This design comes from an exercise in tuning for small area and a short achievable clock period on the open sky130 flow, not from production work. RTL that was checked went through simulation tests only; none was proved equivalent to the original. The series may have gaps, and a smaller design here may also do less where the tests do not look. Function not checked in runs 1, 2, 7 and 10: the RTL went through the layout flow alone. Power is estimated from default activity; no workload was simulated.

==> flow/design.v <==
module reflex_core (
    input wire clk,
    input wire rst_n,
    input wire signed [15:0] z_pos,
    input wire signed [15:0] z_vel,
    input wire signed [15:0] kp_gain,
    input wire signed [15:0] kd_gain,
    input wire signed [15:0] vel_threshold,
    output wire signed [15:0] u_out,
    output reg guardian_active
);
    wire [16:0] g_dif = {vel_threshold[15], vel_threshold} - {z_vel[15], z_vel};
    wire [16:0] g_sum = {z_vel[15], z_vel} + {vel_threshold[15], vel_threshold};
    wire g = g_dif[16] | (g_sum[16] & ~(vel_threshold == 16'h8000));
    wire [7:0] bp_one_d, bp_two_d, bp_ngn_d;
    wire [7:0] bd_one_d, bd_two_d, bd_ngn_d;
    assign bp_one_d[0] = ~(kp_gain[0] ^ 1'b0);
    assign bp_two_d[0] = ~((kp_gain[1] & ~kp_gain[0] & ~1'b0) | (~kp_gain[1] & kp_gain[0] & 1'b0));
    assign bp_ngn_d[0] = ~kp_gain[1] & (kp_gain[0] | 1'b0);
    assign bp_one_d[1] = ~(kp_gain[2] ^ kp_gain[1]);
    assign bp_two_d[1] = ~((kp_gain[3] & ~kp_gain[2] & ~kp_gain[1]) | (~kp_gain[3] & kp_gain[2] & kp_gain[1]));
    assign bp_ngn_d[1] = ~kp_gain[3] & (kp_gain[2] | kp_gain[1]);
    assign bp_one_d[2] = ~(kp_gain[4] ^ kp_gain[3]);
    assign bp_two_d[2] = ~((kp_gain[5] & ~kp_gain[4] & ~kp_gain[3]) | (~kp_gain[5] & kp_gain[4] & kp_gain[3]));
    assign bp_ngn_d[2] = ~kp_gain[5] & (kp_gain[4] | kp_gain[3]);
    assign bp_one_d[3] = ~(kp_gain[6] ^ kp_gain[5]);
    assign bp_two_d[3] = ~((kp_gain[7] & ~kp_gain[6] & ~kp_gain[5]) | (~kp_gain[7] & kp_gain[6] & kp_gain[5]));
    assign bp_ngn_d[3] = ~kp_gain[7] & (kp_gain[6] | kp_gain[5]);
    assign bp_one_d[4] = ~(kp_gain[8] ^ kp_gain[7]);
    assign bp_two_d[4] = ~((kp_gain[9] & ~kp_gain[8] & ~kp_gain[7]) | (~kp_gain[9] & kp_gain[8] & kp_gain[7]));
    assign bp_ngn_d[4] = ~kp_gain[9] & (kp_gain[8] | kp_gain[7]);
    assign bp_one_d[5] = ~(kp_gain[10] ^ kp_gain[9]);
    assign bp_two_d[5] = ~((kp_gain[11] & ~kp_gain[10] & ~kp_gain[9]) | (~kp_gain[11] & kp_gain[10] & kp_gain[9]));
    assign bp_ngn_d[5] = ~kp_gain[11] & (kp_gain[10] | kp_gain[9]);
    assign bp_one_d[6] = ~(kp_gain[12] ^ kp_gain[11]);
    assign bp_two_d[6] = ~((kp_gain[13] & ~kp_gain[12] & ~kp_gain[11]) | (~kp_gain[13] & kp_gain[12] & kp_gain[11]));
    assign bp_ngn_d[6] = ~kp_gain[13] & (kp_gain[12] | kp_gain[11]);
    assign bp_one_d[7] = ~(kp_gain[14] ^ kp_gain[13]);
    assign bp_two_d[7] = ~((kp_gain[15] & ~kp_gain[14] & ~kp_gain[13]) | (~kp_gain[15] & kp_gain[14] & kp_gain[13]));
    assign bp_ngn_d[7] = ~kp_gain[15] & (kp_gain[14] | kp_gain[13]);
    assign bd_one_d[0] = ~(kd_gain[0] ^ 1'b0);
    assign bd_two_d[0] = ~((kd_gain[1] & ~kd_gain[0] & ~1'b0) | (~kd_gain[1] & kd_gain[0] & 1'b0));
    assign bd_ngn_d[0] = ~kd_gain[1] & (kd_gain[0] | 1'b0);
    assign bd_one_d[1] = ~(kd_gain[2] ^ kd_gain[1]);
    assign bd_two_d[1] = ~((kd_gain[3] & ~kd_gain[2] & ~kd_gain[1]) | (~kd_gain[3] & kd_gain[2] & kd_gain[1]));
    assign bd_ngn_d[1] = ~kd_gain[3] & (kd_gain[2] | kd_gain[1]);
    assign bd_one_d[2] = ~(kd_gain[4] ^ kd_gain[3]);
    assign bd_two_d[2] = ~((kd_gain[5] & ~kd_gain[4] & ~kd_gain[3]) | (~kd_gain[5] & kd_gain[4] & kd_gain[3]));
    assign bd_ngn_d[2] = ~kd_gain[5] & (kd_gain[4] | kd_gain[3]);
    assign bd_one_d[3] = ~(kd_gain[6] ^ kd_gain[5]);
    assign bd_two_d[3] = ~((kd_gain[7] & ~kd_gain[6] & ~kd_gain[5]) | (~kd_gain[7] & kd_gain[6] & kd_gain[5]));
    assign bd_ngn_d[3] = ~kd_gain[7] & (kd_gain[6] | kd_gain[5]);
    assign bd_one_d[4] = ~(kd_gain[8] ^ kd_gain[7]);
    assign bd_two_d[4] = ~((kd_gain[9] & ~kd_gain[8] & ~kd_gain[7]) | (~kd_gain[9] & kd_gain[8] & kd_gain[7]));
    assign bd_ngn_d[4] = ~kd_gain[9] & (kd_gain[8] | kd_gain[7]);
    assign bd_one_d[5] = ~(kd_gain[10] ^ kd_gain[9]);
    assign bd_two_d[5] = ~((kd_gain[11] & ~kd_gain[10] & ~kd_gain[9]) | (~kd_gain[11] & kd_gain[10] & kd_gain[9]));
    assign bd_ngn_d[5] = ~kd_gain[11] & (kd_gain[10] | kd_gain[9]);
    assign bd_one_d[6] = ~(kd_gain[12] ^ kd_gain[11]);
    assign bd_two_d[6] = ~((kd_gain[13] & ~kd_gain[12] & ~kd_gain[11]) | (~kd_gain[13] & kd_gain[12] & kd_gain[11]));
    assign bd_ngn_d[6] = ~kd_gain[13] & (kd_gain[12] | kd_gain[11]);
    assign bd_one_d[7] = ~(kd_gain[14] ^ kd_gain[13]);
    assign bd_two_d[7] = ~((kd_gain[15] & ~kd_gain[14] & ~kd_gain[13]) | (~kd_gain[15] & kd_gain[14] & kd_gain[13]));
    assign bd_ngn_d[7] = ~kd_gain[15] & (kd_gain[14] | kd_gain[13]);
    reg vld_a;
    always @(posedge clk or negedge rst_n)
        if (!rst_n) begin vld_a <= 1'b0; guardian_active <= 1'b0; end
        else begin vld_a <= 1'b1; guardian_active <= g; end
    reg [15:0] zp;
    reg [16:0] zv;
    reg [7:0] bp_one, bp_two, bp_ngn;
    reg [7:0] bd_one, bd_two, bd_ngn;
    always @(posedge clk) begin
        zp <= z_pos;
        zv <= g ? {z_vel, 1'b0} : {z_vel[15], z_vel};
        bp_one <= bp_one_d;
        bp_two <= bp_two_d;
        bp_ngn <= bp_ngn_d;
        bd_one <= bd_one_d;
        bd_two <= bd_two_d;
        bd_ngn <= bd_ngn_d;
    end
    wire px1 = ~(zp[0] ^ bp_ngn[0]);
    wire px2 = ~(zp[1] ^ bp_ngn[0]);
    wire px3 = ~(zp[2] ^ bp_ngn[0]);
    wire px4 = ~(zp[3] ^ bp_ngn[0]);
    wire px5 = ~(zp[4] ^ bp_ngn[0]);
    wire px6 = ~(zp[5] ^ bp_ngn[0]);
    wire px7 = ~(zp[6] ^ bp_ngn[0]);
    wire px8 = ~(zp[7] ^ bp_ngn[0]);
    wire px9 = ~(zp[8] ^ bp_ngn[0]);
    wire px10 = ~(zp[9] ^ bp_ngn[0]);
    wire px11 = ~(zp[10] ^ bp_ngn[0]);
    wire px12 = ~(zp[11] ^ bp_ngn[0]);
    wire px13 = ~(zp[12] ^ bp_ngn[0]);
    wire px14 = ~(zp[13] ^ bp_ngn[0]);
    wire px15 = ~(zp[14] ^ bp_ngn[0]);
    wire px16 = ~(zp[15] ^ bp_ngn[0]);
    wire pq17;
    rc_pp u_pq17 (.onen(bp_one[0]), .twon(bp_two[0]), .x0n(px1), .x1n(~bp_ngn[0]), .pp(pq17));
    wire pq18;
    rc_pp u_pq18 (.onen(bp_one[0]), .twon(bp_two[0]), .x0n(px2), .x1n(px1), .pp(pq18));
    wire pq19;
    rc_pp u_pq19 (.onen(bp_one[0]), .twon(bp_two[0]), .x0n(px3), .x1n(px2), .pp(pq19));
    wire pq20;
    rc_pp u_pq20 (.onen(bp_one[0]), .twon(bp_two[0]), .x0n(px4), .x1n(px3), .pp(pq20));
    wire pq21;
    rc_pp u_pq21 (.onen(bp_one[0]), .twon(bp_two[0]), .x0n(px5), .x1n(px4), .pp(pq21));
    wire pq22;
    rc_pp u_pq22 (.onen(bp_one[0]), .twon(bp_two[0]), .x0n(px6), .x1n(px5), .pp(pq22));
    wire pq23;
    rc_pp u_pq23 (.onen(bp_one[0]), .twon(bp_two[0]), .x0n(px7), .x1n(px6), .pp(pq23));
    wire pq24;
    rc_pp u_pq24 (.onen(bp_one[0]), .twon(bp_two[0]), .x0n(px8), .x1n(px7), .pp(pq24));
    wire pq25;
    rc_pp u_pq25 (.onen(bp_one[0]), .twon(bp_two[0]), .x0n(px9), .x1n(px8), .pp(pq25));
    wire pq26;
    rc_pp u_pq26 (.onen(bp_one[0]), .twon(bp_two[0]), .x0n(px10), .x1n(px9), .pp(pq26));
    wire pq27;
    rc_pp u_pq27 (.onen(bp_one[0]), .twon(bp_two[0]), .x0n(px11), .x1n(px10), .pp(pq27));
    wire pq28;
    rc_pp u_pq28 (.onen(bp_one[0]), .twon(bp_two[0]), .x0n(px12), .x1n(px11), .pp(pq28));
    wire pq29;
    rc_pp u_pq29 (.onen(bp_one[0]), .twon(bp_two[0]), .x0n(px13), .x1n(px12), .pp(pq29));
    wire pq30;
    rc_pp u_pq30 (.onen(bp_one[0]), .twon(bp_two[0]), .x0n(px14), .x1n(px13), .pp(pq30));
    wire pq31;
    rc_pp u_pq31 (.onen(bp_one[0]), .twon(bp_two[0]), .x0n(px15), .x1n(px14), .pp(pq31));
    wire pq32;
    rc_pp u_pq32 (.onen(bp_one[0]), .twon(bp_two[0]), .x0n(px16), .x1n(px15), .pp(pq32));
    wire pt33 = (bp_one[0] & bp_two[0]) | px16;
    wire px34 = ~(zp[0] ^ bp_ngn[1]);
    wire px35 = ~(zp[1] ^ bp_ngn[1]);
    wire px36 = ~(zp[2] ^ bp_ngn[1]);
    wire px37 = ~(zp[3] ^ bp_ngn[1]);
    wire px38 = ~(zp[4] ^ bp_ngn[1]);
    wire px39 = ~(zp[5] ^ bp_ngn[1]);
    wire px40 = ~(zp[6] ^ bp_ngn[1]);
    wire px41 = ~(zp[7] ^ bp_ngn[1]);
    wire px42 = ~(zp[8] ^ bp_ngn[1]);
    wire px43 = ~(zp[9] ^ bp_ngn[1]);
    wire px44 = ~(zp[10] ^ bp_ngn[1]);
    wire px45 = ~(zp[11] ^ bp_ngn[1]);
    wire px46 = ~(zp[12] ^ bp_ngn[1]);
    wire px47 = ~(zp[13] ^ bp_ngn[1]);
    wire px48 = ~(zp[14] ^ bp_ngn[1]);
    wire px49 = ~(zp[15] ^ bp_ngn[1]);
    wire pq50;
    rc_pp u_pq50 (.onen(bp_one[1]), .twon(bp_two[1]), .x0n(px34), .x1n(~bp_ngn[1]), .pp(pq50));
    wire pq51;
    rc_pp u_pq51 (.onen(bp_one[1]), .twon(bp_two[1]), .x0n(px35), .x1n(px34), .pp(pq51));
    wire pq52;
    rc_pp u_pq52 (.onen(bp_one[1]), .twon(bp_two[1]), .x0n(px36), .x1n(px35), .pp(pq52));
    wire pq53;
    rc_pp u_pq53 (.onen(bp_one[1]), .twon(bp_two[1]), .x0n(px37), .x1n(px36), .pp(pq53));
    wire pq54;
    rc_pp u_pq54 (.onen(bp_one[1]), .twon(bp_two[1]), .x0n(px38), .x1n(px37), .pp(pq54));
    wire pq55;
    rc_pp u_pq55 (.onen(bp_one[1]), .twon(bp_two[1]), .x0n(px39), .x1n(px38), .pp(pq55));
    wire pq56;
    rc_pp u_pq56 (.onen(bp_one[1]), .twon(bp_two[1]), .x0n(px40), .x1n(px39), .pp(pq56));
    wire pq57;
    rc_pp u_pq57 (.onen(bp_one[1]), .twon(bp_two[1]), .x0n(px41), .x1n(px40), .pp(pq57));
    wire pq58;
    rc_pp u_pq58 (.onen(bp_one[1]), .twon(bp_two[1]), .x0n(px42), .x1n(px41), .pp(pq58));
    wire pq59;
    rc_pp u_pq59 (.onen(bp_one[1]), .twon(bp_two[1]), .x0n(px43), .x1n(px42), .pp(pq59));
    wire pq60;
    rc_pp u_pq60 (.onen(bp_one[1]), .twon(bp_two[1]), .x0n(px44), .x1n(px43), .pp(pq60));
    wire pq61;
    rc_pp u_pq61 (.onen(bp_one[1]), .twon(bp_two[1]), .x0n(px45), .x1n(px44), .pp(pq61));
    wire pq62;
    rc_pp u_pq62 (.onen(bp_one[1]), .twon(bp_two[1]), .x0n(px46), .x1n(px45), .pp(pq62));
    wire pq63;
    rc_pp u_pq63 (.onen(bp_one[1]), .twon(bp_two[1]), .x0n(px47), .x1n(px46), .pp(pq63));
    wire pq64;
    rc_pp u_pq64 (.onen(bp_one[1]), .twon(bp_two[1]), .x0n(px48), .x1n(px47), .pp(pq64));
    wire pq65;
    rc_pp u_pq65 (.onen(bp_one[1]), .twon(bp_two[1]), .x0n(px49), .x1n(px48), .pp(pq65));
    wire pt66 = (bp_one[1] & bp_two[1]) | px49;
    wire px67 = ~(zp[0] ^ bp_ngn[2]);
    wire px68 = ~(zp[1] ^ bp_ngn[2]);
    wire px69 = ~(zp[2] ^ bp_ngn[2]);
    wire px70 = ~(zp[3] ^ bp_ngn[2]);
    wire px71 = ~(zp[4] ^ bp_ngn[2]);
    wire px72 = ~(zp[5] ^ bp_ngn[2]);
    wire px73 = ~(zp[6] ^ bp_ngn[2]);
    wire px74 = ~(zp[7] ^ bp_ngn[2]);
    wire px75 = ~(zp[8] ^ bp_ngn[2]);
    wire px76 = ~(zp[9] ^ bp_ngn[2]);
    wire px77 = ~(zp[10] ^ bp_ngn[2]);
    wire px78 = ~(zp[11] ^ bp_ngn[2]);
    wire px79 = ~(zp[12] ^ bp_ngn[2]);
    wire px80 = ~(zp[13] ^ bp_ngn[2]);
    wire px81 = ~(zp[14] ^ bp_ngn[2]);
    wire px82 = ~(zp[15] ^ bp_ngn[2]);
    wire pq83;
    rc_pp u_pq83 (.onen(bp_one[2]), .twon(bp_two[2]), .x0n(px67), .x1n(~bp_ngn[2]), .pp(pq83));
    wire pq84;
    rc_pp u_pq84 (.onen(bp_one[2]), .twon(bp_two[2]), .x0n(px68), .x1n(px67), .pp(pq84));
    wire pq85;
    rc_pp u_pq85 (.onen(bp_one[2]), .twon(bp_two[2]), .x0n(px69), .x1n(px68), .pp(pq85));
    wire pq86;
    rc_pp u_pq86 (.onen(bp_one[2]), .twon(bp_two[2]), .x0n(px70), .x1n(px69), .pp(pq86));
    wire pq87;
    rc_pp u_pq87 (.onen(bp_one[2]), .twon(bp_two[2]), .x0n(px71), .x1n(px70), .pp(pq87));
    wire pq88;
    rc_pp u_pq88 (.onen(bp_one[2]), .twon(bp_two[2]), .x0n(px72), .x1n(px71), .pp(pq88));
    wire pq89;
    rc_pp u_pq89 (.onen(bp_one[2]), .twon(bp_two[2]), .x0n(px73), .x1n(px72), .pp(pq89));
    wire pq90;
    rc_pp u_pq90 (.onen(bp_one[2]), .twon(bp_two[2]), .x0n(px74), .x1n(px73), .pp(pq90));
    wire pq91;
    rc_pp u_pq91 (.onen(bp_one[2]), .twon(bp_two[2]), .x0n(px75), .x1n(px74), .pp(pq91));
    wire pq92;
    rc_pp u_pq92 (.onen(bp_one[2]), .twon(bp_two[2]), .x0n(px76), .x1n(px75), .pp(pq92));
    wire pq93;
    rc_pp u_pq93 (.onen(bp_one[2]), .twon(bp_two[2]), .x0n(px77), .x1n(px76), .pp(pq93));
    wire pq94;
    rc_pp u_pq94 (.onen(bp_one[2]), .twon(bp_two[2]), .x0n(px78), .x1n(px77), .pp(pq94));
    wire pq95;
    rc_pp u_pq95 (.onen(bp_one[2]), .twon(bp_two[2]), .x0n(px79), .x1n(px78), .pp(pq95));
    wire pq96;
    rc_pp u_pq96 (.onen(bp_one[2]), .twon(bp_two[2]), .x0n(px80), .x1n(px79), .pp(pq96));
    wire pq97;
    rc_pp u_pq97 (.onen(bp_one[2]), .twon(bp_two[2]), .x0n(px81), .x1n(px80), .pp(pq97));
    wire pq98;
    rc_pp u_pq98 (.onen(bp_one[2]), .twon(bp_two[2]), .x0n(px82), .x1n(px81), .pp(pq98));
    wire pt99 = (bp_one[2] & bp_two[2]) | px82;
    wire px100 = ~(zp[0] ^ bp_ngn[3]);
    wire px101 = ~(zp[1] ^ bp_ngn[3]);
    wire px102 = ~(zp[2] ^ bp_ngn[3]);
    wire px103 = ~(zp[3] ^ bp_ngn[3]);
    wire px104 = ~(zp[4] ^ bp_ngn[3]);
    wire px105 = ~(zp[5] ^ bp_ngn[3]);
    wire px106 = ~(zp[6] ^ bp_ngn[3]);
    wire px107 = ~(zp[7] ^ bp_ngn[3]);
    wire px108 = ~(zp[8] ^ bp_ngn[3]);
    wire px109 = ~(zp[9] ^ bp_ngn[3]);
    wire px110 = ~(zp[10] ^ bp_ngn[3]);
    wire px111 = ~(zp[11] ^ bp_ngn[3]);
    wire px112 = ~(zp[12] ^ bp_ngn[3]);
    wire px113 = ~(zp[13] ^ bp_ngn[3]);
    wire px114 = ~(zp[14] ^ bp_ngn[3]);
    wire px115 = ~(zp[15] ^ bp_ngn[3]);
    wire pq116;
    rc_pp u_pq116 (.onen(bp_one[3]), .twon(bp_two[3]), .x0n(px100), .x1n(~bp_ngn[3]), .pp(pq116));
    wire pq117;
    rc_pp u_pq117 (.onen(bp_one[3]), .twon(bp_two[3]), .x0n(px101), .x1n(px100), .pp(pq117));
    wire pq118;
    rc_pp u_pq118 (.onen(bp_one[3]), .twon(bp_two[3]), .x0n(px102), .x1n(px101), .pp(pq118));
    wire pq119;
    rc_pp u_pq119 (.onen(bp_one[3]), .twon(bp_two[3]), .x0n(px103), .x1n(px102), .pp(pq119));
    wire pq120;
    rc_pp u_pq120 (.onen(bp_one[3]), .twon(bp_two[3]), .x0n(px104), .x1n(px103), .pp(pq120));
    wire pq121;
    rc_pp u_pq121 (.onen(bp_one[3]), .twon(bp_two[3]), .x0n(px105), .x1n(px104), .pp(pq121));
    wire pq122;
    rc_pp u_pq122 (.onen(bp_one[3]), .twon(bp_two[3]), .x0n(px106), .x1n(px105), .pp(pq122));
    wire pq123;
    rc_pp u_pq123 (.onen(bp_one[3]), .twon(bp_two[3]), .x0n(px107), .x1n(px106), .pp(pq123));
    wire pq124;
    rc_pp u_pq124 (.onen(bp_one[3]), .twon(bp_two[3]), .x0n(px108), .x1n(px107), .pp(pq124));
    wire pq125;
    rc_pp u_pq125 (.onen(bp_one[3]), .twon(bp_two[3]), .x0n(px109), .x1n(px108), .pp(pq125));
    wire pq126;
    rc_pp u_pq126 (.onen(bp_one[3]), .twon(bp_two[3]), .x0n(px110), .x1n(px109), .pp(pq126));
    wire pq127;
    rc_pp u_pq127 (.onen(bp_one[3]), .twon(bp_two[3]), .x0n(px111), .x1n(px110), .pp(pq127));
    wire pq128;
    rc_pp u_pq128 (.onen(bp_one[3]), .twon(bp_two[3]), .x0n(px112), .x1n(px111), .pp(pq128));
    wire pq129;
    rc_pp u_pq129 (.onen(bp_one[3]), .twon(bp_two[3]), .x0n(px113), .x1n(px112), .pp(pq129));
    wire pq130;
    rc_pp u_pq130 (.onen(bp_one[3]), .twon(bp_two[3]), .x0n(px114), .x1n(px113), .pp(pq130));
    wire pq131;
    rc_pp u_pq131 (.onen(bp_one[3]), .twon(bp_two[3]), .x0n(px115), .x1n(px114), .pp(pq131));
    wire pt132 = (bp_one[3] & bp_two[3]) | px115;
    wire px133 = ~(zp[0] ^ bp_ngn[4]);
    wire px134 = ~(zp[1] ^ bp_ngn[4]);
    wire px135 = ~(zp[2] ^ bp_ngn[4]);
    wire px136 = ~(zp[3] ^ bp_ngn[4]);
    wire px137 = ~(zp[4] ^ bp_ngn[4]);
    wire px138 = ~(zp[5] ^ bp_ngn[4]);
    wire px139 = ~(zp[6] ^ bp_ngn[4]);
    wire px140 = ~(zp[7] ^ bp_ngn[4]);
    wire px141 = ~(zp[8] ^ bp_ngn[4]);
    wire px142 = ~(zp[9] ^ bp_ngn[4]);
    wire px143 = ~(zp[10] ^ bp_ngn[4]);
    wire px144 = ~(zp[11] ^ bp_ngn[4]);
    wire px145 = ~(zp[12] ^ bp_ngn[4]);
    wire px146 = ~(zp[13] ^ bp_ngn[4]);
    wire px147 = ~(zp[14] ^ bp_ngn[4]);
    wire px148 = ~(zp[15] ^ bp_ngn[4]);
    wire pq149;
    rc_pp u_pq149 (.onen(bp_one[4]), .twon(bp_two[4]), .x0n(px133), .x1n(~bp_ngn[4]), .pp(pq149));
    wire pq150;
    rc_pp u_pq150 (.onen(bp_one[4]), .twon(bp_two[4]), .x0n(px134), .x1n(px133), .pp(pq150));
    wire pq151;
    rc_pp u_pq151 (.onen(bp_one[4]), .twon(bp_two[4]), .x0n(px135), .x1n(px134), .pp(pq151));
    wire pq152;
    rc_pp u_pq152 (.onen(bp_one[4]), .twon(bp_two[4]), .x0n(px136), .x1n(px135), .pp(pq152));
    wire pq153;
    rc_pp u_pq153 (.onen(bp_one[4]), .twon(bp_two[4]), .x0n(px137), .x1n(px136), .pp(pq153));
    wire pq154;
    rc_pp u_pq154 (.onen(bp_one[4]), .twon(bp_two[4]), .x0n(px138), .x1n(px137), .pp(pq154));
    wire pq155;
    rc_pp u_pq155 (.onen(bp_one[4]), .twon(bp_two[4]), .x0n(px139), .x1n(px138), .pp(pq155));
    wire pq156;
    rc_pp u_pq156 (.onen(bp_one[4]), .twon(bp_two[4]), .x0n(px140), .x1n(px139), .pp(pq156));
    wire pq157;
    rc_pp u_pq157 (.onen(bp_one[4]), .twon(bp_two[4]), .x0n(px141), .x1n(px140), .pp(pq157));
    wire pq158;
    rc_pp u_pq158 (.onen(bp_one[4]), .twon(bp_two[4]), .x0n(px142), .x1n(px141), .pp(pq158));
    wire pq159;
    rc_pp u_pq159 (.onen(bp_one[4]), .twon(bp_two[4]), .x0n(px143), .x1n(px142), .pp(pq159));
    wire pq160;
    rc_pp u_pq160 (.onen(bp_one[4]), .twon(bp_two[4]), .x0n(px144), .x1n(px143), .pp(pq160));
    wire pq161;
    rc_pp u_pq161 (.onen(bp_one[4]), .twon(bp_two[4]), .x0n(px145), .x1n(px144), .pp(pq161));
    wire pq162;
    rc_pp u_pq162 (.onen(bp_one[4]), .twon(bp_two[4]), .x0n(px146), .x1n(px145), .pp(pq162));
    wire pq163;
    rc_pp u_pq163 (.onen(bp_one[4]), .twon(bp_two[4]), .x0n(px147), .x1n(px146), .pp(pq163));
    wire pq164;
    rc_pp u_pq164 (.onen(bp_one[4]), .twon(bp_two[4]), .x0n(px148), .x1n(px147), .pp(pq164));
    wire pt165 = (bp_one[4] & bp_two[4]) | px148;
    wire px166 = ~(zp[0] ^ bp_ngn[5]);
    wire px167 = ~(zp[1] ^ bp_ngn[5]);
    wire px168 = ~(zp[2] ^ bp_ngn[5]);
    wire px169 = ~(zp[3] ^ bp_ngn[5]);
    wire px170 = ~(zp[4] ^ bp_ngn[5]);
    wire px171 = ~(zp[5] ^ bp_ngn[5]);
    wire px172 = ~(zp[6] ^ bp_ngn[5]);
    wire px173 = ~(zp[7] ^ bp_ngn[5]);
    wire px174 = ~(zp[8] ^ bp_ngn[5]);
    wire px175 = ~(zp[9] ^ bp_ngn[5]);
    wire px176 = ~(zp[10] ^ bp_ngn[5]);
    wire px177 = ~(zp[11] ^ bp_ngn[5]);
    wire px178 = ~(zp[12] ^ bp_ngn[5]);
    wire px179 = ~(zp[13] ^ bp_ngn[5]);
    wire px180 = ~(zp[14] ^ bp_ngn[5]);
    wire px181 = ~(zp[15] ^ bp_ngn[5]);
    wire pq182;
    rc_pp u_pq182 (.onen(bp_one[5]), .twon(bp_two[5]), .x0n(px166), .x1n(~bp_ngn[5]), .pp(pq182));
    wire pq183;
    rc_pp u_pq183 (.onen(bp_one[5]), .twon(bp_two[5]), .x0n(px167), .x1n(px166), .pp(pq183));
    wire pq184;
    rc_pp u_pq184 (.onen(bp_one[5]), .twon(bp_two[5]), .x0n(px168), .x1n(px167), .pp(pq184));
    wire pq185;
    rc_pp u_pq185 (.onen(bp_one[5]), .twon(bp_two[5]), .x0n(px169), .x1n(px168), .pp(pq185));
    wire pq186;
    rc_pp u_pq186 (.onen(bp_one[5]), .twon(bp_two[5]), .x0n(px170), .x1n(px169), .pp(pq186));
    wire pq187;
    rc_pp u_pq187 (.onen(bp_one[5]), .twon(bp_two[5]), .x0n(px171), .x1n(px170), .pp(pq187));
    wire pq188;
    rc_pp u_pq188 (.onen(bp_one[5]), .twon(bp_two[5]), .x0n(px172), .x1n(px171), .pp(pq188));
    wire pq189;
    rc_pp u_pq189 (.onen(bp_one[5]), .twon(bp_two[5]), .x0n(px173), .x1n(px172), .pp(pq189));
    wire pq190;
    rc_pp u_pq190 (.onen(bp_one[5]), .twon(bp_two[5]), .x0n(px174), .x1n(px173), .pp(pq190));
    wire pq191;
    rc_pp u_pq191 (.onen(bp_one[5]), .twon(bp_two[5]), .x0n(px175), .x1n(px174), .pp(pq191));
    wire pq192;
    rc_pp u_pq192 (.onen(bp_one[5]), .twon(bp_two[5]), .x0n(px176), .x1n(px175), .pp(pq192));
    wire pq193;
    rc_pp u_pq193 (.onen(bp_one[5]), .twon(bp_two[5]), .x0n(px177), .x1n(px176), .pp(pq193));
    wire pq194;
    rc_pp u_pq194 (.onen(bp_one[5]), .twon(bp_two[5]), .x0n(px178), .x1n(px177), .pp(pq194));
    wire pq195;
    rc_pp u_pq195 (.onen(bp_one[5]), .twon(bp_two[5]), .x0n(px179), .x1n(px178), .pp(pq195));
    wire pq196;
    rc_pp u_pq196 (.onen(bp_one[5]), .twon(bp_two[5]), .x0n(px180), .x1n(px179), .pp(pq196));
    wire pq197;
    rc_pp u_pq197 (.onen(bp_one[5]), .twon(bp_two[5]), .x0n(px181), .x1n(px180), .pp(pq197));
    wire pt198 = (bp_one[5] & bp_two[5]) | px181;
    wire px199 = ~(zp[0] ^ bp_ngn[6]);
    wire px200 = ~(zp[1] ^ bp_ngn[6]);
    wire px201 = ~(zp[2] ^ bp_ngn[6]);
    wire px202 = ~(zp[3] ^ bp_ngn[6]);
    wire px203 = ~(zp[4] ^ bp_ngn[6]);
    wire px204 = ~(zp[5] ^ bp_ngn[6]);
    wire px205 = ~(zp[6] ^ bp_ngn[6]);
    wire px206 = ~(zp[7] ^ bp_ngn[6]);
    wire px207 = ~(zp[8] ^ bp_ngn[6]);
    wire px208 = ~(zp[9] ^ bp_ngn[6]);
    wire px209 = ~(zp[10] ^ bp_ngn[6]);
    wire px210 = ~(zp[11] ^ bp_ngn[6]);
    wire px211 = ~(zp[12] ^ bp_ngn[6]);
    wire px212 = ~(zp[13] ^ bp_ngn[6]);
    wire px213 = ~(zp[14] ^ bp_ngn[6]);
    wire px214 = ~(zp[15] ^ bp_ngn[6]);
    wire pq215;
    rc_pp u_pq215 (.onen(bp_one[6]), .twon(bp_two[6]), .x0n(px199), .x1n(~bp_ngn[6]), .pp(pq215));
    wire pq216;
    rc_pp u_pq216 (.onen(bp_one[6]), .twon(bp_two[6]), .x0n(px200), .x1n(px199), .pp(pq216));
    wire pq217;
    rc_pp u_pq217 (.onen(bp_one[6]), .twon(bp_two[6]), .x0n(px201), .x1n(px200), .pp(pq217));
    wire pq218;
    rc_pp u_pq218 (.onen(bp_one[6]), .twon(bp_two[6]), .x0n(px202), .x1n(px201), .pp(pq218));
    wire pq219;
    rc_pp u_pq219 (.onen(bp_one[6]), .twon(bp_two[6]), .x0n(px203), .x1n(px202), .pp(pq219));
    wire pq220;
    rc_pp u_pq220 (.onen(bp_one[6]), .twon(bp_two[6]), .x0n(px204), .x1n(px203), .pp(pq220));
    wire pq221;
    rc_pp u_pq221 (.onen(bp_one[6]), .twon(bp_two[6]), .x0n(px205), .x1n(px204), .pp(pq221));
    wire pq222;
    rc_pp u_pq222 (.onen(bp_one[6]), .twon(bp_two[6]), .x0n(px206), .x1n(px205), .pp(pq222));
    wire pq223;
    rc_pp u_pq223 (.onen(bp_one[6]), .twon(bp_two[6]), .x0n(px207), .x1n(px206), .pp(pq223));
    wire pq224;
    rc_pp u_pq224 (.onen(bp_one[6]), .twon(bp_two[6]), .x0n(px208), .x1n(px207), .pp(pq224));
    wire pq225;
    rc_pp u_pq225 (.onen(bp_one[6]), .twon(bp_two[6]), .x0n(px209), .x1n(px208), .pp(pq225));
    wire pq226;
    rc_pp u_pq226 (.onen(bp_one[6]), .twon(bp_two[6]), .x0n(px210), .x1n(px209), .pp(pq226));
    wire pq227;
    rc_pp u_pq227 (.onen(bp_one[6]), .twon(bp_two[6]), .x0n(px211), .x1n(px210), .pp(pq227));
    wire pq228;
    rc_pp u_pq228 (.onen(bp_one[6]), .twon(bp_two[6]), .x0n(px212), .x1n(px211), .pp(pq228));
    wire pq229;
    rc_pp u_pq229 (.onen(bp_one[6]), .twon(bp_two[6]), .x0n(px213), .x1n(px212), .pp(pq229));
    wire pq230;
    rc_pp u_pq230 (.onen(bp_one[6]), .twon(bp_two[6]), .x0n(px214), .x1n(px213), .pp(pq230));
    wire pt231 = (bp_one[6] & bp_two[6]) | px214;
    wire px232 = ~(zp[0] ^ bp_ngn[7]);
    wire px233 = ~(zp[1] ^ bp_ngn[7]);
    wire px234 = ~(zp[2] ^ bp_ngn[7]);
    wire px235 = ~(zp[3] ^ bp_ngn[7]);
    wire px236 = ~(zp[4] ^ bp_ngn[7]);
    wire px237 = ~(zp[5] ^ bp_ngn[7]);
    wire px238 = ~(zp[6] ^ bp_ngn[7]);
    wire px239 = ~(zp[7] ^ bp_ngn[7]);
    wire px240 = ~(zp[8] ^ bp_ngn[7]);
    wire px241 = ~(zp[9] ^ bp_ngn[7]);
    wire px242 = ~(zp[10] ^ bp_ngn[7]);
    wire px243 = ~(zp[11] ^ bp_ngn[7]);
    wire px244 = ~(zp[12] ^ bp_ngn[7]);
    wire px245 = ~(zp[13] ^ bp_ngn[7]);
    wire px246 = ~(zp[14] ^ bp_ngn[7]);
    wire px247 = ~(zp[15] ^ bp_ngn[7]);
    wire pq248;
    rc_pp u_pq248 (.onen(bp_one[7]), .twon(bp_two[7]), .x0n(px232), .x1n(~bp_ngn[7]), .pp(pq248));
    wire pq249;
    rc_pp u_pq249 (.onen(bp_one[7]), .twon(bp_two[7]), .x0n(px233), .x1n(px232), .pp(pq249));
    wire pq250;
    rc_pp u_pq250 (.onen(bp_one[7]), .twon(bp_two[7]), .x0n(px234), .x1n(px233), .pp(pq250));
    wire pq251;
    rc_pp u_pq251 (.onen(bp_one[7]), .twon(bp_two[7]), .x0n(px235), .x1n(px234), .pp(pq251));
    wire pq252;
    rc_pp u_pq252 (.onen(bp_one[7]), .twon(bp_two[7]), .x0n(px236), .x1n(px235), .pp(pq252));
    wire pq253;
    rc_pp u_pq253 (.onen(bp_one[7]), .twon(bp_two[7]), .x0n(px237), .x1n(px236), .pp(pq253));
    wire pq254;
    rc_pp u_pq254 (.onen(bp_one[7]), .twon(bp_two[7]), .x0n(px238), .x1n(px237), .pp(pq254));
    wire pq255;
    rc_pp u_pq255 (.onen(bp_one[7]), .twon(bp_two[7]), .x0n(px239), .x1n(px238), .pp(pq255));
    wire pq256;
    rc_pp u_pq256 (.onen(bp_one[7]), .twon(bp_two[7]), .x0n(px240), .x1n(px239), .pp(pq256));
    wire pq257;
    rc_pp u_pq257 (.onen(bp_one[7]), .twon(bp_two[7]), .x0n(px241), .x1n(px240), .pp(pq257));
    wire pq258;
    rc_pp u_pq258 (.onen(bp_one[7]), .twon(bp_two[7]), .x0n(px242), .x1n(px241), .pp(pq258));
    wire pq259;
    rc_pp u_pq259 (.onen(bp_one[7]), .twon(bp_two[7]), .x0n(px243), .x1n(px242), .pp(pq259));
    wire pq260;
    rc_pp u_pq260 (.onen(bp_one[7]), .twon(bp_two[7]), .x0n(px244), .x1n(px243), .pp(pq260));
    wire pq261;
    rc_pp u_pq261 (.onen(bp_one[7]), .twon(bp_two[7]), .x0n(px245), .x1n(px244), .pp(pq261));
    wire pq262;
    rc_pp u_pq262 (.onen(bp_one[7]), .twon(bp_two[7]), .x0n(px246), .x1n(px245), .pp(pq262));
    wire pq263;
    rc_pp u_pq263 (.onen(bp_one[7]), .twon(bp_two[7]), .x0n(px247), .x1n(px246), .pp(pq263));
    wire pt264 = (bp_one[7] & bp_two[7]) | px247;
    wire dx265 = ~(zv[0] ^ bd_ngn[0]);
    wire dx266 = ~(zv[1] ^ bd_ngn[0]);
    wire dx267 = ~(zv[2] ^ bd_ngn[0]);
    wire dx268 = ~(zv[3] ^ bd_ngn[0]);
    wire dx269 = ~(zv[4] ^ bd_ngn[0]);
    wire dx270 = ~(zv[5] ^ bd_ngn[0]);
    wire dx271 = ~(zv[6] ^ bd_ngn[0]);
    wire dx272 = ~(zv[7] ^ bd_ngn[0]);
    wire dx273 = ~(zv[8] ^ bd_ngn[0]);
    wire dx274 = ~(zv[9] ^ bd_ngn[0]);
    wire dx275 = ~(zv[10] ^ bd_ngn[0]);
    wire dx276 = ~(zv[11] ^ bd_ngn[0]);
    wire dx277 = ~(zv[12] ^ bd_ngn[0]);
    wire dx278 = ~(zv[13] ^ bd_ngn[0]);
    wire dx279 = ~(zv[14] ^ bd_ngn[0]);
    wire dx280 = ~(zv[15] ^ bd_ngn[0]);
    wire dx281 = ~(zv[16] ^ bd_ngn[0]);
    wire dq282;
    rc_pp u_dq282 (.onen(bd_one[0]), .twon(bd_two[0]), .x0n(dx265), .x1n(~bd_ngn[0]), .pp(dq282));
    wire dq283;
    rc_pp u_dq283 (.onen(bd_one[0]), .twon(bd_two[0]), .x0n(dx266), .x1n(dx265), .pp(dq283));
    wire dq284;
    rc_pp u_dq284 (.onen(bd_one[0]), .twon(bd_two[0]), .x0n(dx267), .x1n(dx266), .pp(dq284));
    wire dq285;
    rc_pp u_dq285 (.onen(bd_one[0]), .twon(bd_two[0]), .x0n(dx268), .x1n(dx267), .pp(dq285));
    wire dq286;
    rc_pp u_dq286 (.onen(bd_one[0]), .twon(bd_two[0]), .x0n(dx269), .x1n(dx268), .pp(dq286));
    wire dq287;
    rc_pp u_dq287 (.onen(bd_one[0]), .twon(bd_two[0]), .x0n(dx270), .x1n(dx269), .pp(dq287));
    wire dq288;
    rc_pp u_dq288 (.onen(bd_one[0]), .twon(bd_two[0]), .x0n(dx271), .x1n(dx270), .pp(dq288));
    wire dq289;
    rc_pp u_dq289 (.onen(bd_one[0]), .twon(bd_two[0]), .x0n(dx272), .x1n(dx271), .pp(dq289));
    wire dq290;
    rc_pp u_dq290 (.onen(bd_one[0]), .twon(bd_two[0]), .x0n(dx273), .x1n(dx272), .pp(dq290));
    wire dq291;
    rc_pp u_dq291 (.onen(bd_one[0]), .twon(bd_two[0]), .x0n(dx274), .x1n(dx273), .pp(dq291));
    wire dq292;
    rc_pp u_dq292 (.onen(bd_one[0]), .twon(bd_two[0]), .x0n(dx275), .x1n(dx274), .pp(dq292));
    wire dq293;
    rc_pp u_dq293 (.onen(bd_one[0]), .twon(bd_two[0]), .x0n(dx276), .x1n(dx275), .pp(dq293));
    wire dq294;
    rc_pp u_dq294 (.onen(bd_one[0]), .twon(bd_two[0]), .x0n(dx277), .x1n(dx276), .pp(dq294));
    wire dq295;
    rc_pp u_dq295 (.onen(bd_one[0]), .twon(bd_two[0]), .x0n(dx278), .x1n(dx277), .pp(dq295));
    wire dq296;
    rc_pp u_dq296 (.onen(bd_one[0]), .twon(bd_two[0]), .x0n(dx279), .x1n(dx278), .pp(dq296));
    wire dq297;
    rc_pp u_dq297 (.onen(bd_one[0]), .twon(bd_two[0]), .x0n(dx280), .x1n(dx279), .pp(dq297));
    wire dq298;
    rc_pp u_dq298 (.onen(bd_one[0]), .twon(bd_two[0]), .x0n(dx281), .x1n(dx280), .pp(dq298));
    wire dt299 = (bd_one[0] & bd_two[0]) | dx281;
    wire dx300 = ~(zv[0] ^ bd_ngn[1]);
    wire dx301 = ~(zv[1] ^ bd_ngn[1]);
    wire dx302 = ~(zv[2] ^ bd_ngn[1]);
    wire dx303 = ~(zv[3] ^ bd_ngn[1]);
    wire dx304 = ~(zv[4] ^ bd_ngn[1]);
    wire dx305 = ~(zv[5] ^ bd_ngn[1]);
    wire dx306 = ~(zv[6] ^ bd_ngn[1]);
    wire dx307 = ~(zv[7] ^ bd_ngn[1]);
    wire dx308 = ~(zv[8] ^ bd_ngn[1]);
    wire dx309 = ~(zv[9] ^ bd_ngn[1]);
    wire dx310 = ~(zv[10] ^ bd_ngn[1]);
    wire dx311 = ~(zv[11] ^ bd_ngn[1]);
    wire dx312 = ~(zv[12] ^ bd_ngn[1]);
    wire dx313 = ~(zv[13] ^ bd_ngn[1]);
    wire dx314 = ~(zv[14] ^ bd_ngn[1]);
    wire dx315 = ~(zv[15] ^ bd_ngn[1]);
    wire dx316 = ~(zv[16] ^ bd_ngn[1]);
    wire dq317;
    rc_pp u_dq317 (.onen(bd_one[1]), .twon(bd_two[1]), .x0n(dx300), .x1n(~bd_ngn[1]), .pp(dq317));
    wire dq318;
    rc_pp u_dq318 (.onen(bd_one[1]), .twon(bd_two[1]), .x0n(dx301), .x1n(dx300), .pp(dq318));
    wire dq319;
    rc_pp u_dq319 (.onen(bd_one[1]), .twon(bd_two[1]), .x0n(dx302), .x1n(dx301), .pp(dq319));
    wire dq320;
    rc_pp u_dq320 (.onen(bd_one[1]), .twon(bd_two[1]), .x0n(dx303), .x1n(dx302), .pp(dq320));
    wire dq321;
    rc_pp u_dq321 (.onen(bd_one[1]), .twon(bd_two[1]), .x0n(dx304), .x1n(dx303), .pp(dq321));
    wire dq322;
    rc_pp u_dq322 (.onen(bd_one[1]), .twon(bd_two[1]), .x0n(dx305), .x1n(dx304), .pp(dq322));
    wire dq323;
    rc_pp u_dq323 (.onen(bd_one[1]), .twon(bd_two[1]), .x0n(dx306), .x1n(dx305), .pp(dq323));
    wire dq324;
    rc_pp u_dq324 (.onen(bd_one[1]), .twon(bd_two[1]), .x0n(dx307), .x1n(dx306), .pp(dq324));
    wire dq325;
    rc_pp u_dq325 (.onen(bd_one[1]), .twon(bd_two[1]), .x0n(dx308), .x1n(dx307), .pp(dq325));
    wire dq326;
    rc_pp u_dq326 (.onen(bd_one[1]), .twon(bd_two[1]), .x0n(dx309), .x1n(dx308), .pp(dq326));
    wire dq327;
    rc_pp u_dq327 (.onen(bd_one[1]), .twon(bd_two[1]), .x0n(dx310), .x1n(dx309), .pp(dq327));
    wire dq328;
    rc_pp u_dq328 (.onen(bd_one[1]), .twon(bd_two[1]), .x0n(dx311), .x1n(dx310), .pp(dq328));
    wire dq329;
    rc_pp u_dq329 (.onen(bd_one[1]), .twon(bd_two[1]), .x0n(dx312), .x1n(dx311), .pp(dq329));
    wire dq330;
    rc_pp u_dq330 (.onen(bd_one[1]), .twon(bd_two[1]), .x0n(dx313), .x1n(dx312), .pp(dq330));
    wire dq331;
    rc_pp u_dq331 (.onen(bd_one[1]), .twon(bd_two[1]), .x0n(dx314), .x1n(dx313), .pp(dq331));
    wire dq332;
    rc_pp u_dq332 (.onen(bd_one[1]), .twon(bd_two[1]), .x0n(dx315), .x1n(dx314), .pp(dq332));
    wire dq333;
    rc_pp u_dq333 (.onen(bd_one[1]), .twon(bd_two[1]), .x0n(dx316), .x1n(dx315), .pp(dq333));
    wire dt334 = (bd_one[1] & bd_two[1]) | dx316;
    wire dx335 = ~(zv[0] ^ bd_ngn[2]);
    wire dx336 = ~(zv[1] ^ bd_ngn[2]);
    wire dx337 = ~(zv[2] ^ bd_ngn[2]);
    wire dx338 = ~(zv[3] ^ bd_ngn[2]);
    wire dx339 = ~(zv[4] ^ bd_ngn[2]);
    wire dx340 = ~(zv[5] ^ bd_ngn[2]);
    wire dx341 = ~(zv[6] ^ bd_ngn[2]);
    wire dx342 = ~(zv[7] ^ bd_ngn[2]);
    wire dx343 = ~(zv[8] ^ bd_ngn[2]);
    wire dx344 = ~(zv[9] ^ bd_ngn[2]);
    wire dx345 = ~(zv[10] ^ bd_ngn[2]);
    wire dx346 = ~(zv[11] ^ bd_ngn[2]);
    wire dx347 = ~(zv[12] ^ bd_ngn[2]);
    wire dx348 = ~(zv[13] ^ bd_ngn[2]);
    wire dx349 = ~(zv[14] ^ bd_ngn[2]);
    wire dx350 = ~(zv[15] ^ bd_ngn[2]);
    wire dx351 = ~(zv[16] ^ bd_ngn[2]);
    wire dq352;
    rc_pp u_dq352 (.onen(bd_one[2]), .twon(bd_two[2]), .x0n(dx335), .x1n(~bd_ngn[2]), .pp(dq352));
    wire dq353;
    rc_pp u_dq353 (.onen(bd_one[2]), .twon(bd_two[2]), .x0n(dx336), .x1n(dx335), .pp(dq353));
    wire dq354;
    rc_pp u_dq354 (.onen(bd_one[2]), .twon(bd_two[2]), .x0n(dx337), .x1n(dx336), .pp(dq354));
    wire dq355;
    rc_pp u_dq355 (.onen(bd_one[2]), .twon(bd_two[2]), .x0n(dx338), .x1n(dx337), .pp(dq355));
    wire dq356;
    rc_pp u_dq356 (.onen(bd_one[2]), .twon(bd_two[2]), .x0n(dx339), .x1n(dx338), .pp(dq356));
    wire dq357;
    rc_pp u_dq357 (.onen(bd_one[2]), .twon(bd_two[2]), .x0n(dx340), .x1n(dx339), .pp(dq357));
    wire dq358;
    rc_pp u_dq358 (.onen(bd_one[2]), .twon(bd_two[2]), .x0n(dx341), .x1n(dx340), .pp(dq358));
    wire dq359;
    rc_pp u_dq359 (.onen(bd_one[2]), .twon(bd_two[2]), .x0n(dx342), .x1n(dx341), .pp(dq359));
    wire dq360;
    rc_pp u_dq360 (.onen(bd_one[2]), .twon(bd_two[2]), .x0n(dx343), .x1n(dx342), .pp(dq360));
    wire dq361;
    rc_pp u_dq361 (.onen(bd_one[2]), .twon(bd_two[2]), .x0n(dx344), .x1n(dx343), .pp(dq361));
    wire dq362;
    rc_pp u_dq362 (.onen(bd_one[2]), .twon(bd_two[2]), .x0n(dx345), .x1n(dx344), .pp(dq362));
    wire dq363;
    rc_pp u_dq363 (.onen(bd_one[2]), .twon(bd_two[2]), .x0n(dx346), .x1n(dx345), .pp(dq363));
    wire dq364;
    rc_pp u_dq364 (.onen(bd_one[2]), .twon(bd_two[2]), .x0n(dx347), .x1n(dx346), .pp(dq364));
    wire dq365;
    rc_pp u_dq365 (.onen(bd_one[2]), .twon(bd_two[2]), .x0n(dx348), .x1n(dx347), .pp(dq365));
    wire dq366;
    rc_pp u_dq366 (.onen(bd_one[2]), .twon(bd_two[2]), .x0n(dx349), .x1n(dx348), .pp(dq366));
    wire dq367;
    rc_pp u_dq367 (.onen(bd_one[2]), .twon(bd_two[2]), .x0n(dx350), .x1n(dx349), .pp(dq367));
    wire dq368;
    rc_pp u_dq368 (.onen(bd_one[2]), .twon(bd_two[2]), .x0n(dx351), .x1n(dx350), .pp(dq368));
    wire dt369 = (bd_one[2] & bd_two[2]) | dx351;
    wire dx370 = ~(zv[0] ^ bd_ngn[3]);
    wire dx371 = ~(zv[1] ^ bd_ngn[3]);
    wire dx372 = ~(zv[2] ^ bd_ngn[3]);
    wire dx373 = ~(zv[3] ^ bd_ngn[3]);
    wire dx374 = ~(zv[4] ^ bd_ngn[3]);
    wire dx375 = ~(zv[5] ^ bd_ngn[3]);
    wire dx376 = ~(zv[6] ^ bd_ngn[3]);
    wire dx377 = ~(zv[7] ^ bd_ngn[3]);
    wire dx378 = ~(zv[8] ^ bd_ngn[3]);
    wire dx379 = ~(zv[9] ^ bd_ngn[3]);
    wire dx380 = ~(zv[10] ^ bd_ngn[3]);
    wire dx381 = ~(zv[11] ^ bd_ngn[3]);
    wire dx382 = ~(zv[12] ^ bd_ngn[3]);
    wire dx383 = ~(zv[13] ^ bd_ngn[3]);
    wire dx384 = ~(zv[14] ^ bd_ngn[3]);
    wire dx385 = ~(zv[15] ^ bd_ngn[3]);
    wire dx386 = ~(zv[16] ^ bd_ngn[3]);
    wire dq387;
    rc_pp u_dq387 (.onen(bd_one[3]), .twon(bd_two[3]), .x0n(dx370), .x1n(~bd_ngn[3]), .pp(dq387));
    wire dq388;
    rc_pp u_dq388 (.onen(bd_one[3]), .twon(bd_two[3]), .x0n(dx371), .x1n(dx370), .pp(dq388));
    wire dq389;
    rc_pp u_dq389 (.onen(bd_one[3]), .twon(bd_two[3]), .x0n(dx372), .x1n(dx371), .pp(dq389));
    wire dq390;
    rc_pp u_dq390 (.onen(bd_one[3]), .twon(bd_two[3]), .x0n(dx373), .x1n(dx372), .pp(dq390));
    wire dq391;
    rc_pp u_dq391 (.onen(bd_one[3]), .twon(bd_two[3]), .x0n(dx374), .x1n(dx373), .pp(dq391));
    wire dq392;
    rc_pp u_dq392 (.onen(bd_one[3]), .twon(bd_two[3]), .x0n(dx375), .x1n(dx374), .pp(dq392));
    wire dq393;
    rc_pp u_dq393 (.onen(bd_one[3]), .twon(bd_two[3]), .x0n(dx376), .x1n(dx375), .pp(dq393));
    wire dq394;
    rc_pp u_dq394 (.onen(bd_one[3]), .twon(bd_two[3]), .x0n(dx377), .x1n(dx376), .pp(dq394));
    wire dq395;
    rc_pp u_dq395 (.onen(bd_one[3]), .twon(bd_two[3]), .x0n(dx378), .x1n(dx377), .pp(dq395));
    wire dq396;
    rc_pp u_dq396 (.onen(bd_one[3]), .twon(bd_two[3]), .x0n(dx379), .x1n(dx378), .pp(dq396));
    wire dq397;
    rc_pp u_dq397 (.onen(bd_one[3]), .twon(bd_two[3]), .x0n(dx380), .x1n(dx379), .pp(dq397));
    wire dq398;
    rc_pp u_dq398 (.onen(bd_one[3]), .twon(bd_two[3]), .x0n(dx381), .x1n(dx380), .pp(dq398));
    wire dq399;
    rc_pp u_dq399 (.onen(bd_one[3]), .twon(bd_two[3]), .x0n(dx382), .x1n(dx381), .pp(dq399));
    wire dq400;
    rc_pp u_dq400 (.onen(bd_one[3]), .twon(bd_two[3]), .x0n(dx383), .x1n(dx382), .pp(dq400));
    wire dq401;
    rc_pp u_dq401 (.onen(bd_one[3]), .twon(bd_two[3]), .x0n(dx384), .x1n(dx383), .pp(dq401));
    wire dq402;
    rc_pp u_dq402 (.onen(bd_one[3]), .twon(bd_two[3]), .x0n(dx385), .x1n(dx384), .pp(dq402));
    wire dq403;
    rc_pp u_dq403 (.onen(bd_one[3]), .twon(bd_two[3]), .x0n(dx386), .x1n(dx385), .pp(dq403));
    wire dt404 = (bd_one[3] & bd_two[3]) | dx386;
    wire dx405 = ~(zv[0] ^ bd_ngn[4]);
    wire dx406 = ~(zv[1] ^ bd_ngn[4]);
    wire dx407 = ~(zv[2] ^ bd_ngn[4]);
    wire dx408 = ~(zv[3] ^ bd_ngn[4]);
    wire dx409 = ~(zv[4] ^ bd_ngn[4]);
    wire dx410 = ~(zv[5] ^ bd_ngn[4]);
    wire dx411 = ~(zv[6] ^ bd_ngn[4]);
    wire dx412 = ~(zv[7] ^ bd_ngn[4]);
    wire dx413 = ~(zv[8] ^ bd_ngn[4]);
    wire dx414 = ~(zv[9] ^ bd_ngn[4]);
    wire dx415 = ~(zv[10] ^ bd_ngn[4]);
    wire dx416 = ~(zv[11] ^ bd_ngn[4]);
    wire dx417 = ~(zv[12] ^ bd_ngn[4]);
    wire dx418 = ~(zv[13] ^ bd_ngn[4]);
    wire dx419 = ~(zv[14] ^ bd_ngn[4]);
    wire dx420 = ~(zv[15] ^ bd_ngn[4]);
    wire dx421 = ~(zv[16] ^ bd_ngn[4]);
    wire dq422;
    rc_pp u_dq422 (.onen(bd_one[4]), .twon(bd_two[4]), .x0n(dx405), .x1n(~bd_ngn[4]), .pp(dq422));
    wire dq423;
    rc_pp u_dq423 (.onen(bd_one[4]), .twon(bd_two[4]), .x0n(dx406), .x1n(dx405), .pp(dq423));
    wire dq424;
    rc_pp u_dq424 (.onen(bd_one[4]), .twon(bd_two[4]), .x0n(dx407), .x1n(dx406), .pp(dq424));
    wire dq425;
    rc_pp u_dq425 (.onen(bd_one[4]), .twon(bd_two[4]), .x0n(dx408), .x1n(dx407), .pp(dq425));
    wire dq426;
    rc_pp u_dq426 (.onen(bd_one[4]), .twon(bd_two[4]), .x0n(dx409), .x1n(dx408), .pp(dq426));
    wire dq427;
    rc_pp u_dq427 (.onen(bd_one[4]), .twon(bd_two[4]), .x0n(dx410), .x1n(dx409), .pp(dq427));
    wire dq428;
    rc_pp u_dq428 (.onen(bd_one[4]), .twon(bd_two[4]), .x0n(dx411), .x1n(dx410), .pp(dq428));
    wire dq429;
    rc_pp u_dq429 (.onen(bd_one[4]), .twon(bd_two[4]), .x0n(dx412), .x1n(dx411), .pp(dq429));
    wire dq430;
    rc_pp u_dq430 (.onen(bd_one[4]), .twon(bd_two[4]), .x0n(dx413), .x1n(dx412), .pp(dq430));
    wire dq431;
    rc_pp u_dq431 (.onen(bd_one[4]), .twon(bd_two[4]), .x0n(dx414), .x1n(dx413), .pp(dq431));
    wire dq432;
    rc_pp u_dq432 (.onen(bd_one[4]), .twon(bd_two[4]), .x0n(dx415), .x1n(dx414), .pp(dq432));
    wire dq433;
    rc_pp u_dq433 (.onen(bd_one[4]), .twon(bd_two[4]), .x0n(dx416), .x1n(dx415), .pp(dq433));
    wire dq434;
    rc_pp u_dq434 (.onen(bd_one[4]), .twon(bd_two[4]), .x0n(dx417), .x1n(dx416), .pp(dq434));
    wire dq435;
    rc_pp u_dq435 (.onen(bd_one[4]), .twon(bd_two[4]), .x0n(dx418), .x1n(dx417), .pp(dq435));
    wire dq436;
    rc_pp u_dq436 (.onen(bd_one[4]), .twon(bd_two[4]), .x0n(dx419), .x1n(dx418), .pp(dq436));
    wire dq437;
    rc_pp u_dq437 (.onen(bd_one[4]), .twon(bd_two[4]), .x0n(dx420), .x1n(dx419), .pp(dq437));
    wire dq438;
    rc_pp u_dq438 (.onen(bd_one[4]), .twon(bd_two[4]), .x0n(dx421), .x1n(dx420), .pp(dq438));
    wire dt439 = (bd_one[4] & bd_two[4]) | dx421;
    wire dx440 = ~(zv[0] ^ bd_ngn[5]);
    wire dx441 = ~(zv[1] ^ bd_ngn[5]);
    wire dx442 = ~(zv[2] ^ bd_ngn[5]);
    wire dx443 = ~(zv[3] ^ bd_ngn[5]);
    wire dx444 = ~(zv[4] ^ bd_ngn[5]);
    wire dx445 = ~(zv[5] ^ bd_ngn[5]);
    wire dx446 = ~(zv[6] ^ bd_ngn[5]);
    wire dx447 = ~(zv[7] ^ bd_ngn[5]);
    wire dx448 = ~(zv[8] ^ bd_ngn[5]);
    wire dx449 = ~(zv[9] ^ bd_ngn[5]);
    wire dx450 = ~(zv[10] ^ bd_ngn[5]);
    wire dx451 = ~(zv[11] ^ bd_ngn[5]);
    wire dx452 = ~(zv[12] ^ bd_ngn[5]);
    wire dx453 = ~(zv[13] ^ bd_ngn[5]);
    wire dx454 = ~(zv[14] ^ bd_ngn[5]);
    wire dx455 = ~(zv[15] ^ bd_ngn[5]);
    wire dx456 = ~(zv[16] ^ bd_ngn[5]);
    wire dq457;
    rc_pp u_dq457 (.onen(bd_one[5]), .twon(bd_two[5]), .x0n(dx440), .x1n(~bd_ngn[5]), .pp(dq457));
    wire dq458;
    rc_pp u_dq458 (.onen(bd_one[5]), .twon(bd_two[5]), .x0n(dx441), .x1n(dx440), .pp(dq458));
    wire dq459;
    rc_pp u_dq459 (.onen(bd_one[5]), .twon(bd_two[5]), .x0n(dx442), .x1n(dx441), .pp(dq459));
    wire dq460;
    rc_pp u_dq460 (.onen(bd_one[5]), .twon(bd_two[5]), .x0n(dx443), .x1n(dx442), .pp(dq460));
    wire dq461;
    rc_pp u_dq461 (.onen(bd_one[5]), .twon(bd_two[5]), .x0n(dx444), .x1n(dx443), .pp(dq461));
    wire dq462;
    rc_pp u_dq462 (.onen(bd_one[5]), .twon(bd_two[5]), .x0n(dx445), .x1n(dx444), .pp(dq462));
    wire dq463;
    rc_pp u_dq463 (.onen(bd_one[5]), .twon(bd_two[5]), .x0n(dx446), .x1n(dx445), .pp(dq463));
    wire dq464;
    rc_pp u_dq464 (.onen(bd_one[5]), .twon(bd_two[5]), .x0n(dx447), .x1n(dx446), .pp(dq464));
    wire dq465;
    rc_pp u_dq465 (.onen(bd_one[5]), .twon(bd_two[5]), .x0n(dx448), .x1n(dx447), .pp(dq465));
    wire dq466;
    rc_pp u_dq466 (.onen(bd_one[5]), .twon(bd_two[5]), .x0n(dx449), .x1n(dx448), .pp(dq466));
    wire dq467;
    rc_pp u_dq467 (.onen(bd_one[5]), .twon(bd_two[5]), .x0n(dx450), .x1n(dx449), .pp(dq467));
    wire dq468;
    rc_pp u_dq468 (.onen(bd_one[5]), .twon(bd_two[5]), .x0n(dx451), .x1n(dx450), .pp(dq468));
    wire dq469;
    rc_pp u_dq469 (.onen(bd_one[5]), .twon(bd_two[5]), .x0n(dx452), .x1n(dx451), .pp(dq469));
    wire dq470;
    rc_pp u_dq470 (.onen(bd_one[5]), .twon(bd_two[5]), .x0n(dx453), .x1n(dx452), .pp(dq470));
    wire dq471;
    rc_pp u_dq471 (.onen(bd_one[5]), .twon(bd_two[5]), .x0n(dx454), .x1n(dx453), .pp(dq471));
    wire dq472;
    rc_pp u_dq472 (.onen(bd_one[5]), .twon(bd_two[5]), .x0n(dx455), .x1n(dx454), .pp(dq472));
    wire dq473;
    rc_pp u_dq473 (.onen(bd_one[5]), .twon(bd_two[5]), .x0n(dx456), .x1n(dx455), .pp(dq473));
    wire dt474 = (bd_one[5] & bd_two[5]) | dx456;
    wire dx475 = ~(zv[0] ^ bd_ngn[6]);
    wire dx476 = ~(zv[1] ^ bd_ngn[6]);
    wire dx477 = ~(zv[2] ^ bd_ngn[6]);
    wire dx478 = ~(zv[3] ^ bd_ngn[6]);
    wire dx479 = ~(zv[4] ^ bd_ngn[6]);
    wire dx480 = ~(zv[5] ^ bd_ngn[6]);
    wire dx481 = ~(zv[6] ^ bd_ngn[6]);
    wire dx482 = ~(zv[7] ^ bd_ngn[6]);
    wire dx483 = ~(zv[8] ^ bd_ngn[6]);
    wire dx484 = ~(zv[9] ^ bd_ngn[6]);
    wire dx485 = ~(zv[10] ^ bd_ngn[6]);
    wire dx486 = ~(zv[11] ^ bd_ngn[6]);
    wire dx487 = ~(zv[12] ^ bd_ngn[6]);
    wire dx488 = ~(zv[13] ^ bd_ngn[6]);
    wire dx489 = ~(zv[14] ^ bd_ngn[6]);
    wire dx490 = ~(zv[15] ^ bd_ngn[6]);
    wire dx491 = ~(zv[16] ^ bd_ngn[6]);
    wire dq492;
    rc_pp u_dq492 (.onen(bd_one[6]), .twon(bd_two[6]), .x0n(dx475), .x1n(~bd_ngn[6]), .pp(dq492));
    wire dq493;
    rc_pp u_dq493 (.onen(bd_one[6]), .twon(bd_two[6]), .x0n(dx476), .x1n(dx475), .pp(dq493));
    wire dq494;
    rc_pp u_dq494 (.onen(bd_one[6]), .twon(bd_two[6]), .x0n(dx477), .x1n(dx476), .pp(dq494));
    wire dq495;
    rc_pp u_dq495 (.onen(bd_one[6]), .twon(bd_two[6]), .x0n(dx478), .x1n(dx477), .pp(dq495));
    wire dq496;
    rc_pp u_dq496 (.onen(bd_one[6]), .twon(bd_two[6]), .x0n(dx479), .x1n(dx478), .pp(dq496));
    wire dq497;
    rc_pp u_dq497 (.onen(bd_one[6]), .twon(bd_two[6]), .x0n(dx480), .x1n(dx479), .pp(dq497));
    wire dq498;
    rc_pp u_dq498 (.onen(bd_one[6]), .twon(bd_two[6]), .x0n(dx481), .x1n(dx480), .pp(dq498));
    wire dq499;
    rc_pp u_dq499 (.onen(bd_one[6]), .twon(bd_two[6]), .x0n(dx482), .x1n(dx481), .pp(dq499));
    wire dq500;
    rc_pp u_dq500 (.onen(bd_one[6]), .twon(bd_two[6]), .x0n(dx483), .x1n(dx482), .pp(dq500));
    wire dq501;
    rc_pp u_dq501 (.onen(bd_one[6]), .twon(bd_two[6]), .x0n(dx484), .x1n(dx483), .pp(dq501));
    wire dq502;
    rc_pp u_dq502 (.onen(bd_one[6]), .twon(bd_two[6]), .x0n(dx485), .x1n(dx484), .pp(dq502));
    wire dq503;
    rc_pp u_dq503 (.onen(bd_one[6]), .twon(bd_two[6]), .x0n(dx486), .x1n(dx485), .pp(dq503));
    wire dq504;
    rc_pp u_dq504 (.onen(bd_one[6]), .twon(bd_two[6]), .x0n(dx487), .x1n(dx486), .pp(dq504));
    wire dq505;
    rc_pp u_dq505 (.onen(bd_one[6]), .twon(bd_two[6]), .x0n(dx488), .x1n(dx487), .pp(dq505));
    wire dq506;
    rc_pp u_dq506 (.onen(bd_one[6]), .twon(bd_two[6]), .x0n(dx489), .x1n(dx488), .pp(dq506));
    wire dq507;
    rc_pp u_dq507 (.onen(bd_one[6]), .twon(bd_two[6]), .x0n(dx490), .x1n(dx489), .pp(dq507));
    wire dq508;
    rc_pp u_dq508 (.onen(bd_one[6]), .twon(bd_two[6]), .x0n(dx491), .x1n(dx490), .pp(dq508));
    wire dt509 = (bd_one[6] & bd_two[6]) | dx491;
    wire dx510 = ~(zv[0] ^ bd_ngn[7]);
    wire dx511 = ~(zv[1] ^ bd_ngn[7]);
    wire dx512 = ~(zv[2] ^ bd_ngn[7]);
    wire dx513 = ~(zv[3] ^ bd_ngn[7]);
    wire dx514 = ~(zv[4] ^ bd_ngn[7]);
    wire dx515 = ~(zv[5] ^ bd_ngn[7]);
    wire dx516 = ~(zv[6] ^ bd_ngn[7]);
    wire dx517 = ~(zv[7] ^ bd_ngn[7]);
    wire dx518 = ~(zv[8] ^ bd_ngn[7]);
    wire dx519 = ~(zv[9] ^ bd_ngn[7]);
    wire dx520 = ~(zv[10] ^ bd_ngn[7]);
    wire dx521 = ~(zv[11] ^ bd_ngn[7]);
    wire dx522 = ~(zv[12] ^ bd_ngn[7]);
    wire dx523 = ~(zv[13] ^ bd_ngn[7]);
    wire dx524 = ~(zv[14] ^ bd_ngn[7]);
    wire dx525 = ~(zv[15] ^ bd_ngn[7]);
    wire dx526 = ~(zv[16] ^ bd_ngn[7]);
    wire dq527;
    rc_pp u_dq527 (.onen(bd_one[7]), .twon(bd_two[7]), .x0n(dx510), .x1n(~bd_ngn[7]), .pp(dq527));
    wire dq528;
    rc_pp u_dq528 (.onen(bd_one[7]), .twon(bd_two[7]), .x0n(dx511), .x1n(dx510), .pp(dq528));
    wire dq529;
    rc_pp u_dq529 (.onen(bd_one[7]), .twon(bd_two[7]), .x0n(dx512), .x1n(dx511), .pp(dq529));
    wire dq530;
    rc_pp u_dq530 (.onen(bd_one[7]), .twon(bd_two[7]), .x0n(dx513), .x1n(dx512), .pp(dq530));
    wire dq531;
    rc_pp u_dq531 (.onen(bd_one[7]), .twon(bd_two[7]), .x0n(dx514), .x1n(dx513), .pp(dq531));
    wire dq532;
    rc_pp u_dq532 (.onen(bd_one[7]), .twon(bd_two[7]), .x0n(dx515), .x1n(dx514), .pp(dq532));
    wire dq533;
    rc_pp u_dq533 (.onen(bd_one[7]), .twon(bd_two[7]), .x0n(dx516), .x1n(dx515), .pp(dq533));
    wire dq534;
    rc_pp u_dq534 (.onen(bd_one[7]), .twon(bd_two[7]), .x0n(dx517), .x1n(dx516), .pp(dq534));
    wire dq535;
    rc_pp u_dq535 (.onen(bd_one[7]), .twon(bd_two[7]), .x0n(dx518), .x1n(dx517), .pp(dq535));
    wire dq536;
    rc_pp u_dq536 (.onen(bd_one[7]), .twon(bd_two[7]), .x0n(dx519), .x1n(dx518), .pp(dq536));
    wire dq537;
    rc_pp u_dq537 (.onen(bd_one[7]), .twon(bd_two[7]), .x0n(dx520), .x1n(dx519), .pp(dq537));
    wire dq538;
    rc_pp u_dq538 (.onen(bd_one[7]), .twon(bd_two[7]), .x0n(dx521), .x1n(dx520), .pp(dq538));
    wire dq539;
    rc_pp u_dq539 (.onen(bd_one[7]), .twon(bd_two[7]), .x0n(dx522), .x1n(dx521), .pp(dq539));
    wire dq540;
    rc_pp u_dq540 (.onen(bd_one[7]), .twon(bd_two[7]), .x0n(dx523), .x1n(dx522), .pp(dq540));
    wire dq541;
    rc_pp u_dq541 (.onen(bd_one[7]), .twon(bd_two[7]), .x0n(dx524), .x1n(dx523), .pp(dq541));
    wire dq542;
    rc_pp u_dq542 (.onen(bd_one[7]), .twon(bd_two[7]), .x0n(dx525), .x1n(dx524), .pp(dq542));
    wire dq543;
    rc_pp u_dq543 (.onen(bd_one[7]), .twon(bd_two[7]), .x0n(dx526), .x1n(dx525), .pp(dq543));
    wire dt544 = (bd_one[7] & bd_two[7]) | dx526;
    wire s545, c546;
    rc_ha u_s545 (.a(bp_ngn[5]), .b(bd_ngn[5]), .s(s545), .co(c546));
    wire s547, c548;
    rc_fa u_s547 (.a(bp_ngn[6]), .b(bd_ngn[6]), .c(pq29), .s(s547), .co(c548));
    wire s549, c550;
    rc_ha u_s549 (.a(pq60), .b(pq91), .s(s549), .co(c550));
    wire s551, c552;
    rc_fa u_s551 (.a(pq30), .b(pq61), .c(pq92), .s(s551), .co(c552));
    wire s553, c554;
    rc_ha u_s553 (.a(pq123), .b(pq154), .s(s553), .co(c554));
    wire s555, c556;
    rc_fa u_s555 (.a(bp_ngn[7]), .b(bd_ngn[7]), .c(pq31), .s(s555), .co(c556));
    wire s557, c558;
    rc_fa u_s557 (.a(pq62), .b(pq93), .c(pq124), .s(s557), .co(c558));
    wire s559, c560;
    rc_fa u_s559 (.a(pq155), .b(pq186), .c(pq217), .s(s559), .co(c560));
    wire s561, c562;
    rc_ha u_s561 (.a(pq248), .b(dq296), .s(s561), .co(c562));
    wire s563, c564;
    rc_fa u_s563 (.a(pq32), .b(pq63), .c(pq94), .s(s563), .co(c564));
    wire s565, c566;
    rc_fa u_s565 (.a(pq125), .b(pq156), .c(pq187), .s(s565), .co(c566));
    wire s567, c568;
    rc_fa u_s567 (.a(pq218), .b(pq249), .c(dq297), .s(s567), .co(c568));
    wire s569, c570;
    rc_ha u_s569 (.a(dq330), .b(dq363), .s(s569), .co(c570));
    wire s571 = 1'b1 ^ pt33 ^ pq64;
    wire c572 = (1'b1 & pt33) | (1'b1 & pq64) | (pt33 & pq64);
    wire s573, c574;
    rc_fa u_s573 (.a(pq95), .b(pq126), .c(pq157), .s(s573), .co(c574));
    wire s575, c576;
    rc_fa u_s575 (.a(pq188), .b(pq219), .c(pq250), .s(s575), .co(c576));
    wire s577, c578;
    rc_fa u_s577 (.a(dq298), .b(dq331), .c(dq364), .s(s577), .co(c578));
    wire s579, c580;
    rc_fa u_s579 (.a(dt299), .b(pq65), .c(pq96), .s(s579), .co(c580));
    wire s581, c582;
    rc_fa u_s581 (.a(pq127), .b(pq158), .c(pq189), .s(s581), .co(c582));
    wire s583, c584;
    rc_fa u_s583 (.a(pq220), .b(pq251), .c(dq332), .s(s583), .co(c584));
    wire s585, c586;
    rc_fa u_s585 (.a(pt66), .b(pq97), .c(pq128), .s(s585), .co(c586));
    wire s587, c588;
    rc_fa u_s587 (.a(pq159), .b(pq190), .c(pq221), .s(s587), .co(c588));
    wire s589, c590;
    rc_fa u_s589 (.a(dt334), .b(pq98), .c(pq129), .s(s589), .co(c590));
    wire s591, c592;
    rc_ha u_s591 (.a(bp_ngn[3]), .b(bd_ngn[3]), .s(s591), .co(c592));
    wire s593, c594;
    rc_fa u_s593 (.a(bp_ngn[4]), .b(bd_ngn[4]), .c(pq25), .s(s593), .co(c594));
    wire s595, c596;
    rc_ha u_s595 (.a(pq56), .b(pq87), .s(s595), .co(c596));
    wire s597, c598;
    rc_fa u_s597 (.a(pq26), .b(pq57), .c(pq88), .s(s597), .co(c598));
    wire s599, c600;
    rc_ha u_s599 (.a(pq119), .b(pq150), .s(s599), .co(c600));
    wire s601, c602;
    rc_fa u_s601 (.a(s545), .b(pq27), .c(pq58), .s(s601), .co(c602));
    wire s603, c604;
    rc_fa u_s603 (.a(pq89), .b(pq120), .c(pq151), .s(s603), .co(c604));
    wire s605, c606;
    rc_fa u_s605 (.a(pq182), .b(dq292), .c(dq325), .s(s605), .co(c606));
    wire s607, c608;
    rc_fa u_s607 (.a(c546), .b(pq28), .c(pq59), .s(s607), .co(c608));
    wire s609, c610;
    rc_fa u_s609 (.a(pq90), .b(pq121), .c(pq152), .s(s609), .co(c610));
    wire s611, c612;
    rc_fa u_s611 (.a(pq183), .b(dq293), .c(dq326), .s(s611), .co(c612));
    wire s613, c614;
    rc_ha u_s613 (.a(dq359), .b(dq392), .s(s613), .co(c614));
    wire s615, c616;
    rc_fa u_s615 (.a(pq122), .b(pq153), .c(pq184), .s(s615), .co(c616));
    wire s617, c618;
    rc_fa u_s617 (.a(pq215), .b(dq294), .c(dq327), .s(s617), .co(c618));
    wire s619, c620;
    rc_fa u_s619 (.a(dq360), .b(dq393), .c(dq426), .s(s619), .co(c620));
    wire s621, c622;
    rc_fa u_s621 (.a(dq459), .b(dq492), .c(s549), .s(s621), .co(c622));
    wire s623, c624;
    rc_fa u_s623 (.a(pq185), .b(pq216), .c(dq295), .s(s623), .co(c624));
    wire s625, c626;
    rc_fa u_s625 (.a(dq328), .b(dq361), .c(dq394), .s(s625), .co(c626));
    wire s627, c628;
    rc_fa u_s627 (.a(dq427), .b(dq460), .c(dq493), .s(s627), .co(c628));
    wire s629, c630;
    rc_fa u_s629 (.a(c550), .b(s553), .c(c548), .s(s629), .co(c630));
    wire s631, c632;
    rc_fa u_s631 (.a(dq329), .b(dq362), .c(dq395), .s(s631), .co(c632));
    wire s633, c634;
    rc_fa u_s633 (.a(dq428), .b(dq461), .c(dq494), .s(s633), .co(c634));
    wire s635, c636;
    rc_fa u_s635 (.a(dq527), .b(c554), .c(s561), .s(s635), .co(c636));
    wire s637, c638;
    rc_fa u_s637 (.a(c552), .b(s555), .c(s557), .s(s637), .co(c638));
    wire s639, c640;
    rc_fa u_s639 (.a(dq396), .b(dq429), .c(dq462), .s(s639), .co(c640));
    wire s641, c642;
    rc_fa u_s641 (.a(dq495), .b(dq528), .c(c562), .s(s641), .co(c642));
    wire s643, c644;
    rc_fa u_s643 (.a(s569), .b(c556), .c(c558), .s(s643), .co(c644));
    wire s645, c646;
    rc_fa u_s645 (.a(c560), .b(s563), .c(s565), .s(s645), .co(c646));
    wire s647, c648;
    rc_fa u_s647 (.a(dq397), .b(dq430), .c(dq463), .s(s647), .co(c648));
    wire s649, c650;
    rc_fa u_s649 (.a(dq496), .b(dq529), .c(c570), .s(s649), .co(c650));
    wire s651, c652;
    rc_fa u_s651 (.a(c564), .b(c566), .c(c568), .s(s651), .co(c652));
    wire s653, c654;
    rc_fa u_s653 (.a(s571), .b(s573), .c(s575), .s(s653), .co(c654));
    wire s655, c656;
    rc_fa u_s655 (.a(dq365), .b(dq398), .c(dq431), .s(s655), .co(c656));
    wire s657, c658;
    rc_fa u_s657 (.a(dq464), .b(dq497), .c(dq530), .s(s657), .co(c658));
    wire s659, c660;
    rc_fa u_s659 (.a(c572), .b(c574), .c(c576), .s(s659), .co(c660));
    wire s661, c662;
    rc_fa u_s661 (.a(c578), .b(s579), .c(s581), .s(s661), .co(c662));
    wire s663, c664;
    rc_fa u_s663 (.a(pq252), .b(dq333), .c(dq366), .s(s663), .co(c664));
    wire s665, c666;
    rc_fa u_s665 (.a(dq399), .b(dq432), .c(dq465), .s(s665), .co(c666));
    wire s667, c668;
    rc_fa u_s667 (.a(dq498), .b(dq531), .c(c580), .s(s667), .co(c668));
    wire s669, c670;
    rc_fa u_s669 (.a(c582), .b(c584), .c(s585), .s(s669), .co(c670));
    wire s671, c672;
    rc_fa u_s671 (.a(pq160), .b(pq191), .c(pq222), .s(s671), .co(c672));
    wire s673, c674;
    rc_fa u_s673 (.a(pq253), .b(dq367), .c(dq400), .s(s673), .co(c674));
    wire s675, c676;
    rc_fa u_s675 (.a(dq433), .b(dq466), .c(dq499), .s(s675), .co(c676));
    wire s677, c678;
    rc_fa u_s677 (.a(dq532), .b(c586), .c(c588), .s(s677), .co(c678));
    wire s679, c680;
    rc_fa u_s679 (.a(pt99), .b(pq130), .c(pq161), .s(s679), .co(c680));
    wire s681, c682;
    rc_fa u_s681 (.a(pq192), .b(pq223), .c(pq254), .s(s681), .co(c682));
    wire s683, c684;
    rc_fa u_s683 (.a(dq368), .b(dq401), .c(dq434), .s(s683), .co(c684));
    wire s685, c686;
    rc_fa u_s685 (.a(dq467), .b(dq500), .c(dq533), .s(s685), .co(c686));
    wire s687, c688;
    rc_fa u_s687 (.a(dt369), .b(pq131), .c(pq162), .s(s687), .co(c688));
    wire s689, c690;
    rc_fa u_s689 (.a(pq193), .b(pq224), .c(pq255), .s(s689), .co(c690));
    wire s691, c692;
    rc_fa u_s691 (.a(dq402), .b(dq435), .c(dq468), .s(s691), .co(c692));
    wire s693, c694;
    rc_fa u_s693 (.a(pt132), .b(pq163), .c(pq194), .s(s693), .co(c694));
    wire s695, c696;
    rc_fa u_s695 (.a(pq225), .b(pq256), .c(dq403), .s(s695), .co(c696));
    wire s697, c698;
    rc_fa u_s697 (.a(dt404), .b(pq164), .c(pq195), .s(s697), .co(c698));
    wire s699, c700;
    rc_fa u_s699 (.a(bp_ngn[2]), .b(bd_ngn[2]), .c(pq21), .s(s699), .co(c700));
    wire s701, c702;
    rc_ha u_s701 (.a(pq22), .b(pq53), .s(s701), .co(c702));
    wire s703, c704;
    rc_fa u_s703 (.a(s591), .b(pq23), .c(pq54), .s(s703), .co(c704));
    wire s705, c706;
    rc_fa u_s705 (.a(pq85), .b(pq116), .c(dq288), .s(s705), .co(c706));
    wire s707, c708;
    rc_fa u_s707 (.a(c592), .b(pq24), .c(pq55), .s(s707), .co(c708));
    wire s709, c710;
    rc_fa u_s709 (.a(pq86), .b(pq117), .c(dq289), .s(s709), .co(c710));
    wire s711, c712;
    rc_ha u_s711 (.a(dq322), .b(dq355), .s(s711), .co(c712));
    wire s713, c714;
    rc_fa u_s713 (.a(pq118), .b(pq149), .c(dq290), .s(s713), .co(c714));
    wire s715, c716;
    rc_fa u_s715 (.a(dq323), .b(dq356), .c(dq389), .s(s715), .co(c716));
    wire s717, c718;
    rc_fa u_s717 (.a(dq422), .b(s595), .c(s593), .s(s717), .co(c718));
    wire s719, c720;
    rc_fa u_s719 (.a(dq291), .b(dq324), .c(dq357), .s(s719), .co(c720));
    wire s721, c722;
    rc_fa u_s721 (.a(dq390), .b(dq423), .c(c596), .s(s721), .co(c722));
    wire s723, c724;
    rc_fa u_s723 (.a(s599), .b(c594), .c(s597), .s(s723), .co(c724));
    wire s725, c726;
    rc_fa u_s725 (.a(dq358), .b(dq391), .c(dq424), .s(s725), .co(c726));
    wire s727, c728;
    rc_fa u_s727 (.a(dq457), .b(c600), .c(c598), .s(s727), .co(c728));
    wire s729, c730;
    rc_fa u_s729 (.a(s601), .b(s603), .c(s605), .s(s729), .co(c730));
    wire s731, c732;
    rc_fa u_s731 (.a(dq425), .b(dq458), .c(s613), .s(s731), .co(c732));
    wire s733, c734;
    rc_fa u_s733 (.a(c602), .b(c604), .c(c606), .s(s733), .co(c734));
    wire s735, c736;
    rc_fa u_s735 (.a(s607), .b(s609), .c(s611), .s(s735), .co(c736));
    wire s737, c738;
    rc_fa u_s737 (.a(c614), .b(c608), .c(c610), .s(s737), .co(c738));
    wire s739, c740;
    rc_fa u_s739 (.a(c612), .b(s547), .c(s615), .s(s739), .co(c740));
    wire s741, c742;
    rc_fa u_s741 (.a(s617), .b(s619), .c(s621), .s(s741), .co(c742));
    wire s743, c744;
    rc_fa u_s743 (.a(c616), .b(c618), .c(c620), .s(s743), .co(c744));
    wire s745, c746;
    rc_fa u_s745 (.a(s551), .b(s623), .c(s625), .s(s745), .co(c746));
    wire s747, c748;
    rc_fa u_s747 (.a(s627), .b(c622), .c(s629), .s(s747), .co(c748));
    wire s749, c750;
    rc_fa u_s749 (.a(c624), .b(c626), .c(c628), .s(s749), .co(c750));
    wire s751, c752;
    rc_fa u_s751 (.a(s559), .b(s631), .c(s633), .s(s751), .co(c752));
    wire s753, c754;
    rc_fa u_s753 (.a(s635), .b(c630), .c(s637), .s(s753), .co(c754));
    wire s755, c756;
    rc_fa u_s755 (.a(c632), .b(c634), .c(s567), .s(s755), .co(c756));
    wire s757, c758;
    rc_fa u_s757 (.a(s639), .b(c636), .c(s641), .s(s757), .co(c758));
    wire s759, c760;
    rc_fa u_s759 (.a(c638), .b(s643), .c(s645), .s(s759), .co(c760));
    wire s761, c762;
    rc_fa u_s761 (.a(c640), .b(s577), .c(s647), .s(s761), .co(c762));
    wire s763, c764;
    rc_fa u_s763 (.a(c642), .b(s649), .c(c644), .s(s763), .co(c764));
    wire s765, c766;
    rc_fa u_s765 (.a(c646), .b(s651), .c(s653), .s(s765), .co(c766));
    wire s767, c768;
    rc_fa u_s767 (.a(c648), .b(s583), .c(s655), .s(s767), .co(c768));
    wire s769, c770;
    rc_fa u_s769 (.a(s657), .b(c650), .c(c652), .s(s769), .co(c770));
    wire s771, c772;
    rc_fa u_s771 (.a(c654), .b(s659), .c(s661), .s(s771), .co(c772));
    wire s773, c774;
    rc_fa u_s773 (.a(c656), .b(c658), .c(s587), .s(s773), .co(c774));
    wire s775, c776;
    rc_fa u_s775 (.a(s663), .b(s665), .c(c660), .s(s775), .co(c776));
    wire s777, c778;
    rc_fa u_s777 (.a(c662), .b(s667), .c(s669), .s(s777), .co(c778));
    wire s779, c780;
    rc_fa u_s779 (.a(c664), .b(c666), .c(s589), .s(s779), .co(c780));
    wire s781, c782;
    rc_fa u_s781 (.a(s671), .b(s673), .c(s675), .s(s781), .co(c782));
    wire s783, c784;
    rc_fa u_s783 (.a(c668), .b(c670), .c(s677), .s(s783), .co(c784));
    wire s785, c786;
    rc_fa u_s785 (.a(c590), .b(c672), .c(c674), .s(s785), .co(c786));
    wire s787, c788;
    rc_fa u_s787 (.a(c676), .b(s679), .c(s681), .s(s787), .co(c788));
    wire s789, c790;
    rc_fa u_s789 (.a(s683), .b(s685), .c(c678), .s(s789), .co(c790));
    wire s791, c792;
    rc_fa u_s791 (.a(dq501), .b(dq534), .c(c680), .s(s791), .co(c792));
    wire s793, c794;
    rc_fa u_s793 (.a(c682), .b(c684), .c(c686), .s(s793), .co(c794));
    wire s795, c796;
    rc_fa u_s795 (.a(s687), .b(s689), .c(s691), .s(s795), .co(c796));
    wire s797, c798;
    rc_fa u_s797 (.a(dq436), .b(dq469), .c(dq502), .s(s797), .co(c798));
    wire s799, c800;
    rc_fa u_s799 (.a(dq535), .b(c688), .c(c690), .s(s799), .co(c800));
    wire s801, c802;
    rc_fa u_s801 (.a(c692), .b(s693), .c(s695), .s(s801), .co(c802));
    wire s803, c804;
    rc_fa u_s803 (.a(pq226), .b(pq257), .c(dq437), .s(s803), .co(c804));
    wire s805, c806;
    rc_fa u_s805 (.a(dq470), .b(dq503), .c(dq536), .s(s805), .co(c806));
    wire s807, c808;
    rc_fa u_s807 (.a(c694), .b(c696), .c(s697), .s(s807), .co(c808));
    wire s809, c810;
    rc_fa u_s809 (.a(pt165), .b(pq196), .c(pq227), .s(s809), .co(c810));
    wire s811, c812;
    rc_fa u_s811 (.a(pq258), .b(dq438), .c(dq471), .s(s811), .co(c812));
    wire s813, c814;
    rc_fa u_s813 (.a(dq504), .b(dq537), .c(c698), .s(s813), .co(c814));
    wire s815, c816;
    rc_fa u_s815 (.a(dt439), .b(pq197), .c(pq228), .s(s815), .co(c816));
    wire s817, c818;
    rc_fa u_s817 (.a(pq259), .b(dq472), .c(dq505), .s(s817), .co(c818));
    wire s819, c820;
    rc_fa u_s819 (.a(pt198), .b(pq229), .c(pq260), .s(s819), .co(c820));
    wire s821, c822;
    rc_fa u_s821 (.a(bp_ngn[1]), .b(bd_ngn[1]), .c(pq19), .s(s821), .co(c822));
    wire s823, c824;
    rc_ha u_s823 (.a(pq20), .b(pq51), .s(s823), .co(c824));
    wire s825, c826;
    rc_fa u_s825 (.a(pq52), .b(pq83), .c(dq286), .s(s825), .co(c826));
    wire s827, c828;
    rc_ha u_s827 (.a(dq319), .b(dq352), .s(s827), .co(c828));
    wire s829, c830;
    rc_fa u_s829 (.a(pq84), .b(dq287), .c(dq320), .s(s829), .co(c830));
    wire s831, c832;
    rc_fa u_s831 (.a(dq353), .b(s701), .c(c700), .s(s831), .co(c832));
    wire s833, c834;
    rc_fa u_s833 (.a(dq321), .b(dq354), .c(dq387), .s(s833), .co(c834));
    wire s835, c836;
    rc_fa u_s835 (.a(c702), .b(s703), .c(s705), .s(s835), .co(c836));
    wire s837, c838;
    rc_fa u_s837 (.a(dq388), .b(s711), .c(c704), .s(s837), .co(c838));
    wire s839, c840;
    rc_fa u_s839 (.a(c706), .b(s707), .c(s709), .s(s839), .co(c840));
    wire s841, c842;
    rc_fa u_s841 (.a(c712), .b(c708), .c(c710), .s(s841), .co(c842));
    wire s843, c844;
    rc_fa u_s843 (.a(s713), .b(s715), .c(s717), .s(s843), .co(c844));
    wire s845, c846;
    rc_fa u_s845 (.a(c714), .b(c716), .c(s719), .s(s845), .co(c846));
    wire s847, c848;
    rc_fa u_s847 (.a(s721), .b(c718), .c(s723), .s(s847), .co(c848));
    wire s849, c850;
    rc_fa u_s849 (.a(c720), .b(s725), .c(c722), .s(s849), .co(c850));
    wire s851, c852;
    rc_fa u_s851 (.a(c724), .b(s727), .c(s729), .s(s851), .co(c852));
    wire s853, c854;
    rc_fa u_s853 (.a(c726), .b(s731), .c(c728), .s(s853), .co(c854));
    wire s855, c856;
    rc_fa u_s855 (.a(c730), .b(s733), .c(s735), .s(s855), .co(c856));
    wire s857, c858;
    rc_fa u_s857 (.a(c732), .b(c734), .c(c736), .s(s857), .co(c858));
    wire s859, c860;
    rc_fa u_s859 (.a(s737), .b(s739), .c(s741), .s(s859), .co(c860));
    wire s861, c862;
    rc_fa u_s861 (.a(c738), .b(c740), .c(s743), .s(s861), .co(c862));
    wire s863, c864;
    rc_fa u_s863 (.a(s745), .b(c742), .c(s747), .s(s863), .co(c864));
    wire s865, c866;
    rc_fa u_s865 (.a(c744), .b(c746), .c(s749), .s(s865), .co(c866));
    wire s867, c868;
    rc_fa u_s867 (.a(s751), .b(c748), .c(s753), .s(s867), .co(c868));
    wire s869, c870;
    rc_fa u_s869 (.a(c750), .b(c752), .c(s755), .s(s869), .co(c870));
    wire s871, c872;
    rc_fa u_s871 (.a(s757), .b(c754), .c(s759), .s(s871), .co(c872));
    wire s873, c874;
    rc_fa u_s873 (.a(c756), .b(s761), .c(c758), .s(s873), .co(c874));
    wire s875, c876;
    rc_fa u_s875 (.a(s763), .b(c760), .c(s765), .s(s875), .co(c876));
    wire s877, c878;
    rc_fa u_s877 (.a(c762), .b(s767), .c(c764), .s(s877), .co(c878));
    wire s879, c880;
    rc_fa u_s879 (.a(s769), .b(c766), .c(s771), .s(s879), .co(c880));
    wire s881, c882;
    rc_fa u_s881 (.a(c768), .b(s773), .c(c770), .s(s881), .co(c882));
    wire s883, c884;
    rc_fa u_s883 (.a(s775), .b(c772), .c(s777), .s(s883), .co(c884));
    wire s885, c886;
    rc_fa u_s885 (.a(c774), .b(s779), .c(s781), .s(s885), .co(c886));
    wire s887, c888;
    rc_fa u_s887 (.a(c776), .b(c778), .c(s783), .s(s887), .co(c888));
    wire s889, c890;
    rc_fa u_s889 (.a(c780), .b(c782), .c(s785), .s(s889), .co(c890));
    wire s891, c892;
    rc_fa u_s891 (.a(s787), .b(c784), .c(s789), .s(s891), .co(c892));
    wire s893, c894;
    rc_fa u_s893 (.a(c786), .b(c788), .c(s791), .s(s893), .co(c894));
    wire s895, c896;
    rc_fa u_s895 (.a(s793), .b(s795), .c(c790), .s(s895), .co(c896));
    wire s897, c898;
    rc_fa u_s897 (.a(s797), .b(c792), .c(c794), .s(s897), .co(c898));
    wire s899, c900;
    rc_fa u_s899 (.a(c796), .b(s799), .c(s801), .s(s899), .co(c900));
    wire s901, c902;
    rc_fa u_s901 (.a(c798), .b(s803), .c(s805), .s(s901), .co(c902));
    wire s903, c904;
    rc_fa u_s903 (.a(c800), .b(c802), .c(s807), .s(s903), .co(c904));
    wire s905, c906;
    rc_fa u_s905 (.a(c804), .b(c806), .c(s809), .s(s905), .co(c906));
    wire s907, c908;
    rc_fa u_s907 (.a(s811), .b(c808), .c(s813), .s(s907), .co(c908));
    wire s909, c910;
    rc_fa u_s909 (.a(dq538), .b(c810), .c(c812), .s(s909), .co(c910));
    wire s911, c912;
    rc_fa u_s911 (.a(s815), .b(s817), .c(c814), .s(s911), .co(c912));
    wire s913, c914;
    rc_fa u_s913 (.a(dq473), .b(dq506), .c(dq539), .s(s913), .co(c914));
    wire s915, c916;
    rc_fa u_s915 (.a(c816), .b(c818), .c(s819), .s(s915), .co(c916));
    wire s917, c918;
    rc_fa u_s917 (.a(dt474), .b(pq230), .c(pq261), .s(s917), .co(c918));
    wire s919, c920;
    rc_fa u_s919 (.a(dq507), .b(dq540), .c(c820), .s(s919), .co(c920));
    wire s921, c922;
    rc_fa u_s921 (.a(pt231), .b(pq262), .c(dq508), .s(s921), .co(c922));
    wire s923, c924;
    rc_ha u_s923 (.a(bp_ngn[0]), .b(bd_ngn[0]), .s(s923), .co(c924));
    wire s925, c926;
    rc_ha u_s925 (.a(pq50), .b(dq284), .s(s925), .co(c926));
    wire s927, c928;
    rc_fa u_s927 (.a(dq285), .b(dq318), .c(s823), .s(s927), .co(c928));
    wire s929, c930;
    rc_fa u_s929 (.a(c824), .b(s827), .c(s699), .s(s929), .co(c930));
    wire s931, c932;
    rc_fa u_s931 (.a(c828), .b(c826), .c(s829), .s(s931), .co(c932));
    wire s933, c934;
    rc_fa u_s933 (.a(c830), .b(s833), .c(c832), .s(s933), .co(c934));
    wire s935, c936;
    rc_fa u_s935 (.a(c834), .b(c836), .c(s837), .s(s935), .co(c936));
    wire s937, c938;
    rc_fa u_s937 (.a(c838), .b(c840), .c(s841), .s(s937), .co(c938));
    wire s939, c940;
    rc_fa u_s939 (.a(c842), .b(s845), .c(c844), .s(s939), .co(c940));
    wire s941, c942;
    rc_fa u_s941 (.a(c846), .b(s849), .c(c848), .s(s941), .co(c942));
    wire s943, c944;
    rc_fa u_s943 (.a(c850), .b(s853), .c(c852), .s(s943), .co(c944));
    wire s945, c946;
    rc_fa u_s945 (.a(c854), .b(c856), .c(s857), .s(s945), .co(c946));
    wire s947, c948;
    rc_fa u_s947 (.a(c858), .b(s861), .c(c860), .s(s947), .co(c948));
    wire s949, c950;
    rc_fa u_s949 (.a(c862), .b(s865), .c(c864), .s(s949), .co(c950));
    wire s951, c952;
    rc_fa u_s951 (.a(c866), .b(s869), .c(c868), .s(s951), .co(c952));
    wire s953, c954;
    rc_fa u_s953 (.a(c870), .b(s873), .c(c872), .s(s953), .co(c954));
    wire s955, c956;
    rc_fa u_s955 (.a(c874), .b(s877), .c(c876), .s(s955), .co(c956));
    wire s957, c958;
    rc_fa u_s957 (.a(c878), .b(s881), .c(c880), .s(s957), .co(c958));
    wire s959, c960;
    rc_fa u_s959 (.a(s885), .b(c882), .c(c884), .s(s959), .co(c960));
    wire s961, c962;
    rc_fa u_s961 (.a(c886), .b(s889), .c(s891), .s(s961), .co(c962));
    wire s963, c964;
    rc_fa u_s963 (.a(c890), .b(s893), .c(c892), .s(s963), .co(c964));
    wire s965, c966;
    rc_fa u_s965 (.a(c894), .b(s897), .c(s899), .s(s965), .co(c966));
    wire s967, c968;
    rc_fa u_s967 (.a(s901), .b(c898), .c(c900), .s(s967), .co(c968));
    wire s969, c970;
    rc_fa u_s969 (.a(c902), .b(s905), .c(c904), .s(s969), .co(c970));
    wire s971, c972;
    rc_fa u_s971 (.a(c906), .b(s909), .c(c908), .s(s971), .co(c972));
    wire s973, c974;
    rc_fa u_s973 (.a(s913), .b(c910), .c(s915), .s(s973), .co(c974));
    wire s975, c976;
    rc_fa u_s975 (.a(c914), .b(s917), .c(c916), .s(s975), .co(c976));
    wire s977, c978;
    rc_fa u_s977 (.a(dq541), .b(c918), .c(s921), .s(s977), .co(c978));
    wire s979, c980;
    rc_fa u_s979 (.a(dt509), .b(pq263), .c(dq542), .s(s979), .co(c980));
    wire s981, c982;
    rc_ha u_s981 (.a(s923), .b(pq17), .s(s981), .co(c982));
    wire s983, c984;
    rc_fa u_s983 (.a(c924), .b(pq18), .c(dq283), .s(s983), .co(c984));
    wire s985, c986;
    rc_fa u_s985 (.a(dq317), .b(s925), .c(s821), .s(s985), .co(c986));
    wire s987, c988;
    rc_fa u_s987 (.a(c926), .b(c822), .c(s927), .s(s987), .co(c988));
    wire s989, c990;
    rc_fa u_s989 (.a(s825), .b(c928), .c(s929), .s(s989), .co(c990));
    wire s991, c992;
    rc_fa u_s991 (.a(s831), .b(c930), .c(s931), .s(s991), .co(c992));
    wire s993, c994;
    rc_fa u_s993 (.a(c932), .b(s835), .c(s933), .s(s993), .co(c994));
    wire s995, c996;
    rc_fa u_s995 (.a(s839), .b(c934), .c(s935), .s(s995), .co(c996));
    wire s997, c998;
    rc_fa u_s997 (.a(c936), .b(s937), .c(s843), .s(s997), .co(c998));
    wire s999, c1000;
    rc_fa u_s999 (.a(c938), .b(s847), .c(s939), .s(s999), .co(c1000));
    wire s1001, c1002;
    rc_fa u_s1001 (.a(s851), .b(c940), .c(s941), .s(s1001), .co(c1002));
    wire s1003, c1004;
    rc_fa u_s1003 (.a(s855), .b(c942), .c(s943), .s(s1003), .co(c1004));
    wire s1005, c1006;
    rc_fa u_s1005 (.a(s859), .b(c944), .c(s945), .s(s1005), .co(c1006));
    wire s1007, c1008;
    rc_fa u_s1007 (.a(c946), .b(s863), .c(s947), .s(s1007), .co(c1008));
    wire s1009, c1010;
    rc_fa u_s1009 (.a(s867), .b(c948), .c(s949), .s(s1009), .co(c1010));
    wire s1011, c1012;
    rc_fa u_s1011 (.a(s871), .b(c950), .c(s951), .s(s1011), .co(c1012));
    wire s1013, c1014;
    rc_fa u_s1013 (.a(s875), .b(c952), .c(s953), .s(s1013), .co(c1014));
    wire s1015, c1016;
    rc_fa u_s1015 (.a(s879), .b(c954), .c(s955), .s(s1015), .co(c1016));
    wire s1017, c1018;
    rc_fa u_s1017 (.a(s883), .b(c956), .c(s957), .s(s1017), .co(c1018));
    wire s1019, c1020;
    rc_fa u_s1019 (.a(s887), .b(c958), .c(s959), .s(s1019), .co(c1020));
    wire s1021, c1022;
    rc_fa u_s1021 (.a(c888), .b(s961), .c(c960), .s(s1021), .co(c1022));
    wire s1023, c1024;
    rc_fa u_s1023 (.a(s895), .b(c962), .c(s963), .s(s1023), .co(c1024));
    wire s1025, c1026;
    rc_fa u_s1025 (.a(c896), .b(s965), .c(c964), .s(s1025), .co(c1026));
    wire s1027, c1028;
    rc_fa u_s1027 (.a(s903), .b(c966), .c(s967), .s(s1027), .co(c1028));
    wire s1029, c1030;
    rc_fa u_s1029 (.a(s907), .b(c968), .c(s969), .s(s1029), .co(c1030));
    wire s1031, c1032;
    rc_fa u_s1031 (.a(s911), .b(s971), .c(c970), .s(s1031), .co(c1032));
    wire s1033, c1034;
    rc_fa u_s1033 (.a(c912), .b(s973), .c(c972), .s(s1033), .co(c1034));
    wire s1035, c1036;
    rc_fa u_s1035 (.a(s919), .b(c974), .c(s975), .s(s1035), .co(c1036));
    wire s1037, c1038;
    rc_fa u_s1037 (.a(c920), .b(s977), .c(c976), .s(s1037), .co(c1038));
    wire s1039, c1040;
    rc_fa u_s1039 (.a(c922), .b(s979), .c(c978), .s(s1039), .co(c1040));
    wire s1041, c1042;
    rc_fa u_s1041 (.a(pt264), .b(dq543), .c(c980), .s(s1041), .co(c1042));
    wire lp0 = (dq282 ^ s981);
    wire lg0 = (dq282 & s981);
    wire lp1 = (c982 ^ s983);
    wire lg1 = (c982 & s983);
    wire lp2 = (c984 ^ s985);
    wire lg2 = (c984 & s985);
    wire lp3 = (c986 ^ s987);
    wire lg3 = (c986 & s987);
    wire lp4 = (c988 ^ s989);
    wire lg4 = (c988 & s989);
    wire lp5 = (c990 ^ s991);
    wire lg5 = (c990 & s991);
    wire lpg1_1 = lg1 | (lp1 & lg0);
    wire lpp1_1 = lp1 & lp0;
    wire lpg1_3 = lg3 | (lp3 & lg2);
    wire lpp1_3 = lp3 & lp2;
    wire lpg1_5 = lg5 | (lp5 & lg4);
    wire lpp1_5 = lp5 & lp4;
    wire lpg2_2 = lg2 | (lp2 & lpg1_1);
    wire lpp2_2 = lp2 & lpp1_1;
    wire lpg2_3 = lpg1_3 | (lpp1_3 & lpg1_1);
    wire lpp2_3 = lpp1_3 & lpp1_1;
    wire lpg4_4 = lg4 | (lp4 & lpg2_3);
    wire lpp4_4 = lp4 & lpp2_3;
    wire lpg4_5 = lpg1_5 | (lpp1_5 & lpg2_3);
    wire lpp4_5 = lpp1_5 & lpp2_3;
    wire ls0 = lp0 ^ 1'b0;
    wire ls1 = lp1 ^ lg0;
    wire ls2 = lp2 ^ lpg1_1;
    wire ls3 = lp3 ^ lpg2_2;
    wire ls4 = lp4 ^ lpg2_3;
    wire ls5 = lp5 ^ lpg4_4;
    reg vld_b;
    always @(posedge clk or negedge rst_n)
        if (!rst_n) vld_b <= 1'b0;
        else vld_b <= vld_a;
    reg [57:0] cs;
    always @(posedge clk) cs <= {lpg4_5, ls5, ls4, ls3, ls2, ls1, ls0, (dt544 ^ c1042), (c1040 & s1041), (c1040 ^ s1041), (c1038 & s1039), (c1038 ^ s1039), (c1036 & s1037), (c1036 ^ s1037), (c1034 & s1035), (c1034 ^ s1035), (c1032 & s1033), (c1032 ^ s1033), (c1030 & s1031), (c1030 ^ s1031), (c1028 & s1029), (c1028 ^ s1029), (c1026 & s1027), (c1026 ^ s1027), (c1024 & s1025), (c1024 ^ s1025), (c1022 & s1023), (c1022 ^ s1023), (c1020 & s1021), (c1020 ^ s1021), (c1018 & s1019), (c1018 ^ s1019), (c1016 & s1017), (c1016 ^ s1017), (c1014 & s1015), (c1014 ^ s1015), (c1012 & s1013), (c1012 ^ s1013), (c1010 & s1011), (c1010 ^ s1011), (c1008 & s1009), (c1008 ^ s1009), (c1006 & s1007), (c1006 ^ s1007), (c1004 & s1005), (c1004 ^ s1005), (c1002 & s1003), (c1002 ^ s1003), (c1000 & s1001), (c1000 ^ s1001), (c998 & s999), (c998 ^ s999), (c996 & s997), (c996 ^ s997), (c994 & s995), (c994 ^ s995), (c992 & s993), (c992 ^ s993)};
    wire [31:0] rp = {cs[50], cs[48], cs[46], cs[44], cs[42], cs[40], cs[38], cs[36], cs[34], cs[32], cs[30], cs[28], cs[26], cs[24], cs[22], cs[20], cs[18], cs[16], cs[14], cs[12], cs[10], cs[8], cs[6], cs[4], cs[2], cs[0], 1'b0, 1'b0, 1'b0, 1'b0, 1'b0, 1'b0};
    wire [31:0] rg = {1'b0, cs[49], cs[47], cs[45], cs[43], cs[41], cs[39], cs[37], cs[35], cs[33], cs[31], cs[29], cs[27], cs[25], cs[23], cs[21], cs[19], cs[17], cs[15], cs[13], cs[11], cs[9], cs[7], cs[5], cs[3], cs[1], cs[57], 1'b0, 1'b0, 1'b0, 1'b0, 1'b0};
    wire [31:0] rk = ~(rp | rg);
    wire pg0_1 = rg[1] | (rp[1] & rg[0]);
    wire pp0_1 = rp[1] & rp[0];
    wire pg0_3 = rg[3] | (rp[3] & rg[2]);
    wire pp0_3 = rp[3] & rp[2];
    wire pg0_5 = rg[5] | (rp[5] & rg[4]);
    wire pp0_5 = rp[5] & rp[4];
    wire pg0_7 = rg[7] | (rp[7] & rg[6]);
    wire pp0_7 = rp[7] & rp[6];
    wire pg0_9 = rg[9] | (rp[9] & rg[8]);
    wire pp0_9 = rp[9] & rp[8];
    wire pg0_11 = rg[11] | (rp[11] & rg[10]);
    wire pp0_11 = rp[11] & rp[10];
    wire pg0_13 = rg[13] | (rp[13] & rg[12]);
    wire pp0_13 = rp[13] & rp[12];
    wire pg0_15 = rg[15] | (rp[15] & rg[14]);
    wire pp0_15 = rp[15] & rp[14];
    wire pg0_17 = rg[17] | (rp[17] & rg[16]);
    wire pp0_17 = rp[17] & rp[16];
    wire pg0_19 = rg[19] | (rp[19] & rg[18]);
    wire pp0_19 = rp[19] & rp[18];
    wire pg0_21 = rg[21] | (rp[21] & rg[20]);
    wire pp0_21 = rp[21] & rp[20];
    wire pg0_23 = rg[23] | (rp[23] & rg[22]);
    wire pp0_23 = rp[23] & rp[22];
    wire pg0_25 = rg[25] | (rp[25] & rg[24]);
    wire pp0_25 = rp[25] & rp[24];
    wire pg0_27 = rg[27] | (rp[27] & rg[26]);
    wire pp0_27 = rp[27] & rp[26];
    wire pg0_29 = rg[29] | (rp[29] & rg[28]);
    wire pp0_29 = rp[29] & rp[28];
    wire pg1_2 = rg[2] | (rp[2] & pg0_1);
    wire pp1_2 = rp[2] & pp0_1;
    wire pg1_3 = pg0_3 | (pp0_3 & pg0_1);
    wire pp1_3 = pp0_3 & pp0_1;
    wire pg1_6 = rg[6] | (rp[6] & pg0_5);
    wire pp1_6 = rp[6] & pp0_5;
    wire pg1_7 = pg0_7 | (pp0_7 & pg0_5);
    wire pp1_7 = pp0_7 & pp0_5;
    wire pg1_10 = rg[10] | (rp[10] & pg0_9);
    wire pp1_10 = rp[10] & pp0_9;
    wire pg1_11 = pg0_11 | (pp0_11 & pg0_9);
    wire pp1_11 = pp0_11 & pp0_9;
    wire pg1_14 = rg[14] | (rp[14] & pg0_13);
    wire pp1_14 = rp[14] & pp0_13;
    wire pg1_15 = pg0_15 | (pp0_15 & pg0_13);
    wire pp1_15 = pp0_15 & pp0_13;
    wire pg1_18 = rg[18] | (rp[18] & pg0_17);
    wire pp1_18 = rp[18] & pp0_17;
    wire pg1_19 = pg0_19 | (pp0_19 & pg0_17);
    wire pp1_19 = pp0_19 & pp0_17;
    wire pg1_22 = rg[22] | (rp[22] & pg0_21);
    wire pp1_22 = rp[22] & pp0_21;
    wire pg1_23 = pg0_23 | (pp0_23 & pg0_21);
    wire pp1_23 = pp0_23 & pp0_21;
    wire pg1_26 = rg[26] | (rp[26] & pg0_25);
    wire pp1_26 = rp[26] & pp0_25;
    wire pg1_27 = pg0_27 | (pp0_27 & pg0_25);
    wire pp1_27 = pp0_27 & pp0_25;
    wire pg1_30 = rg[30] | (rp[30] & pg0_29);
    wire pp1_30 = rp[30] & pp0_29;
    wire pg2_4 = rg[4] | (rp[4] & pg1_3);
    wire pp2_4 = rp[4] & pp1_3;
    wire pg2_5 = pg0_5 | (pp0_5 & pg1_3);
    wire pp2_5 = pp0_5 & pp1_3;
    wire pg2_6 = pg1_6 | (pp1_6 & pg1_3);
    wire pp2_6 = pp1_6 & pp1_3;
    wire pg2_7 = pg1_7 | (pp1_7 & pg1_3);
    wire pp2_7 = pp1_7 & pp1_3;
    wire pg2_12 = rg[12] | (rp[12] & pg1_11);
    wire pp2_12 = rp[12] & pp1_11;
    wire pg2_13 = pg0_13 | (pp0_13 & pg1_11);
    wire pp2_13 = pp0_13 & pp1_11;
    wire pg2_14 = pg1_14 | (pp1_14 & pg1_11);
    wire pp2_14 = pp1_14 & pp1_11;
    wire pg2_15 = pg1_15 | (pp1_15 & pg1_11);
    wire pp2_15 = pp1_15 & pp1_11;
    wire pg2_20 = rg[20] | (rp[20] & pg1_19);
    wire pp2_20 = rp[20] & pp1_19;
    wire pg2_21 = pg0_21 | (pp0_21 & pg1_19);
    wire pp2_21 = pp0_21 & pp1_19;
    wire pg2_22 = pg1_22 | (pp1_22 & pg1_19);
    wire pp2_22 = pp1_22 & pp1_19;
    wire pg2_23 = pg1_23 | (pp1_23 & pg1_19);
    wire pp2_23 = pp1_23 & pp1_19;
    wire pg2_28 = rg[28] | (rp[28] & pg1_27);
    wire pp2_28 = rp[28] & pp1_27;
    wire pg2_29 = pg0_29 | (pp0_29 & pg1_27);
    wire pp2_29 = pp0_29 & pp1_27;
    wire pg2_30 = pg1_30 | (pp1_30 & pg1_27);
    wire pp2_30 = pp1_30 & pp1_27;
    wire pg3_8 = rg[8] | (rp[8] & pg2_7);
    wire pp3_8 = rp[8] & pp2_7;
    wire pg3_9 = pg0_9 | (pp0_9 & pg2_7);
    wire pp3_9 = pp0_9 & pp2_7;
    wire pg3_10 = pg1_10 | (pp1_10 & pg2_7);
    wire pp3_10 = pp1_10 & pp2_7;
    wire pg3_11 = pg1_11 | (pp1_11 & pg2_7);
    wire pp3_11 = pp1_11 & pp2_7;
    wire pg3_12 = pg2_12 | (pp2_12 & pg2_7);
    wire pp3_12 = pp2_12 & pp2_7;
    wire pg3_13 = pg2_13 | (pp2_13 & pg2_7);
    wire pp3_13 = pp2_13 & pp2_7;
    wire pg3_14 = pg2_14 | (pp2_14 & pg2_7);
    wire pp3_14 = pp2_14 & pp2_7;
    wire pg3_15 = pg2_15 | (pp2_15 & pg2_7);
    wire pp3_15 = pp2_15 & pp2_7;
    wire pg3_24 = rg[24] | (rp[24] & pg2_23);
    wire pp3_24 = rp[24] & pp2_23;
    wire pg3_25 = pg0_25 | (pp0_25 & pg2_23);
    wire pp3_25 = pp0_25 & pp2_23;
    wire pg3_26 = pg1_26 | (pp1_26 & pg2_23);
    wire pp3_26 = pp1_26 & pp2_23;
    wire pg3_27 = pg1_27 | (pp1_27 & pg2_23);
    wire pp3_27 = pp1_27 & pp2_23;
    wire pg3_28 = pg2_28 | (pp2_28 & pg2_23);
    wire pp3_28 = pp2_28 & pp2_23;
    wire pg3_29 = pg2_29 | (pp2_29 & pg2_23);
    wire pp3_29 = pp2_29 & pp2_23;
    wire pg3_30 = pg2_30 | (pp2_30 & pg2_23);
    wire pp3_30 = pp2_30 & pp2_23;
    wire pg4_16 = rg[16] | (rp[16] & pg3_15);
    wire pp4_16 = rp[16] & pp3_15;
    wire pg4_17 = pg0_17 | (pp0_17 & pg3_15);
    wire pp4_17 = pp0_17 & pp3_15;
    wire pg4_18 = pg1_18 | (pp1_18 & pg3_15);
    wire pp4_18 = pp1_18 & pp3_15;
    wire pg4_19 = pg1_19 | (pp1_19 & pg3_15);
    wire pp4_19 = pp1_19 & pp3_15;
    wire pg4_20 = pg2_20 | (pp2_20 & pg3_15);
    wire pp4_20 = pp2_20 & pp3_15;
    wire pg4_21 = pg2_21 | (pp2_21 & pg3_15);
    wire pp4_21 = pp2_21 & pp3_15;
    wire pg4_22 = pg2_22 | (pp2_22 & pg3_15);
    wire pp4_22 = pp2_22 & pp3_15;
    wire pg4_23 = pg2_23 | (pp2_23 & pg3_15);
    wire pp4_23 = pp2_23 & pp3_15;
    wire pg4_24 = pg3_24 | (pp3_24 & pg3_15);
    wire pp4_24 = pp3_24 & pp3_15;
    wire pg4_25 = pg3_25 | (pp3_25 & pg3_15);
    wire pp4_25 = pp3_25 & pp3_15;
    wire pg4_26 = pg3_26 | (pp3_26 & pg3_15);
    wire pp4_26 = pp3_26 & pp3_15;
    wire pg4_27 = pg3_27 | (pp3_27 & pg3_15);
    wire pp4_27 = pp3_27 & pp3_15;
    wire pg4_28 = pg3_28 | (pp3_28 & pg3_15);
    wire pp4_28 = pp3_28 & pp3_15;
    wire pg4_29 = pg3_29 | (pp3_29 & pg3_15);
    wire pp4_29 = pp3_29 & pp3_15;
    wire pg4_30 = pg3_30 | (pp3_30 & pg3_15);
    wire pp4_30 = pp3_30 & pp3_15;
    wire [31:0] c;
    assign c[0] = 1'b0;
    assign c[1] = rg[0];
    assign c[2] = pg0_1;
    assign c[3] = pg1_2;
    assign c[4] = pg1_3;
    assign c[5] = pg2_4;
    assign c[6] = pg2_5;
    assign c[7] = pg2_6;
    assign c[8] = pg2_7;
    assign c[9] = pg3_8;
    assign c[10] = pg3_9;
    assign c[11] = pg3_10;
    assign c[12] = pg3_11;
    assign c[13] = pg3_12;
    assign c[14] = pg3_13;
    assign c[15] = pg3_14;
    assign c[16] = pg3_15;
    assign c[17] = pg4_16;
    assign c[18] = pg4_17;
    assign c[19] = pg4_18;
    assign c[20] = pg4_19;
    assign c[21] = pg4_20;
    assign c[22] = pg4_21;
    assign c[23] = pg4_22;
    assign c[24] = pg4_23;
    assign c[25] = pg4_24;
    assign c[26] = pg4_25;
    assign c[27] = pg4_26;
    assign c[28] = pg4_27;
    assign c[29] = pg4_28;
    assign c[30] = pg4_29;
    assign c[31] = pg4_30;
    wire [31:0] r = {rp[31] ^ c[31], rp[30] ^ c[30], rp[29] ^ c[29], rp[28] ^ c[28], rp[27] ^ c[27], rp[26] ^ c[26], rp[25] ^ c[25], rp[24] ^ c[24], rp[23] ^ c[23], rp[22] ^ c[22], rp[21] ^ c[21], rp[20] ^ c[20], rp[19] ^ c[19], rp[18] ^ c[18], rp[17] ^ c[17], rp[16] ^ c[16], rp[15] ^ c[15], rp[14] ^ c[14], rp[13] ^ c[13], rp[12] ^ c[12], rp[11] ^ c[11], rp[10] ^ c[10], rp[9] ^ c[9], rp[8] ^ c[8], rp[7] ^ c[7], rp[6] ^ c[6], cs[56], cs[55], cs[54], cs[53], cs[52], cs[51]};
    wire z_hi = ~(rp[11] ^ c[11]) & ~(~rk[11] ^ rp[12]) & ~(~rk[12] ^ rp[13]) & ~(~rk[13] ^ rp[14]) & ~(~rk[14] ^ rp[15]) & ~(~rk[15] ^ rp[16]) & ~(~rk[16] ^ rp[17]) & ~(~rk[17] ^ rp[18]) & ~(~rk[18] ^ rp[19]) & ~(~rk[19] ^ rp[20]) & ~(~rk[20] ^ rp[21]) & ~(~rk[21] ^ rp[22]) & ~(~rk[22] ^ rp[23]) & ~(~rk[23] ^ rp[24]) & ~(~rk[24] ^ rp[25]) & ~(~rk[25] ^ rp[26]) & ~(~rk[26] ^ rp[27]) & ~(~rk[27] ^ rp[28]) & ~(~rk[28] ^ rp[29]) & ~(~rk[29] ^ rp[30]) & ~(~rk[30] ^ rp[31]);
    wire o_hi = (rp[11] ^ c[11]) & ~(rg[11] ^ ~rp[12]) & ~(rg[12] ^ ~rp[13]) & ~(rg[13] ^ ~rp[14]) & ~(rg[14] ^ ~rp[15]) & ~(rg[15] ^ ~rp[16]) & ~(rg[16] ^ ~rp[17]) & ~(rg[17] ^ ~rp[18]) & ~(rg[18] ^ ~rp[19]) & ~(rg[19] ^ ~rp[20]) & ~(rg[20] ^ ~rp[21]) & ~(rg[21] ^ ~rp[22]) & ~(rg[22] ^ ~rp[23]) & ~(rg[23] ^ ~rp[24]) & ~(rg[24] ^ ~rp[25]) & ~(rg[25] ^ ~rp[26]) & ~(rg[26] ^ ~rp[27]) & ~(rg[27] ^ ~rp[28]) & ~(rg[28] ^ ~rp[29]) & ~(rg[29] ^ ~rp[30]) & ~(rg[30] ^ ~rp[31]);
    wire gt2000 = (&r[10:5]) | ((r[10:4] == 7'b1111101) & (|r[3:0]));
    wire lt48 = ~(|r[10:6]) & ~(r[5] & r[4]);
    wire fits = z_hi | o_hi;
    wire sat_hi = fits ? (z_hi & gt2000) : ~r[31];
    wire sat_lo = fits ? (o_hi & lt48) : r[31];
    assign u_out = ~vld_b ? 16'd0 : sat_hi ? 16'd2000 : sat_lo ? 16'hf830 : r[15:0];
endmodule
module rc_fa (input wire a, input wire b, input wire c, output wire s, output wire co);
    assign s = a ^ b ^ c;
    assign co = (a & b) | (a & c) | (b & c);
endmodule
module rc_ha (input wire a, input wire b, output wire s, output wire co);
    assign s = a ^ b;
    assign co = a & b;
endmodule
module rc_pp (input wire onen, input wire twon, input wire x0n, input wire x1n, output wire pp);
    assign pp = ~((onen | x0n) & (twon | x1n));
endmodule
==> flow/flow/run.sh <==
#!/bin/bash
set -o pipefail
export BUFFER_PORTS_ARGS="-buffer_cell sky130_fd_sc_hd__buf_1"
bash standard.sh > standard.log 2>&1
status=$?
tail -n 40 standard.log
exit $status
==> flow/standard.sh <==
#!/bin/bash
# synth_recipe.tcl (not shown) runs the flow's synth.tcl, then flattens the netlist and writes it again
# the make line also repeats each setting of config.mk as NAME=value (left out here)
make -C /OpenROAD-flow-scripts/flow DESIGN_CONFIG=/design/flow/config.mk WORK_HOME=/design/flow/orfs CLKGATE_MAP_FILE= SYNTH_SCRIPT=/design/flow/synth_recipe.tcl "${@:-finish}"
==> flow/config.mk <==
export PLATFORM = sky130hd
export DESIGN_NAME = reflex_core
export DESIGN_NICKNAME = reflex_core
export VERILOG_FILES = /design/flow/design.v
export SDC_FILE = /design/flow/constraint.sdc
export NUM_CORES = 4
export LEC_CHECK = 0
export CAP_MARGIN = 20
export CORE_MARGIN = 2
export CORE_UTILIZATION = 40
export SETUP_SLACK_MARGIN = 3.7
export SLEW_MARGIN = 20
export SYNTH_HIERARCHICAL = 1
==> flow/constraint.sdc <==
create_clock -name core_clock -period 8.0 [get_ports {clk}]
set_input_delay 1.6000 -clock core_clock [delete_from_list [all_inputs] [get_ports {clk}]]
set_output_delay 1.6000 -clock core_clock [all_outputs]
set_load 0.01 [all_outputs]
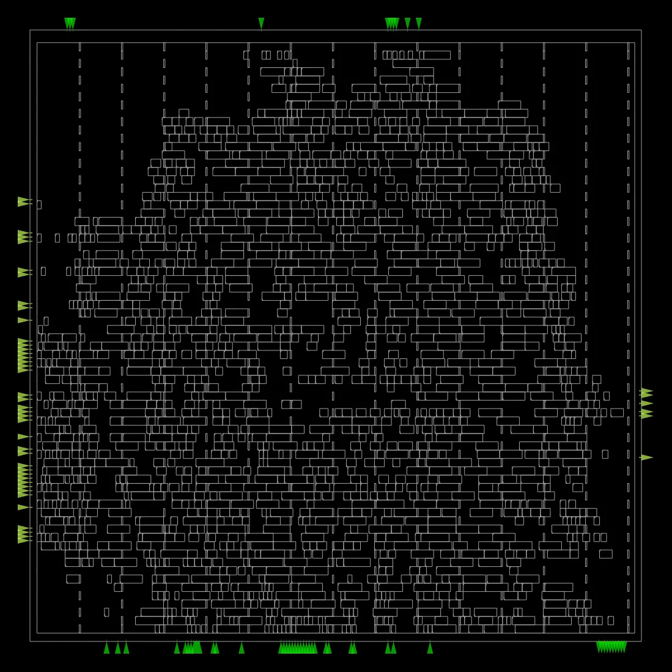
Run 1: cell outlines without signal wires
fin util: 45.22%
Seq area share: 17.33%
Fill cells: 3607
Core Rows: 71
post-route insts no fill: 2061

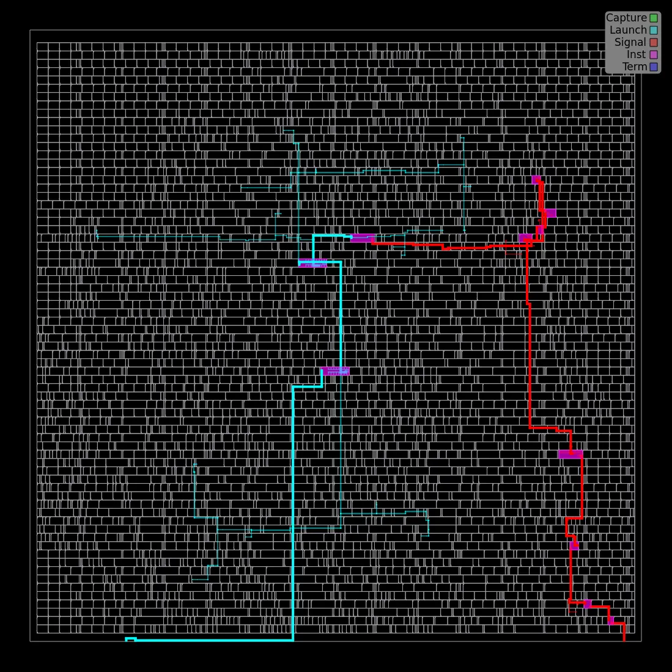
Run 1: critical path on the layout
minimum clock period: 4.611 ns
setup_tns: 0 ns
worst setup margin: 3.389 ns

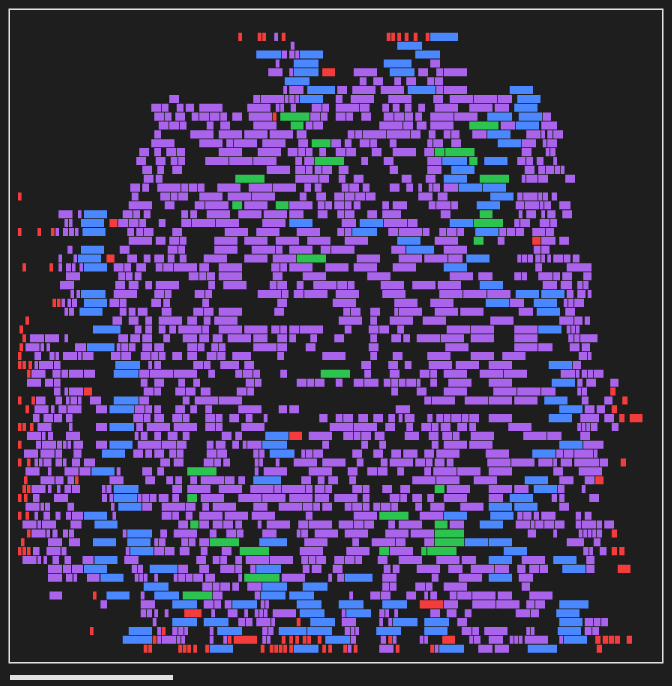
Run 1: placed cells, one colour a class
Bar = 50 um.
purple -> all other logic  # cells 1267
red -> other buffers and delay cells  # cells 109
green -> clock drivers and dummy loads  # cells 32
blue -> flip-flops  # cells 142
core region area: 37760 sq um
final instance area: 17070 sq um

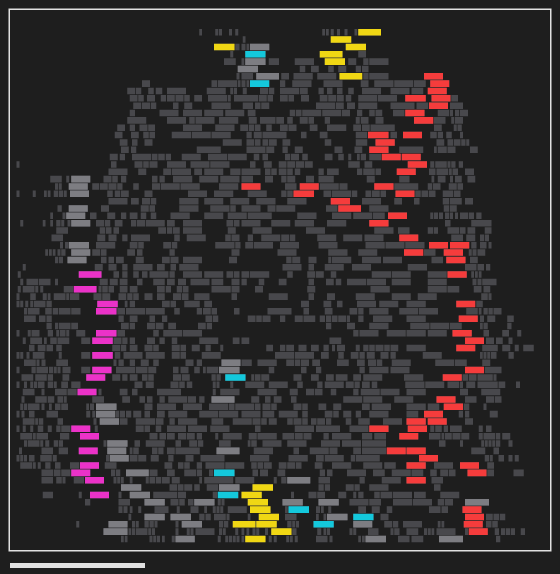
Run 1: sequential cells grouped by signal name
Bar = 50 um. Other sequential cells in the stronger grey, the rest of the logic in the fainter grey.
yellow -> zp  # sequential cells 16
red -> cs  # sequential cells 58, where a column on the right
cyan -> bp_two  # sequential cells 8
magenta -> zv  # sequential cells 17
sequential cell power: 1.42 mW
FF/Latch Area: 2959 sq um

==> results.toml, run 1 <==
[floorplan]
die_h_um = 200.0
initial_core_util_pct = 40.70

[placement]
dpl_cell_area_sq_um = 16170
placed_cells = 2027
place_hpwl_mm = 38.87
port_buffers = 98

[critical_path]
cp_top_family = "simple AND/OR/NAND/NOR gates"
ff2ff_setup_slack_ns = 3.81
critPathArrivalTime_ns = 3.01
cpPeakStageDelay_ns = 0.60
critPathKind = "register to output pin"
r2r-end = "cs[26]"
critPathMaxFanout = 6
required_ns = 6.40
endpoint = "u_out[0]"
rr_worst_depth = 9

[drt]
wl_per_cell_um = 22.52
drtAntennaViolNets = 0
wl_met2_mm = 20.55
drc = 0
via_count = 11840
initialDrtViolationCount = 1017
dr_wl_met3_mm = 3.814
drt-met1-wl_mm = 21.20
wl_mm = 46.40

[global_routing]
grt_use_met3_pct = 4.839
grt_pass1_wl_mm = 71.07
use_met1_pct = 34.13
gr-max-usage-layer = "met2"
antenna_found_initial = 0
grtUsageTotal_pct = 23.92

[logic_synthesis]
synth_edf_count = 0
avgSynthCellArea_sq_um = 10.40
synthTopCellsByArea = "fa_1 31%, dfxtp_1 18%, xnor2_1 15%"
synthMostInstantiatedCell = "xnor2_1"
synth_flop_cell = "dfxtp_1"
ys_seq_elements = 142

[clock_network]
cts_tree = "done"
cts_buffers = 17
cts_sinks = 142
cts-root-buf = "clkbuf_16"
cts.clk_slew.worst_paths_ns = 0.08
cts_setup_buffers = 2
clk_path_buf_depth = 2
postCtsHoldBufs = 0

[outcome]
status = "no timing/DRC/antenna violations"

[power]
netSwitchingFraction_pct = 47.02
power.leakage_nw = 6.627
p_total_mw = 7.777
vdd_drop_max_mv = 0.2783
p_switching_mw = 3.657
comb_power_share_pct = 71.3
power_frac_seq_pct = 18.3

[sta]
setup_viol = 0
slew_viol_final = 0
skew_ns = 0.01557
timing.final.crit_share_pct = 57.64

[job]
cap_violations = 0

[cells_and_area]
syn_to_final_growth_pct = 11.10
top_regs = "cs (58), zv (17), zp (16)"
## run 1: cells by family (layout without fill, tap and decap cells)
kind of cell	after synthesis	after routing	share of synthesized area [%]
flip-flops	142	142	18.60
adder cells (fa/ha/maj)	337	337	38.92
buffers and inverters	166	238	4.112
multiplexers	16	16	1.050
other	1	1	0.02440
AO/OA/AOI/OAI	380	380	15.89
AND/OR/NAND/NOR	149	149	5.040
XOR/XNOR	287	287	16.36
## run 1: power groups by stage
stage	registers, mW	logic (mW)	clock network, mW
3_3_place_gp	1.42	5.25	0
5_1_grt	1.45	6.44	0.856
4_1_cts	1.41	5.55	0.826
6_report	1.42	5.54	0.810
2_1_floorplan	1.24	3.86	0
3_5_place_dp	1.42	5.45	0
## run 1: modules after synthesis, one instance, submodules excluded
module	flip-flops and latches	cells	copies in the design
rc_ha	0	1	16
reflex_core	142	966	1
rc_pp	0	1	264
rc_fa	0	1	232
## run 1: layout make-up
cell class,count,area [sq um],area share (%)
Clock buffer,17,425.4,2.492
Clock inverter,15,163.9,0.9601
Inverter,97,364.1,2.133
Multi-Input combinational cell,1170,11990,70.25
Sequential cell,142,2959,17.33
Tap cell,511,639.4,3.745
Timing Repair Buffer,109,526.8,3.086
## Run 2: what changed since run 1
==> flow/flow/run.sh (replaced) <==
#!/bin/bash
set -o pipefail
export BUFFER_PORTS_ARGS="-buffer_cell sky130_fd_sc_hd__buf_1"
export CTS_ARGS="-sink_clustering_enable -sink_clustering_size 40 -sink_clustering_max_diameter 150 -repair_clock_nets -root_buf sky130_fd_sc_hd__clkbuf_16 -buf_list sky130_fd_sc_hd__clkbuf_16"
bash standard.sh > standard.log 2>&1
status=$?
tail -n 40 standard.log
exit $status
--- a/flow/config.mk
+++ b/flow/config.mk
@@ -8,6 +8,6 @@
 export CAP_MARGIN = 20
 export CORE_MARGIN = 2
 export CORE_UTILIZATION = 40
-export SETUP_SLACK_MARGIN = 3.7
+export SETUP_SLACK_MARGIN = 3.5
 export SLEW_MARGIN = 20
 export SYNTH_HIERARCHICAL = 1
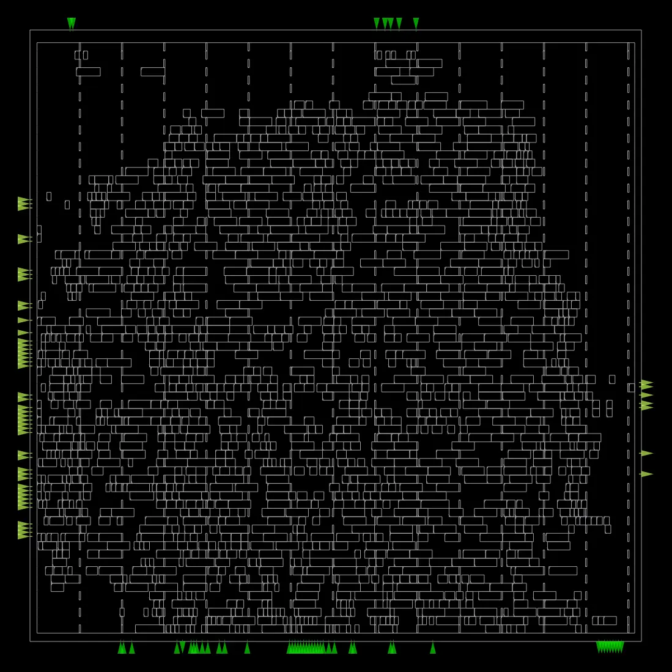
Run 2: cell outlines without signal wires
fin util: 44.96%
Fill cells: 3559
post-route insts no fill: 2064
seq_cells: 142

==> run 2 against run 1 <==
Compared with the run above:
- critical path type unchanged
- clock skew is 0.0031 ns lower
- final area is 0.56% lower
- via count is 0.52% lower
- critical endpoint unchanged
- final cell count is 0.15% higher
- routed wire length is 1.3% lower
- sequential share of layout area is 0.25 points lower
- area after synthesis stayed put
- largest power group unchanged
- first-iteration DRC count is 8.5% higher
==> results.toml, run 2 <==
[power]
powerSeq_mw = 1.41
power_frac_seq_pct = 18.0
power.leakage_nw = 6.619
power_leader = "combinational cells"
clock_power_uw = 843
comb_power_mw = 5.59
p_total_mw = 7.839
comb_power_share_pct = 71.3
netSwitchingFraction_pct = 46.87
p_switching_mw = 3.674

[cells_and_area]
n_clock_buffer = 17
fin_area_sq_um = 16980
seq_area_sq_um = 2900
clk_share_pct = 3.604
area_dominant_class = "multi-input gates"
num-nonclk-buffers = 112
n_all_inverters = 97
syn_to_final_growth_pct = 10.48
area_share_nonclk_buffers_pct = 2.941
top_regs = "cs (58), zv (17), zp (16)"
multi_input_cells = 1170
seq_share_pct = 17.08

[global_routing]
grtUsageTotal_pct = 23.88
grt_pass1_wl_mm = 70.55

[clock_network]
cts.clk_slew.worst_paths_ns = 0.07
cts_setup_buffers = 4
cts_sinks = 142
clk_path_buf_depth = 2

[sta]
timing.final.crit_share_pct = 57.57
slew_viol_final = 0
setup_tns_ns = 0
final.min_clock_period_ns = 4.605
timing.final.ws_setup_ns = 3.395
setup_viol = 0

[critical_path]
r2r-end = "cs[22]"
ff2ff_setup_slack_ns = 3.58
critPathKind = "register to output pin"
critPathMaxFanout = 4
required_ns = 6.40
critPathArrivalTime_ns = 3.01
rr_worst_depth = 9

[logic_synthesis]
synth_simple_gate_area_share_pct = 5.040
synthAdderAreaFrac_pct = 38.92
synthMostInstantiatedCell = "xnor2_1"
synth_edf_count = 0
synth_flop_cell = "dfxtp_1"
avgSynthCellArea_sq_um = 10.40
synthTopCellsByArea = "fa_1 31%, dfxtp_1 18%, xnor2_1 15%"
synthXorXnorAreaFrac_pct = 16.36

[floorplan]
num_rows = 71
initial_core_util_pct = 40.70
taps = 511

[drt]
drc = 0
initialDrtViolationCount = 1103
wl_per_cell_um = 22.19

[placement]
place_hpwl_mm = 38.51
port_buffers = 98

[outcome]
status = "no timing/DRC/antenna violations"
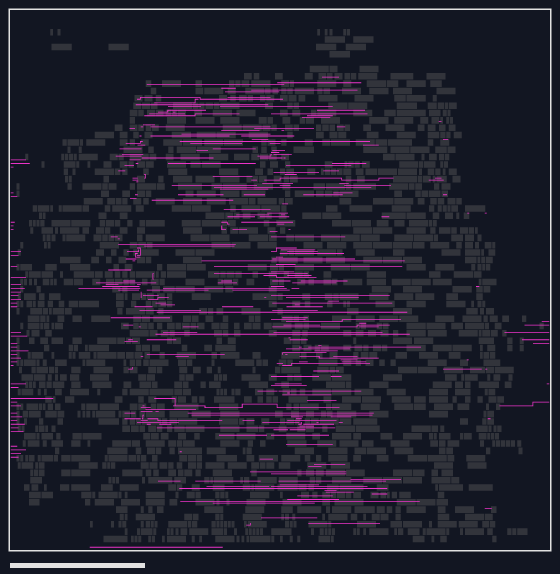
Run 2: M3 wires
Bar = 50 um.
main direction = horizontal
wire length on this layer = 4330 um
longest straight run = 93.8 um
vias: 11780
WL final: 45.80 mm

run 2: cell count changes in the layout (fill, tap and decap cells not counted), moves of 3 or more:
cell and delta:
dfxtp_4 -9, buf_4 +9, xnor2_1 +3, xnor2_2 -3, buf_6 -4, dfxtp_1 +29
dfxtp_2 -20
run 2: cells by family after synthesis:
kind of cell             count (synthesis)
buffers and inverters                  166
AO/OA/AOI/OAI                          380
other                                    1
XOR/XNOR                               287
flip-flops                             142
AND/OR/NAND/NOR                        149
multiplexers                            16
adder cells (fa/ha/maj)                337
run 2: worst max-delay path, cell delays in order, from the launching register on:
cell,delay (ns)
dfxtp_2,0.32
or3_1,0.37
a222oi_1,0.28
o211ai_1,0.17
or4_4,0.61
nor4_4,0.28
o21a_1,0.25
and2_1,0.15
buf_2,0.13
run 2: how the worst max path moves through the flow:
stage	to	cells after the start
5_1_grt	u_out[2]	8
3_5_place_dp	cs[22]	9
4_1_cts	u_out[15]	9
2_1_floorplan	cs[20]	11
6_report	u_out[0]	8
3_3_place_gp	cs[22]	9
run 2: per-layer routing:
metal	GRT usage, %	vias up	routed length (um)
met3	5.578	90	4334
met2	36.45	541	19570
met1	34.04	5813	20790
met4	6.475	0	1102
met5	0	-	0
li1	-	5334	-
## Run 3: what changed since run 2
--- a/flow/design.v
+++ b/flow/design.v
@@ -9,9 +9,9 @@
     output wire signed [15:0] u_out,
     output reg guardian_active
 );
-    wire [16:0] g_dif = {vel_threshold[15], vel_threshold} - {z_vel[15], z_vel};
-    wire [16:0] g_sum = {z_vel[15], z_vel} + {vel_threshold[15], vel_threshold};
-    wire g = g_dif[16] | (g_sum[16] & ~(vel_threshold == 16'h8000));
+    wire [15:0] g_zx = z_vel ^ {16{z_vel[15]}};
+    wire [16:0] g_cmp = {1'b0, g_zx} + {1'b0, ~vel_threshold} + {16'd0, z_vel[15]};
+    wire g = vel_threshold[15] ? ~((vel_threshold == 16'h8000) & (z_vel == 16'h8000)) : g_cmp[16];
     wire [7:0] bp_one_d, bp_two_d, bp_ngn_d;
     wire [7:0] bd_one_d, bd_two_d, bd_ngn_d;
     assign bp_one_d[0] = ~(kp_gain[0] ^ 1'b0);
==> flow/flow/run.sh (replaced) <==
#!/bin/bash
set -o pipefail
export BUFFER_PORTS_ARGS="-buffer_cell sky130_fd_sc_hd__buf_1"
bash standard.sh > standard.log 2>&1
status=$?
tail -n 40 standard.log
exit $status
--- a/flow/config.mk
+++ b/flow/config.mk
@@ -8,6 +8,7 @@
 export CAP_MARGIN = 20
 export CORE_MARGIN = 2
 export CORE_UTILIZATION = 40
+export PLACE_DENSITY = 0.75
 export SETUP_SLACK_MARGIN = 3.5
 export SLEW_MARGIN = 20
 export SYNTH_HIERARCHICAL = 1
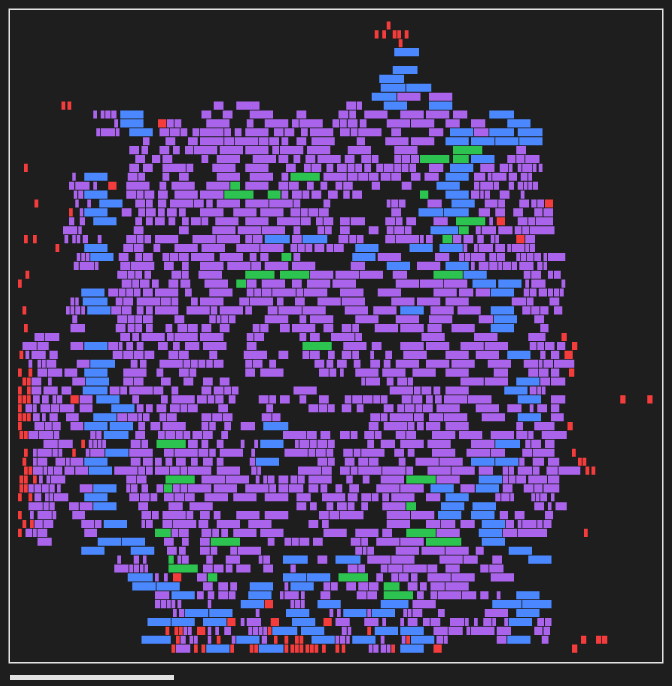
Run 3: placed cells, one colour a class
Bar = 50 um.
red -> other buffers and delay cells  # cells 112
blue -> flip-flops  # cells 142
purple -> all other logic  # cells 1251
green -> clock drivers and dummy loads  # cells 32
Seq area share: 17.15%
fin util: 44.93%
core region area: 37580 sq um
final instance area: 16880 sq um

==> run 3 against run 2 <==
Compared with the run above:
- still clean
- die area is 0.79% lower
- global-route usage shrank 0.25 points
- area after synthesis shrank 0.81%
- clock power fell by 4.4%
- count of clock-buffer cells in the layout rose by 3
- combinational power up 4.7%
- sequential power barely moved
- total power up 3.3%
- sequential share of layout area rose by 0.063 points
- critical path depth up 1
- worst setup slack better by 0.17 ns
- clock skew fell by 0.00060 ns
- largest power group unchanged
- highest routed layer unchanged
==> results.toml, run 3 <==
[power]
power.leakage_nw = 6.435
vdd_drop_max_mv = 0.3765
p_total_mw = 8.094

[drt]
drc = 0
drtAntennaViolNets = 0
via_count = 11890
initialDrtViolationCount = 1324

[placement]
place_hpwl_mm = 37.65
dpl_cell_area_sq_um = 16050

[logic_synthesis]
synthXorXnorAreaFrac_pct = 17.12
synthMuxAreaShare_pct = 1.108
synth_edf_count = 0
synthTopCellsByArea = "fa_1 31%, dfxtp_1 18%, xnor2_1 16%"
synthAdderAreaFrac_pct = 38.01
synth_compound_area_share_pct = 16.31
ys_seq_elements = 142

[critical_path]
endpoint = "cs[22]"
critPathArrivalTime_ns = 4.76
critPathMaxFanout = 8
crit_top_cell = "fa_1"
cp_slowest_cell = "dfxtp_1"
r2r-end = "cs[22]"

[floorplan]
initial_core_util_pct = 40.56
die_h_um = 199.2

[clock_network]
cts.clk_slew.worst_paths_ns = 0.06
cts-root-buf = "clkbuf_16"
cts_tree = "done"
cts_buffers = 17
clk_path_buf_depth = 2
cts_setup_buffers = 1

[global_routing]
grt_pass1_wl_mm = 69.86
antenna_found_initial = 0
grtUsageTotal_pct = 23.63

[sta]
final.min_clock_period_ns = 4.433
timing.final.ws_setup_ns = 3.567
setup_viol = 0
timing.final.crit_share_pct = 55.41
skew_ns = 0.01186

[job]
cap_violations = 0

[cells_and_area]
multi_input_area_share_pct = 70.66
multi_input_cells = 1159
instances_no_fill = 2048
area_share_nonclk_buffers_pct = 2.875
filler_cell_count = 3513
syn_to_final_growth_pct = 10.78
area_dominant_class = "multi-input gates"
sequential_cell_total = 142
multi_input_area_sq_um = 11930
n_all_inverters = 92
top_regs = "cs (58), zv (17), zp (16)"

[outcome]
status = "no timing/DRC/antenna violations"
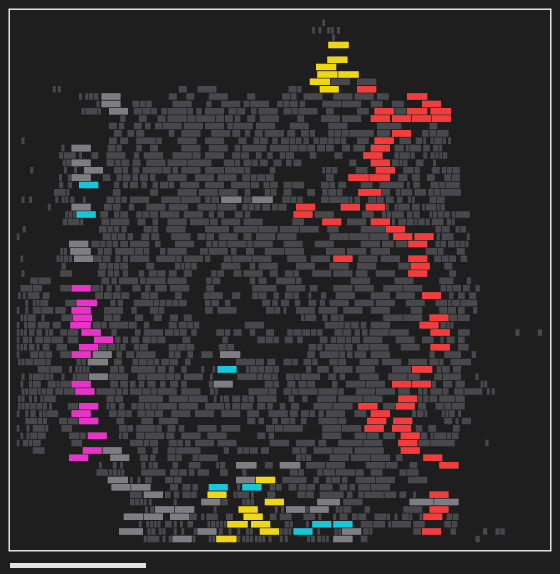
Run 3: sequential cells grouped by signal name
Bar = 50 um. Other sequential cells in the stronger grey, the rest of the logic in the fainter grey.
magenta -> zv  # sequential cells 17
red -> cs  # sequential cells 58, where a column on the right
cyan -> bp_two  # sequential cells 8
yellow -> zp  # sequential cells 16
sequential cell power: 1.44 mW
FF/Latch Area: 2895 sq um

==> run 3: cell count changes after synthesis, sizes merged, moves of 4 or more <==
| cell | before | now |
|---|---|---|
| inv | 97 | 92 |
| mux2i | 15 | 0 |
| buf | 23 | 27 |
| mux2 | 1 | 15 |
| o21ai | 13 | 17 |
| a211oi | 3 | 7 |
| ha | 102 | 87 |
| and2 | 9 | 5 |
| xnor2 | 270 | 281 |
| a21oi | 36 | 28 |
==> run 3: per-layer routing <==
layer  up-vias  share of wire [%]  wire, um  track usage [%]
met5         -                  0         0                0
met3        90                 11      5066            7.190
met2       631                 44     20220            36.75
met1      5877                 42     19120            31.76
li1       5295                  -         -                -
met4         0                2.4      1084            6.799
==> run 3: report_power, final <==
part	switching (mW)	total (mW)	internal, mW
clock	0.346	0.806	0.460
combinational	3.12	5.85	2.73
sequential	0.357	1.44	1.08
==> run 3: modules after synthesis (local to each module, per instance) <==
module,area (sq um),flops+latches,times used
reflex_core,8746,142,1
rc_fa,20.02,0,232
rc_ha,12.51,0,16
rc_pp,6.256,0,264
==> run 3: worst max-delay path: cells and delay by family (launching register included) <==
kind            cells  cell delay (ns)
flops               1             0.77
xor+xnor            1             0.21
compound gates      1             0.26
fa+ha+maj           7             3.07
## Run 4: what changed since run 3
--- a/flow/config.mk
+++ b/flow/config.mk
@@ -8,7 +8,6 @@
 export CAP_MARGIN = 20
 export CORE_MARGIN = 2
 export CORE_UTILIZATION = 40
-export PLACE_DENSITY = 0.75
 export SETUP_SLACK_MARGIN = 3.5
 export SLEW_MARGIN = 20
 export SYNTH_HIERARCHICAL = 1
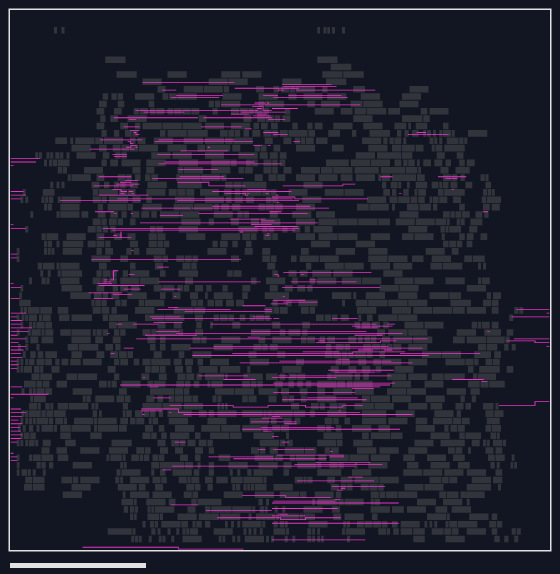
Run 4: M3 wires
Bar = 50 um.
wire length on this layer = 4590 um
nets with wire on the layer = 217
GR Util met3: 7.696%
vias: 11680
WL final: 45.04 mm

==> run 4 against run 3 <==
Compared with the run above:
- clock skew increased by 0.0050 ns
- critical endpoint is now cs[18]
- count of clock-buffer cells in the layout unchanged
- critical path type unchanged
- register-to-register slack improved by 0.07 ns
- sequential power about the same
- synthesized cell count unchanged
- hold slack improved by 0.0059 ns
- clock power decreased by 8.2%
- combinational power decreased by 4.3%
==> results.toml, run 4 <==
[power]
p_total_mw = 7.774
vdd_drop_max_mv = 0.2163
pwr-share-clk_pct = 9.5
comb_power_mw = 5.60

[global_routing]
use_met1_pct = 33.20
grtUsageTotal_pct = 23.76
gr-max-usage-layer = "met2"

[placement]
port_buffers = 98

[sta]
setup_viol = 0

[logic_synthesis]
synthMostInstantiatedCell = "xnor2_1"
synth_simple_gate_area_share_pct = 4.581
synthTopCellsByArea = "fa_1 31%, dfxtp_1 18%, xnor2_1 16%"
ys_seq_elements = 142

[critical_path]
cpPeakStageDelay_ns = 0.75
cp_slowest_cell = "dfxtp_1"

[cells_and_area]
n_all_inverters = 92
seq_share_pct = 17.20
area_dominant_class = "multi-input gates"

[clock_network]
cts_sinks = 142
clk_path_buf_depth = 2

[drt]
drtAntennaViolNets = 0
drc = 0

[floorplan]
die_h_um = 199.2
initial_core_util_pct = 40.56

[outcome]
status = "no timing/DRC/antenna violations"
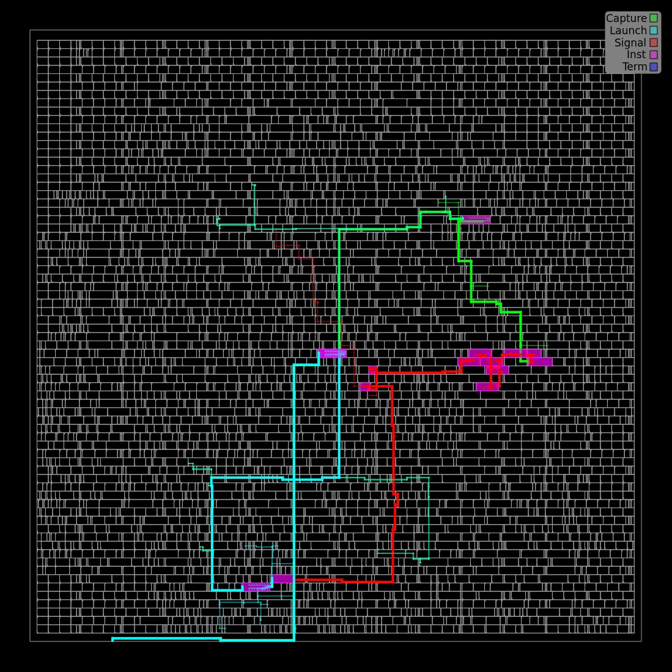
Run 4: critical path on the layout
post-route insts no fill: 2050
minimum clock period: 4.367 ns
worst setup margin: 3.633 ns

run 4: cell counts after synthesis:
Identical to the previous run, type by type.
run 4: per-stage QoR:
| step | hold WS [ns] | std cells | cell area (sq um) | setup WS [ns] |
|---|---|---|---|---|
| floorplan | 0.3312 | 1466 | 15250 | 3.579 |
| finish | 0.3544 | 2050 | 16830 | 3.633 |
| global route | 0.3763 | 2050 | 16830 | 3.500 |
| CTS | 0.3595 | 2044 | 16690 | 3.501 |
| detailed placement | 0.3442 | 2010 | 16030 | 3.373 |
| global placement | 0.3385 | 2010 | 16030 | 3.408 |
run 4: final timing paths:
path	start	endpoint	slack [ns]	cells after the start
max in group asynchronous	rst_n	guardian_active	6.63	1
min in group asynchronous	rst_n	vld_a	1.07	1
max reg2reg	zp[7]	cs[18]	3.63	9
max	zp[7]	cs[18]	3.63	9
min reg2reg	vld_a	vld_b	0.35	0
min	vld_a	vld_b	0.35	0
run 4: cells by family after synthesis:
group                      after synthesis
AOI/OAI and AO/OA                      385
xor gates and xnor gates               298
adders and majority gates              322
buffers and inverters                  165
DFF                                    142
muxes                                   15
other                                    1
and+or+nand+nor                        138
## Run 5: what changed since run 4
--- a/flow/config.mk
+++ b/flow/config.mk
@@ -8,6 +8,6 @@
 export CAP_MARGIN = 20
 export CORE_MARGIN = 2
 export CORE_UTILIZATION = 40
-export SETUP_SLACK_MARGIN = 3.5
+export SETUP_SLACK_MARGIN = 3.7
 export SLEW_MARGIN = 20
 export SYNTH_HIERARCHICAL = 1
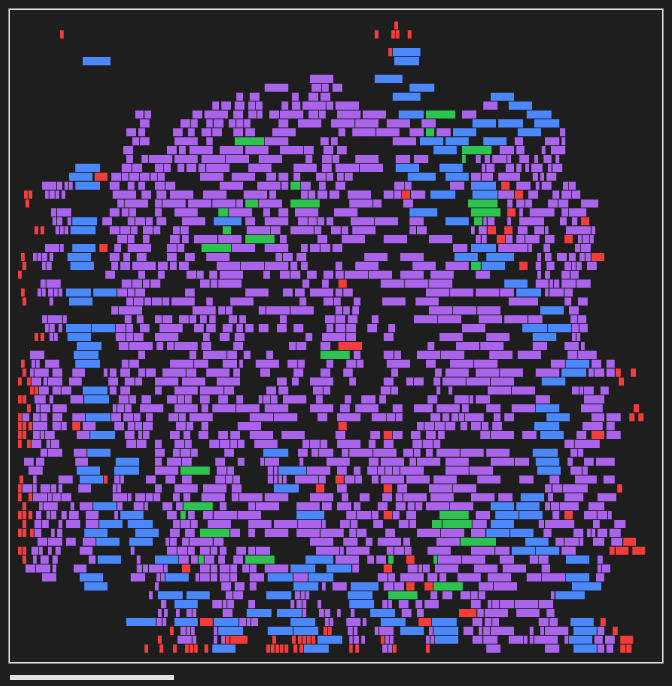
Run 5: placed cells, one colour a class
Bar = 50 um.
red -> other buffers and delay cells  # cells 131
purple -> all other logic  # cells 1251
green -> clock drivers and dummy loads  # cells 31
blue -> flip-flops  # cells 142
final instance area: 17290 sq um
fin util: 46.01%
Seq area share: 17.18%

==> run 5 against run 4 <==
Compared with the run above:
- still clean
- critical path depth grew 1
- fmax increased by 0.63%
- routed wire length down 0.71%
- via count grew 0.75%
- non-clock buffer count rose by 17
- utilization increased by 1.2 points
- global-route usage down 0.066 points
- clock skew increased by 0.0014 ns
- synthesized cell count stayed put
- final cell count rose by 0.78%
- first-iteration DRC count down 14%
- critical path type is now register to output pin
- largest cell class unchanged
- highest routed layer unchanged
==> results.toml, run 5 <==
[global_routing]
grt_pass1_wl_mm = 70.19
grtUsageTotal_pct = 23.69
gr-max-usage-layer = "met2"
grt_use_met3_pct = 5.316

[cells_and_area]
multi_input_cells = 1159
instances_no_fill = 2066
filler_cell_count = 3527
seq_area_sq_um = 2970
num-nonclk-buffers = 131
top_regs = "cs (58), zv (17), zp (16)"
area_dominant_class = "multi-input gates"
multi_input_area_share_pct = 69.88
n_all_inverters = 92
syn_to_final_growth_pct = 13.44
area_share_nonclk_buffers_pct = 4.089

[critical_path]
cpPeakStageDelay_ns = 0.52
cp_slowest_cell = "or4_4"
crit_top_cell = "a21o_1"
cp_num_buf_inv = 1

[logic_synthesis]
synth_flop_cell = "dfxtp_1"
avgSynthCellArea_sq_um = 10.40
synthTopCellsByArea = "fa_1 31%, dfxtp_1 18%, xnor2_1 16%"
ys_seq_elements = 142

[drt]
initialDrtViolationCount = 845
wl_per_cell_um = 21.65
dr_wl_met3_mm = 3.861
drt-met1-wl_mm = 20.87
wl_met2_mm = 19.14
drtAntennaViolNets = 0
drc = 0

[clock_network]
cts-root-buf = "clkbuf_16"
cts.clk_slew.worst_paths_ns = 0.07

[power]
p_switching_mw = 3.762
clock_power_uw = 771
vdd_drop_max_mv = 0.2360
netSwitchingFraction_pct = 46.97
powerSeq_mw = 1.45
power.leakage_nw = 6.592
pwr-share-clk_pct = 9.6
power_frac_seq_pct = 18.1

[placement]
placed_cells = 2010
place_hpwl_mm = 37.38

[sta]
skew_ns = 0.01834
slew_viol_final = 0
fin_hold_ws_ns = 0.3524

[outcome]
status = "no timing/DRC/antenna violations"

[floorplan]
core-area_sq_um = 37580
initial_core_util_pct = 40.56
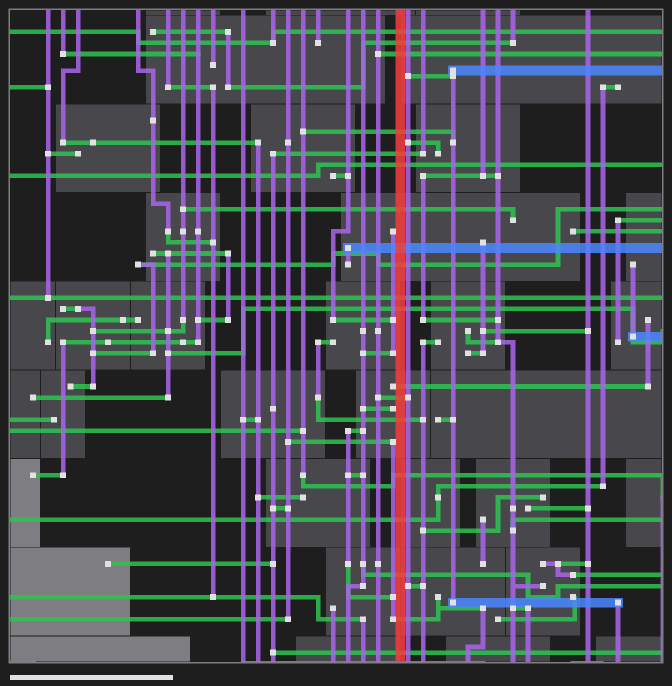
Run 5: a small window of the routed layout
Bar = 5 um. Region (40, 40) to (60, 60) um. Cells in grey, sequential cells in the stronger grey; small squares are vias.
blue -> met3
red -> met4
green -> met1
purple -> met2
sequential cells in the window = 0
most frequent = o22ai_1 (9), xnor2_1 (6)
cells with their middle in the window = 21

run 5: cell counts after synthesis:
No cell type changed its count.
run 5: stage by stage:
step / area [sq um] / worst slack (ns)
CTS: 16880 / 3.593
global route: 17290 / 3.565
detailed placement: 16030 / 3.305
global placement: 16030 / 3.316
floorplan: 15260 / 3.735
finish: 17290 / 3.661
run 5: path summary, 6_finish.rpt:
| path | start | end | slack (ns) | cells after the start |
|---|---|---|---|---|
| worst max-delay path | cs[57] | u_out[1] | 3.66 | 10 |
| worst min-delay path | vld_a | vld_b | 0.35 | 0 |
| worst max register to register | bd_ngn[2] | cs[24] | 3.79 | 10 |
| worst min register to register | vld_a | vld_b | 0.35 | 0 |
| max in group asynchronous | rst_n | guardian_active | 6.64 | 1 |
| min in group asynchronous | rst_n | vld_a | 1.06 | 1 |
run 5: logic make-up after synthesis:
logic type                 Yosys count  synth area share (%)
and+or+nand+nor                    138                 4.581
adders and majority gates          322                 38.01
buffers and inverters              165                 4.096
AOI/OAI and AO/OA                  385                 16.31
DFF                                142                 18.75
muxes                               15                 1.108
other                                1               0.02460
xor gates and xnor gates           298                 17.12
## Run 6: what changed since run 5
--- a/flow/config.mk
+++ b/flow/config.mk
@@ -8,6 +8,6 @@
 export CAP_MARGIN = 20
 export CORE_MARGIN = 2
 export CORE_UTILIZATION = 40
-export SETUP_SLACK_MARGIN = 3.7
+export SETUP_SLACK_MARGIN = 3.6
 export SLEW_MARGIN = 20
 export SYNTH_HIERARCHICAL = 1
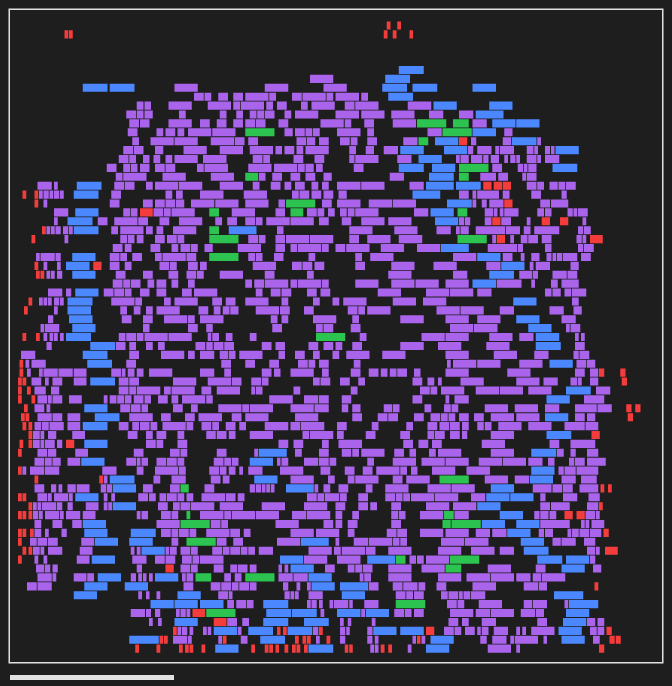
Run 6: placed cells, one colour a class
Bar = 50 um.
red -> other buffers and delay cells  # cells 118
green -> clock drivers and dummy loads  # cells 32
blue -> flip-flops  # cells 142
purple -> all other logic  # cells 1251
final instance area: 17090 sq um
Seq area share: 17.26%

==> run 6 against run 5 <==
Compared with the run above:
- synthesized cell count did not move
- highest routed layer unchanged
- critical endpoint is now u_out[5]
- sequential share of layout area up 0.082 points
- fmax about the same
- hold slack about the same
- utilization decreased by 0.55 points
- sequential power hardly changed
- global-route usage is 0.071 points lower
- first-iteration DRC count down 4.0%
- register-to-register slack worse by 0.02 ns
- largest power group unchanged
- clock power is 1% higher
- area after synthesis is the same
- count of clock-buffer cells in the layout is 2 higher
==> results.toml, run 6 <==
[outcome]
status = "no timing/DRC/antenna violations"

[floorplan]
num_rows = 71
initial_core_util_pct = 40.56
taps = 511
core-area_sq_um = 37580

[critical_path]
cpPeakStageDelay_ns = 0.37
rr_worst_depth = 10
critPathKind = "register to output pin"
path_cells = "ha_4 -> nor4_4 -> a211oi_2 -> o31ai_2 -> o221ai_1 -> a21oi_2 -> buf_6 -> nand3_4 -> o21ai_4 -> o21a_1 -> buf_2"
critPathMaxFanout = 8

[sta]
slew_viol_final = 0
timing.final.ws_setup_ns = 3.663
skew_ns = 0.02023
setup_tns_ns = 0

[clock_network]
cts_sinks = 142
postCtsHoldBufs = 0
cts_tree = "done"
clk_path_buf_depth = 2

[cells_and_area]
clk_share_pct = 3.332
multi_input_cells = 1159
instances_no_fill = 2054
multi_input_area_sq_um = 12030

[drt]
wl_met2_mm = 19.14
wl_per_cell_um = 21.79

[global_routing]
grtUsageMet2_pct = 35.13
use_met1_pct = 33.60

[logic_synthesis]
ys_seq_elements = 142

[power]
vdd_drop_max_mv = 0.2425
p_total_mw = 7.929

[min_path]
holdPathStages = 0

[placement]
placed_cells = 2009
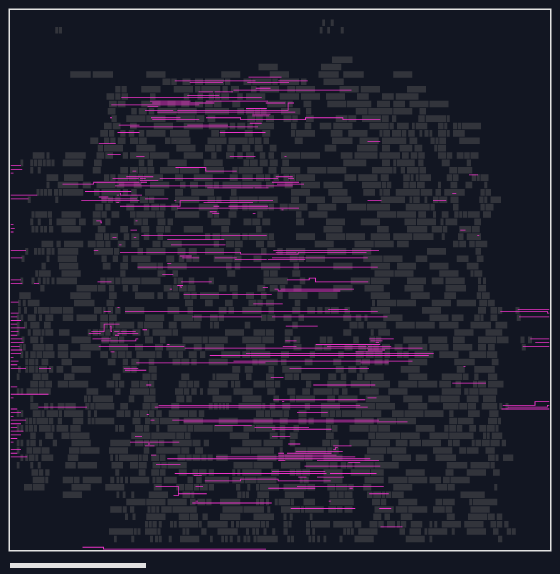
Run 6: M3 wires
Bar = 50 um.
longest straight run = 92.9 um
wire length on this layer = 3840 um
nets with wire on the layer = 193
WL final: 44.75 mm
vias: 11620
GR Util met3: 6.549%

-- run 6: what timing repair did --
item	4_1_cts	5_1_grt
resized for setup	59	72
buffers inserted	9	4
endpoints found under the hold margin	0	0
setup endpoints to repair	35	30
pin swaps	15	22
-- run 6: worst paths after layout --
check                               start               to  slack (ns)
worst max register to register  bd_ngn[2]           cs[24]        3.77
min in group asynchronous           rst_n  guardian_active        1.05
worst max-delay path               cs[30]         u_out[5]        3.66
worst min-delay path                vld_a            vld_b        0.35
worst min register to register      vld_a            vld_b        0.35
max in group asynchronous           rst_n            vld_a        6.66
-- run 6: report_power, final --
part           internal (mW)  switching (mW)
registers               1.09           0.361
logic                   2.70            3.00
clock network          0.430           0.349
-- run 6: cells by family (layout without fill, tap and decap cells) --
logic type / after synthesis / after routing / synth area share, %
adders and majority gates: 322 / 322 / 38.01
AOI/OAI and AO/OA: 385 / 385 / 16.31
muxes: 15 / 15 / 1.108
xor gates and xnor gates: 298 / 298 / 17.12
buffers and inverters: 165 / 242 / 4.096
other: 1 / 1 / 0.02460
and+or+nand+nor: 138 / 138 / 4.581
DFF: 142 / 142 / 18.75
## Run 7: what changed since run 6
--- a/flow/design.v
+++ b/flow/design.v
@@ -9,9 +9,9 @@
     output wire signed [15:0] u_out,
     output reg guardian_active
 );
-    wire [15:0] g_zx = z_vel ^ {16{z_vel[15]}};
-    wire [16:0] g_cmp = {1'b0, g_zx} + {1'b0, ~vel_threshold} + {16'd0, z_vel[15]};
-    wire g = vel_threshold[15] ? ~((vel_threshold == 16'h8000) & (z_vel == 16'h8000)) : g_cmp[16];
+    wire [16:0] g_dif = {vel_threshold[15], vel_threshold} - {z_vel[15], z_vel};
+    wire [16:0] g_sum = {z_vel[15], z_vel} + {vel_threshold[15], vel_threshold};
+    wire g = g_dif[16] | (g_sum[16] & ~(vel_threshold == 16'h8000));
     wire [7:0] bp_one_d, bp_two_d, bp_ngn_d;
     wire [7:0] bd_one_d, bd_two_d, bd_ngn_d;
     assign bp_one_d[0] = ~(kp_gain[0] ^ 1'b0);
@@ -1398,34 +1398,55 @@
     wire lg4 = (c988 & s989);
     wire lp5 = (c990 ^ s991);
     wire lg5 = (c990 & s991);
+    wire lp6 = (c992 ^ s993);
+    wire lg6 = (c992 & s993);
+    wire lp7 = (c994 ^ s995);
+    wire lg7 = (c994 & s995);
+    wire lp8 = (c996 ^ s997);
+    wire lg8 = (c996 & s997);
     wire lpg1_1 = lg1 | (lp1 & lg0);
     wire lpp1_1 = lp1 & lp0;
     wire lpg1_3 = lg3 | (lp3 & lg2);
     wire lpp1_3 = lp3 & lp2;
     wire lpg1_5 = lg5 | (lp5 & lg4);
     wire lpp1_5 = lp5 & lp4;
+    wire lpg1_7 = lg7 | (lp7 & lg6);
+    wire lpp1_7 = lp7 & lp6;
     wire lpg2_2 = lg2 | (lp2 & lpg1_1);
     wire lpp2_2 = lp2 & lpp1_1;
     wire lpg2_3 = lpg1_3 | (lpp1_3 & lpg1_1);
     wire lpp2_3 = lpp1_3 & lpp1_1;
+    wire lpg2_6 = lg6 | (lp6 & lpg1_5);
+    wire lpp2_6 = lp6 & lpp1_5;
+    wire lpg2_7 = lpg1_7 | (lpp1_7 & lpg1_5);
+    wire lpp2_7 = lpp1_7 & lpp1_5;
     wire lpg4_4 = lg4 | (lp4 & lpg2_3);
     wire lpp4_4 = lp4 & lpp2_3;
     wire lpg4_5 = lpg1_5 | (lpp1_5 & lpg2_3);
     wire lpp4_5 = lpp1_5 & lpp2_3;
+    wire lpg4_6 = lpg2_6 | (lpp2_6 & lpg2_3);
+    wire lpp4_6 = lpp2_6 & lpp2_3;
+    wire lpg4_7 = lpg2_7 | (lpp2_7 & lpg2_3);
+    wire lpp4_7 = lpp2_7 & lpp2_3;
+    wire lpg8_8 = lg8 | (lp8 & lpg4_7);
+    wire lpp8_8 = lp8 & lpp4_7;
     wire ls0 = lp0 ^ 1'b0;
     wire ls1 = lp1 ^ lg0;
     wire ls2 = lp2 ^ lpg1_1;
     wire ls3 = lp3 ^ lpg2_2;
     wire ls4 = lp4 ^ lpg2_3;
     wire ls5 = lp5 ^ lpg4_4;
+    wire ls6 = lp6 ^ lpg4_5;
+    wire ls7 = lp7 ^ lpg4_6;
+    wire ls8 = lp8 ^ lpg4_7;
     reg vld_b;
     always @(posedge clk or negedge rst_n)
         if (!rst_n) vld_b <= 1'b0;
         else vld_b <= vld_a;
-    reg [57:0] cs;
-    always @(posedge clk) cs <= {lpg4_5, ls5, ls4, ls3, ls2, ls1, ls0, (dt544 ^ c1042), (c1040 & s1041), (c1040 ^ s1041), (c1038 & s1039), (c1038 ^ s1039), (c1036 & s1037), (c1036 ^ s1037), (c1034 & s1035), (c1034 ^ s1035), (c1032 & s1033), (c1032 ^ s1033), (c1030 & s1031), (c1030 ^ s1031), (c1028 & s1029), (c1028 ^ s1029), (c1026 & s1027), (c1026 ^ s1027), (c1024 & s1025), (c1024 ^ s1025), (c1022 & s1023), (c1022 ^ s1023), (c1020 & s1021), (c1020 ^ s1021), (c1018 & s1019), (c1018 ^ s1019), (c1016 & s1017), (c1016 ^ s1017), (c1014 & s1015), (c1014 ^ s1015), (c1012 & s1013), (c1012 ^ s1013), (c1010 & s1011), (c1010 ^ s1011), (c1008 & s1009), (c1008 ^ s1009), (c1006 & s1007), (c1006 ^ s1007), (c1004 & s1005), (c1004 ^ s1005), (c1002 & s1003), (c1002 ^ s1003), (c1000 & s1001), (c1000 ^ s1001), (c998 & s999), (c998 ^ s999), (c996 & s997), (c996 ^ s997), (c994 & s995), (c994 ^ s995), (c992 & s993), (c992 ^ s993)};
-    wire [31:0] rp = {cs[50], cs[48], cs[46], cs[44], cs[42], cs[40], cs[38], cs[36], cs[34], cs[32], cs[30], cs[28], cs[26], cs[24], cs[22], cs[20], cs[18], cs[16], cs[14], cs[12], cs[10], cs[8], cs[6], cs[4], cs[2], cs[0], 1'b0, 1'b0, 1'b0, 1'b0, 1'b0, 1'b0};
-    wire [31:0] rg = {1'b0, cs[49], cs[47], cs[45], cs[43], cs[41], cs[39], cs[37], cs[35], cs[33], cs[31], cs[29], cs[27], cs[25], cs[23], cs[21], cs[19], cs[17], cs[15], cs[13], cs[11], cs[9], cs[7], cs[5], cs[3], cs[1], cs[57], 1'b0, 1'b0, 1'b0, 1'b0, 1'b0};
+    reg [54:0] cs;
+    always @(posedge clk) cs <= {lpg8_8, ls8, ls7, ls6, ls5, ls4, ls3, ls2, ls1, ls0, (dt544 ^ c1042), (c1040 & s1041), (c1040 ^ s1041), (c1038 & s1039), (c1038 ^ s1039), (c1036 & s1037), (c1036 ^ s1037), (c1034 & s1035), (c1034 ^ s1035), (c1032 & s1033), (c1032 ^ s1033), (c1030 & s1031), (c1030 ^ s1031), (c1028 & s1029), (c1028 ^ s1029), (c1026 & s1027), (c1026 ^ s1027), (c1024 & s1025), (c1024 ^ s1025), (c1022 & s1023), (c1022 ^ s1023), (c1020 & s1021), (c1020 ^ s1021), (c1018 & s1019), (c1018 ^ s1019), (c1016 & s1017), (c1016 ^ s1017), (c1014 & s1015), (c1014 ^ s1015), (c1012 & s1013), (c1012 ^ s1013), (c1010 & s1011), (c1010 ^ s1011), (c1008 & s1009), (c1008 ^ s1009), (c1006 & s1007), (c1006 ^ s1007), (c1004 & s1005), (c1004 ^ s1005), (c1002 & s1003), (c1002 ^ s1003), (c1000 & s1001), (c1000 ^ s1001), (c998 & s999), (c998 ^ s999)};
+    wire [31:0] rp = {cs[44], cs[42], cs[40], cs[38], cs[36], cs[34], cs[32], cs[30], cs[28], cs[26], cs[24], cs[22], cs[20], cs[18], cs[16], cs[14], cs[12], cs[10], cs[8], cs[6], cs[4], cs[2], cs[0], 1'b0, 1'b0, 1'b0, 1'b0, 1'b0, 1'b0, 1'b0, 1'b0, 1'b0};
+    wire [31:0] rg = {1'b0, cs[43], cs[41], cs[39], cs[37], cs[35], cs[33], cs[31], cs[29], cs[27], cs[25], cs[23], cs[21], cs[19], cs[17], cs[15], cs[13], cs[11], cs[9], cs[7], cs[5], cs[3], cs[1], cs[54], 1'b0, 1'b0, 1'b0, 1'b0, 1'b0, 1'b0, 1'b0, 1'b0};
     wire [31:0] rk = ~(rp | rg);
     wire pg0_1 = rg[1] | (rp[1] & rg[0]);
     wire pp0_1 = rp[1] & rp[0];
@@ -1610,7 +1631,7 @@
     assign c[29] = pg4_28;
     assign c[30] = pg4_29;
     assign c[31] = pg4_30;
-    wire [31:0] r = {rp[31] ^ c[31], rp[30] ^ c[30], rp[29] ^ c[29], rp[28] ^ c[28], rp[27] ^ c[27], rp[26] ^ c[26], rp[25] ^ c[25], rp[24] ^ c[24], rp[23] ^ c[23], rp[22] ^ c[22], rp[21] ^ c[21], rp[20] ^ c[20], rp[19] ^ c[19], rp[18] ^ c[18], rp[17] ^ c[17], rp[16] ^ c[16], rp[15] ^ c[15], rp[14] ^ c[14], rp[13] ^ c[13], rp[12] ^ c[12], rp[11] ^ c[11], rp[10] ^ c[10], rp[9] ^ c[9], rp[8] ^ c[8], rp[7] ^ c[7], rp[6] ^ c[6], cs[56], cs[55], cs[54], cs[53], cs[52], cs[51]};
+    wire [31:0] r = {rp[31] ^ c[31], rp[30] ^ c[30], rp[29] ^ c[29], rp[28] ^ c[28], rp[27] ^ c[27], rp[26] ^ c[26], rp[25] ^ c[25], rp[24] ^ c[24], rp[23] ^ c[23], rp[22] ^ c[22], rp[21] ^ c[21], rp[20] ^ c[20], rp[19] ^ c[19], rp[18] ^ c[18], rp[17] ^ c[17], rp[16] ^ c[16], rp[15] ^ c[15], rp[14] ^ c[14], rp[13] ^ c[13], rp[12] ^ c[12], rp[11] ^ c[11], rp[10] ^ c[10], rp[9] ^ c[9], cs[53], cs[52], cs[51], cs[50], cs[49], cs[48], cs[47], cs[46], cs[45]};
     wire z_hi = ~(rp[11] ^ c[11]) & ~(~rk[11] ^ rp[12]) & ~(~rk[12] ^ rp[13]) & ~(~rk[13] ^ rp[14]) & ~(~rk[14] ^ rp[15]) & ~(~rk[15] ^ rp[16]) & ~(~rk[16] ^ rp[17]) & ~(~rk[17] ^ rp[18]) & ~(~rk[18] ^ rp[19]) & ~(~rk[19] ^ rp[20]) & ~(~rk[20] ^ rp[21]) & ~(~rk[21] ^ rp[22]) & ~(~rk[22] ^ rp[23]) & ~(~rk[23] ^ rp[24]) & ~(~rk[24] ^ rp[25]) & ~(~rk[25] ^ rp[26]) & ~(~rk[26] ^ rp[27]) & ~(~rk[27] ^ rp[28]) & ~(~rk[28] ^ rp[29]) & ~(~rk[29] ^ rp[30]) & ~(~rk[30] ^ rp[31]);
     wire o_hi = (rp[11] ^ c[11]) & ~(rg[11] ^ ~rp[12]) & ~(rg[12] ^ ~rp[13]) & ~(rg[13] ^ ~rp[14]) & ~(rg[14] ^ ~rp[15]) & ~(rg[15] ^ ~rp[16]) & ~(rg[16] ^ ~rp[17]) & ~(rg[17] ^ ~rp[18]) & ~(rg[18] ^ ~rp[19]) & ~(rg[19] ^ ~rp[20]) & ~(rg[20] ^ ~rp[21]) & ~(rg[21] ^ ~rp[22]) & ~(rg[22] ^ ~rp[23]) & ~(rg[23] ^ ~rp[24]) & ~(rg[24] ^ ~rp[25]) & ~(rg[25] ^ ~rp[26]) & ~(rg[26] ^ ~rp[27]) & ~(rg[27] ^ ~rp[28]) & ~(rg[28] ^ ~rp[29]) & ~(rg[29] ^ ~rp[30]) & ~(rg[30] ^ ~rp[31]);
     wire gt2000 = (&r[10:5]) | ((r[10:4] == 7'b1111101) & (|r[3:0]));
--- a/flow/config.mk
+++ b/flow/config.mk
@@ -8,6 +8,6 @@
 export CAP_MARGIN = 20
 export CORE_MARGIN = 2
 export CORE_UTILIZATION = 40
-export SETUP_SLACK_MARGIN = 3.6
+export SETUP_SLACK_MARGIN = 3.5
 export SLEW_MARGIN = 20
 export SYNTH_HIERARCHICAL = 1
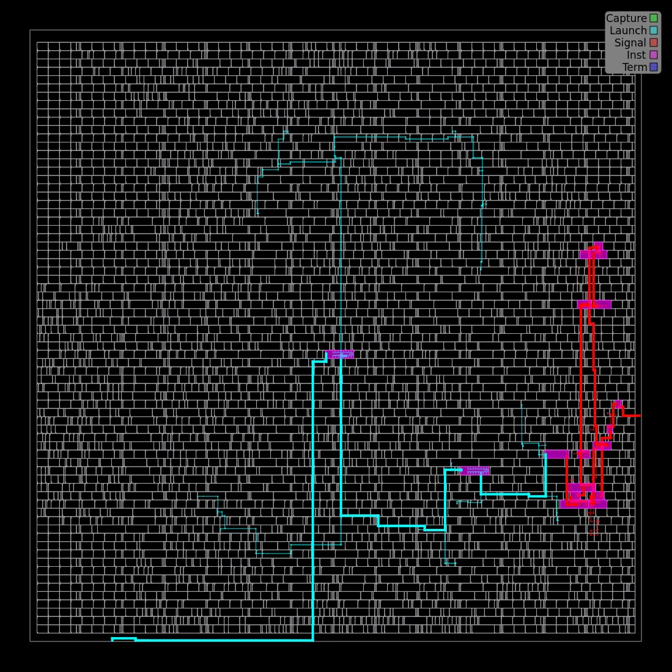
Run 7: critical path on the layout
fin util: 44.86%
post-route insts no fill: 2069

==> run 7 against run 6 <==
Compared with the run above:
- register-to-register slack got worse by 0.17 ns
- largest cell class unchanged
- still clean
- worst setup slack got worse by 0.35 ns
- area after synthesis rose by 0.69%
- first-iteration DRC count rose by 14%
- final cell count rose by 0.73%
- sequential power fell by 4%
==> results.toml, run 7 <==
[logic_synthesis]
ys_seq_elements = 139
synthAdderAreaFrac_pct = 39.10
synth_edf_count = 0
synth_compound_area_share_pct = 16.25

[floorplan]
taps = 511
die_h_um = 199.9
core-area_sq_um = 37760

[sta]
fin_hold_ws_ns = 0.3577
setup_tns_ns = 0
skew_ns = 0.01333
setup_viol = 0

[critical_path]
path_cells = "ha_4 -> or2_4 -> ha_4 -> or3_4 -> a22oi_2 -> o2111ai_2 -> nor4b_4 -> buf_4 -> a21oi_4 -> a21oi_4 -> buf_6 -> a21oi_1 -> buf_2"
required_ns = 6.40
r2r-end = "cs[16]"
critPathArrivalTime_ns = 3.09
r2r-start = "zp[2]"

[min_path]
holdPathStages = 0
hold_start = "vld_a"
whs_endpoint = "vld_b"

[global_routing]
antenna_found_initial = 0
grt_pass1_wl_mm = 70.64
use_met1_pct = 33.55
grtUsageTotal_pct = 23.81

[clock_network]
cts_buffers = 17
postCtsHoldBufs = 0
cts.clk_slew.worst_paths_ns = 0.06
cts-root-buf = "clkbuf_16"
post_cts_resized = 36
clk_path_buf_depth = 2

[power]
power.leakage_nw = 6.603

[cells_and_area]
area_dominant_class = "multi-input gates"
top_regs = "cs (55), zv (17), zp (16)"
num-nonclk-buffers = 111
sequential_cell_total = 139
multi_input_area_share_pct = 70.93
multi_input_area_sq_um = 12010
clk_share_pct = 3.435

[outcome]
status = "no timing/DRC/antenna violations"

[drt]
wl_per_cell_um = 21.96
initialDrtViolationCount = 924
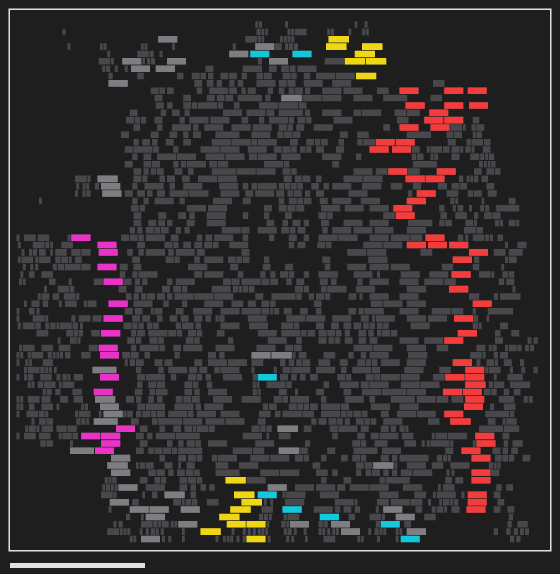
Run 7: sequential cells grouped by signal name
Bar = 50 um. Other sequential cells in the stronger grey, the rest of the logic in the fainter grey.
red -> cs  # sequential cells 55, where a column on the right
magenta -> zv  # sequential cells 17
yellow -> zp  # sequential cells 16
cyan -> bp_two  # sequential cells 8
not coloured = 43
FF/Latch Area: 2828 sq um
sequential cell power: 1.39 mW
Seq area share: 16.69%

-- run 7: changes by cell type in the layout (fill, tap and decap cells not counted), moves of 6 or more --
cell     delta
dfxtp_4    -10
ha_1       +16
nor2_1      +6
inv_1       +9
o21ai_0     +6
a21o_1      -6
mux2_2     -14
dfxtp_1    +26
dfxtp_2    -19
mux2i_1    +14
nand2_1     +7
xnor2_1    -12
-- run 7: power breakdown --
part	switching, mW	total (mW)	internal (mW)
registers	0.333	1.39	1.05
logic	3.02	5.65	2.63
clock network	0.341	0.797	0.456
-- run 7: stage by stage --
stage          utilization, %  std cells  instance area (sq um)  power [mW]  worst slack, ns
2_1_floorplan               -       1483                  15350       5.131            3.579
3_3_place_gp            42.80       2033                  16160       6.841            3.372
3_5_place_dp            42.80       2033                  16160       6.991            3.324
4_1_cts                 44.71       2069                  16880       7.889            3.206
5_1_grt                 44.86       2069                  16940       8.894            3.182
6_report                44.86       2069                  16940       7.837            3.309
-- run 7: worst max-delay path: cells and delay by family, from the launching register on --
family / cells / cell delay [ns]
compound gates: 5 / 0.72
fa+ha+maj: 2 / 0.31
buf+inv: 3 / 0.48
flops: 1 / 0.33
simple gates: 3 / 0.81
## Run 8: what changed since run 7
--- a/flow/design.v
+++ b/flow/design.v
@@ -9,9 +9,9 @@
     output wire signed [15:0] u_out,
     output reg guardian_active
 );
-    wire [16:0] g_dif = {vel_threshold[15], vel_threshold} - {z_vel[15], z_vel};
-    wire [16:0] g_sum = {z_vel[15], z_vel} + {vel_threshold[15], vel_threshold};
-    wire g = g_dif[16] | (g_sum[16] & ~(vel_threshold == 16'h8000));
+    wire [15:0] g_zx = z_vel ^ {16{z_vel[15]}};
+    wire [16:0] g_cmp = {1'b0, g_zx} + {1'b0, ~vel_threshold} + {16'd0, z_vel[15]};
+    wire g = vel_threshold[15] ? ~((vel_threshold == 16'h8000) & (z_vel == 16'h8000)) : g_cmp[16];
     wire [7:0] bp_one_d, bp_two_d, bp_ngn_d;
     wire [7:0] bd_one_d, bd_two_d, bd_ngn_d;
     assign bp_one_d[0] = ~(kp_gain[0] ^ 1'b0);
--- a/flow/config.mk
+++ b/flow/config.mk
@@ -8,6 +8,7 @@
 export CAP_MARGIN = 20
 export CORE_MARGIN = 2
 export CORE_UTILIZATION = 40
+export CTS_BUF_LIST = sky130_fd_sc_hd__clkbuf_8
 export SETUP_SLACK_MARGIN = 3.5
 export SLEW_MARGIN = 20
 export SYNTH_HIERARCHICAL = 1
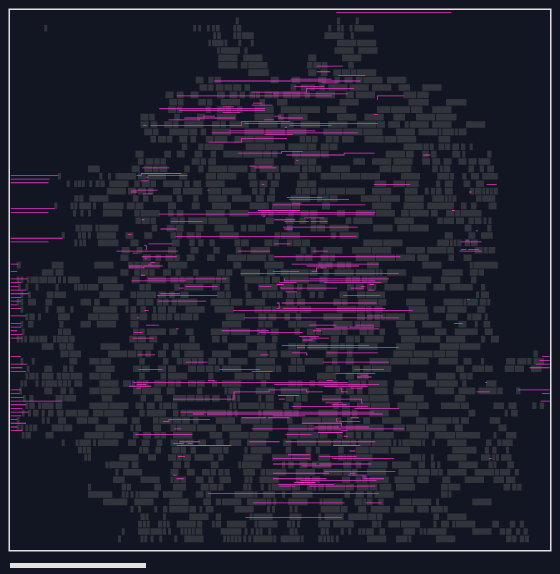
Run 8: M3 wires
Bar = 50 um.
nets with wire on the layer = 218
longest straight run = 78.7 um
vias: 11570
WL final: 43.11 mm

==> run 8 against run 7 <==
Compared with the run above:
- hold slack got worse by 0.0010 ns
- flip-flop and latch count stayed put
- clock skew increased by 0.0039 ns
- sequential share of layout area is 0.42 points higher
- global-route usage fell by 1.0 points
- total power decreased by 7.0%
- still clean
- final cell count is 1.6% lower
- register-to-register slack about the same
- count of clock-buffer cells in the layout shrank 3
- first-iteration DRC count down 5.8%
- critical path type unchanged
- synthesized cell count shrank 1.9%
- worst setup slack gained 0.21 ns
==> results.toml, run 8 <==
[outcome]
status = "no timing/DRC/antenna violations"

[clock_network]
post_cts_resized = 59
cts.clk_slew.worst_paths_ns = 0.09
cts_sinks = 139
cts-root-buf = "clkbuf_8"

[drt]
initialDrtViolationCount = 870
drc = 0
wl_met2_mm = 19.28
highest_layer = "met4"
drtAntennaViolNets = 0
wl_per_cell_um = 21.18
drt-met1-wl_mm = 19.28
dr_wl_met3_mm = 3.644

[logic_synthesis]
synth_simple_gate_area_share_pct = 4.739
synthAdderAreaFrac_pct = 38.43
synth_edf_count = 0
synth_top_family_by_area = "adder cells"

[power]
p_switching_mw = 3.450
powerSeq_mw = 1.38
comb_power_mw = 5.34
intPower_mw = 3.841
clock_power_uw = 575
power_leader = "combinational cells"
power.leakage_nw = 6.312

[critical_path]
required_ns = 6.40
critPathKind = "register to output pin"
r2r-end = "cs[16]"
r2r-start = "zp[8]"
ff2ff_setup_slack_ns = 3.61
rr_worst_depth = 9

[placement]
dpl_cell_area_sq_um = 15900
placed_cells = 1998

[min_path]
holdPathStages = 0
whs_endpoint = "vld_b"
hold_start = "vld_a"

[sta]
setup_viol = 0
skew_ns = 0.01727
final.min_clock_period_ns = 4.477

[job]
cap_violations = 0

[global_routing]
antenna_found_initial = 0
grtUsageMet2_pct = 35.98
gr-max-usage-layer = "met2"

[cells_and_area]
top_regs = "cs (55), zv (17), zp (16)"
syn_to_final_growth_pct = 9.354
fin_area_sq_um = 16540

[floorplan]
initial_core_util_pct = 40.35
die_h_um = 198.5
num_rows = 71
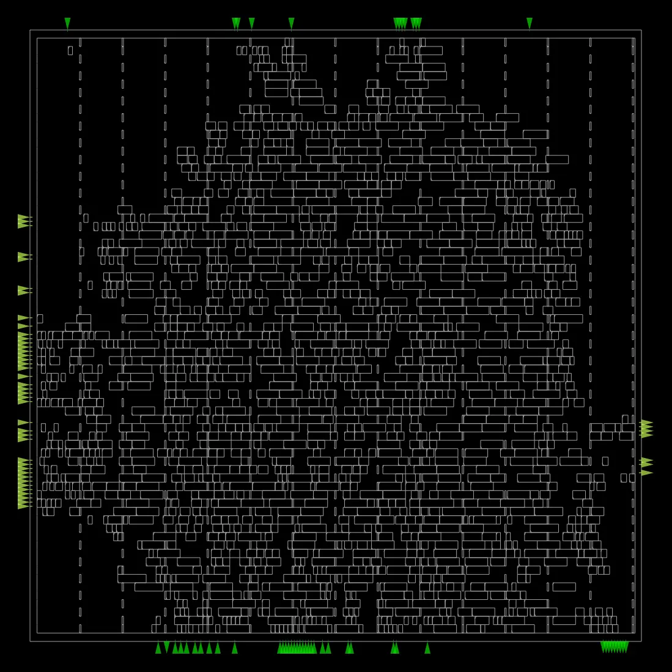
Run 8: cell outlines without signal wires
core region area: 37490 sq um
post-route insts no fill: 2035
Fill cells: 3667

-- run 8: layout make-up --
type,count,area [sq um]
tap,511,639.4
sequential,139,2831
inverter,95,356.6
timing repair buffer,108,480.5
clock buffer,18,247.7
fill,3667,20950
multi-input combinational,1150,11850
clock inverter,14,136.4
-- run 8: worst max-delay path by stage --
stage | depth (start not counted) | slack [ns] | endpoint | start
floorplan | 11 | 3.58 | cs[14] | bp_ngn[4]
finish | 10 | 3.52 | u_out[0] | cs[0]
detailed placement | 9 | 3.03 | zv[15] | z_vel[15]
global route | 10 | 3.42 | u_out[14] | cs[0]
CTS | 9 | 3.49 | u_out[5] | cs[12]
global placement | 9 | 3.10 | zv[15] | z_vel[15]
-- run 8: worst max-delay path: stages (launching register included) --
cell and delay, ns:
dfxtp_2 0.33, ha_4 0.15, or2_4 0.25, ha_4 0.17, or3_4 0.35, o21ai_2 0.14
o211ai_1 0.18, o21bai_4 0.32, and2_4 0.22, and3_1 0.15, buf_2 0.12
-- run 8: per-module statistics from Yosys (local to each module, per instance) --
module       cells  flip-flops and latches  area [sq um]
rc_fa            1                       0         20.02
rc_ha            1                       0         12.51
rc_pp            1                       0         6.256
reflex_core    943                     139          8632
## Run 9: what changed since run 8
--- a/flow/config.mk
+++ b/flow/config.mk
@@ -8,7 +8,6 @@
 export CAP_MARGIN = 20
 export CORE_MARGIN = 2
 export CORE_UTILIZATION = 40
-export CTS_BUF_LIST = sky130_fd_sc_hd__clkbuf_8
 export SETUP_SLACK_MARGIN = 3.5
 export SLEW_MARGIN = 20
 export SYNTH_HIERARCHICAL = 1
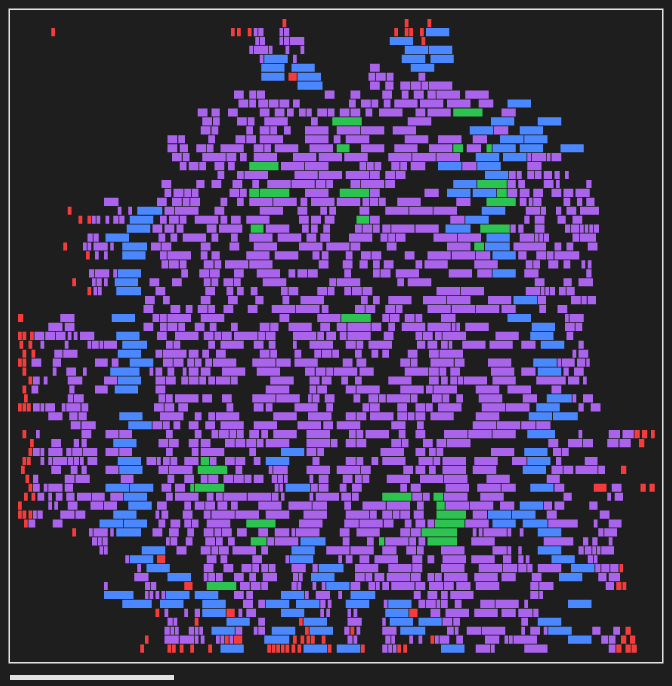
Run 9: placed cells, one colour a class
Bar = 50 um.
purple -> all other logic  # cells 1245
blue -> flip-flops  # cells 139
red -> other buffers and delay cells  # cells 105
green -> clock drivers and dummy loads  # cells 32
fin util: 44.45%
Seq area share: 16.94%
final instance area: 16660 sq um

==> run 9 against run 8 <==
Compared with the run above:
- final cell count shrank 0.15%
- fmax is 1.7% higher
- worst setup slack improved by 0.074 ns
- register-to-register slack hardly changed
- sequential share of layout area down 0.18 points
- synthesized cell count unchanged
- total power up 1.7%
- critical path depth is 2 lower
- die area unchanged
- largest power group unchanged
- non-clock buffer count decreased by 3
==> results.toml, run 9 <==
[cells_and_area]
filler_cell_count = 3648
area_dominant_class = "multi-input gates"
clk_share_pct = 3.454
multi_input_area_sq_um = 11830
n_clock_buffer = 19
syn_to_final_growth_pct = 10.16
instances_no_fill = 2032

[critical_path]
r2r-start = "zp[8]"
critPathArrivalTime_ns = 2.80
rr_worst_depth = 9
crit_start = "cs[25]"
cp_slowest_cell = "a2111oi_4"

[sta]
setup_tns_ns = 0
fin_hold_ws_ns = 0.3503

[clock_network]
cts.clk_slew.worst_paths_ns = 0.06
cts-root-buf = "clkbuf_16"

[outcome]
status = "no timing/DRC/antenna violations"

[power]
p_switching_mw = 3.435
intPower_mw = 3.984
power_frac_seq_pct = 18.6

[drt]
initialDrtViolationCount = 861
drc = 0

[logic_synthesis]
synth_flop_cell = "dfxtp_1"
synthAdderAreaFrac_pct = 38.43
synth_simple_gate_area_share_pct = 4.739
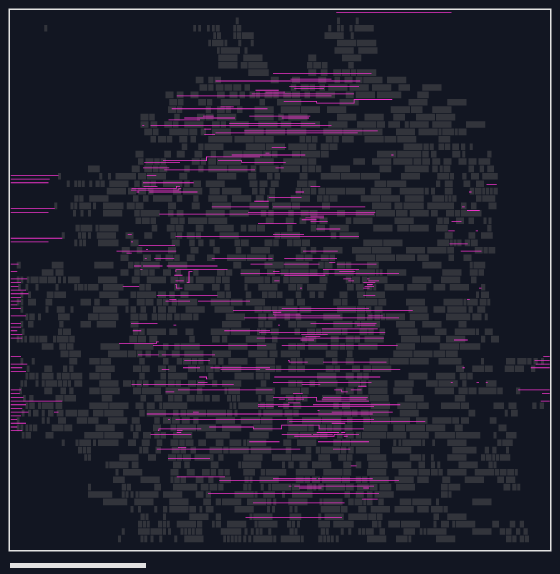
Run 9: M3 wires
Bar = 50 um.
nets with wire on the layer = 196
longest straight run = 82.8 um
wire length on this layer = 3670 um
main direction = horizontal
vias: 11510
WL final: 43.04 mm

## run 9: per-layer routing
metal  part of all wire, %  global-route usage (%)  vias to the layer above
met3                   8.5                   5.392                       67
met2                    45                   35.54                      429
met5                     0                       0                        -
met4                   2.4                   6.965                        0
li1                      -                       -                     5243
met1                    45                   31.01                     5771
## run 9: power groups by stage
| stage | combinational, mW | sequential, mW | clock (mW) |
|---|---|---|---|
| 6_report | 5.26 | 1.38 | 0.782 |
| 5_1_grt | 6.22 | 1.41 | 0.824 |
| 4_1_cts | 5.32 | 1.36 | 0.796 |
| 3_5_place_dp | 5.20 | 1.37 | 0 |
| 3_3_place_gp | 5.06 | 1.37 | 0 |
| 2_1_floorplan | 3.79 | 1.20 | 0 |
## run 9: logic make-up (layout without fill, tap and decap cells)
| family | Yosys count | after routing |
|---|---|---|
| AOI/OAI and AO/OA | 375 | 375 |
| adders and majority gates | 323 | 323 |
| xor gates and xnor gates | 294 | 294 |
| buffers and inverters | 167 | 232 |
| and+or+nand+nor | 142 | 143 |
| DFF | 139 | 139 |
| muxes | 14 | 14 |
| other | 1 | 1 |
==> run 10: too many edits to list; what changed since run 9 <==
flow/design.v: 1654 -> 1685 lines; modules unchanged: 3
  reflex_core: edited, 1643 -> 1674 lines
--- a/flow/config.mk
+++ b/flow/config.mk
@@ -9,5 +9,5 @@
 export CORE_MARGIN = 2
 export CORE_UTILIZATION = 40
-export SETUP_SLACK_MARGIN = 3.5
+export SETUP_SLACK_MARGIN = 3.8
 export SLEW_MARGIN = 20
 export SYNTH_HIERARCHICAL = 1
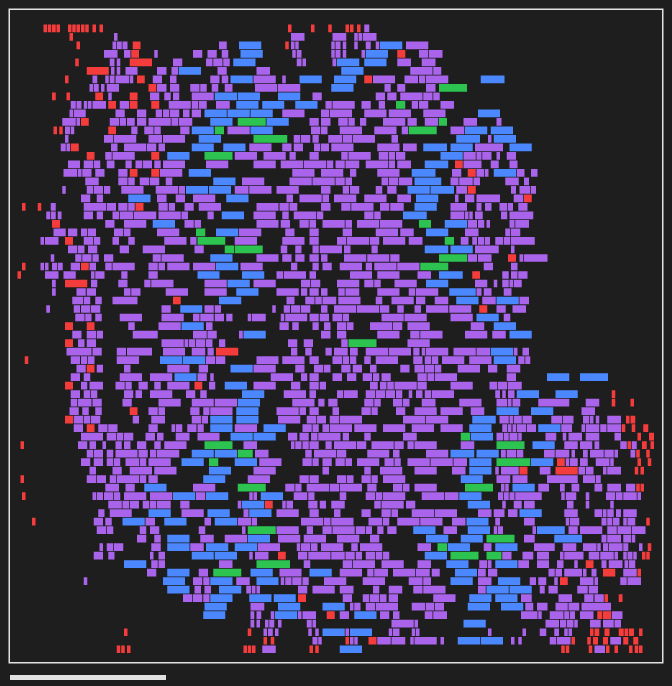
Run 10: placed cells, one colour a class
Bar = 50 um.
purple -> all other logic  # cells 1307
green -> clock drivers and dummy loads  # cells 32
red -> other buffers and delay cells  # cells 153
blue -> flip-flops  # cells 186
fin util: 46.20%
core region area: 41020 sq um
Core Rows: 74
final instance area: 18950 sq um

==> run 10 against run 9 <==
Compared with the run above:
- combinational power rose by 13%
- utilization rose by 1.7 points
- critical path depth rose by 1
- first-iteration DRC count rose by 3.7%
- clock skew barely moved
- global-route usage fell by 1.7 points
- flip-flop and latch count rose by 47
- sequential power rose by about 30%
- total power rose by 17%
- worst setup slack got worse by 0.20 ns
- via count rose by 7.9%
- highest routed layer unchanged
==> results.toml, run 10 <==
[outcome]
status = "no timing/DRC/antenna violations"

[global_routing]
grtUsageMet2_pct = 34.82
grt_pass1_wl_mm = 71.55
grtUsageTotal_pct = 20.94
grt_use_met3_pct = 2.249
gr-max-usage-layer = "met2"

[critical_path]
path_cells = "or4_4 -> o21ai_4 -> a31oi_4 -> nor4_4 -> buf_4 -> or3b_4 -> a211oi_4 -> a22o_1 -> buf_2"
cp_slowest_cell = "or4_4"
critPathMaxFanout = 5
cp_num_buf_inv = 2
cp_top_family = "simple AND/OR/NAND/NOR gates"
critPathKind = "register to output pin"
required_ns = 6.40

[logic_synthesis]
synthMostInstantiatedCell = "xnor2_1"
synthTopCellsByArea = "fa_1 28%, dfxtp_1 22%, xnor2_1 14%"
synth_flop_cell = "dfxtp_1"
synth_compound_area_share_pct = 15.25
avgSynthCellArea_sq_um = 10.72
synth_simple_gate_area_share_pct = 4.817
synth_top_family_by_area = "adder cells"
synthAdderAreaFrac_pct = 37.80
synthXorXnorAreaFrac_pct = 14.87

[drt]
highest_layer = "met4"
drtAntennaViolNets = 0
wl_met2_mm = 20.94
via_count = 12420
wl_per_cell_um = 20.23

[sta]
fin_hold_ws_ns = 0.3554
timing.final.ws_setup_ns = 3.397
slew_viol_final = 0

[placement]
dpl_cell_area_sq_um = 17660
place_hpwl_mm = 37.07
placed_cells = 2138

[power]
comb_power_mw = 5.96
p_total_mw = 8.657
clock_power_uw = 902
power.leakage_nw = 7.543
power_leader = "combinational cells"

[cells_and_area]
syn_to_final_growth_pct = 13.28
top_regs = "pa (84), cs (58), zv (17)"
filler_cell_count = 3855
multi_input_area_sq_um = 12650

[clock_network]
clk_path_buf_depth = 2
cts_buffers = 17
cts-root-buf = "clkbuf_16"
cts_sinks = 186

[floorplan]
die_h_um = 208.5
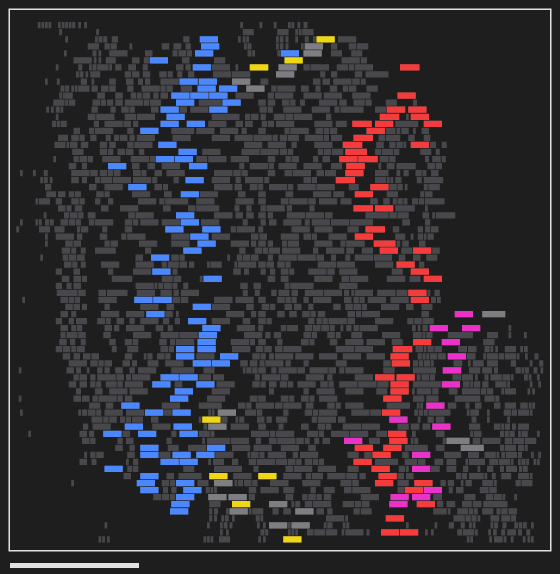
Run 10: sequential cells grouped by signal name
Bar = 50 um. Other sequential cells in the stronger grey, the rest of the logic in the fainter grey.
red -> cs  # sequential cells 58
yellow -> bd_ngn  # sequential cells 8
magenta -> zv  # sequential cells 17, where south-east
blue -> pa  # sequential cells 84
sequential cell power: 1.80 mW
Seq area share: 19.84%
FF/Latch Area: 3760 sq um

## run 10: cell types whose count changed after synthesis, sizes merged, moves of 7 or more
cell	previous run	this run
dfxtp	136	183
ha	87	131
mux2i	0	15
mux2	14	1
xor2	24	12
a21boi	8	0
inv	95	102
## run 10: final cells by class
cell class	instances	area share [%]
inverters	102	2.020
repair buffers	153	4.556
clock inverters	13	0.9441
well taps	532	3.512
clock buffers	19	2.390
flip-flops and latches	186	19.84
multi-input cells	1205	66.74
## run 10: path summary, 6_finish.rpt
path / from / to / slack, ns / depth (start not counted)
worst max-delay path: cs[36] / u_out[6] / 3.40 / 9
worst min-delay path: vld_a / vld_b / 0.36 / 0
worst max register to register: zv[16] / cs[28] / 4.01 / 8
worst min register to register: vld_a / vld_b / 0.36 / 0
max in group asynchronous: rst_n / vld_a / 6.83 / 1
min in group asynchronous: rst_n / guardian_active / 0.98 / 1
## run 10: timing repair
item / in CTS / in global routing
setup endpoints to repair: 32 / 34
gates resized for setup: 57 / 14
pin swaps: 6 / 10
buffers inserted: 12 / 28

==> gallery <==
A small window of the routed layout.
shot_01.png
Bar = 5 um. Region (42, 42) to (62, 62) um. Cells in grey, sequential cells in the stronger grey; small squares are vias.
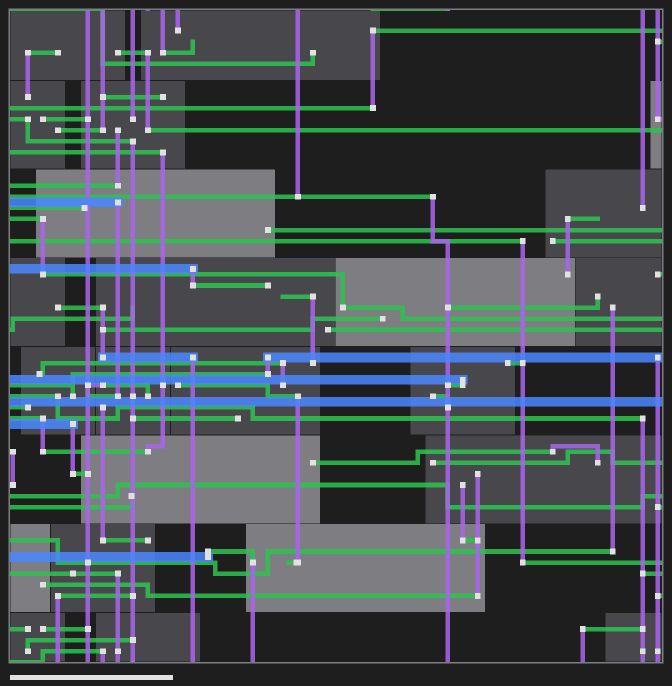
shot_02.png
Bar = 5 um. Region (40, 40) to (60, 60) um. Cells in grey, sequential cells in the stronger grey; small squares are vias.
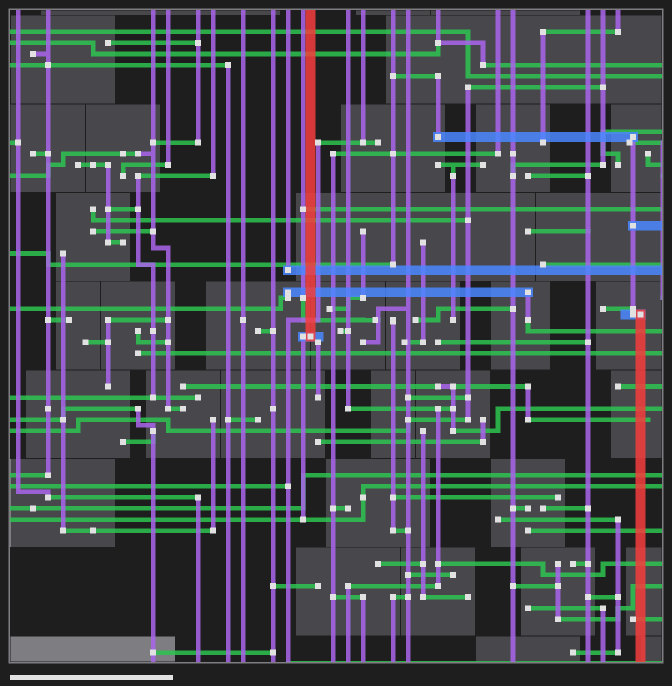
shot_03.png
Bar = 5 um. Region (40, 40) to (60, 60) um. Cells in grey, sequential cells in the stronger grey; small squares are vias.
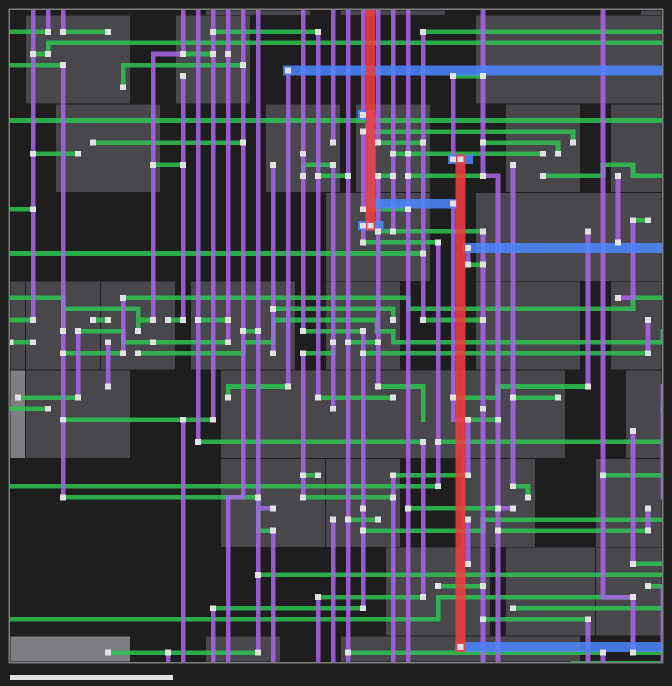
shot_04.png
Bar = 5 um. Region (40, 40) to (60, 60) um. Cells in grey, sequential cells in the stronger grey; small squares are vias.
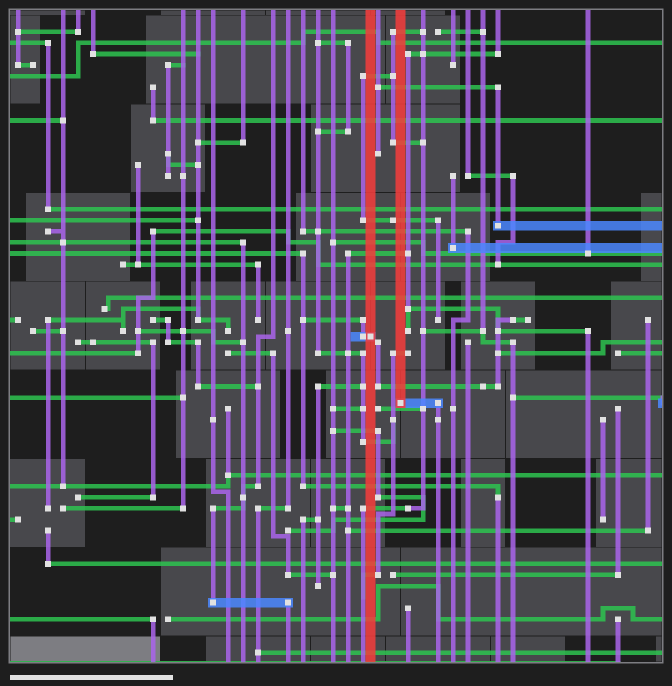
shot_05.png
Bar = 5 um. Region (40, 40) to (60, 60) um. Cells in grey, sequential cells in the stronger grey; small squares are vias.
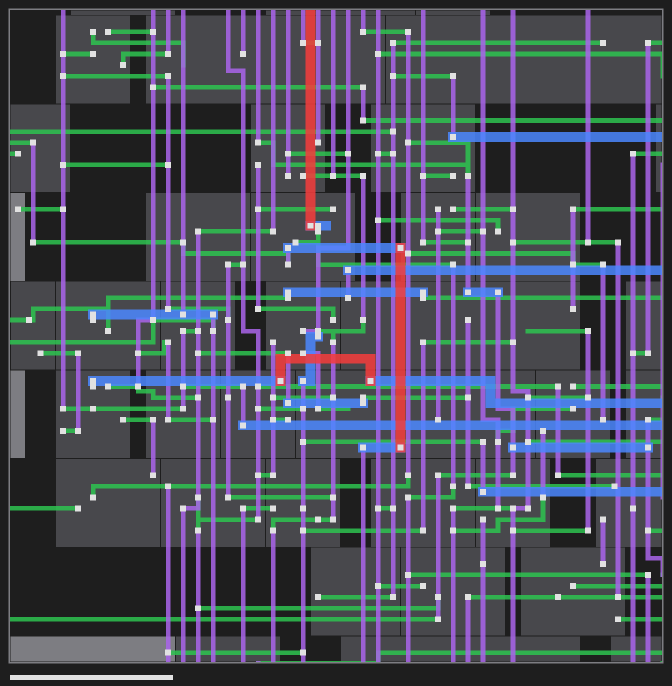
shot_06.png
Bar = 5 um. Region (40, 40) to (60, 60) um. Cells in grey, sequential cells in the stronger grey; small squares are vias.
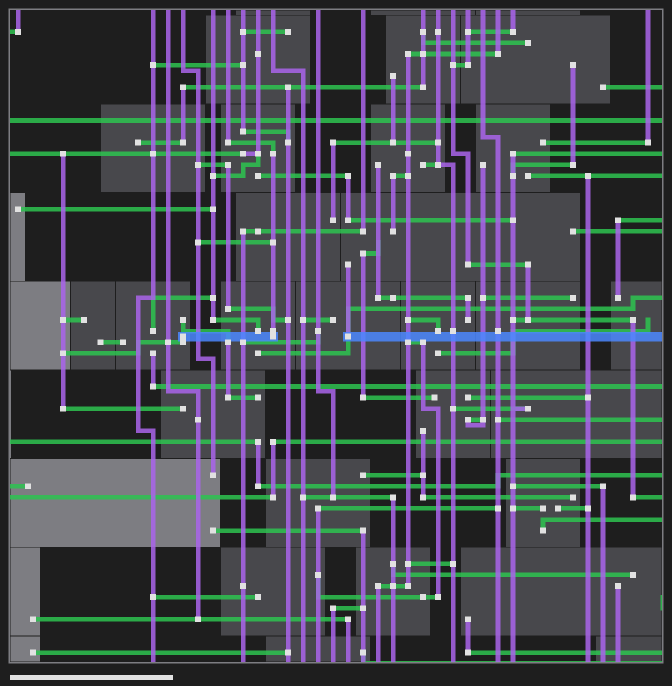
run 4: shot_02.png
run 6: shot_04.png
run 7: shot_06.png
run 10: shot_01.png
run 1: shot_03.png
run 2: shot_05.png

Key to shot_06.png:
blue -> met3
green -> met1
purple -> met2
netlist names of flops here include = zv (1)
cells with their middle in the window = 24
sequential cells in the window = 1
most frequent = o22ai_1 (10), xnor2_1 (8), fa_1 (2)


## Gallery

Cell outlines without signal wires.
picture 1
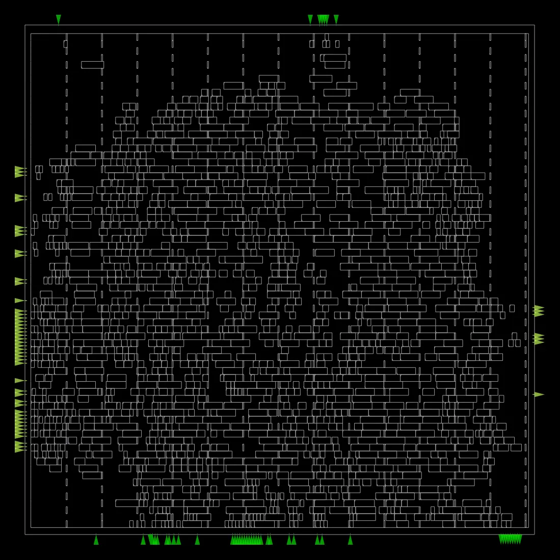
picture 2
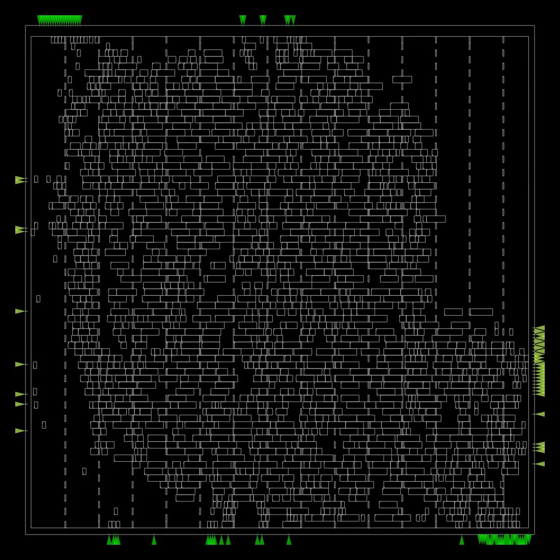
| from | picture |
|---|---|
| run 10 | picture 2 |
| run 5 | picture 1 |

==> afterwards: timing with drivers on the ports <==
In the flow no input, the clock included, has a driving cell. The finished layouts below were timed again as built, in two steps. Step 1: set_driving_cell puts a clkbuf_16 on clk and a buf_2 on each other input, an assumption about the parent block. Step 2 moves the port delays by t, midway between the first and last clock arrival at a register: inputs arrive t later, outputs are due t later. That takes back most of the time a late clock gives input paths. a / b / c = no drivers / after step 1 / after step 2; a / b = the first two.
| run | t (ns) | setup WS [ns] | hold WS [ns] | worst slew at a driven data input, ns |
|---|---|---|---|---|
| run 1 | 0.482 | 3.389 / 3.342 / 3.663 | 0.364 / 0.364 / 0.364 | 0.09 |
| run 2 | 0.486 | 3.395 / 3.346 / 3.578 | 0.353 / 0.353 / 0.353 | 0.04 |
| run 3 | 0.490 | 3.567 / 3.562 / 3.567 | 0.348 / 0.349 / 0.349 | 0.04 |
| run 4 | 0.481 | 3.633 / 3.590 / 3.633 | 0.354 / 0.354 / 0.354 | 0.04 |
| run 5 | 0.494 | 3.661 / 3.612 / 3.685 | 0.352 / 0.352 / 0.352 | 0.04 |
| run 6 | 0.492 | 3.663 / 3.616 / 3.712 | 0.353 / 0.353 / 0.353 | 0.04 |
| run 7 | 0.487 | 3.309 / 3.261 / 3.602 | 0.358 / 0.358 / 0.358 | 0.05 |
| run 8 | 0.528 | 3.523 / 3.477 / 3.612 | 0.357 / 0.357 / 0.357 | 0.05 |
| run 9 | 0.482 | 3.597 / 3.549 / 3.614 | 0.350 / 0.350 / 0.350 | 0.05 |
| run 10 | 0.494 | 3.397 / 3.350 / 3.538 | 0.355 / 0.355 / 0.355 | 0.05 |
After both steps every run listed still meets setup and hold.
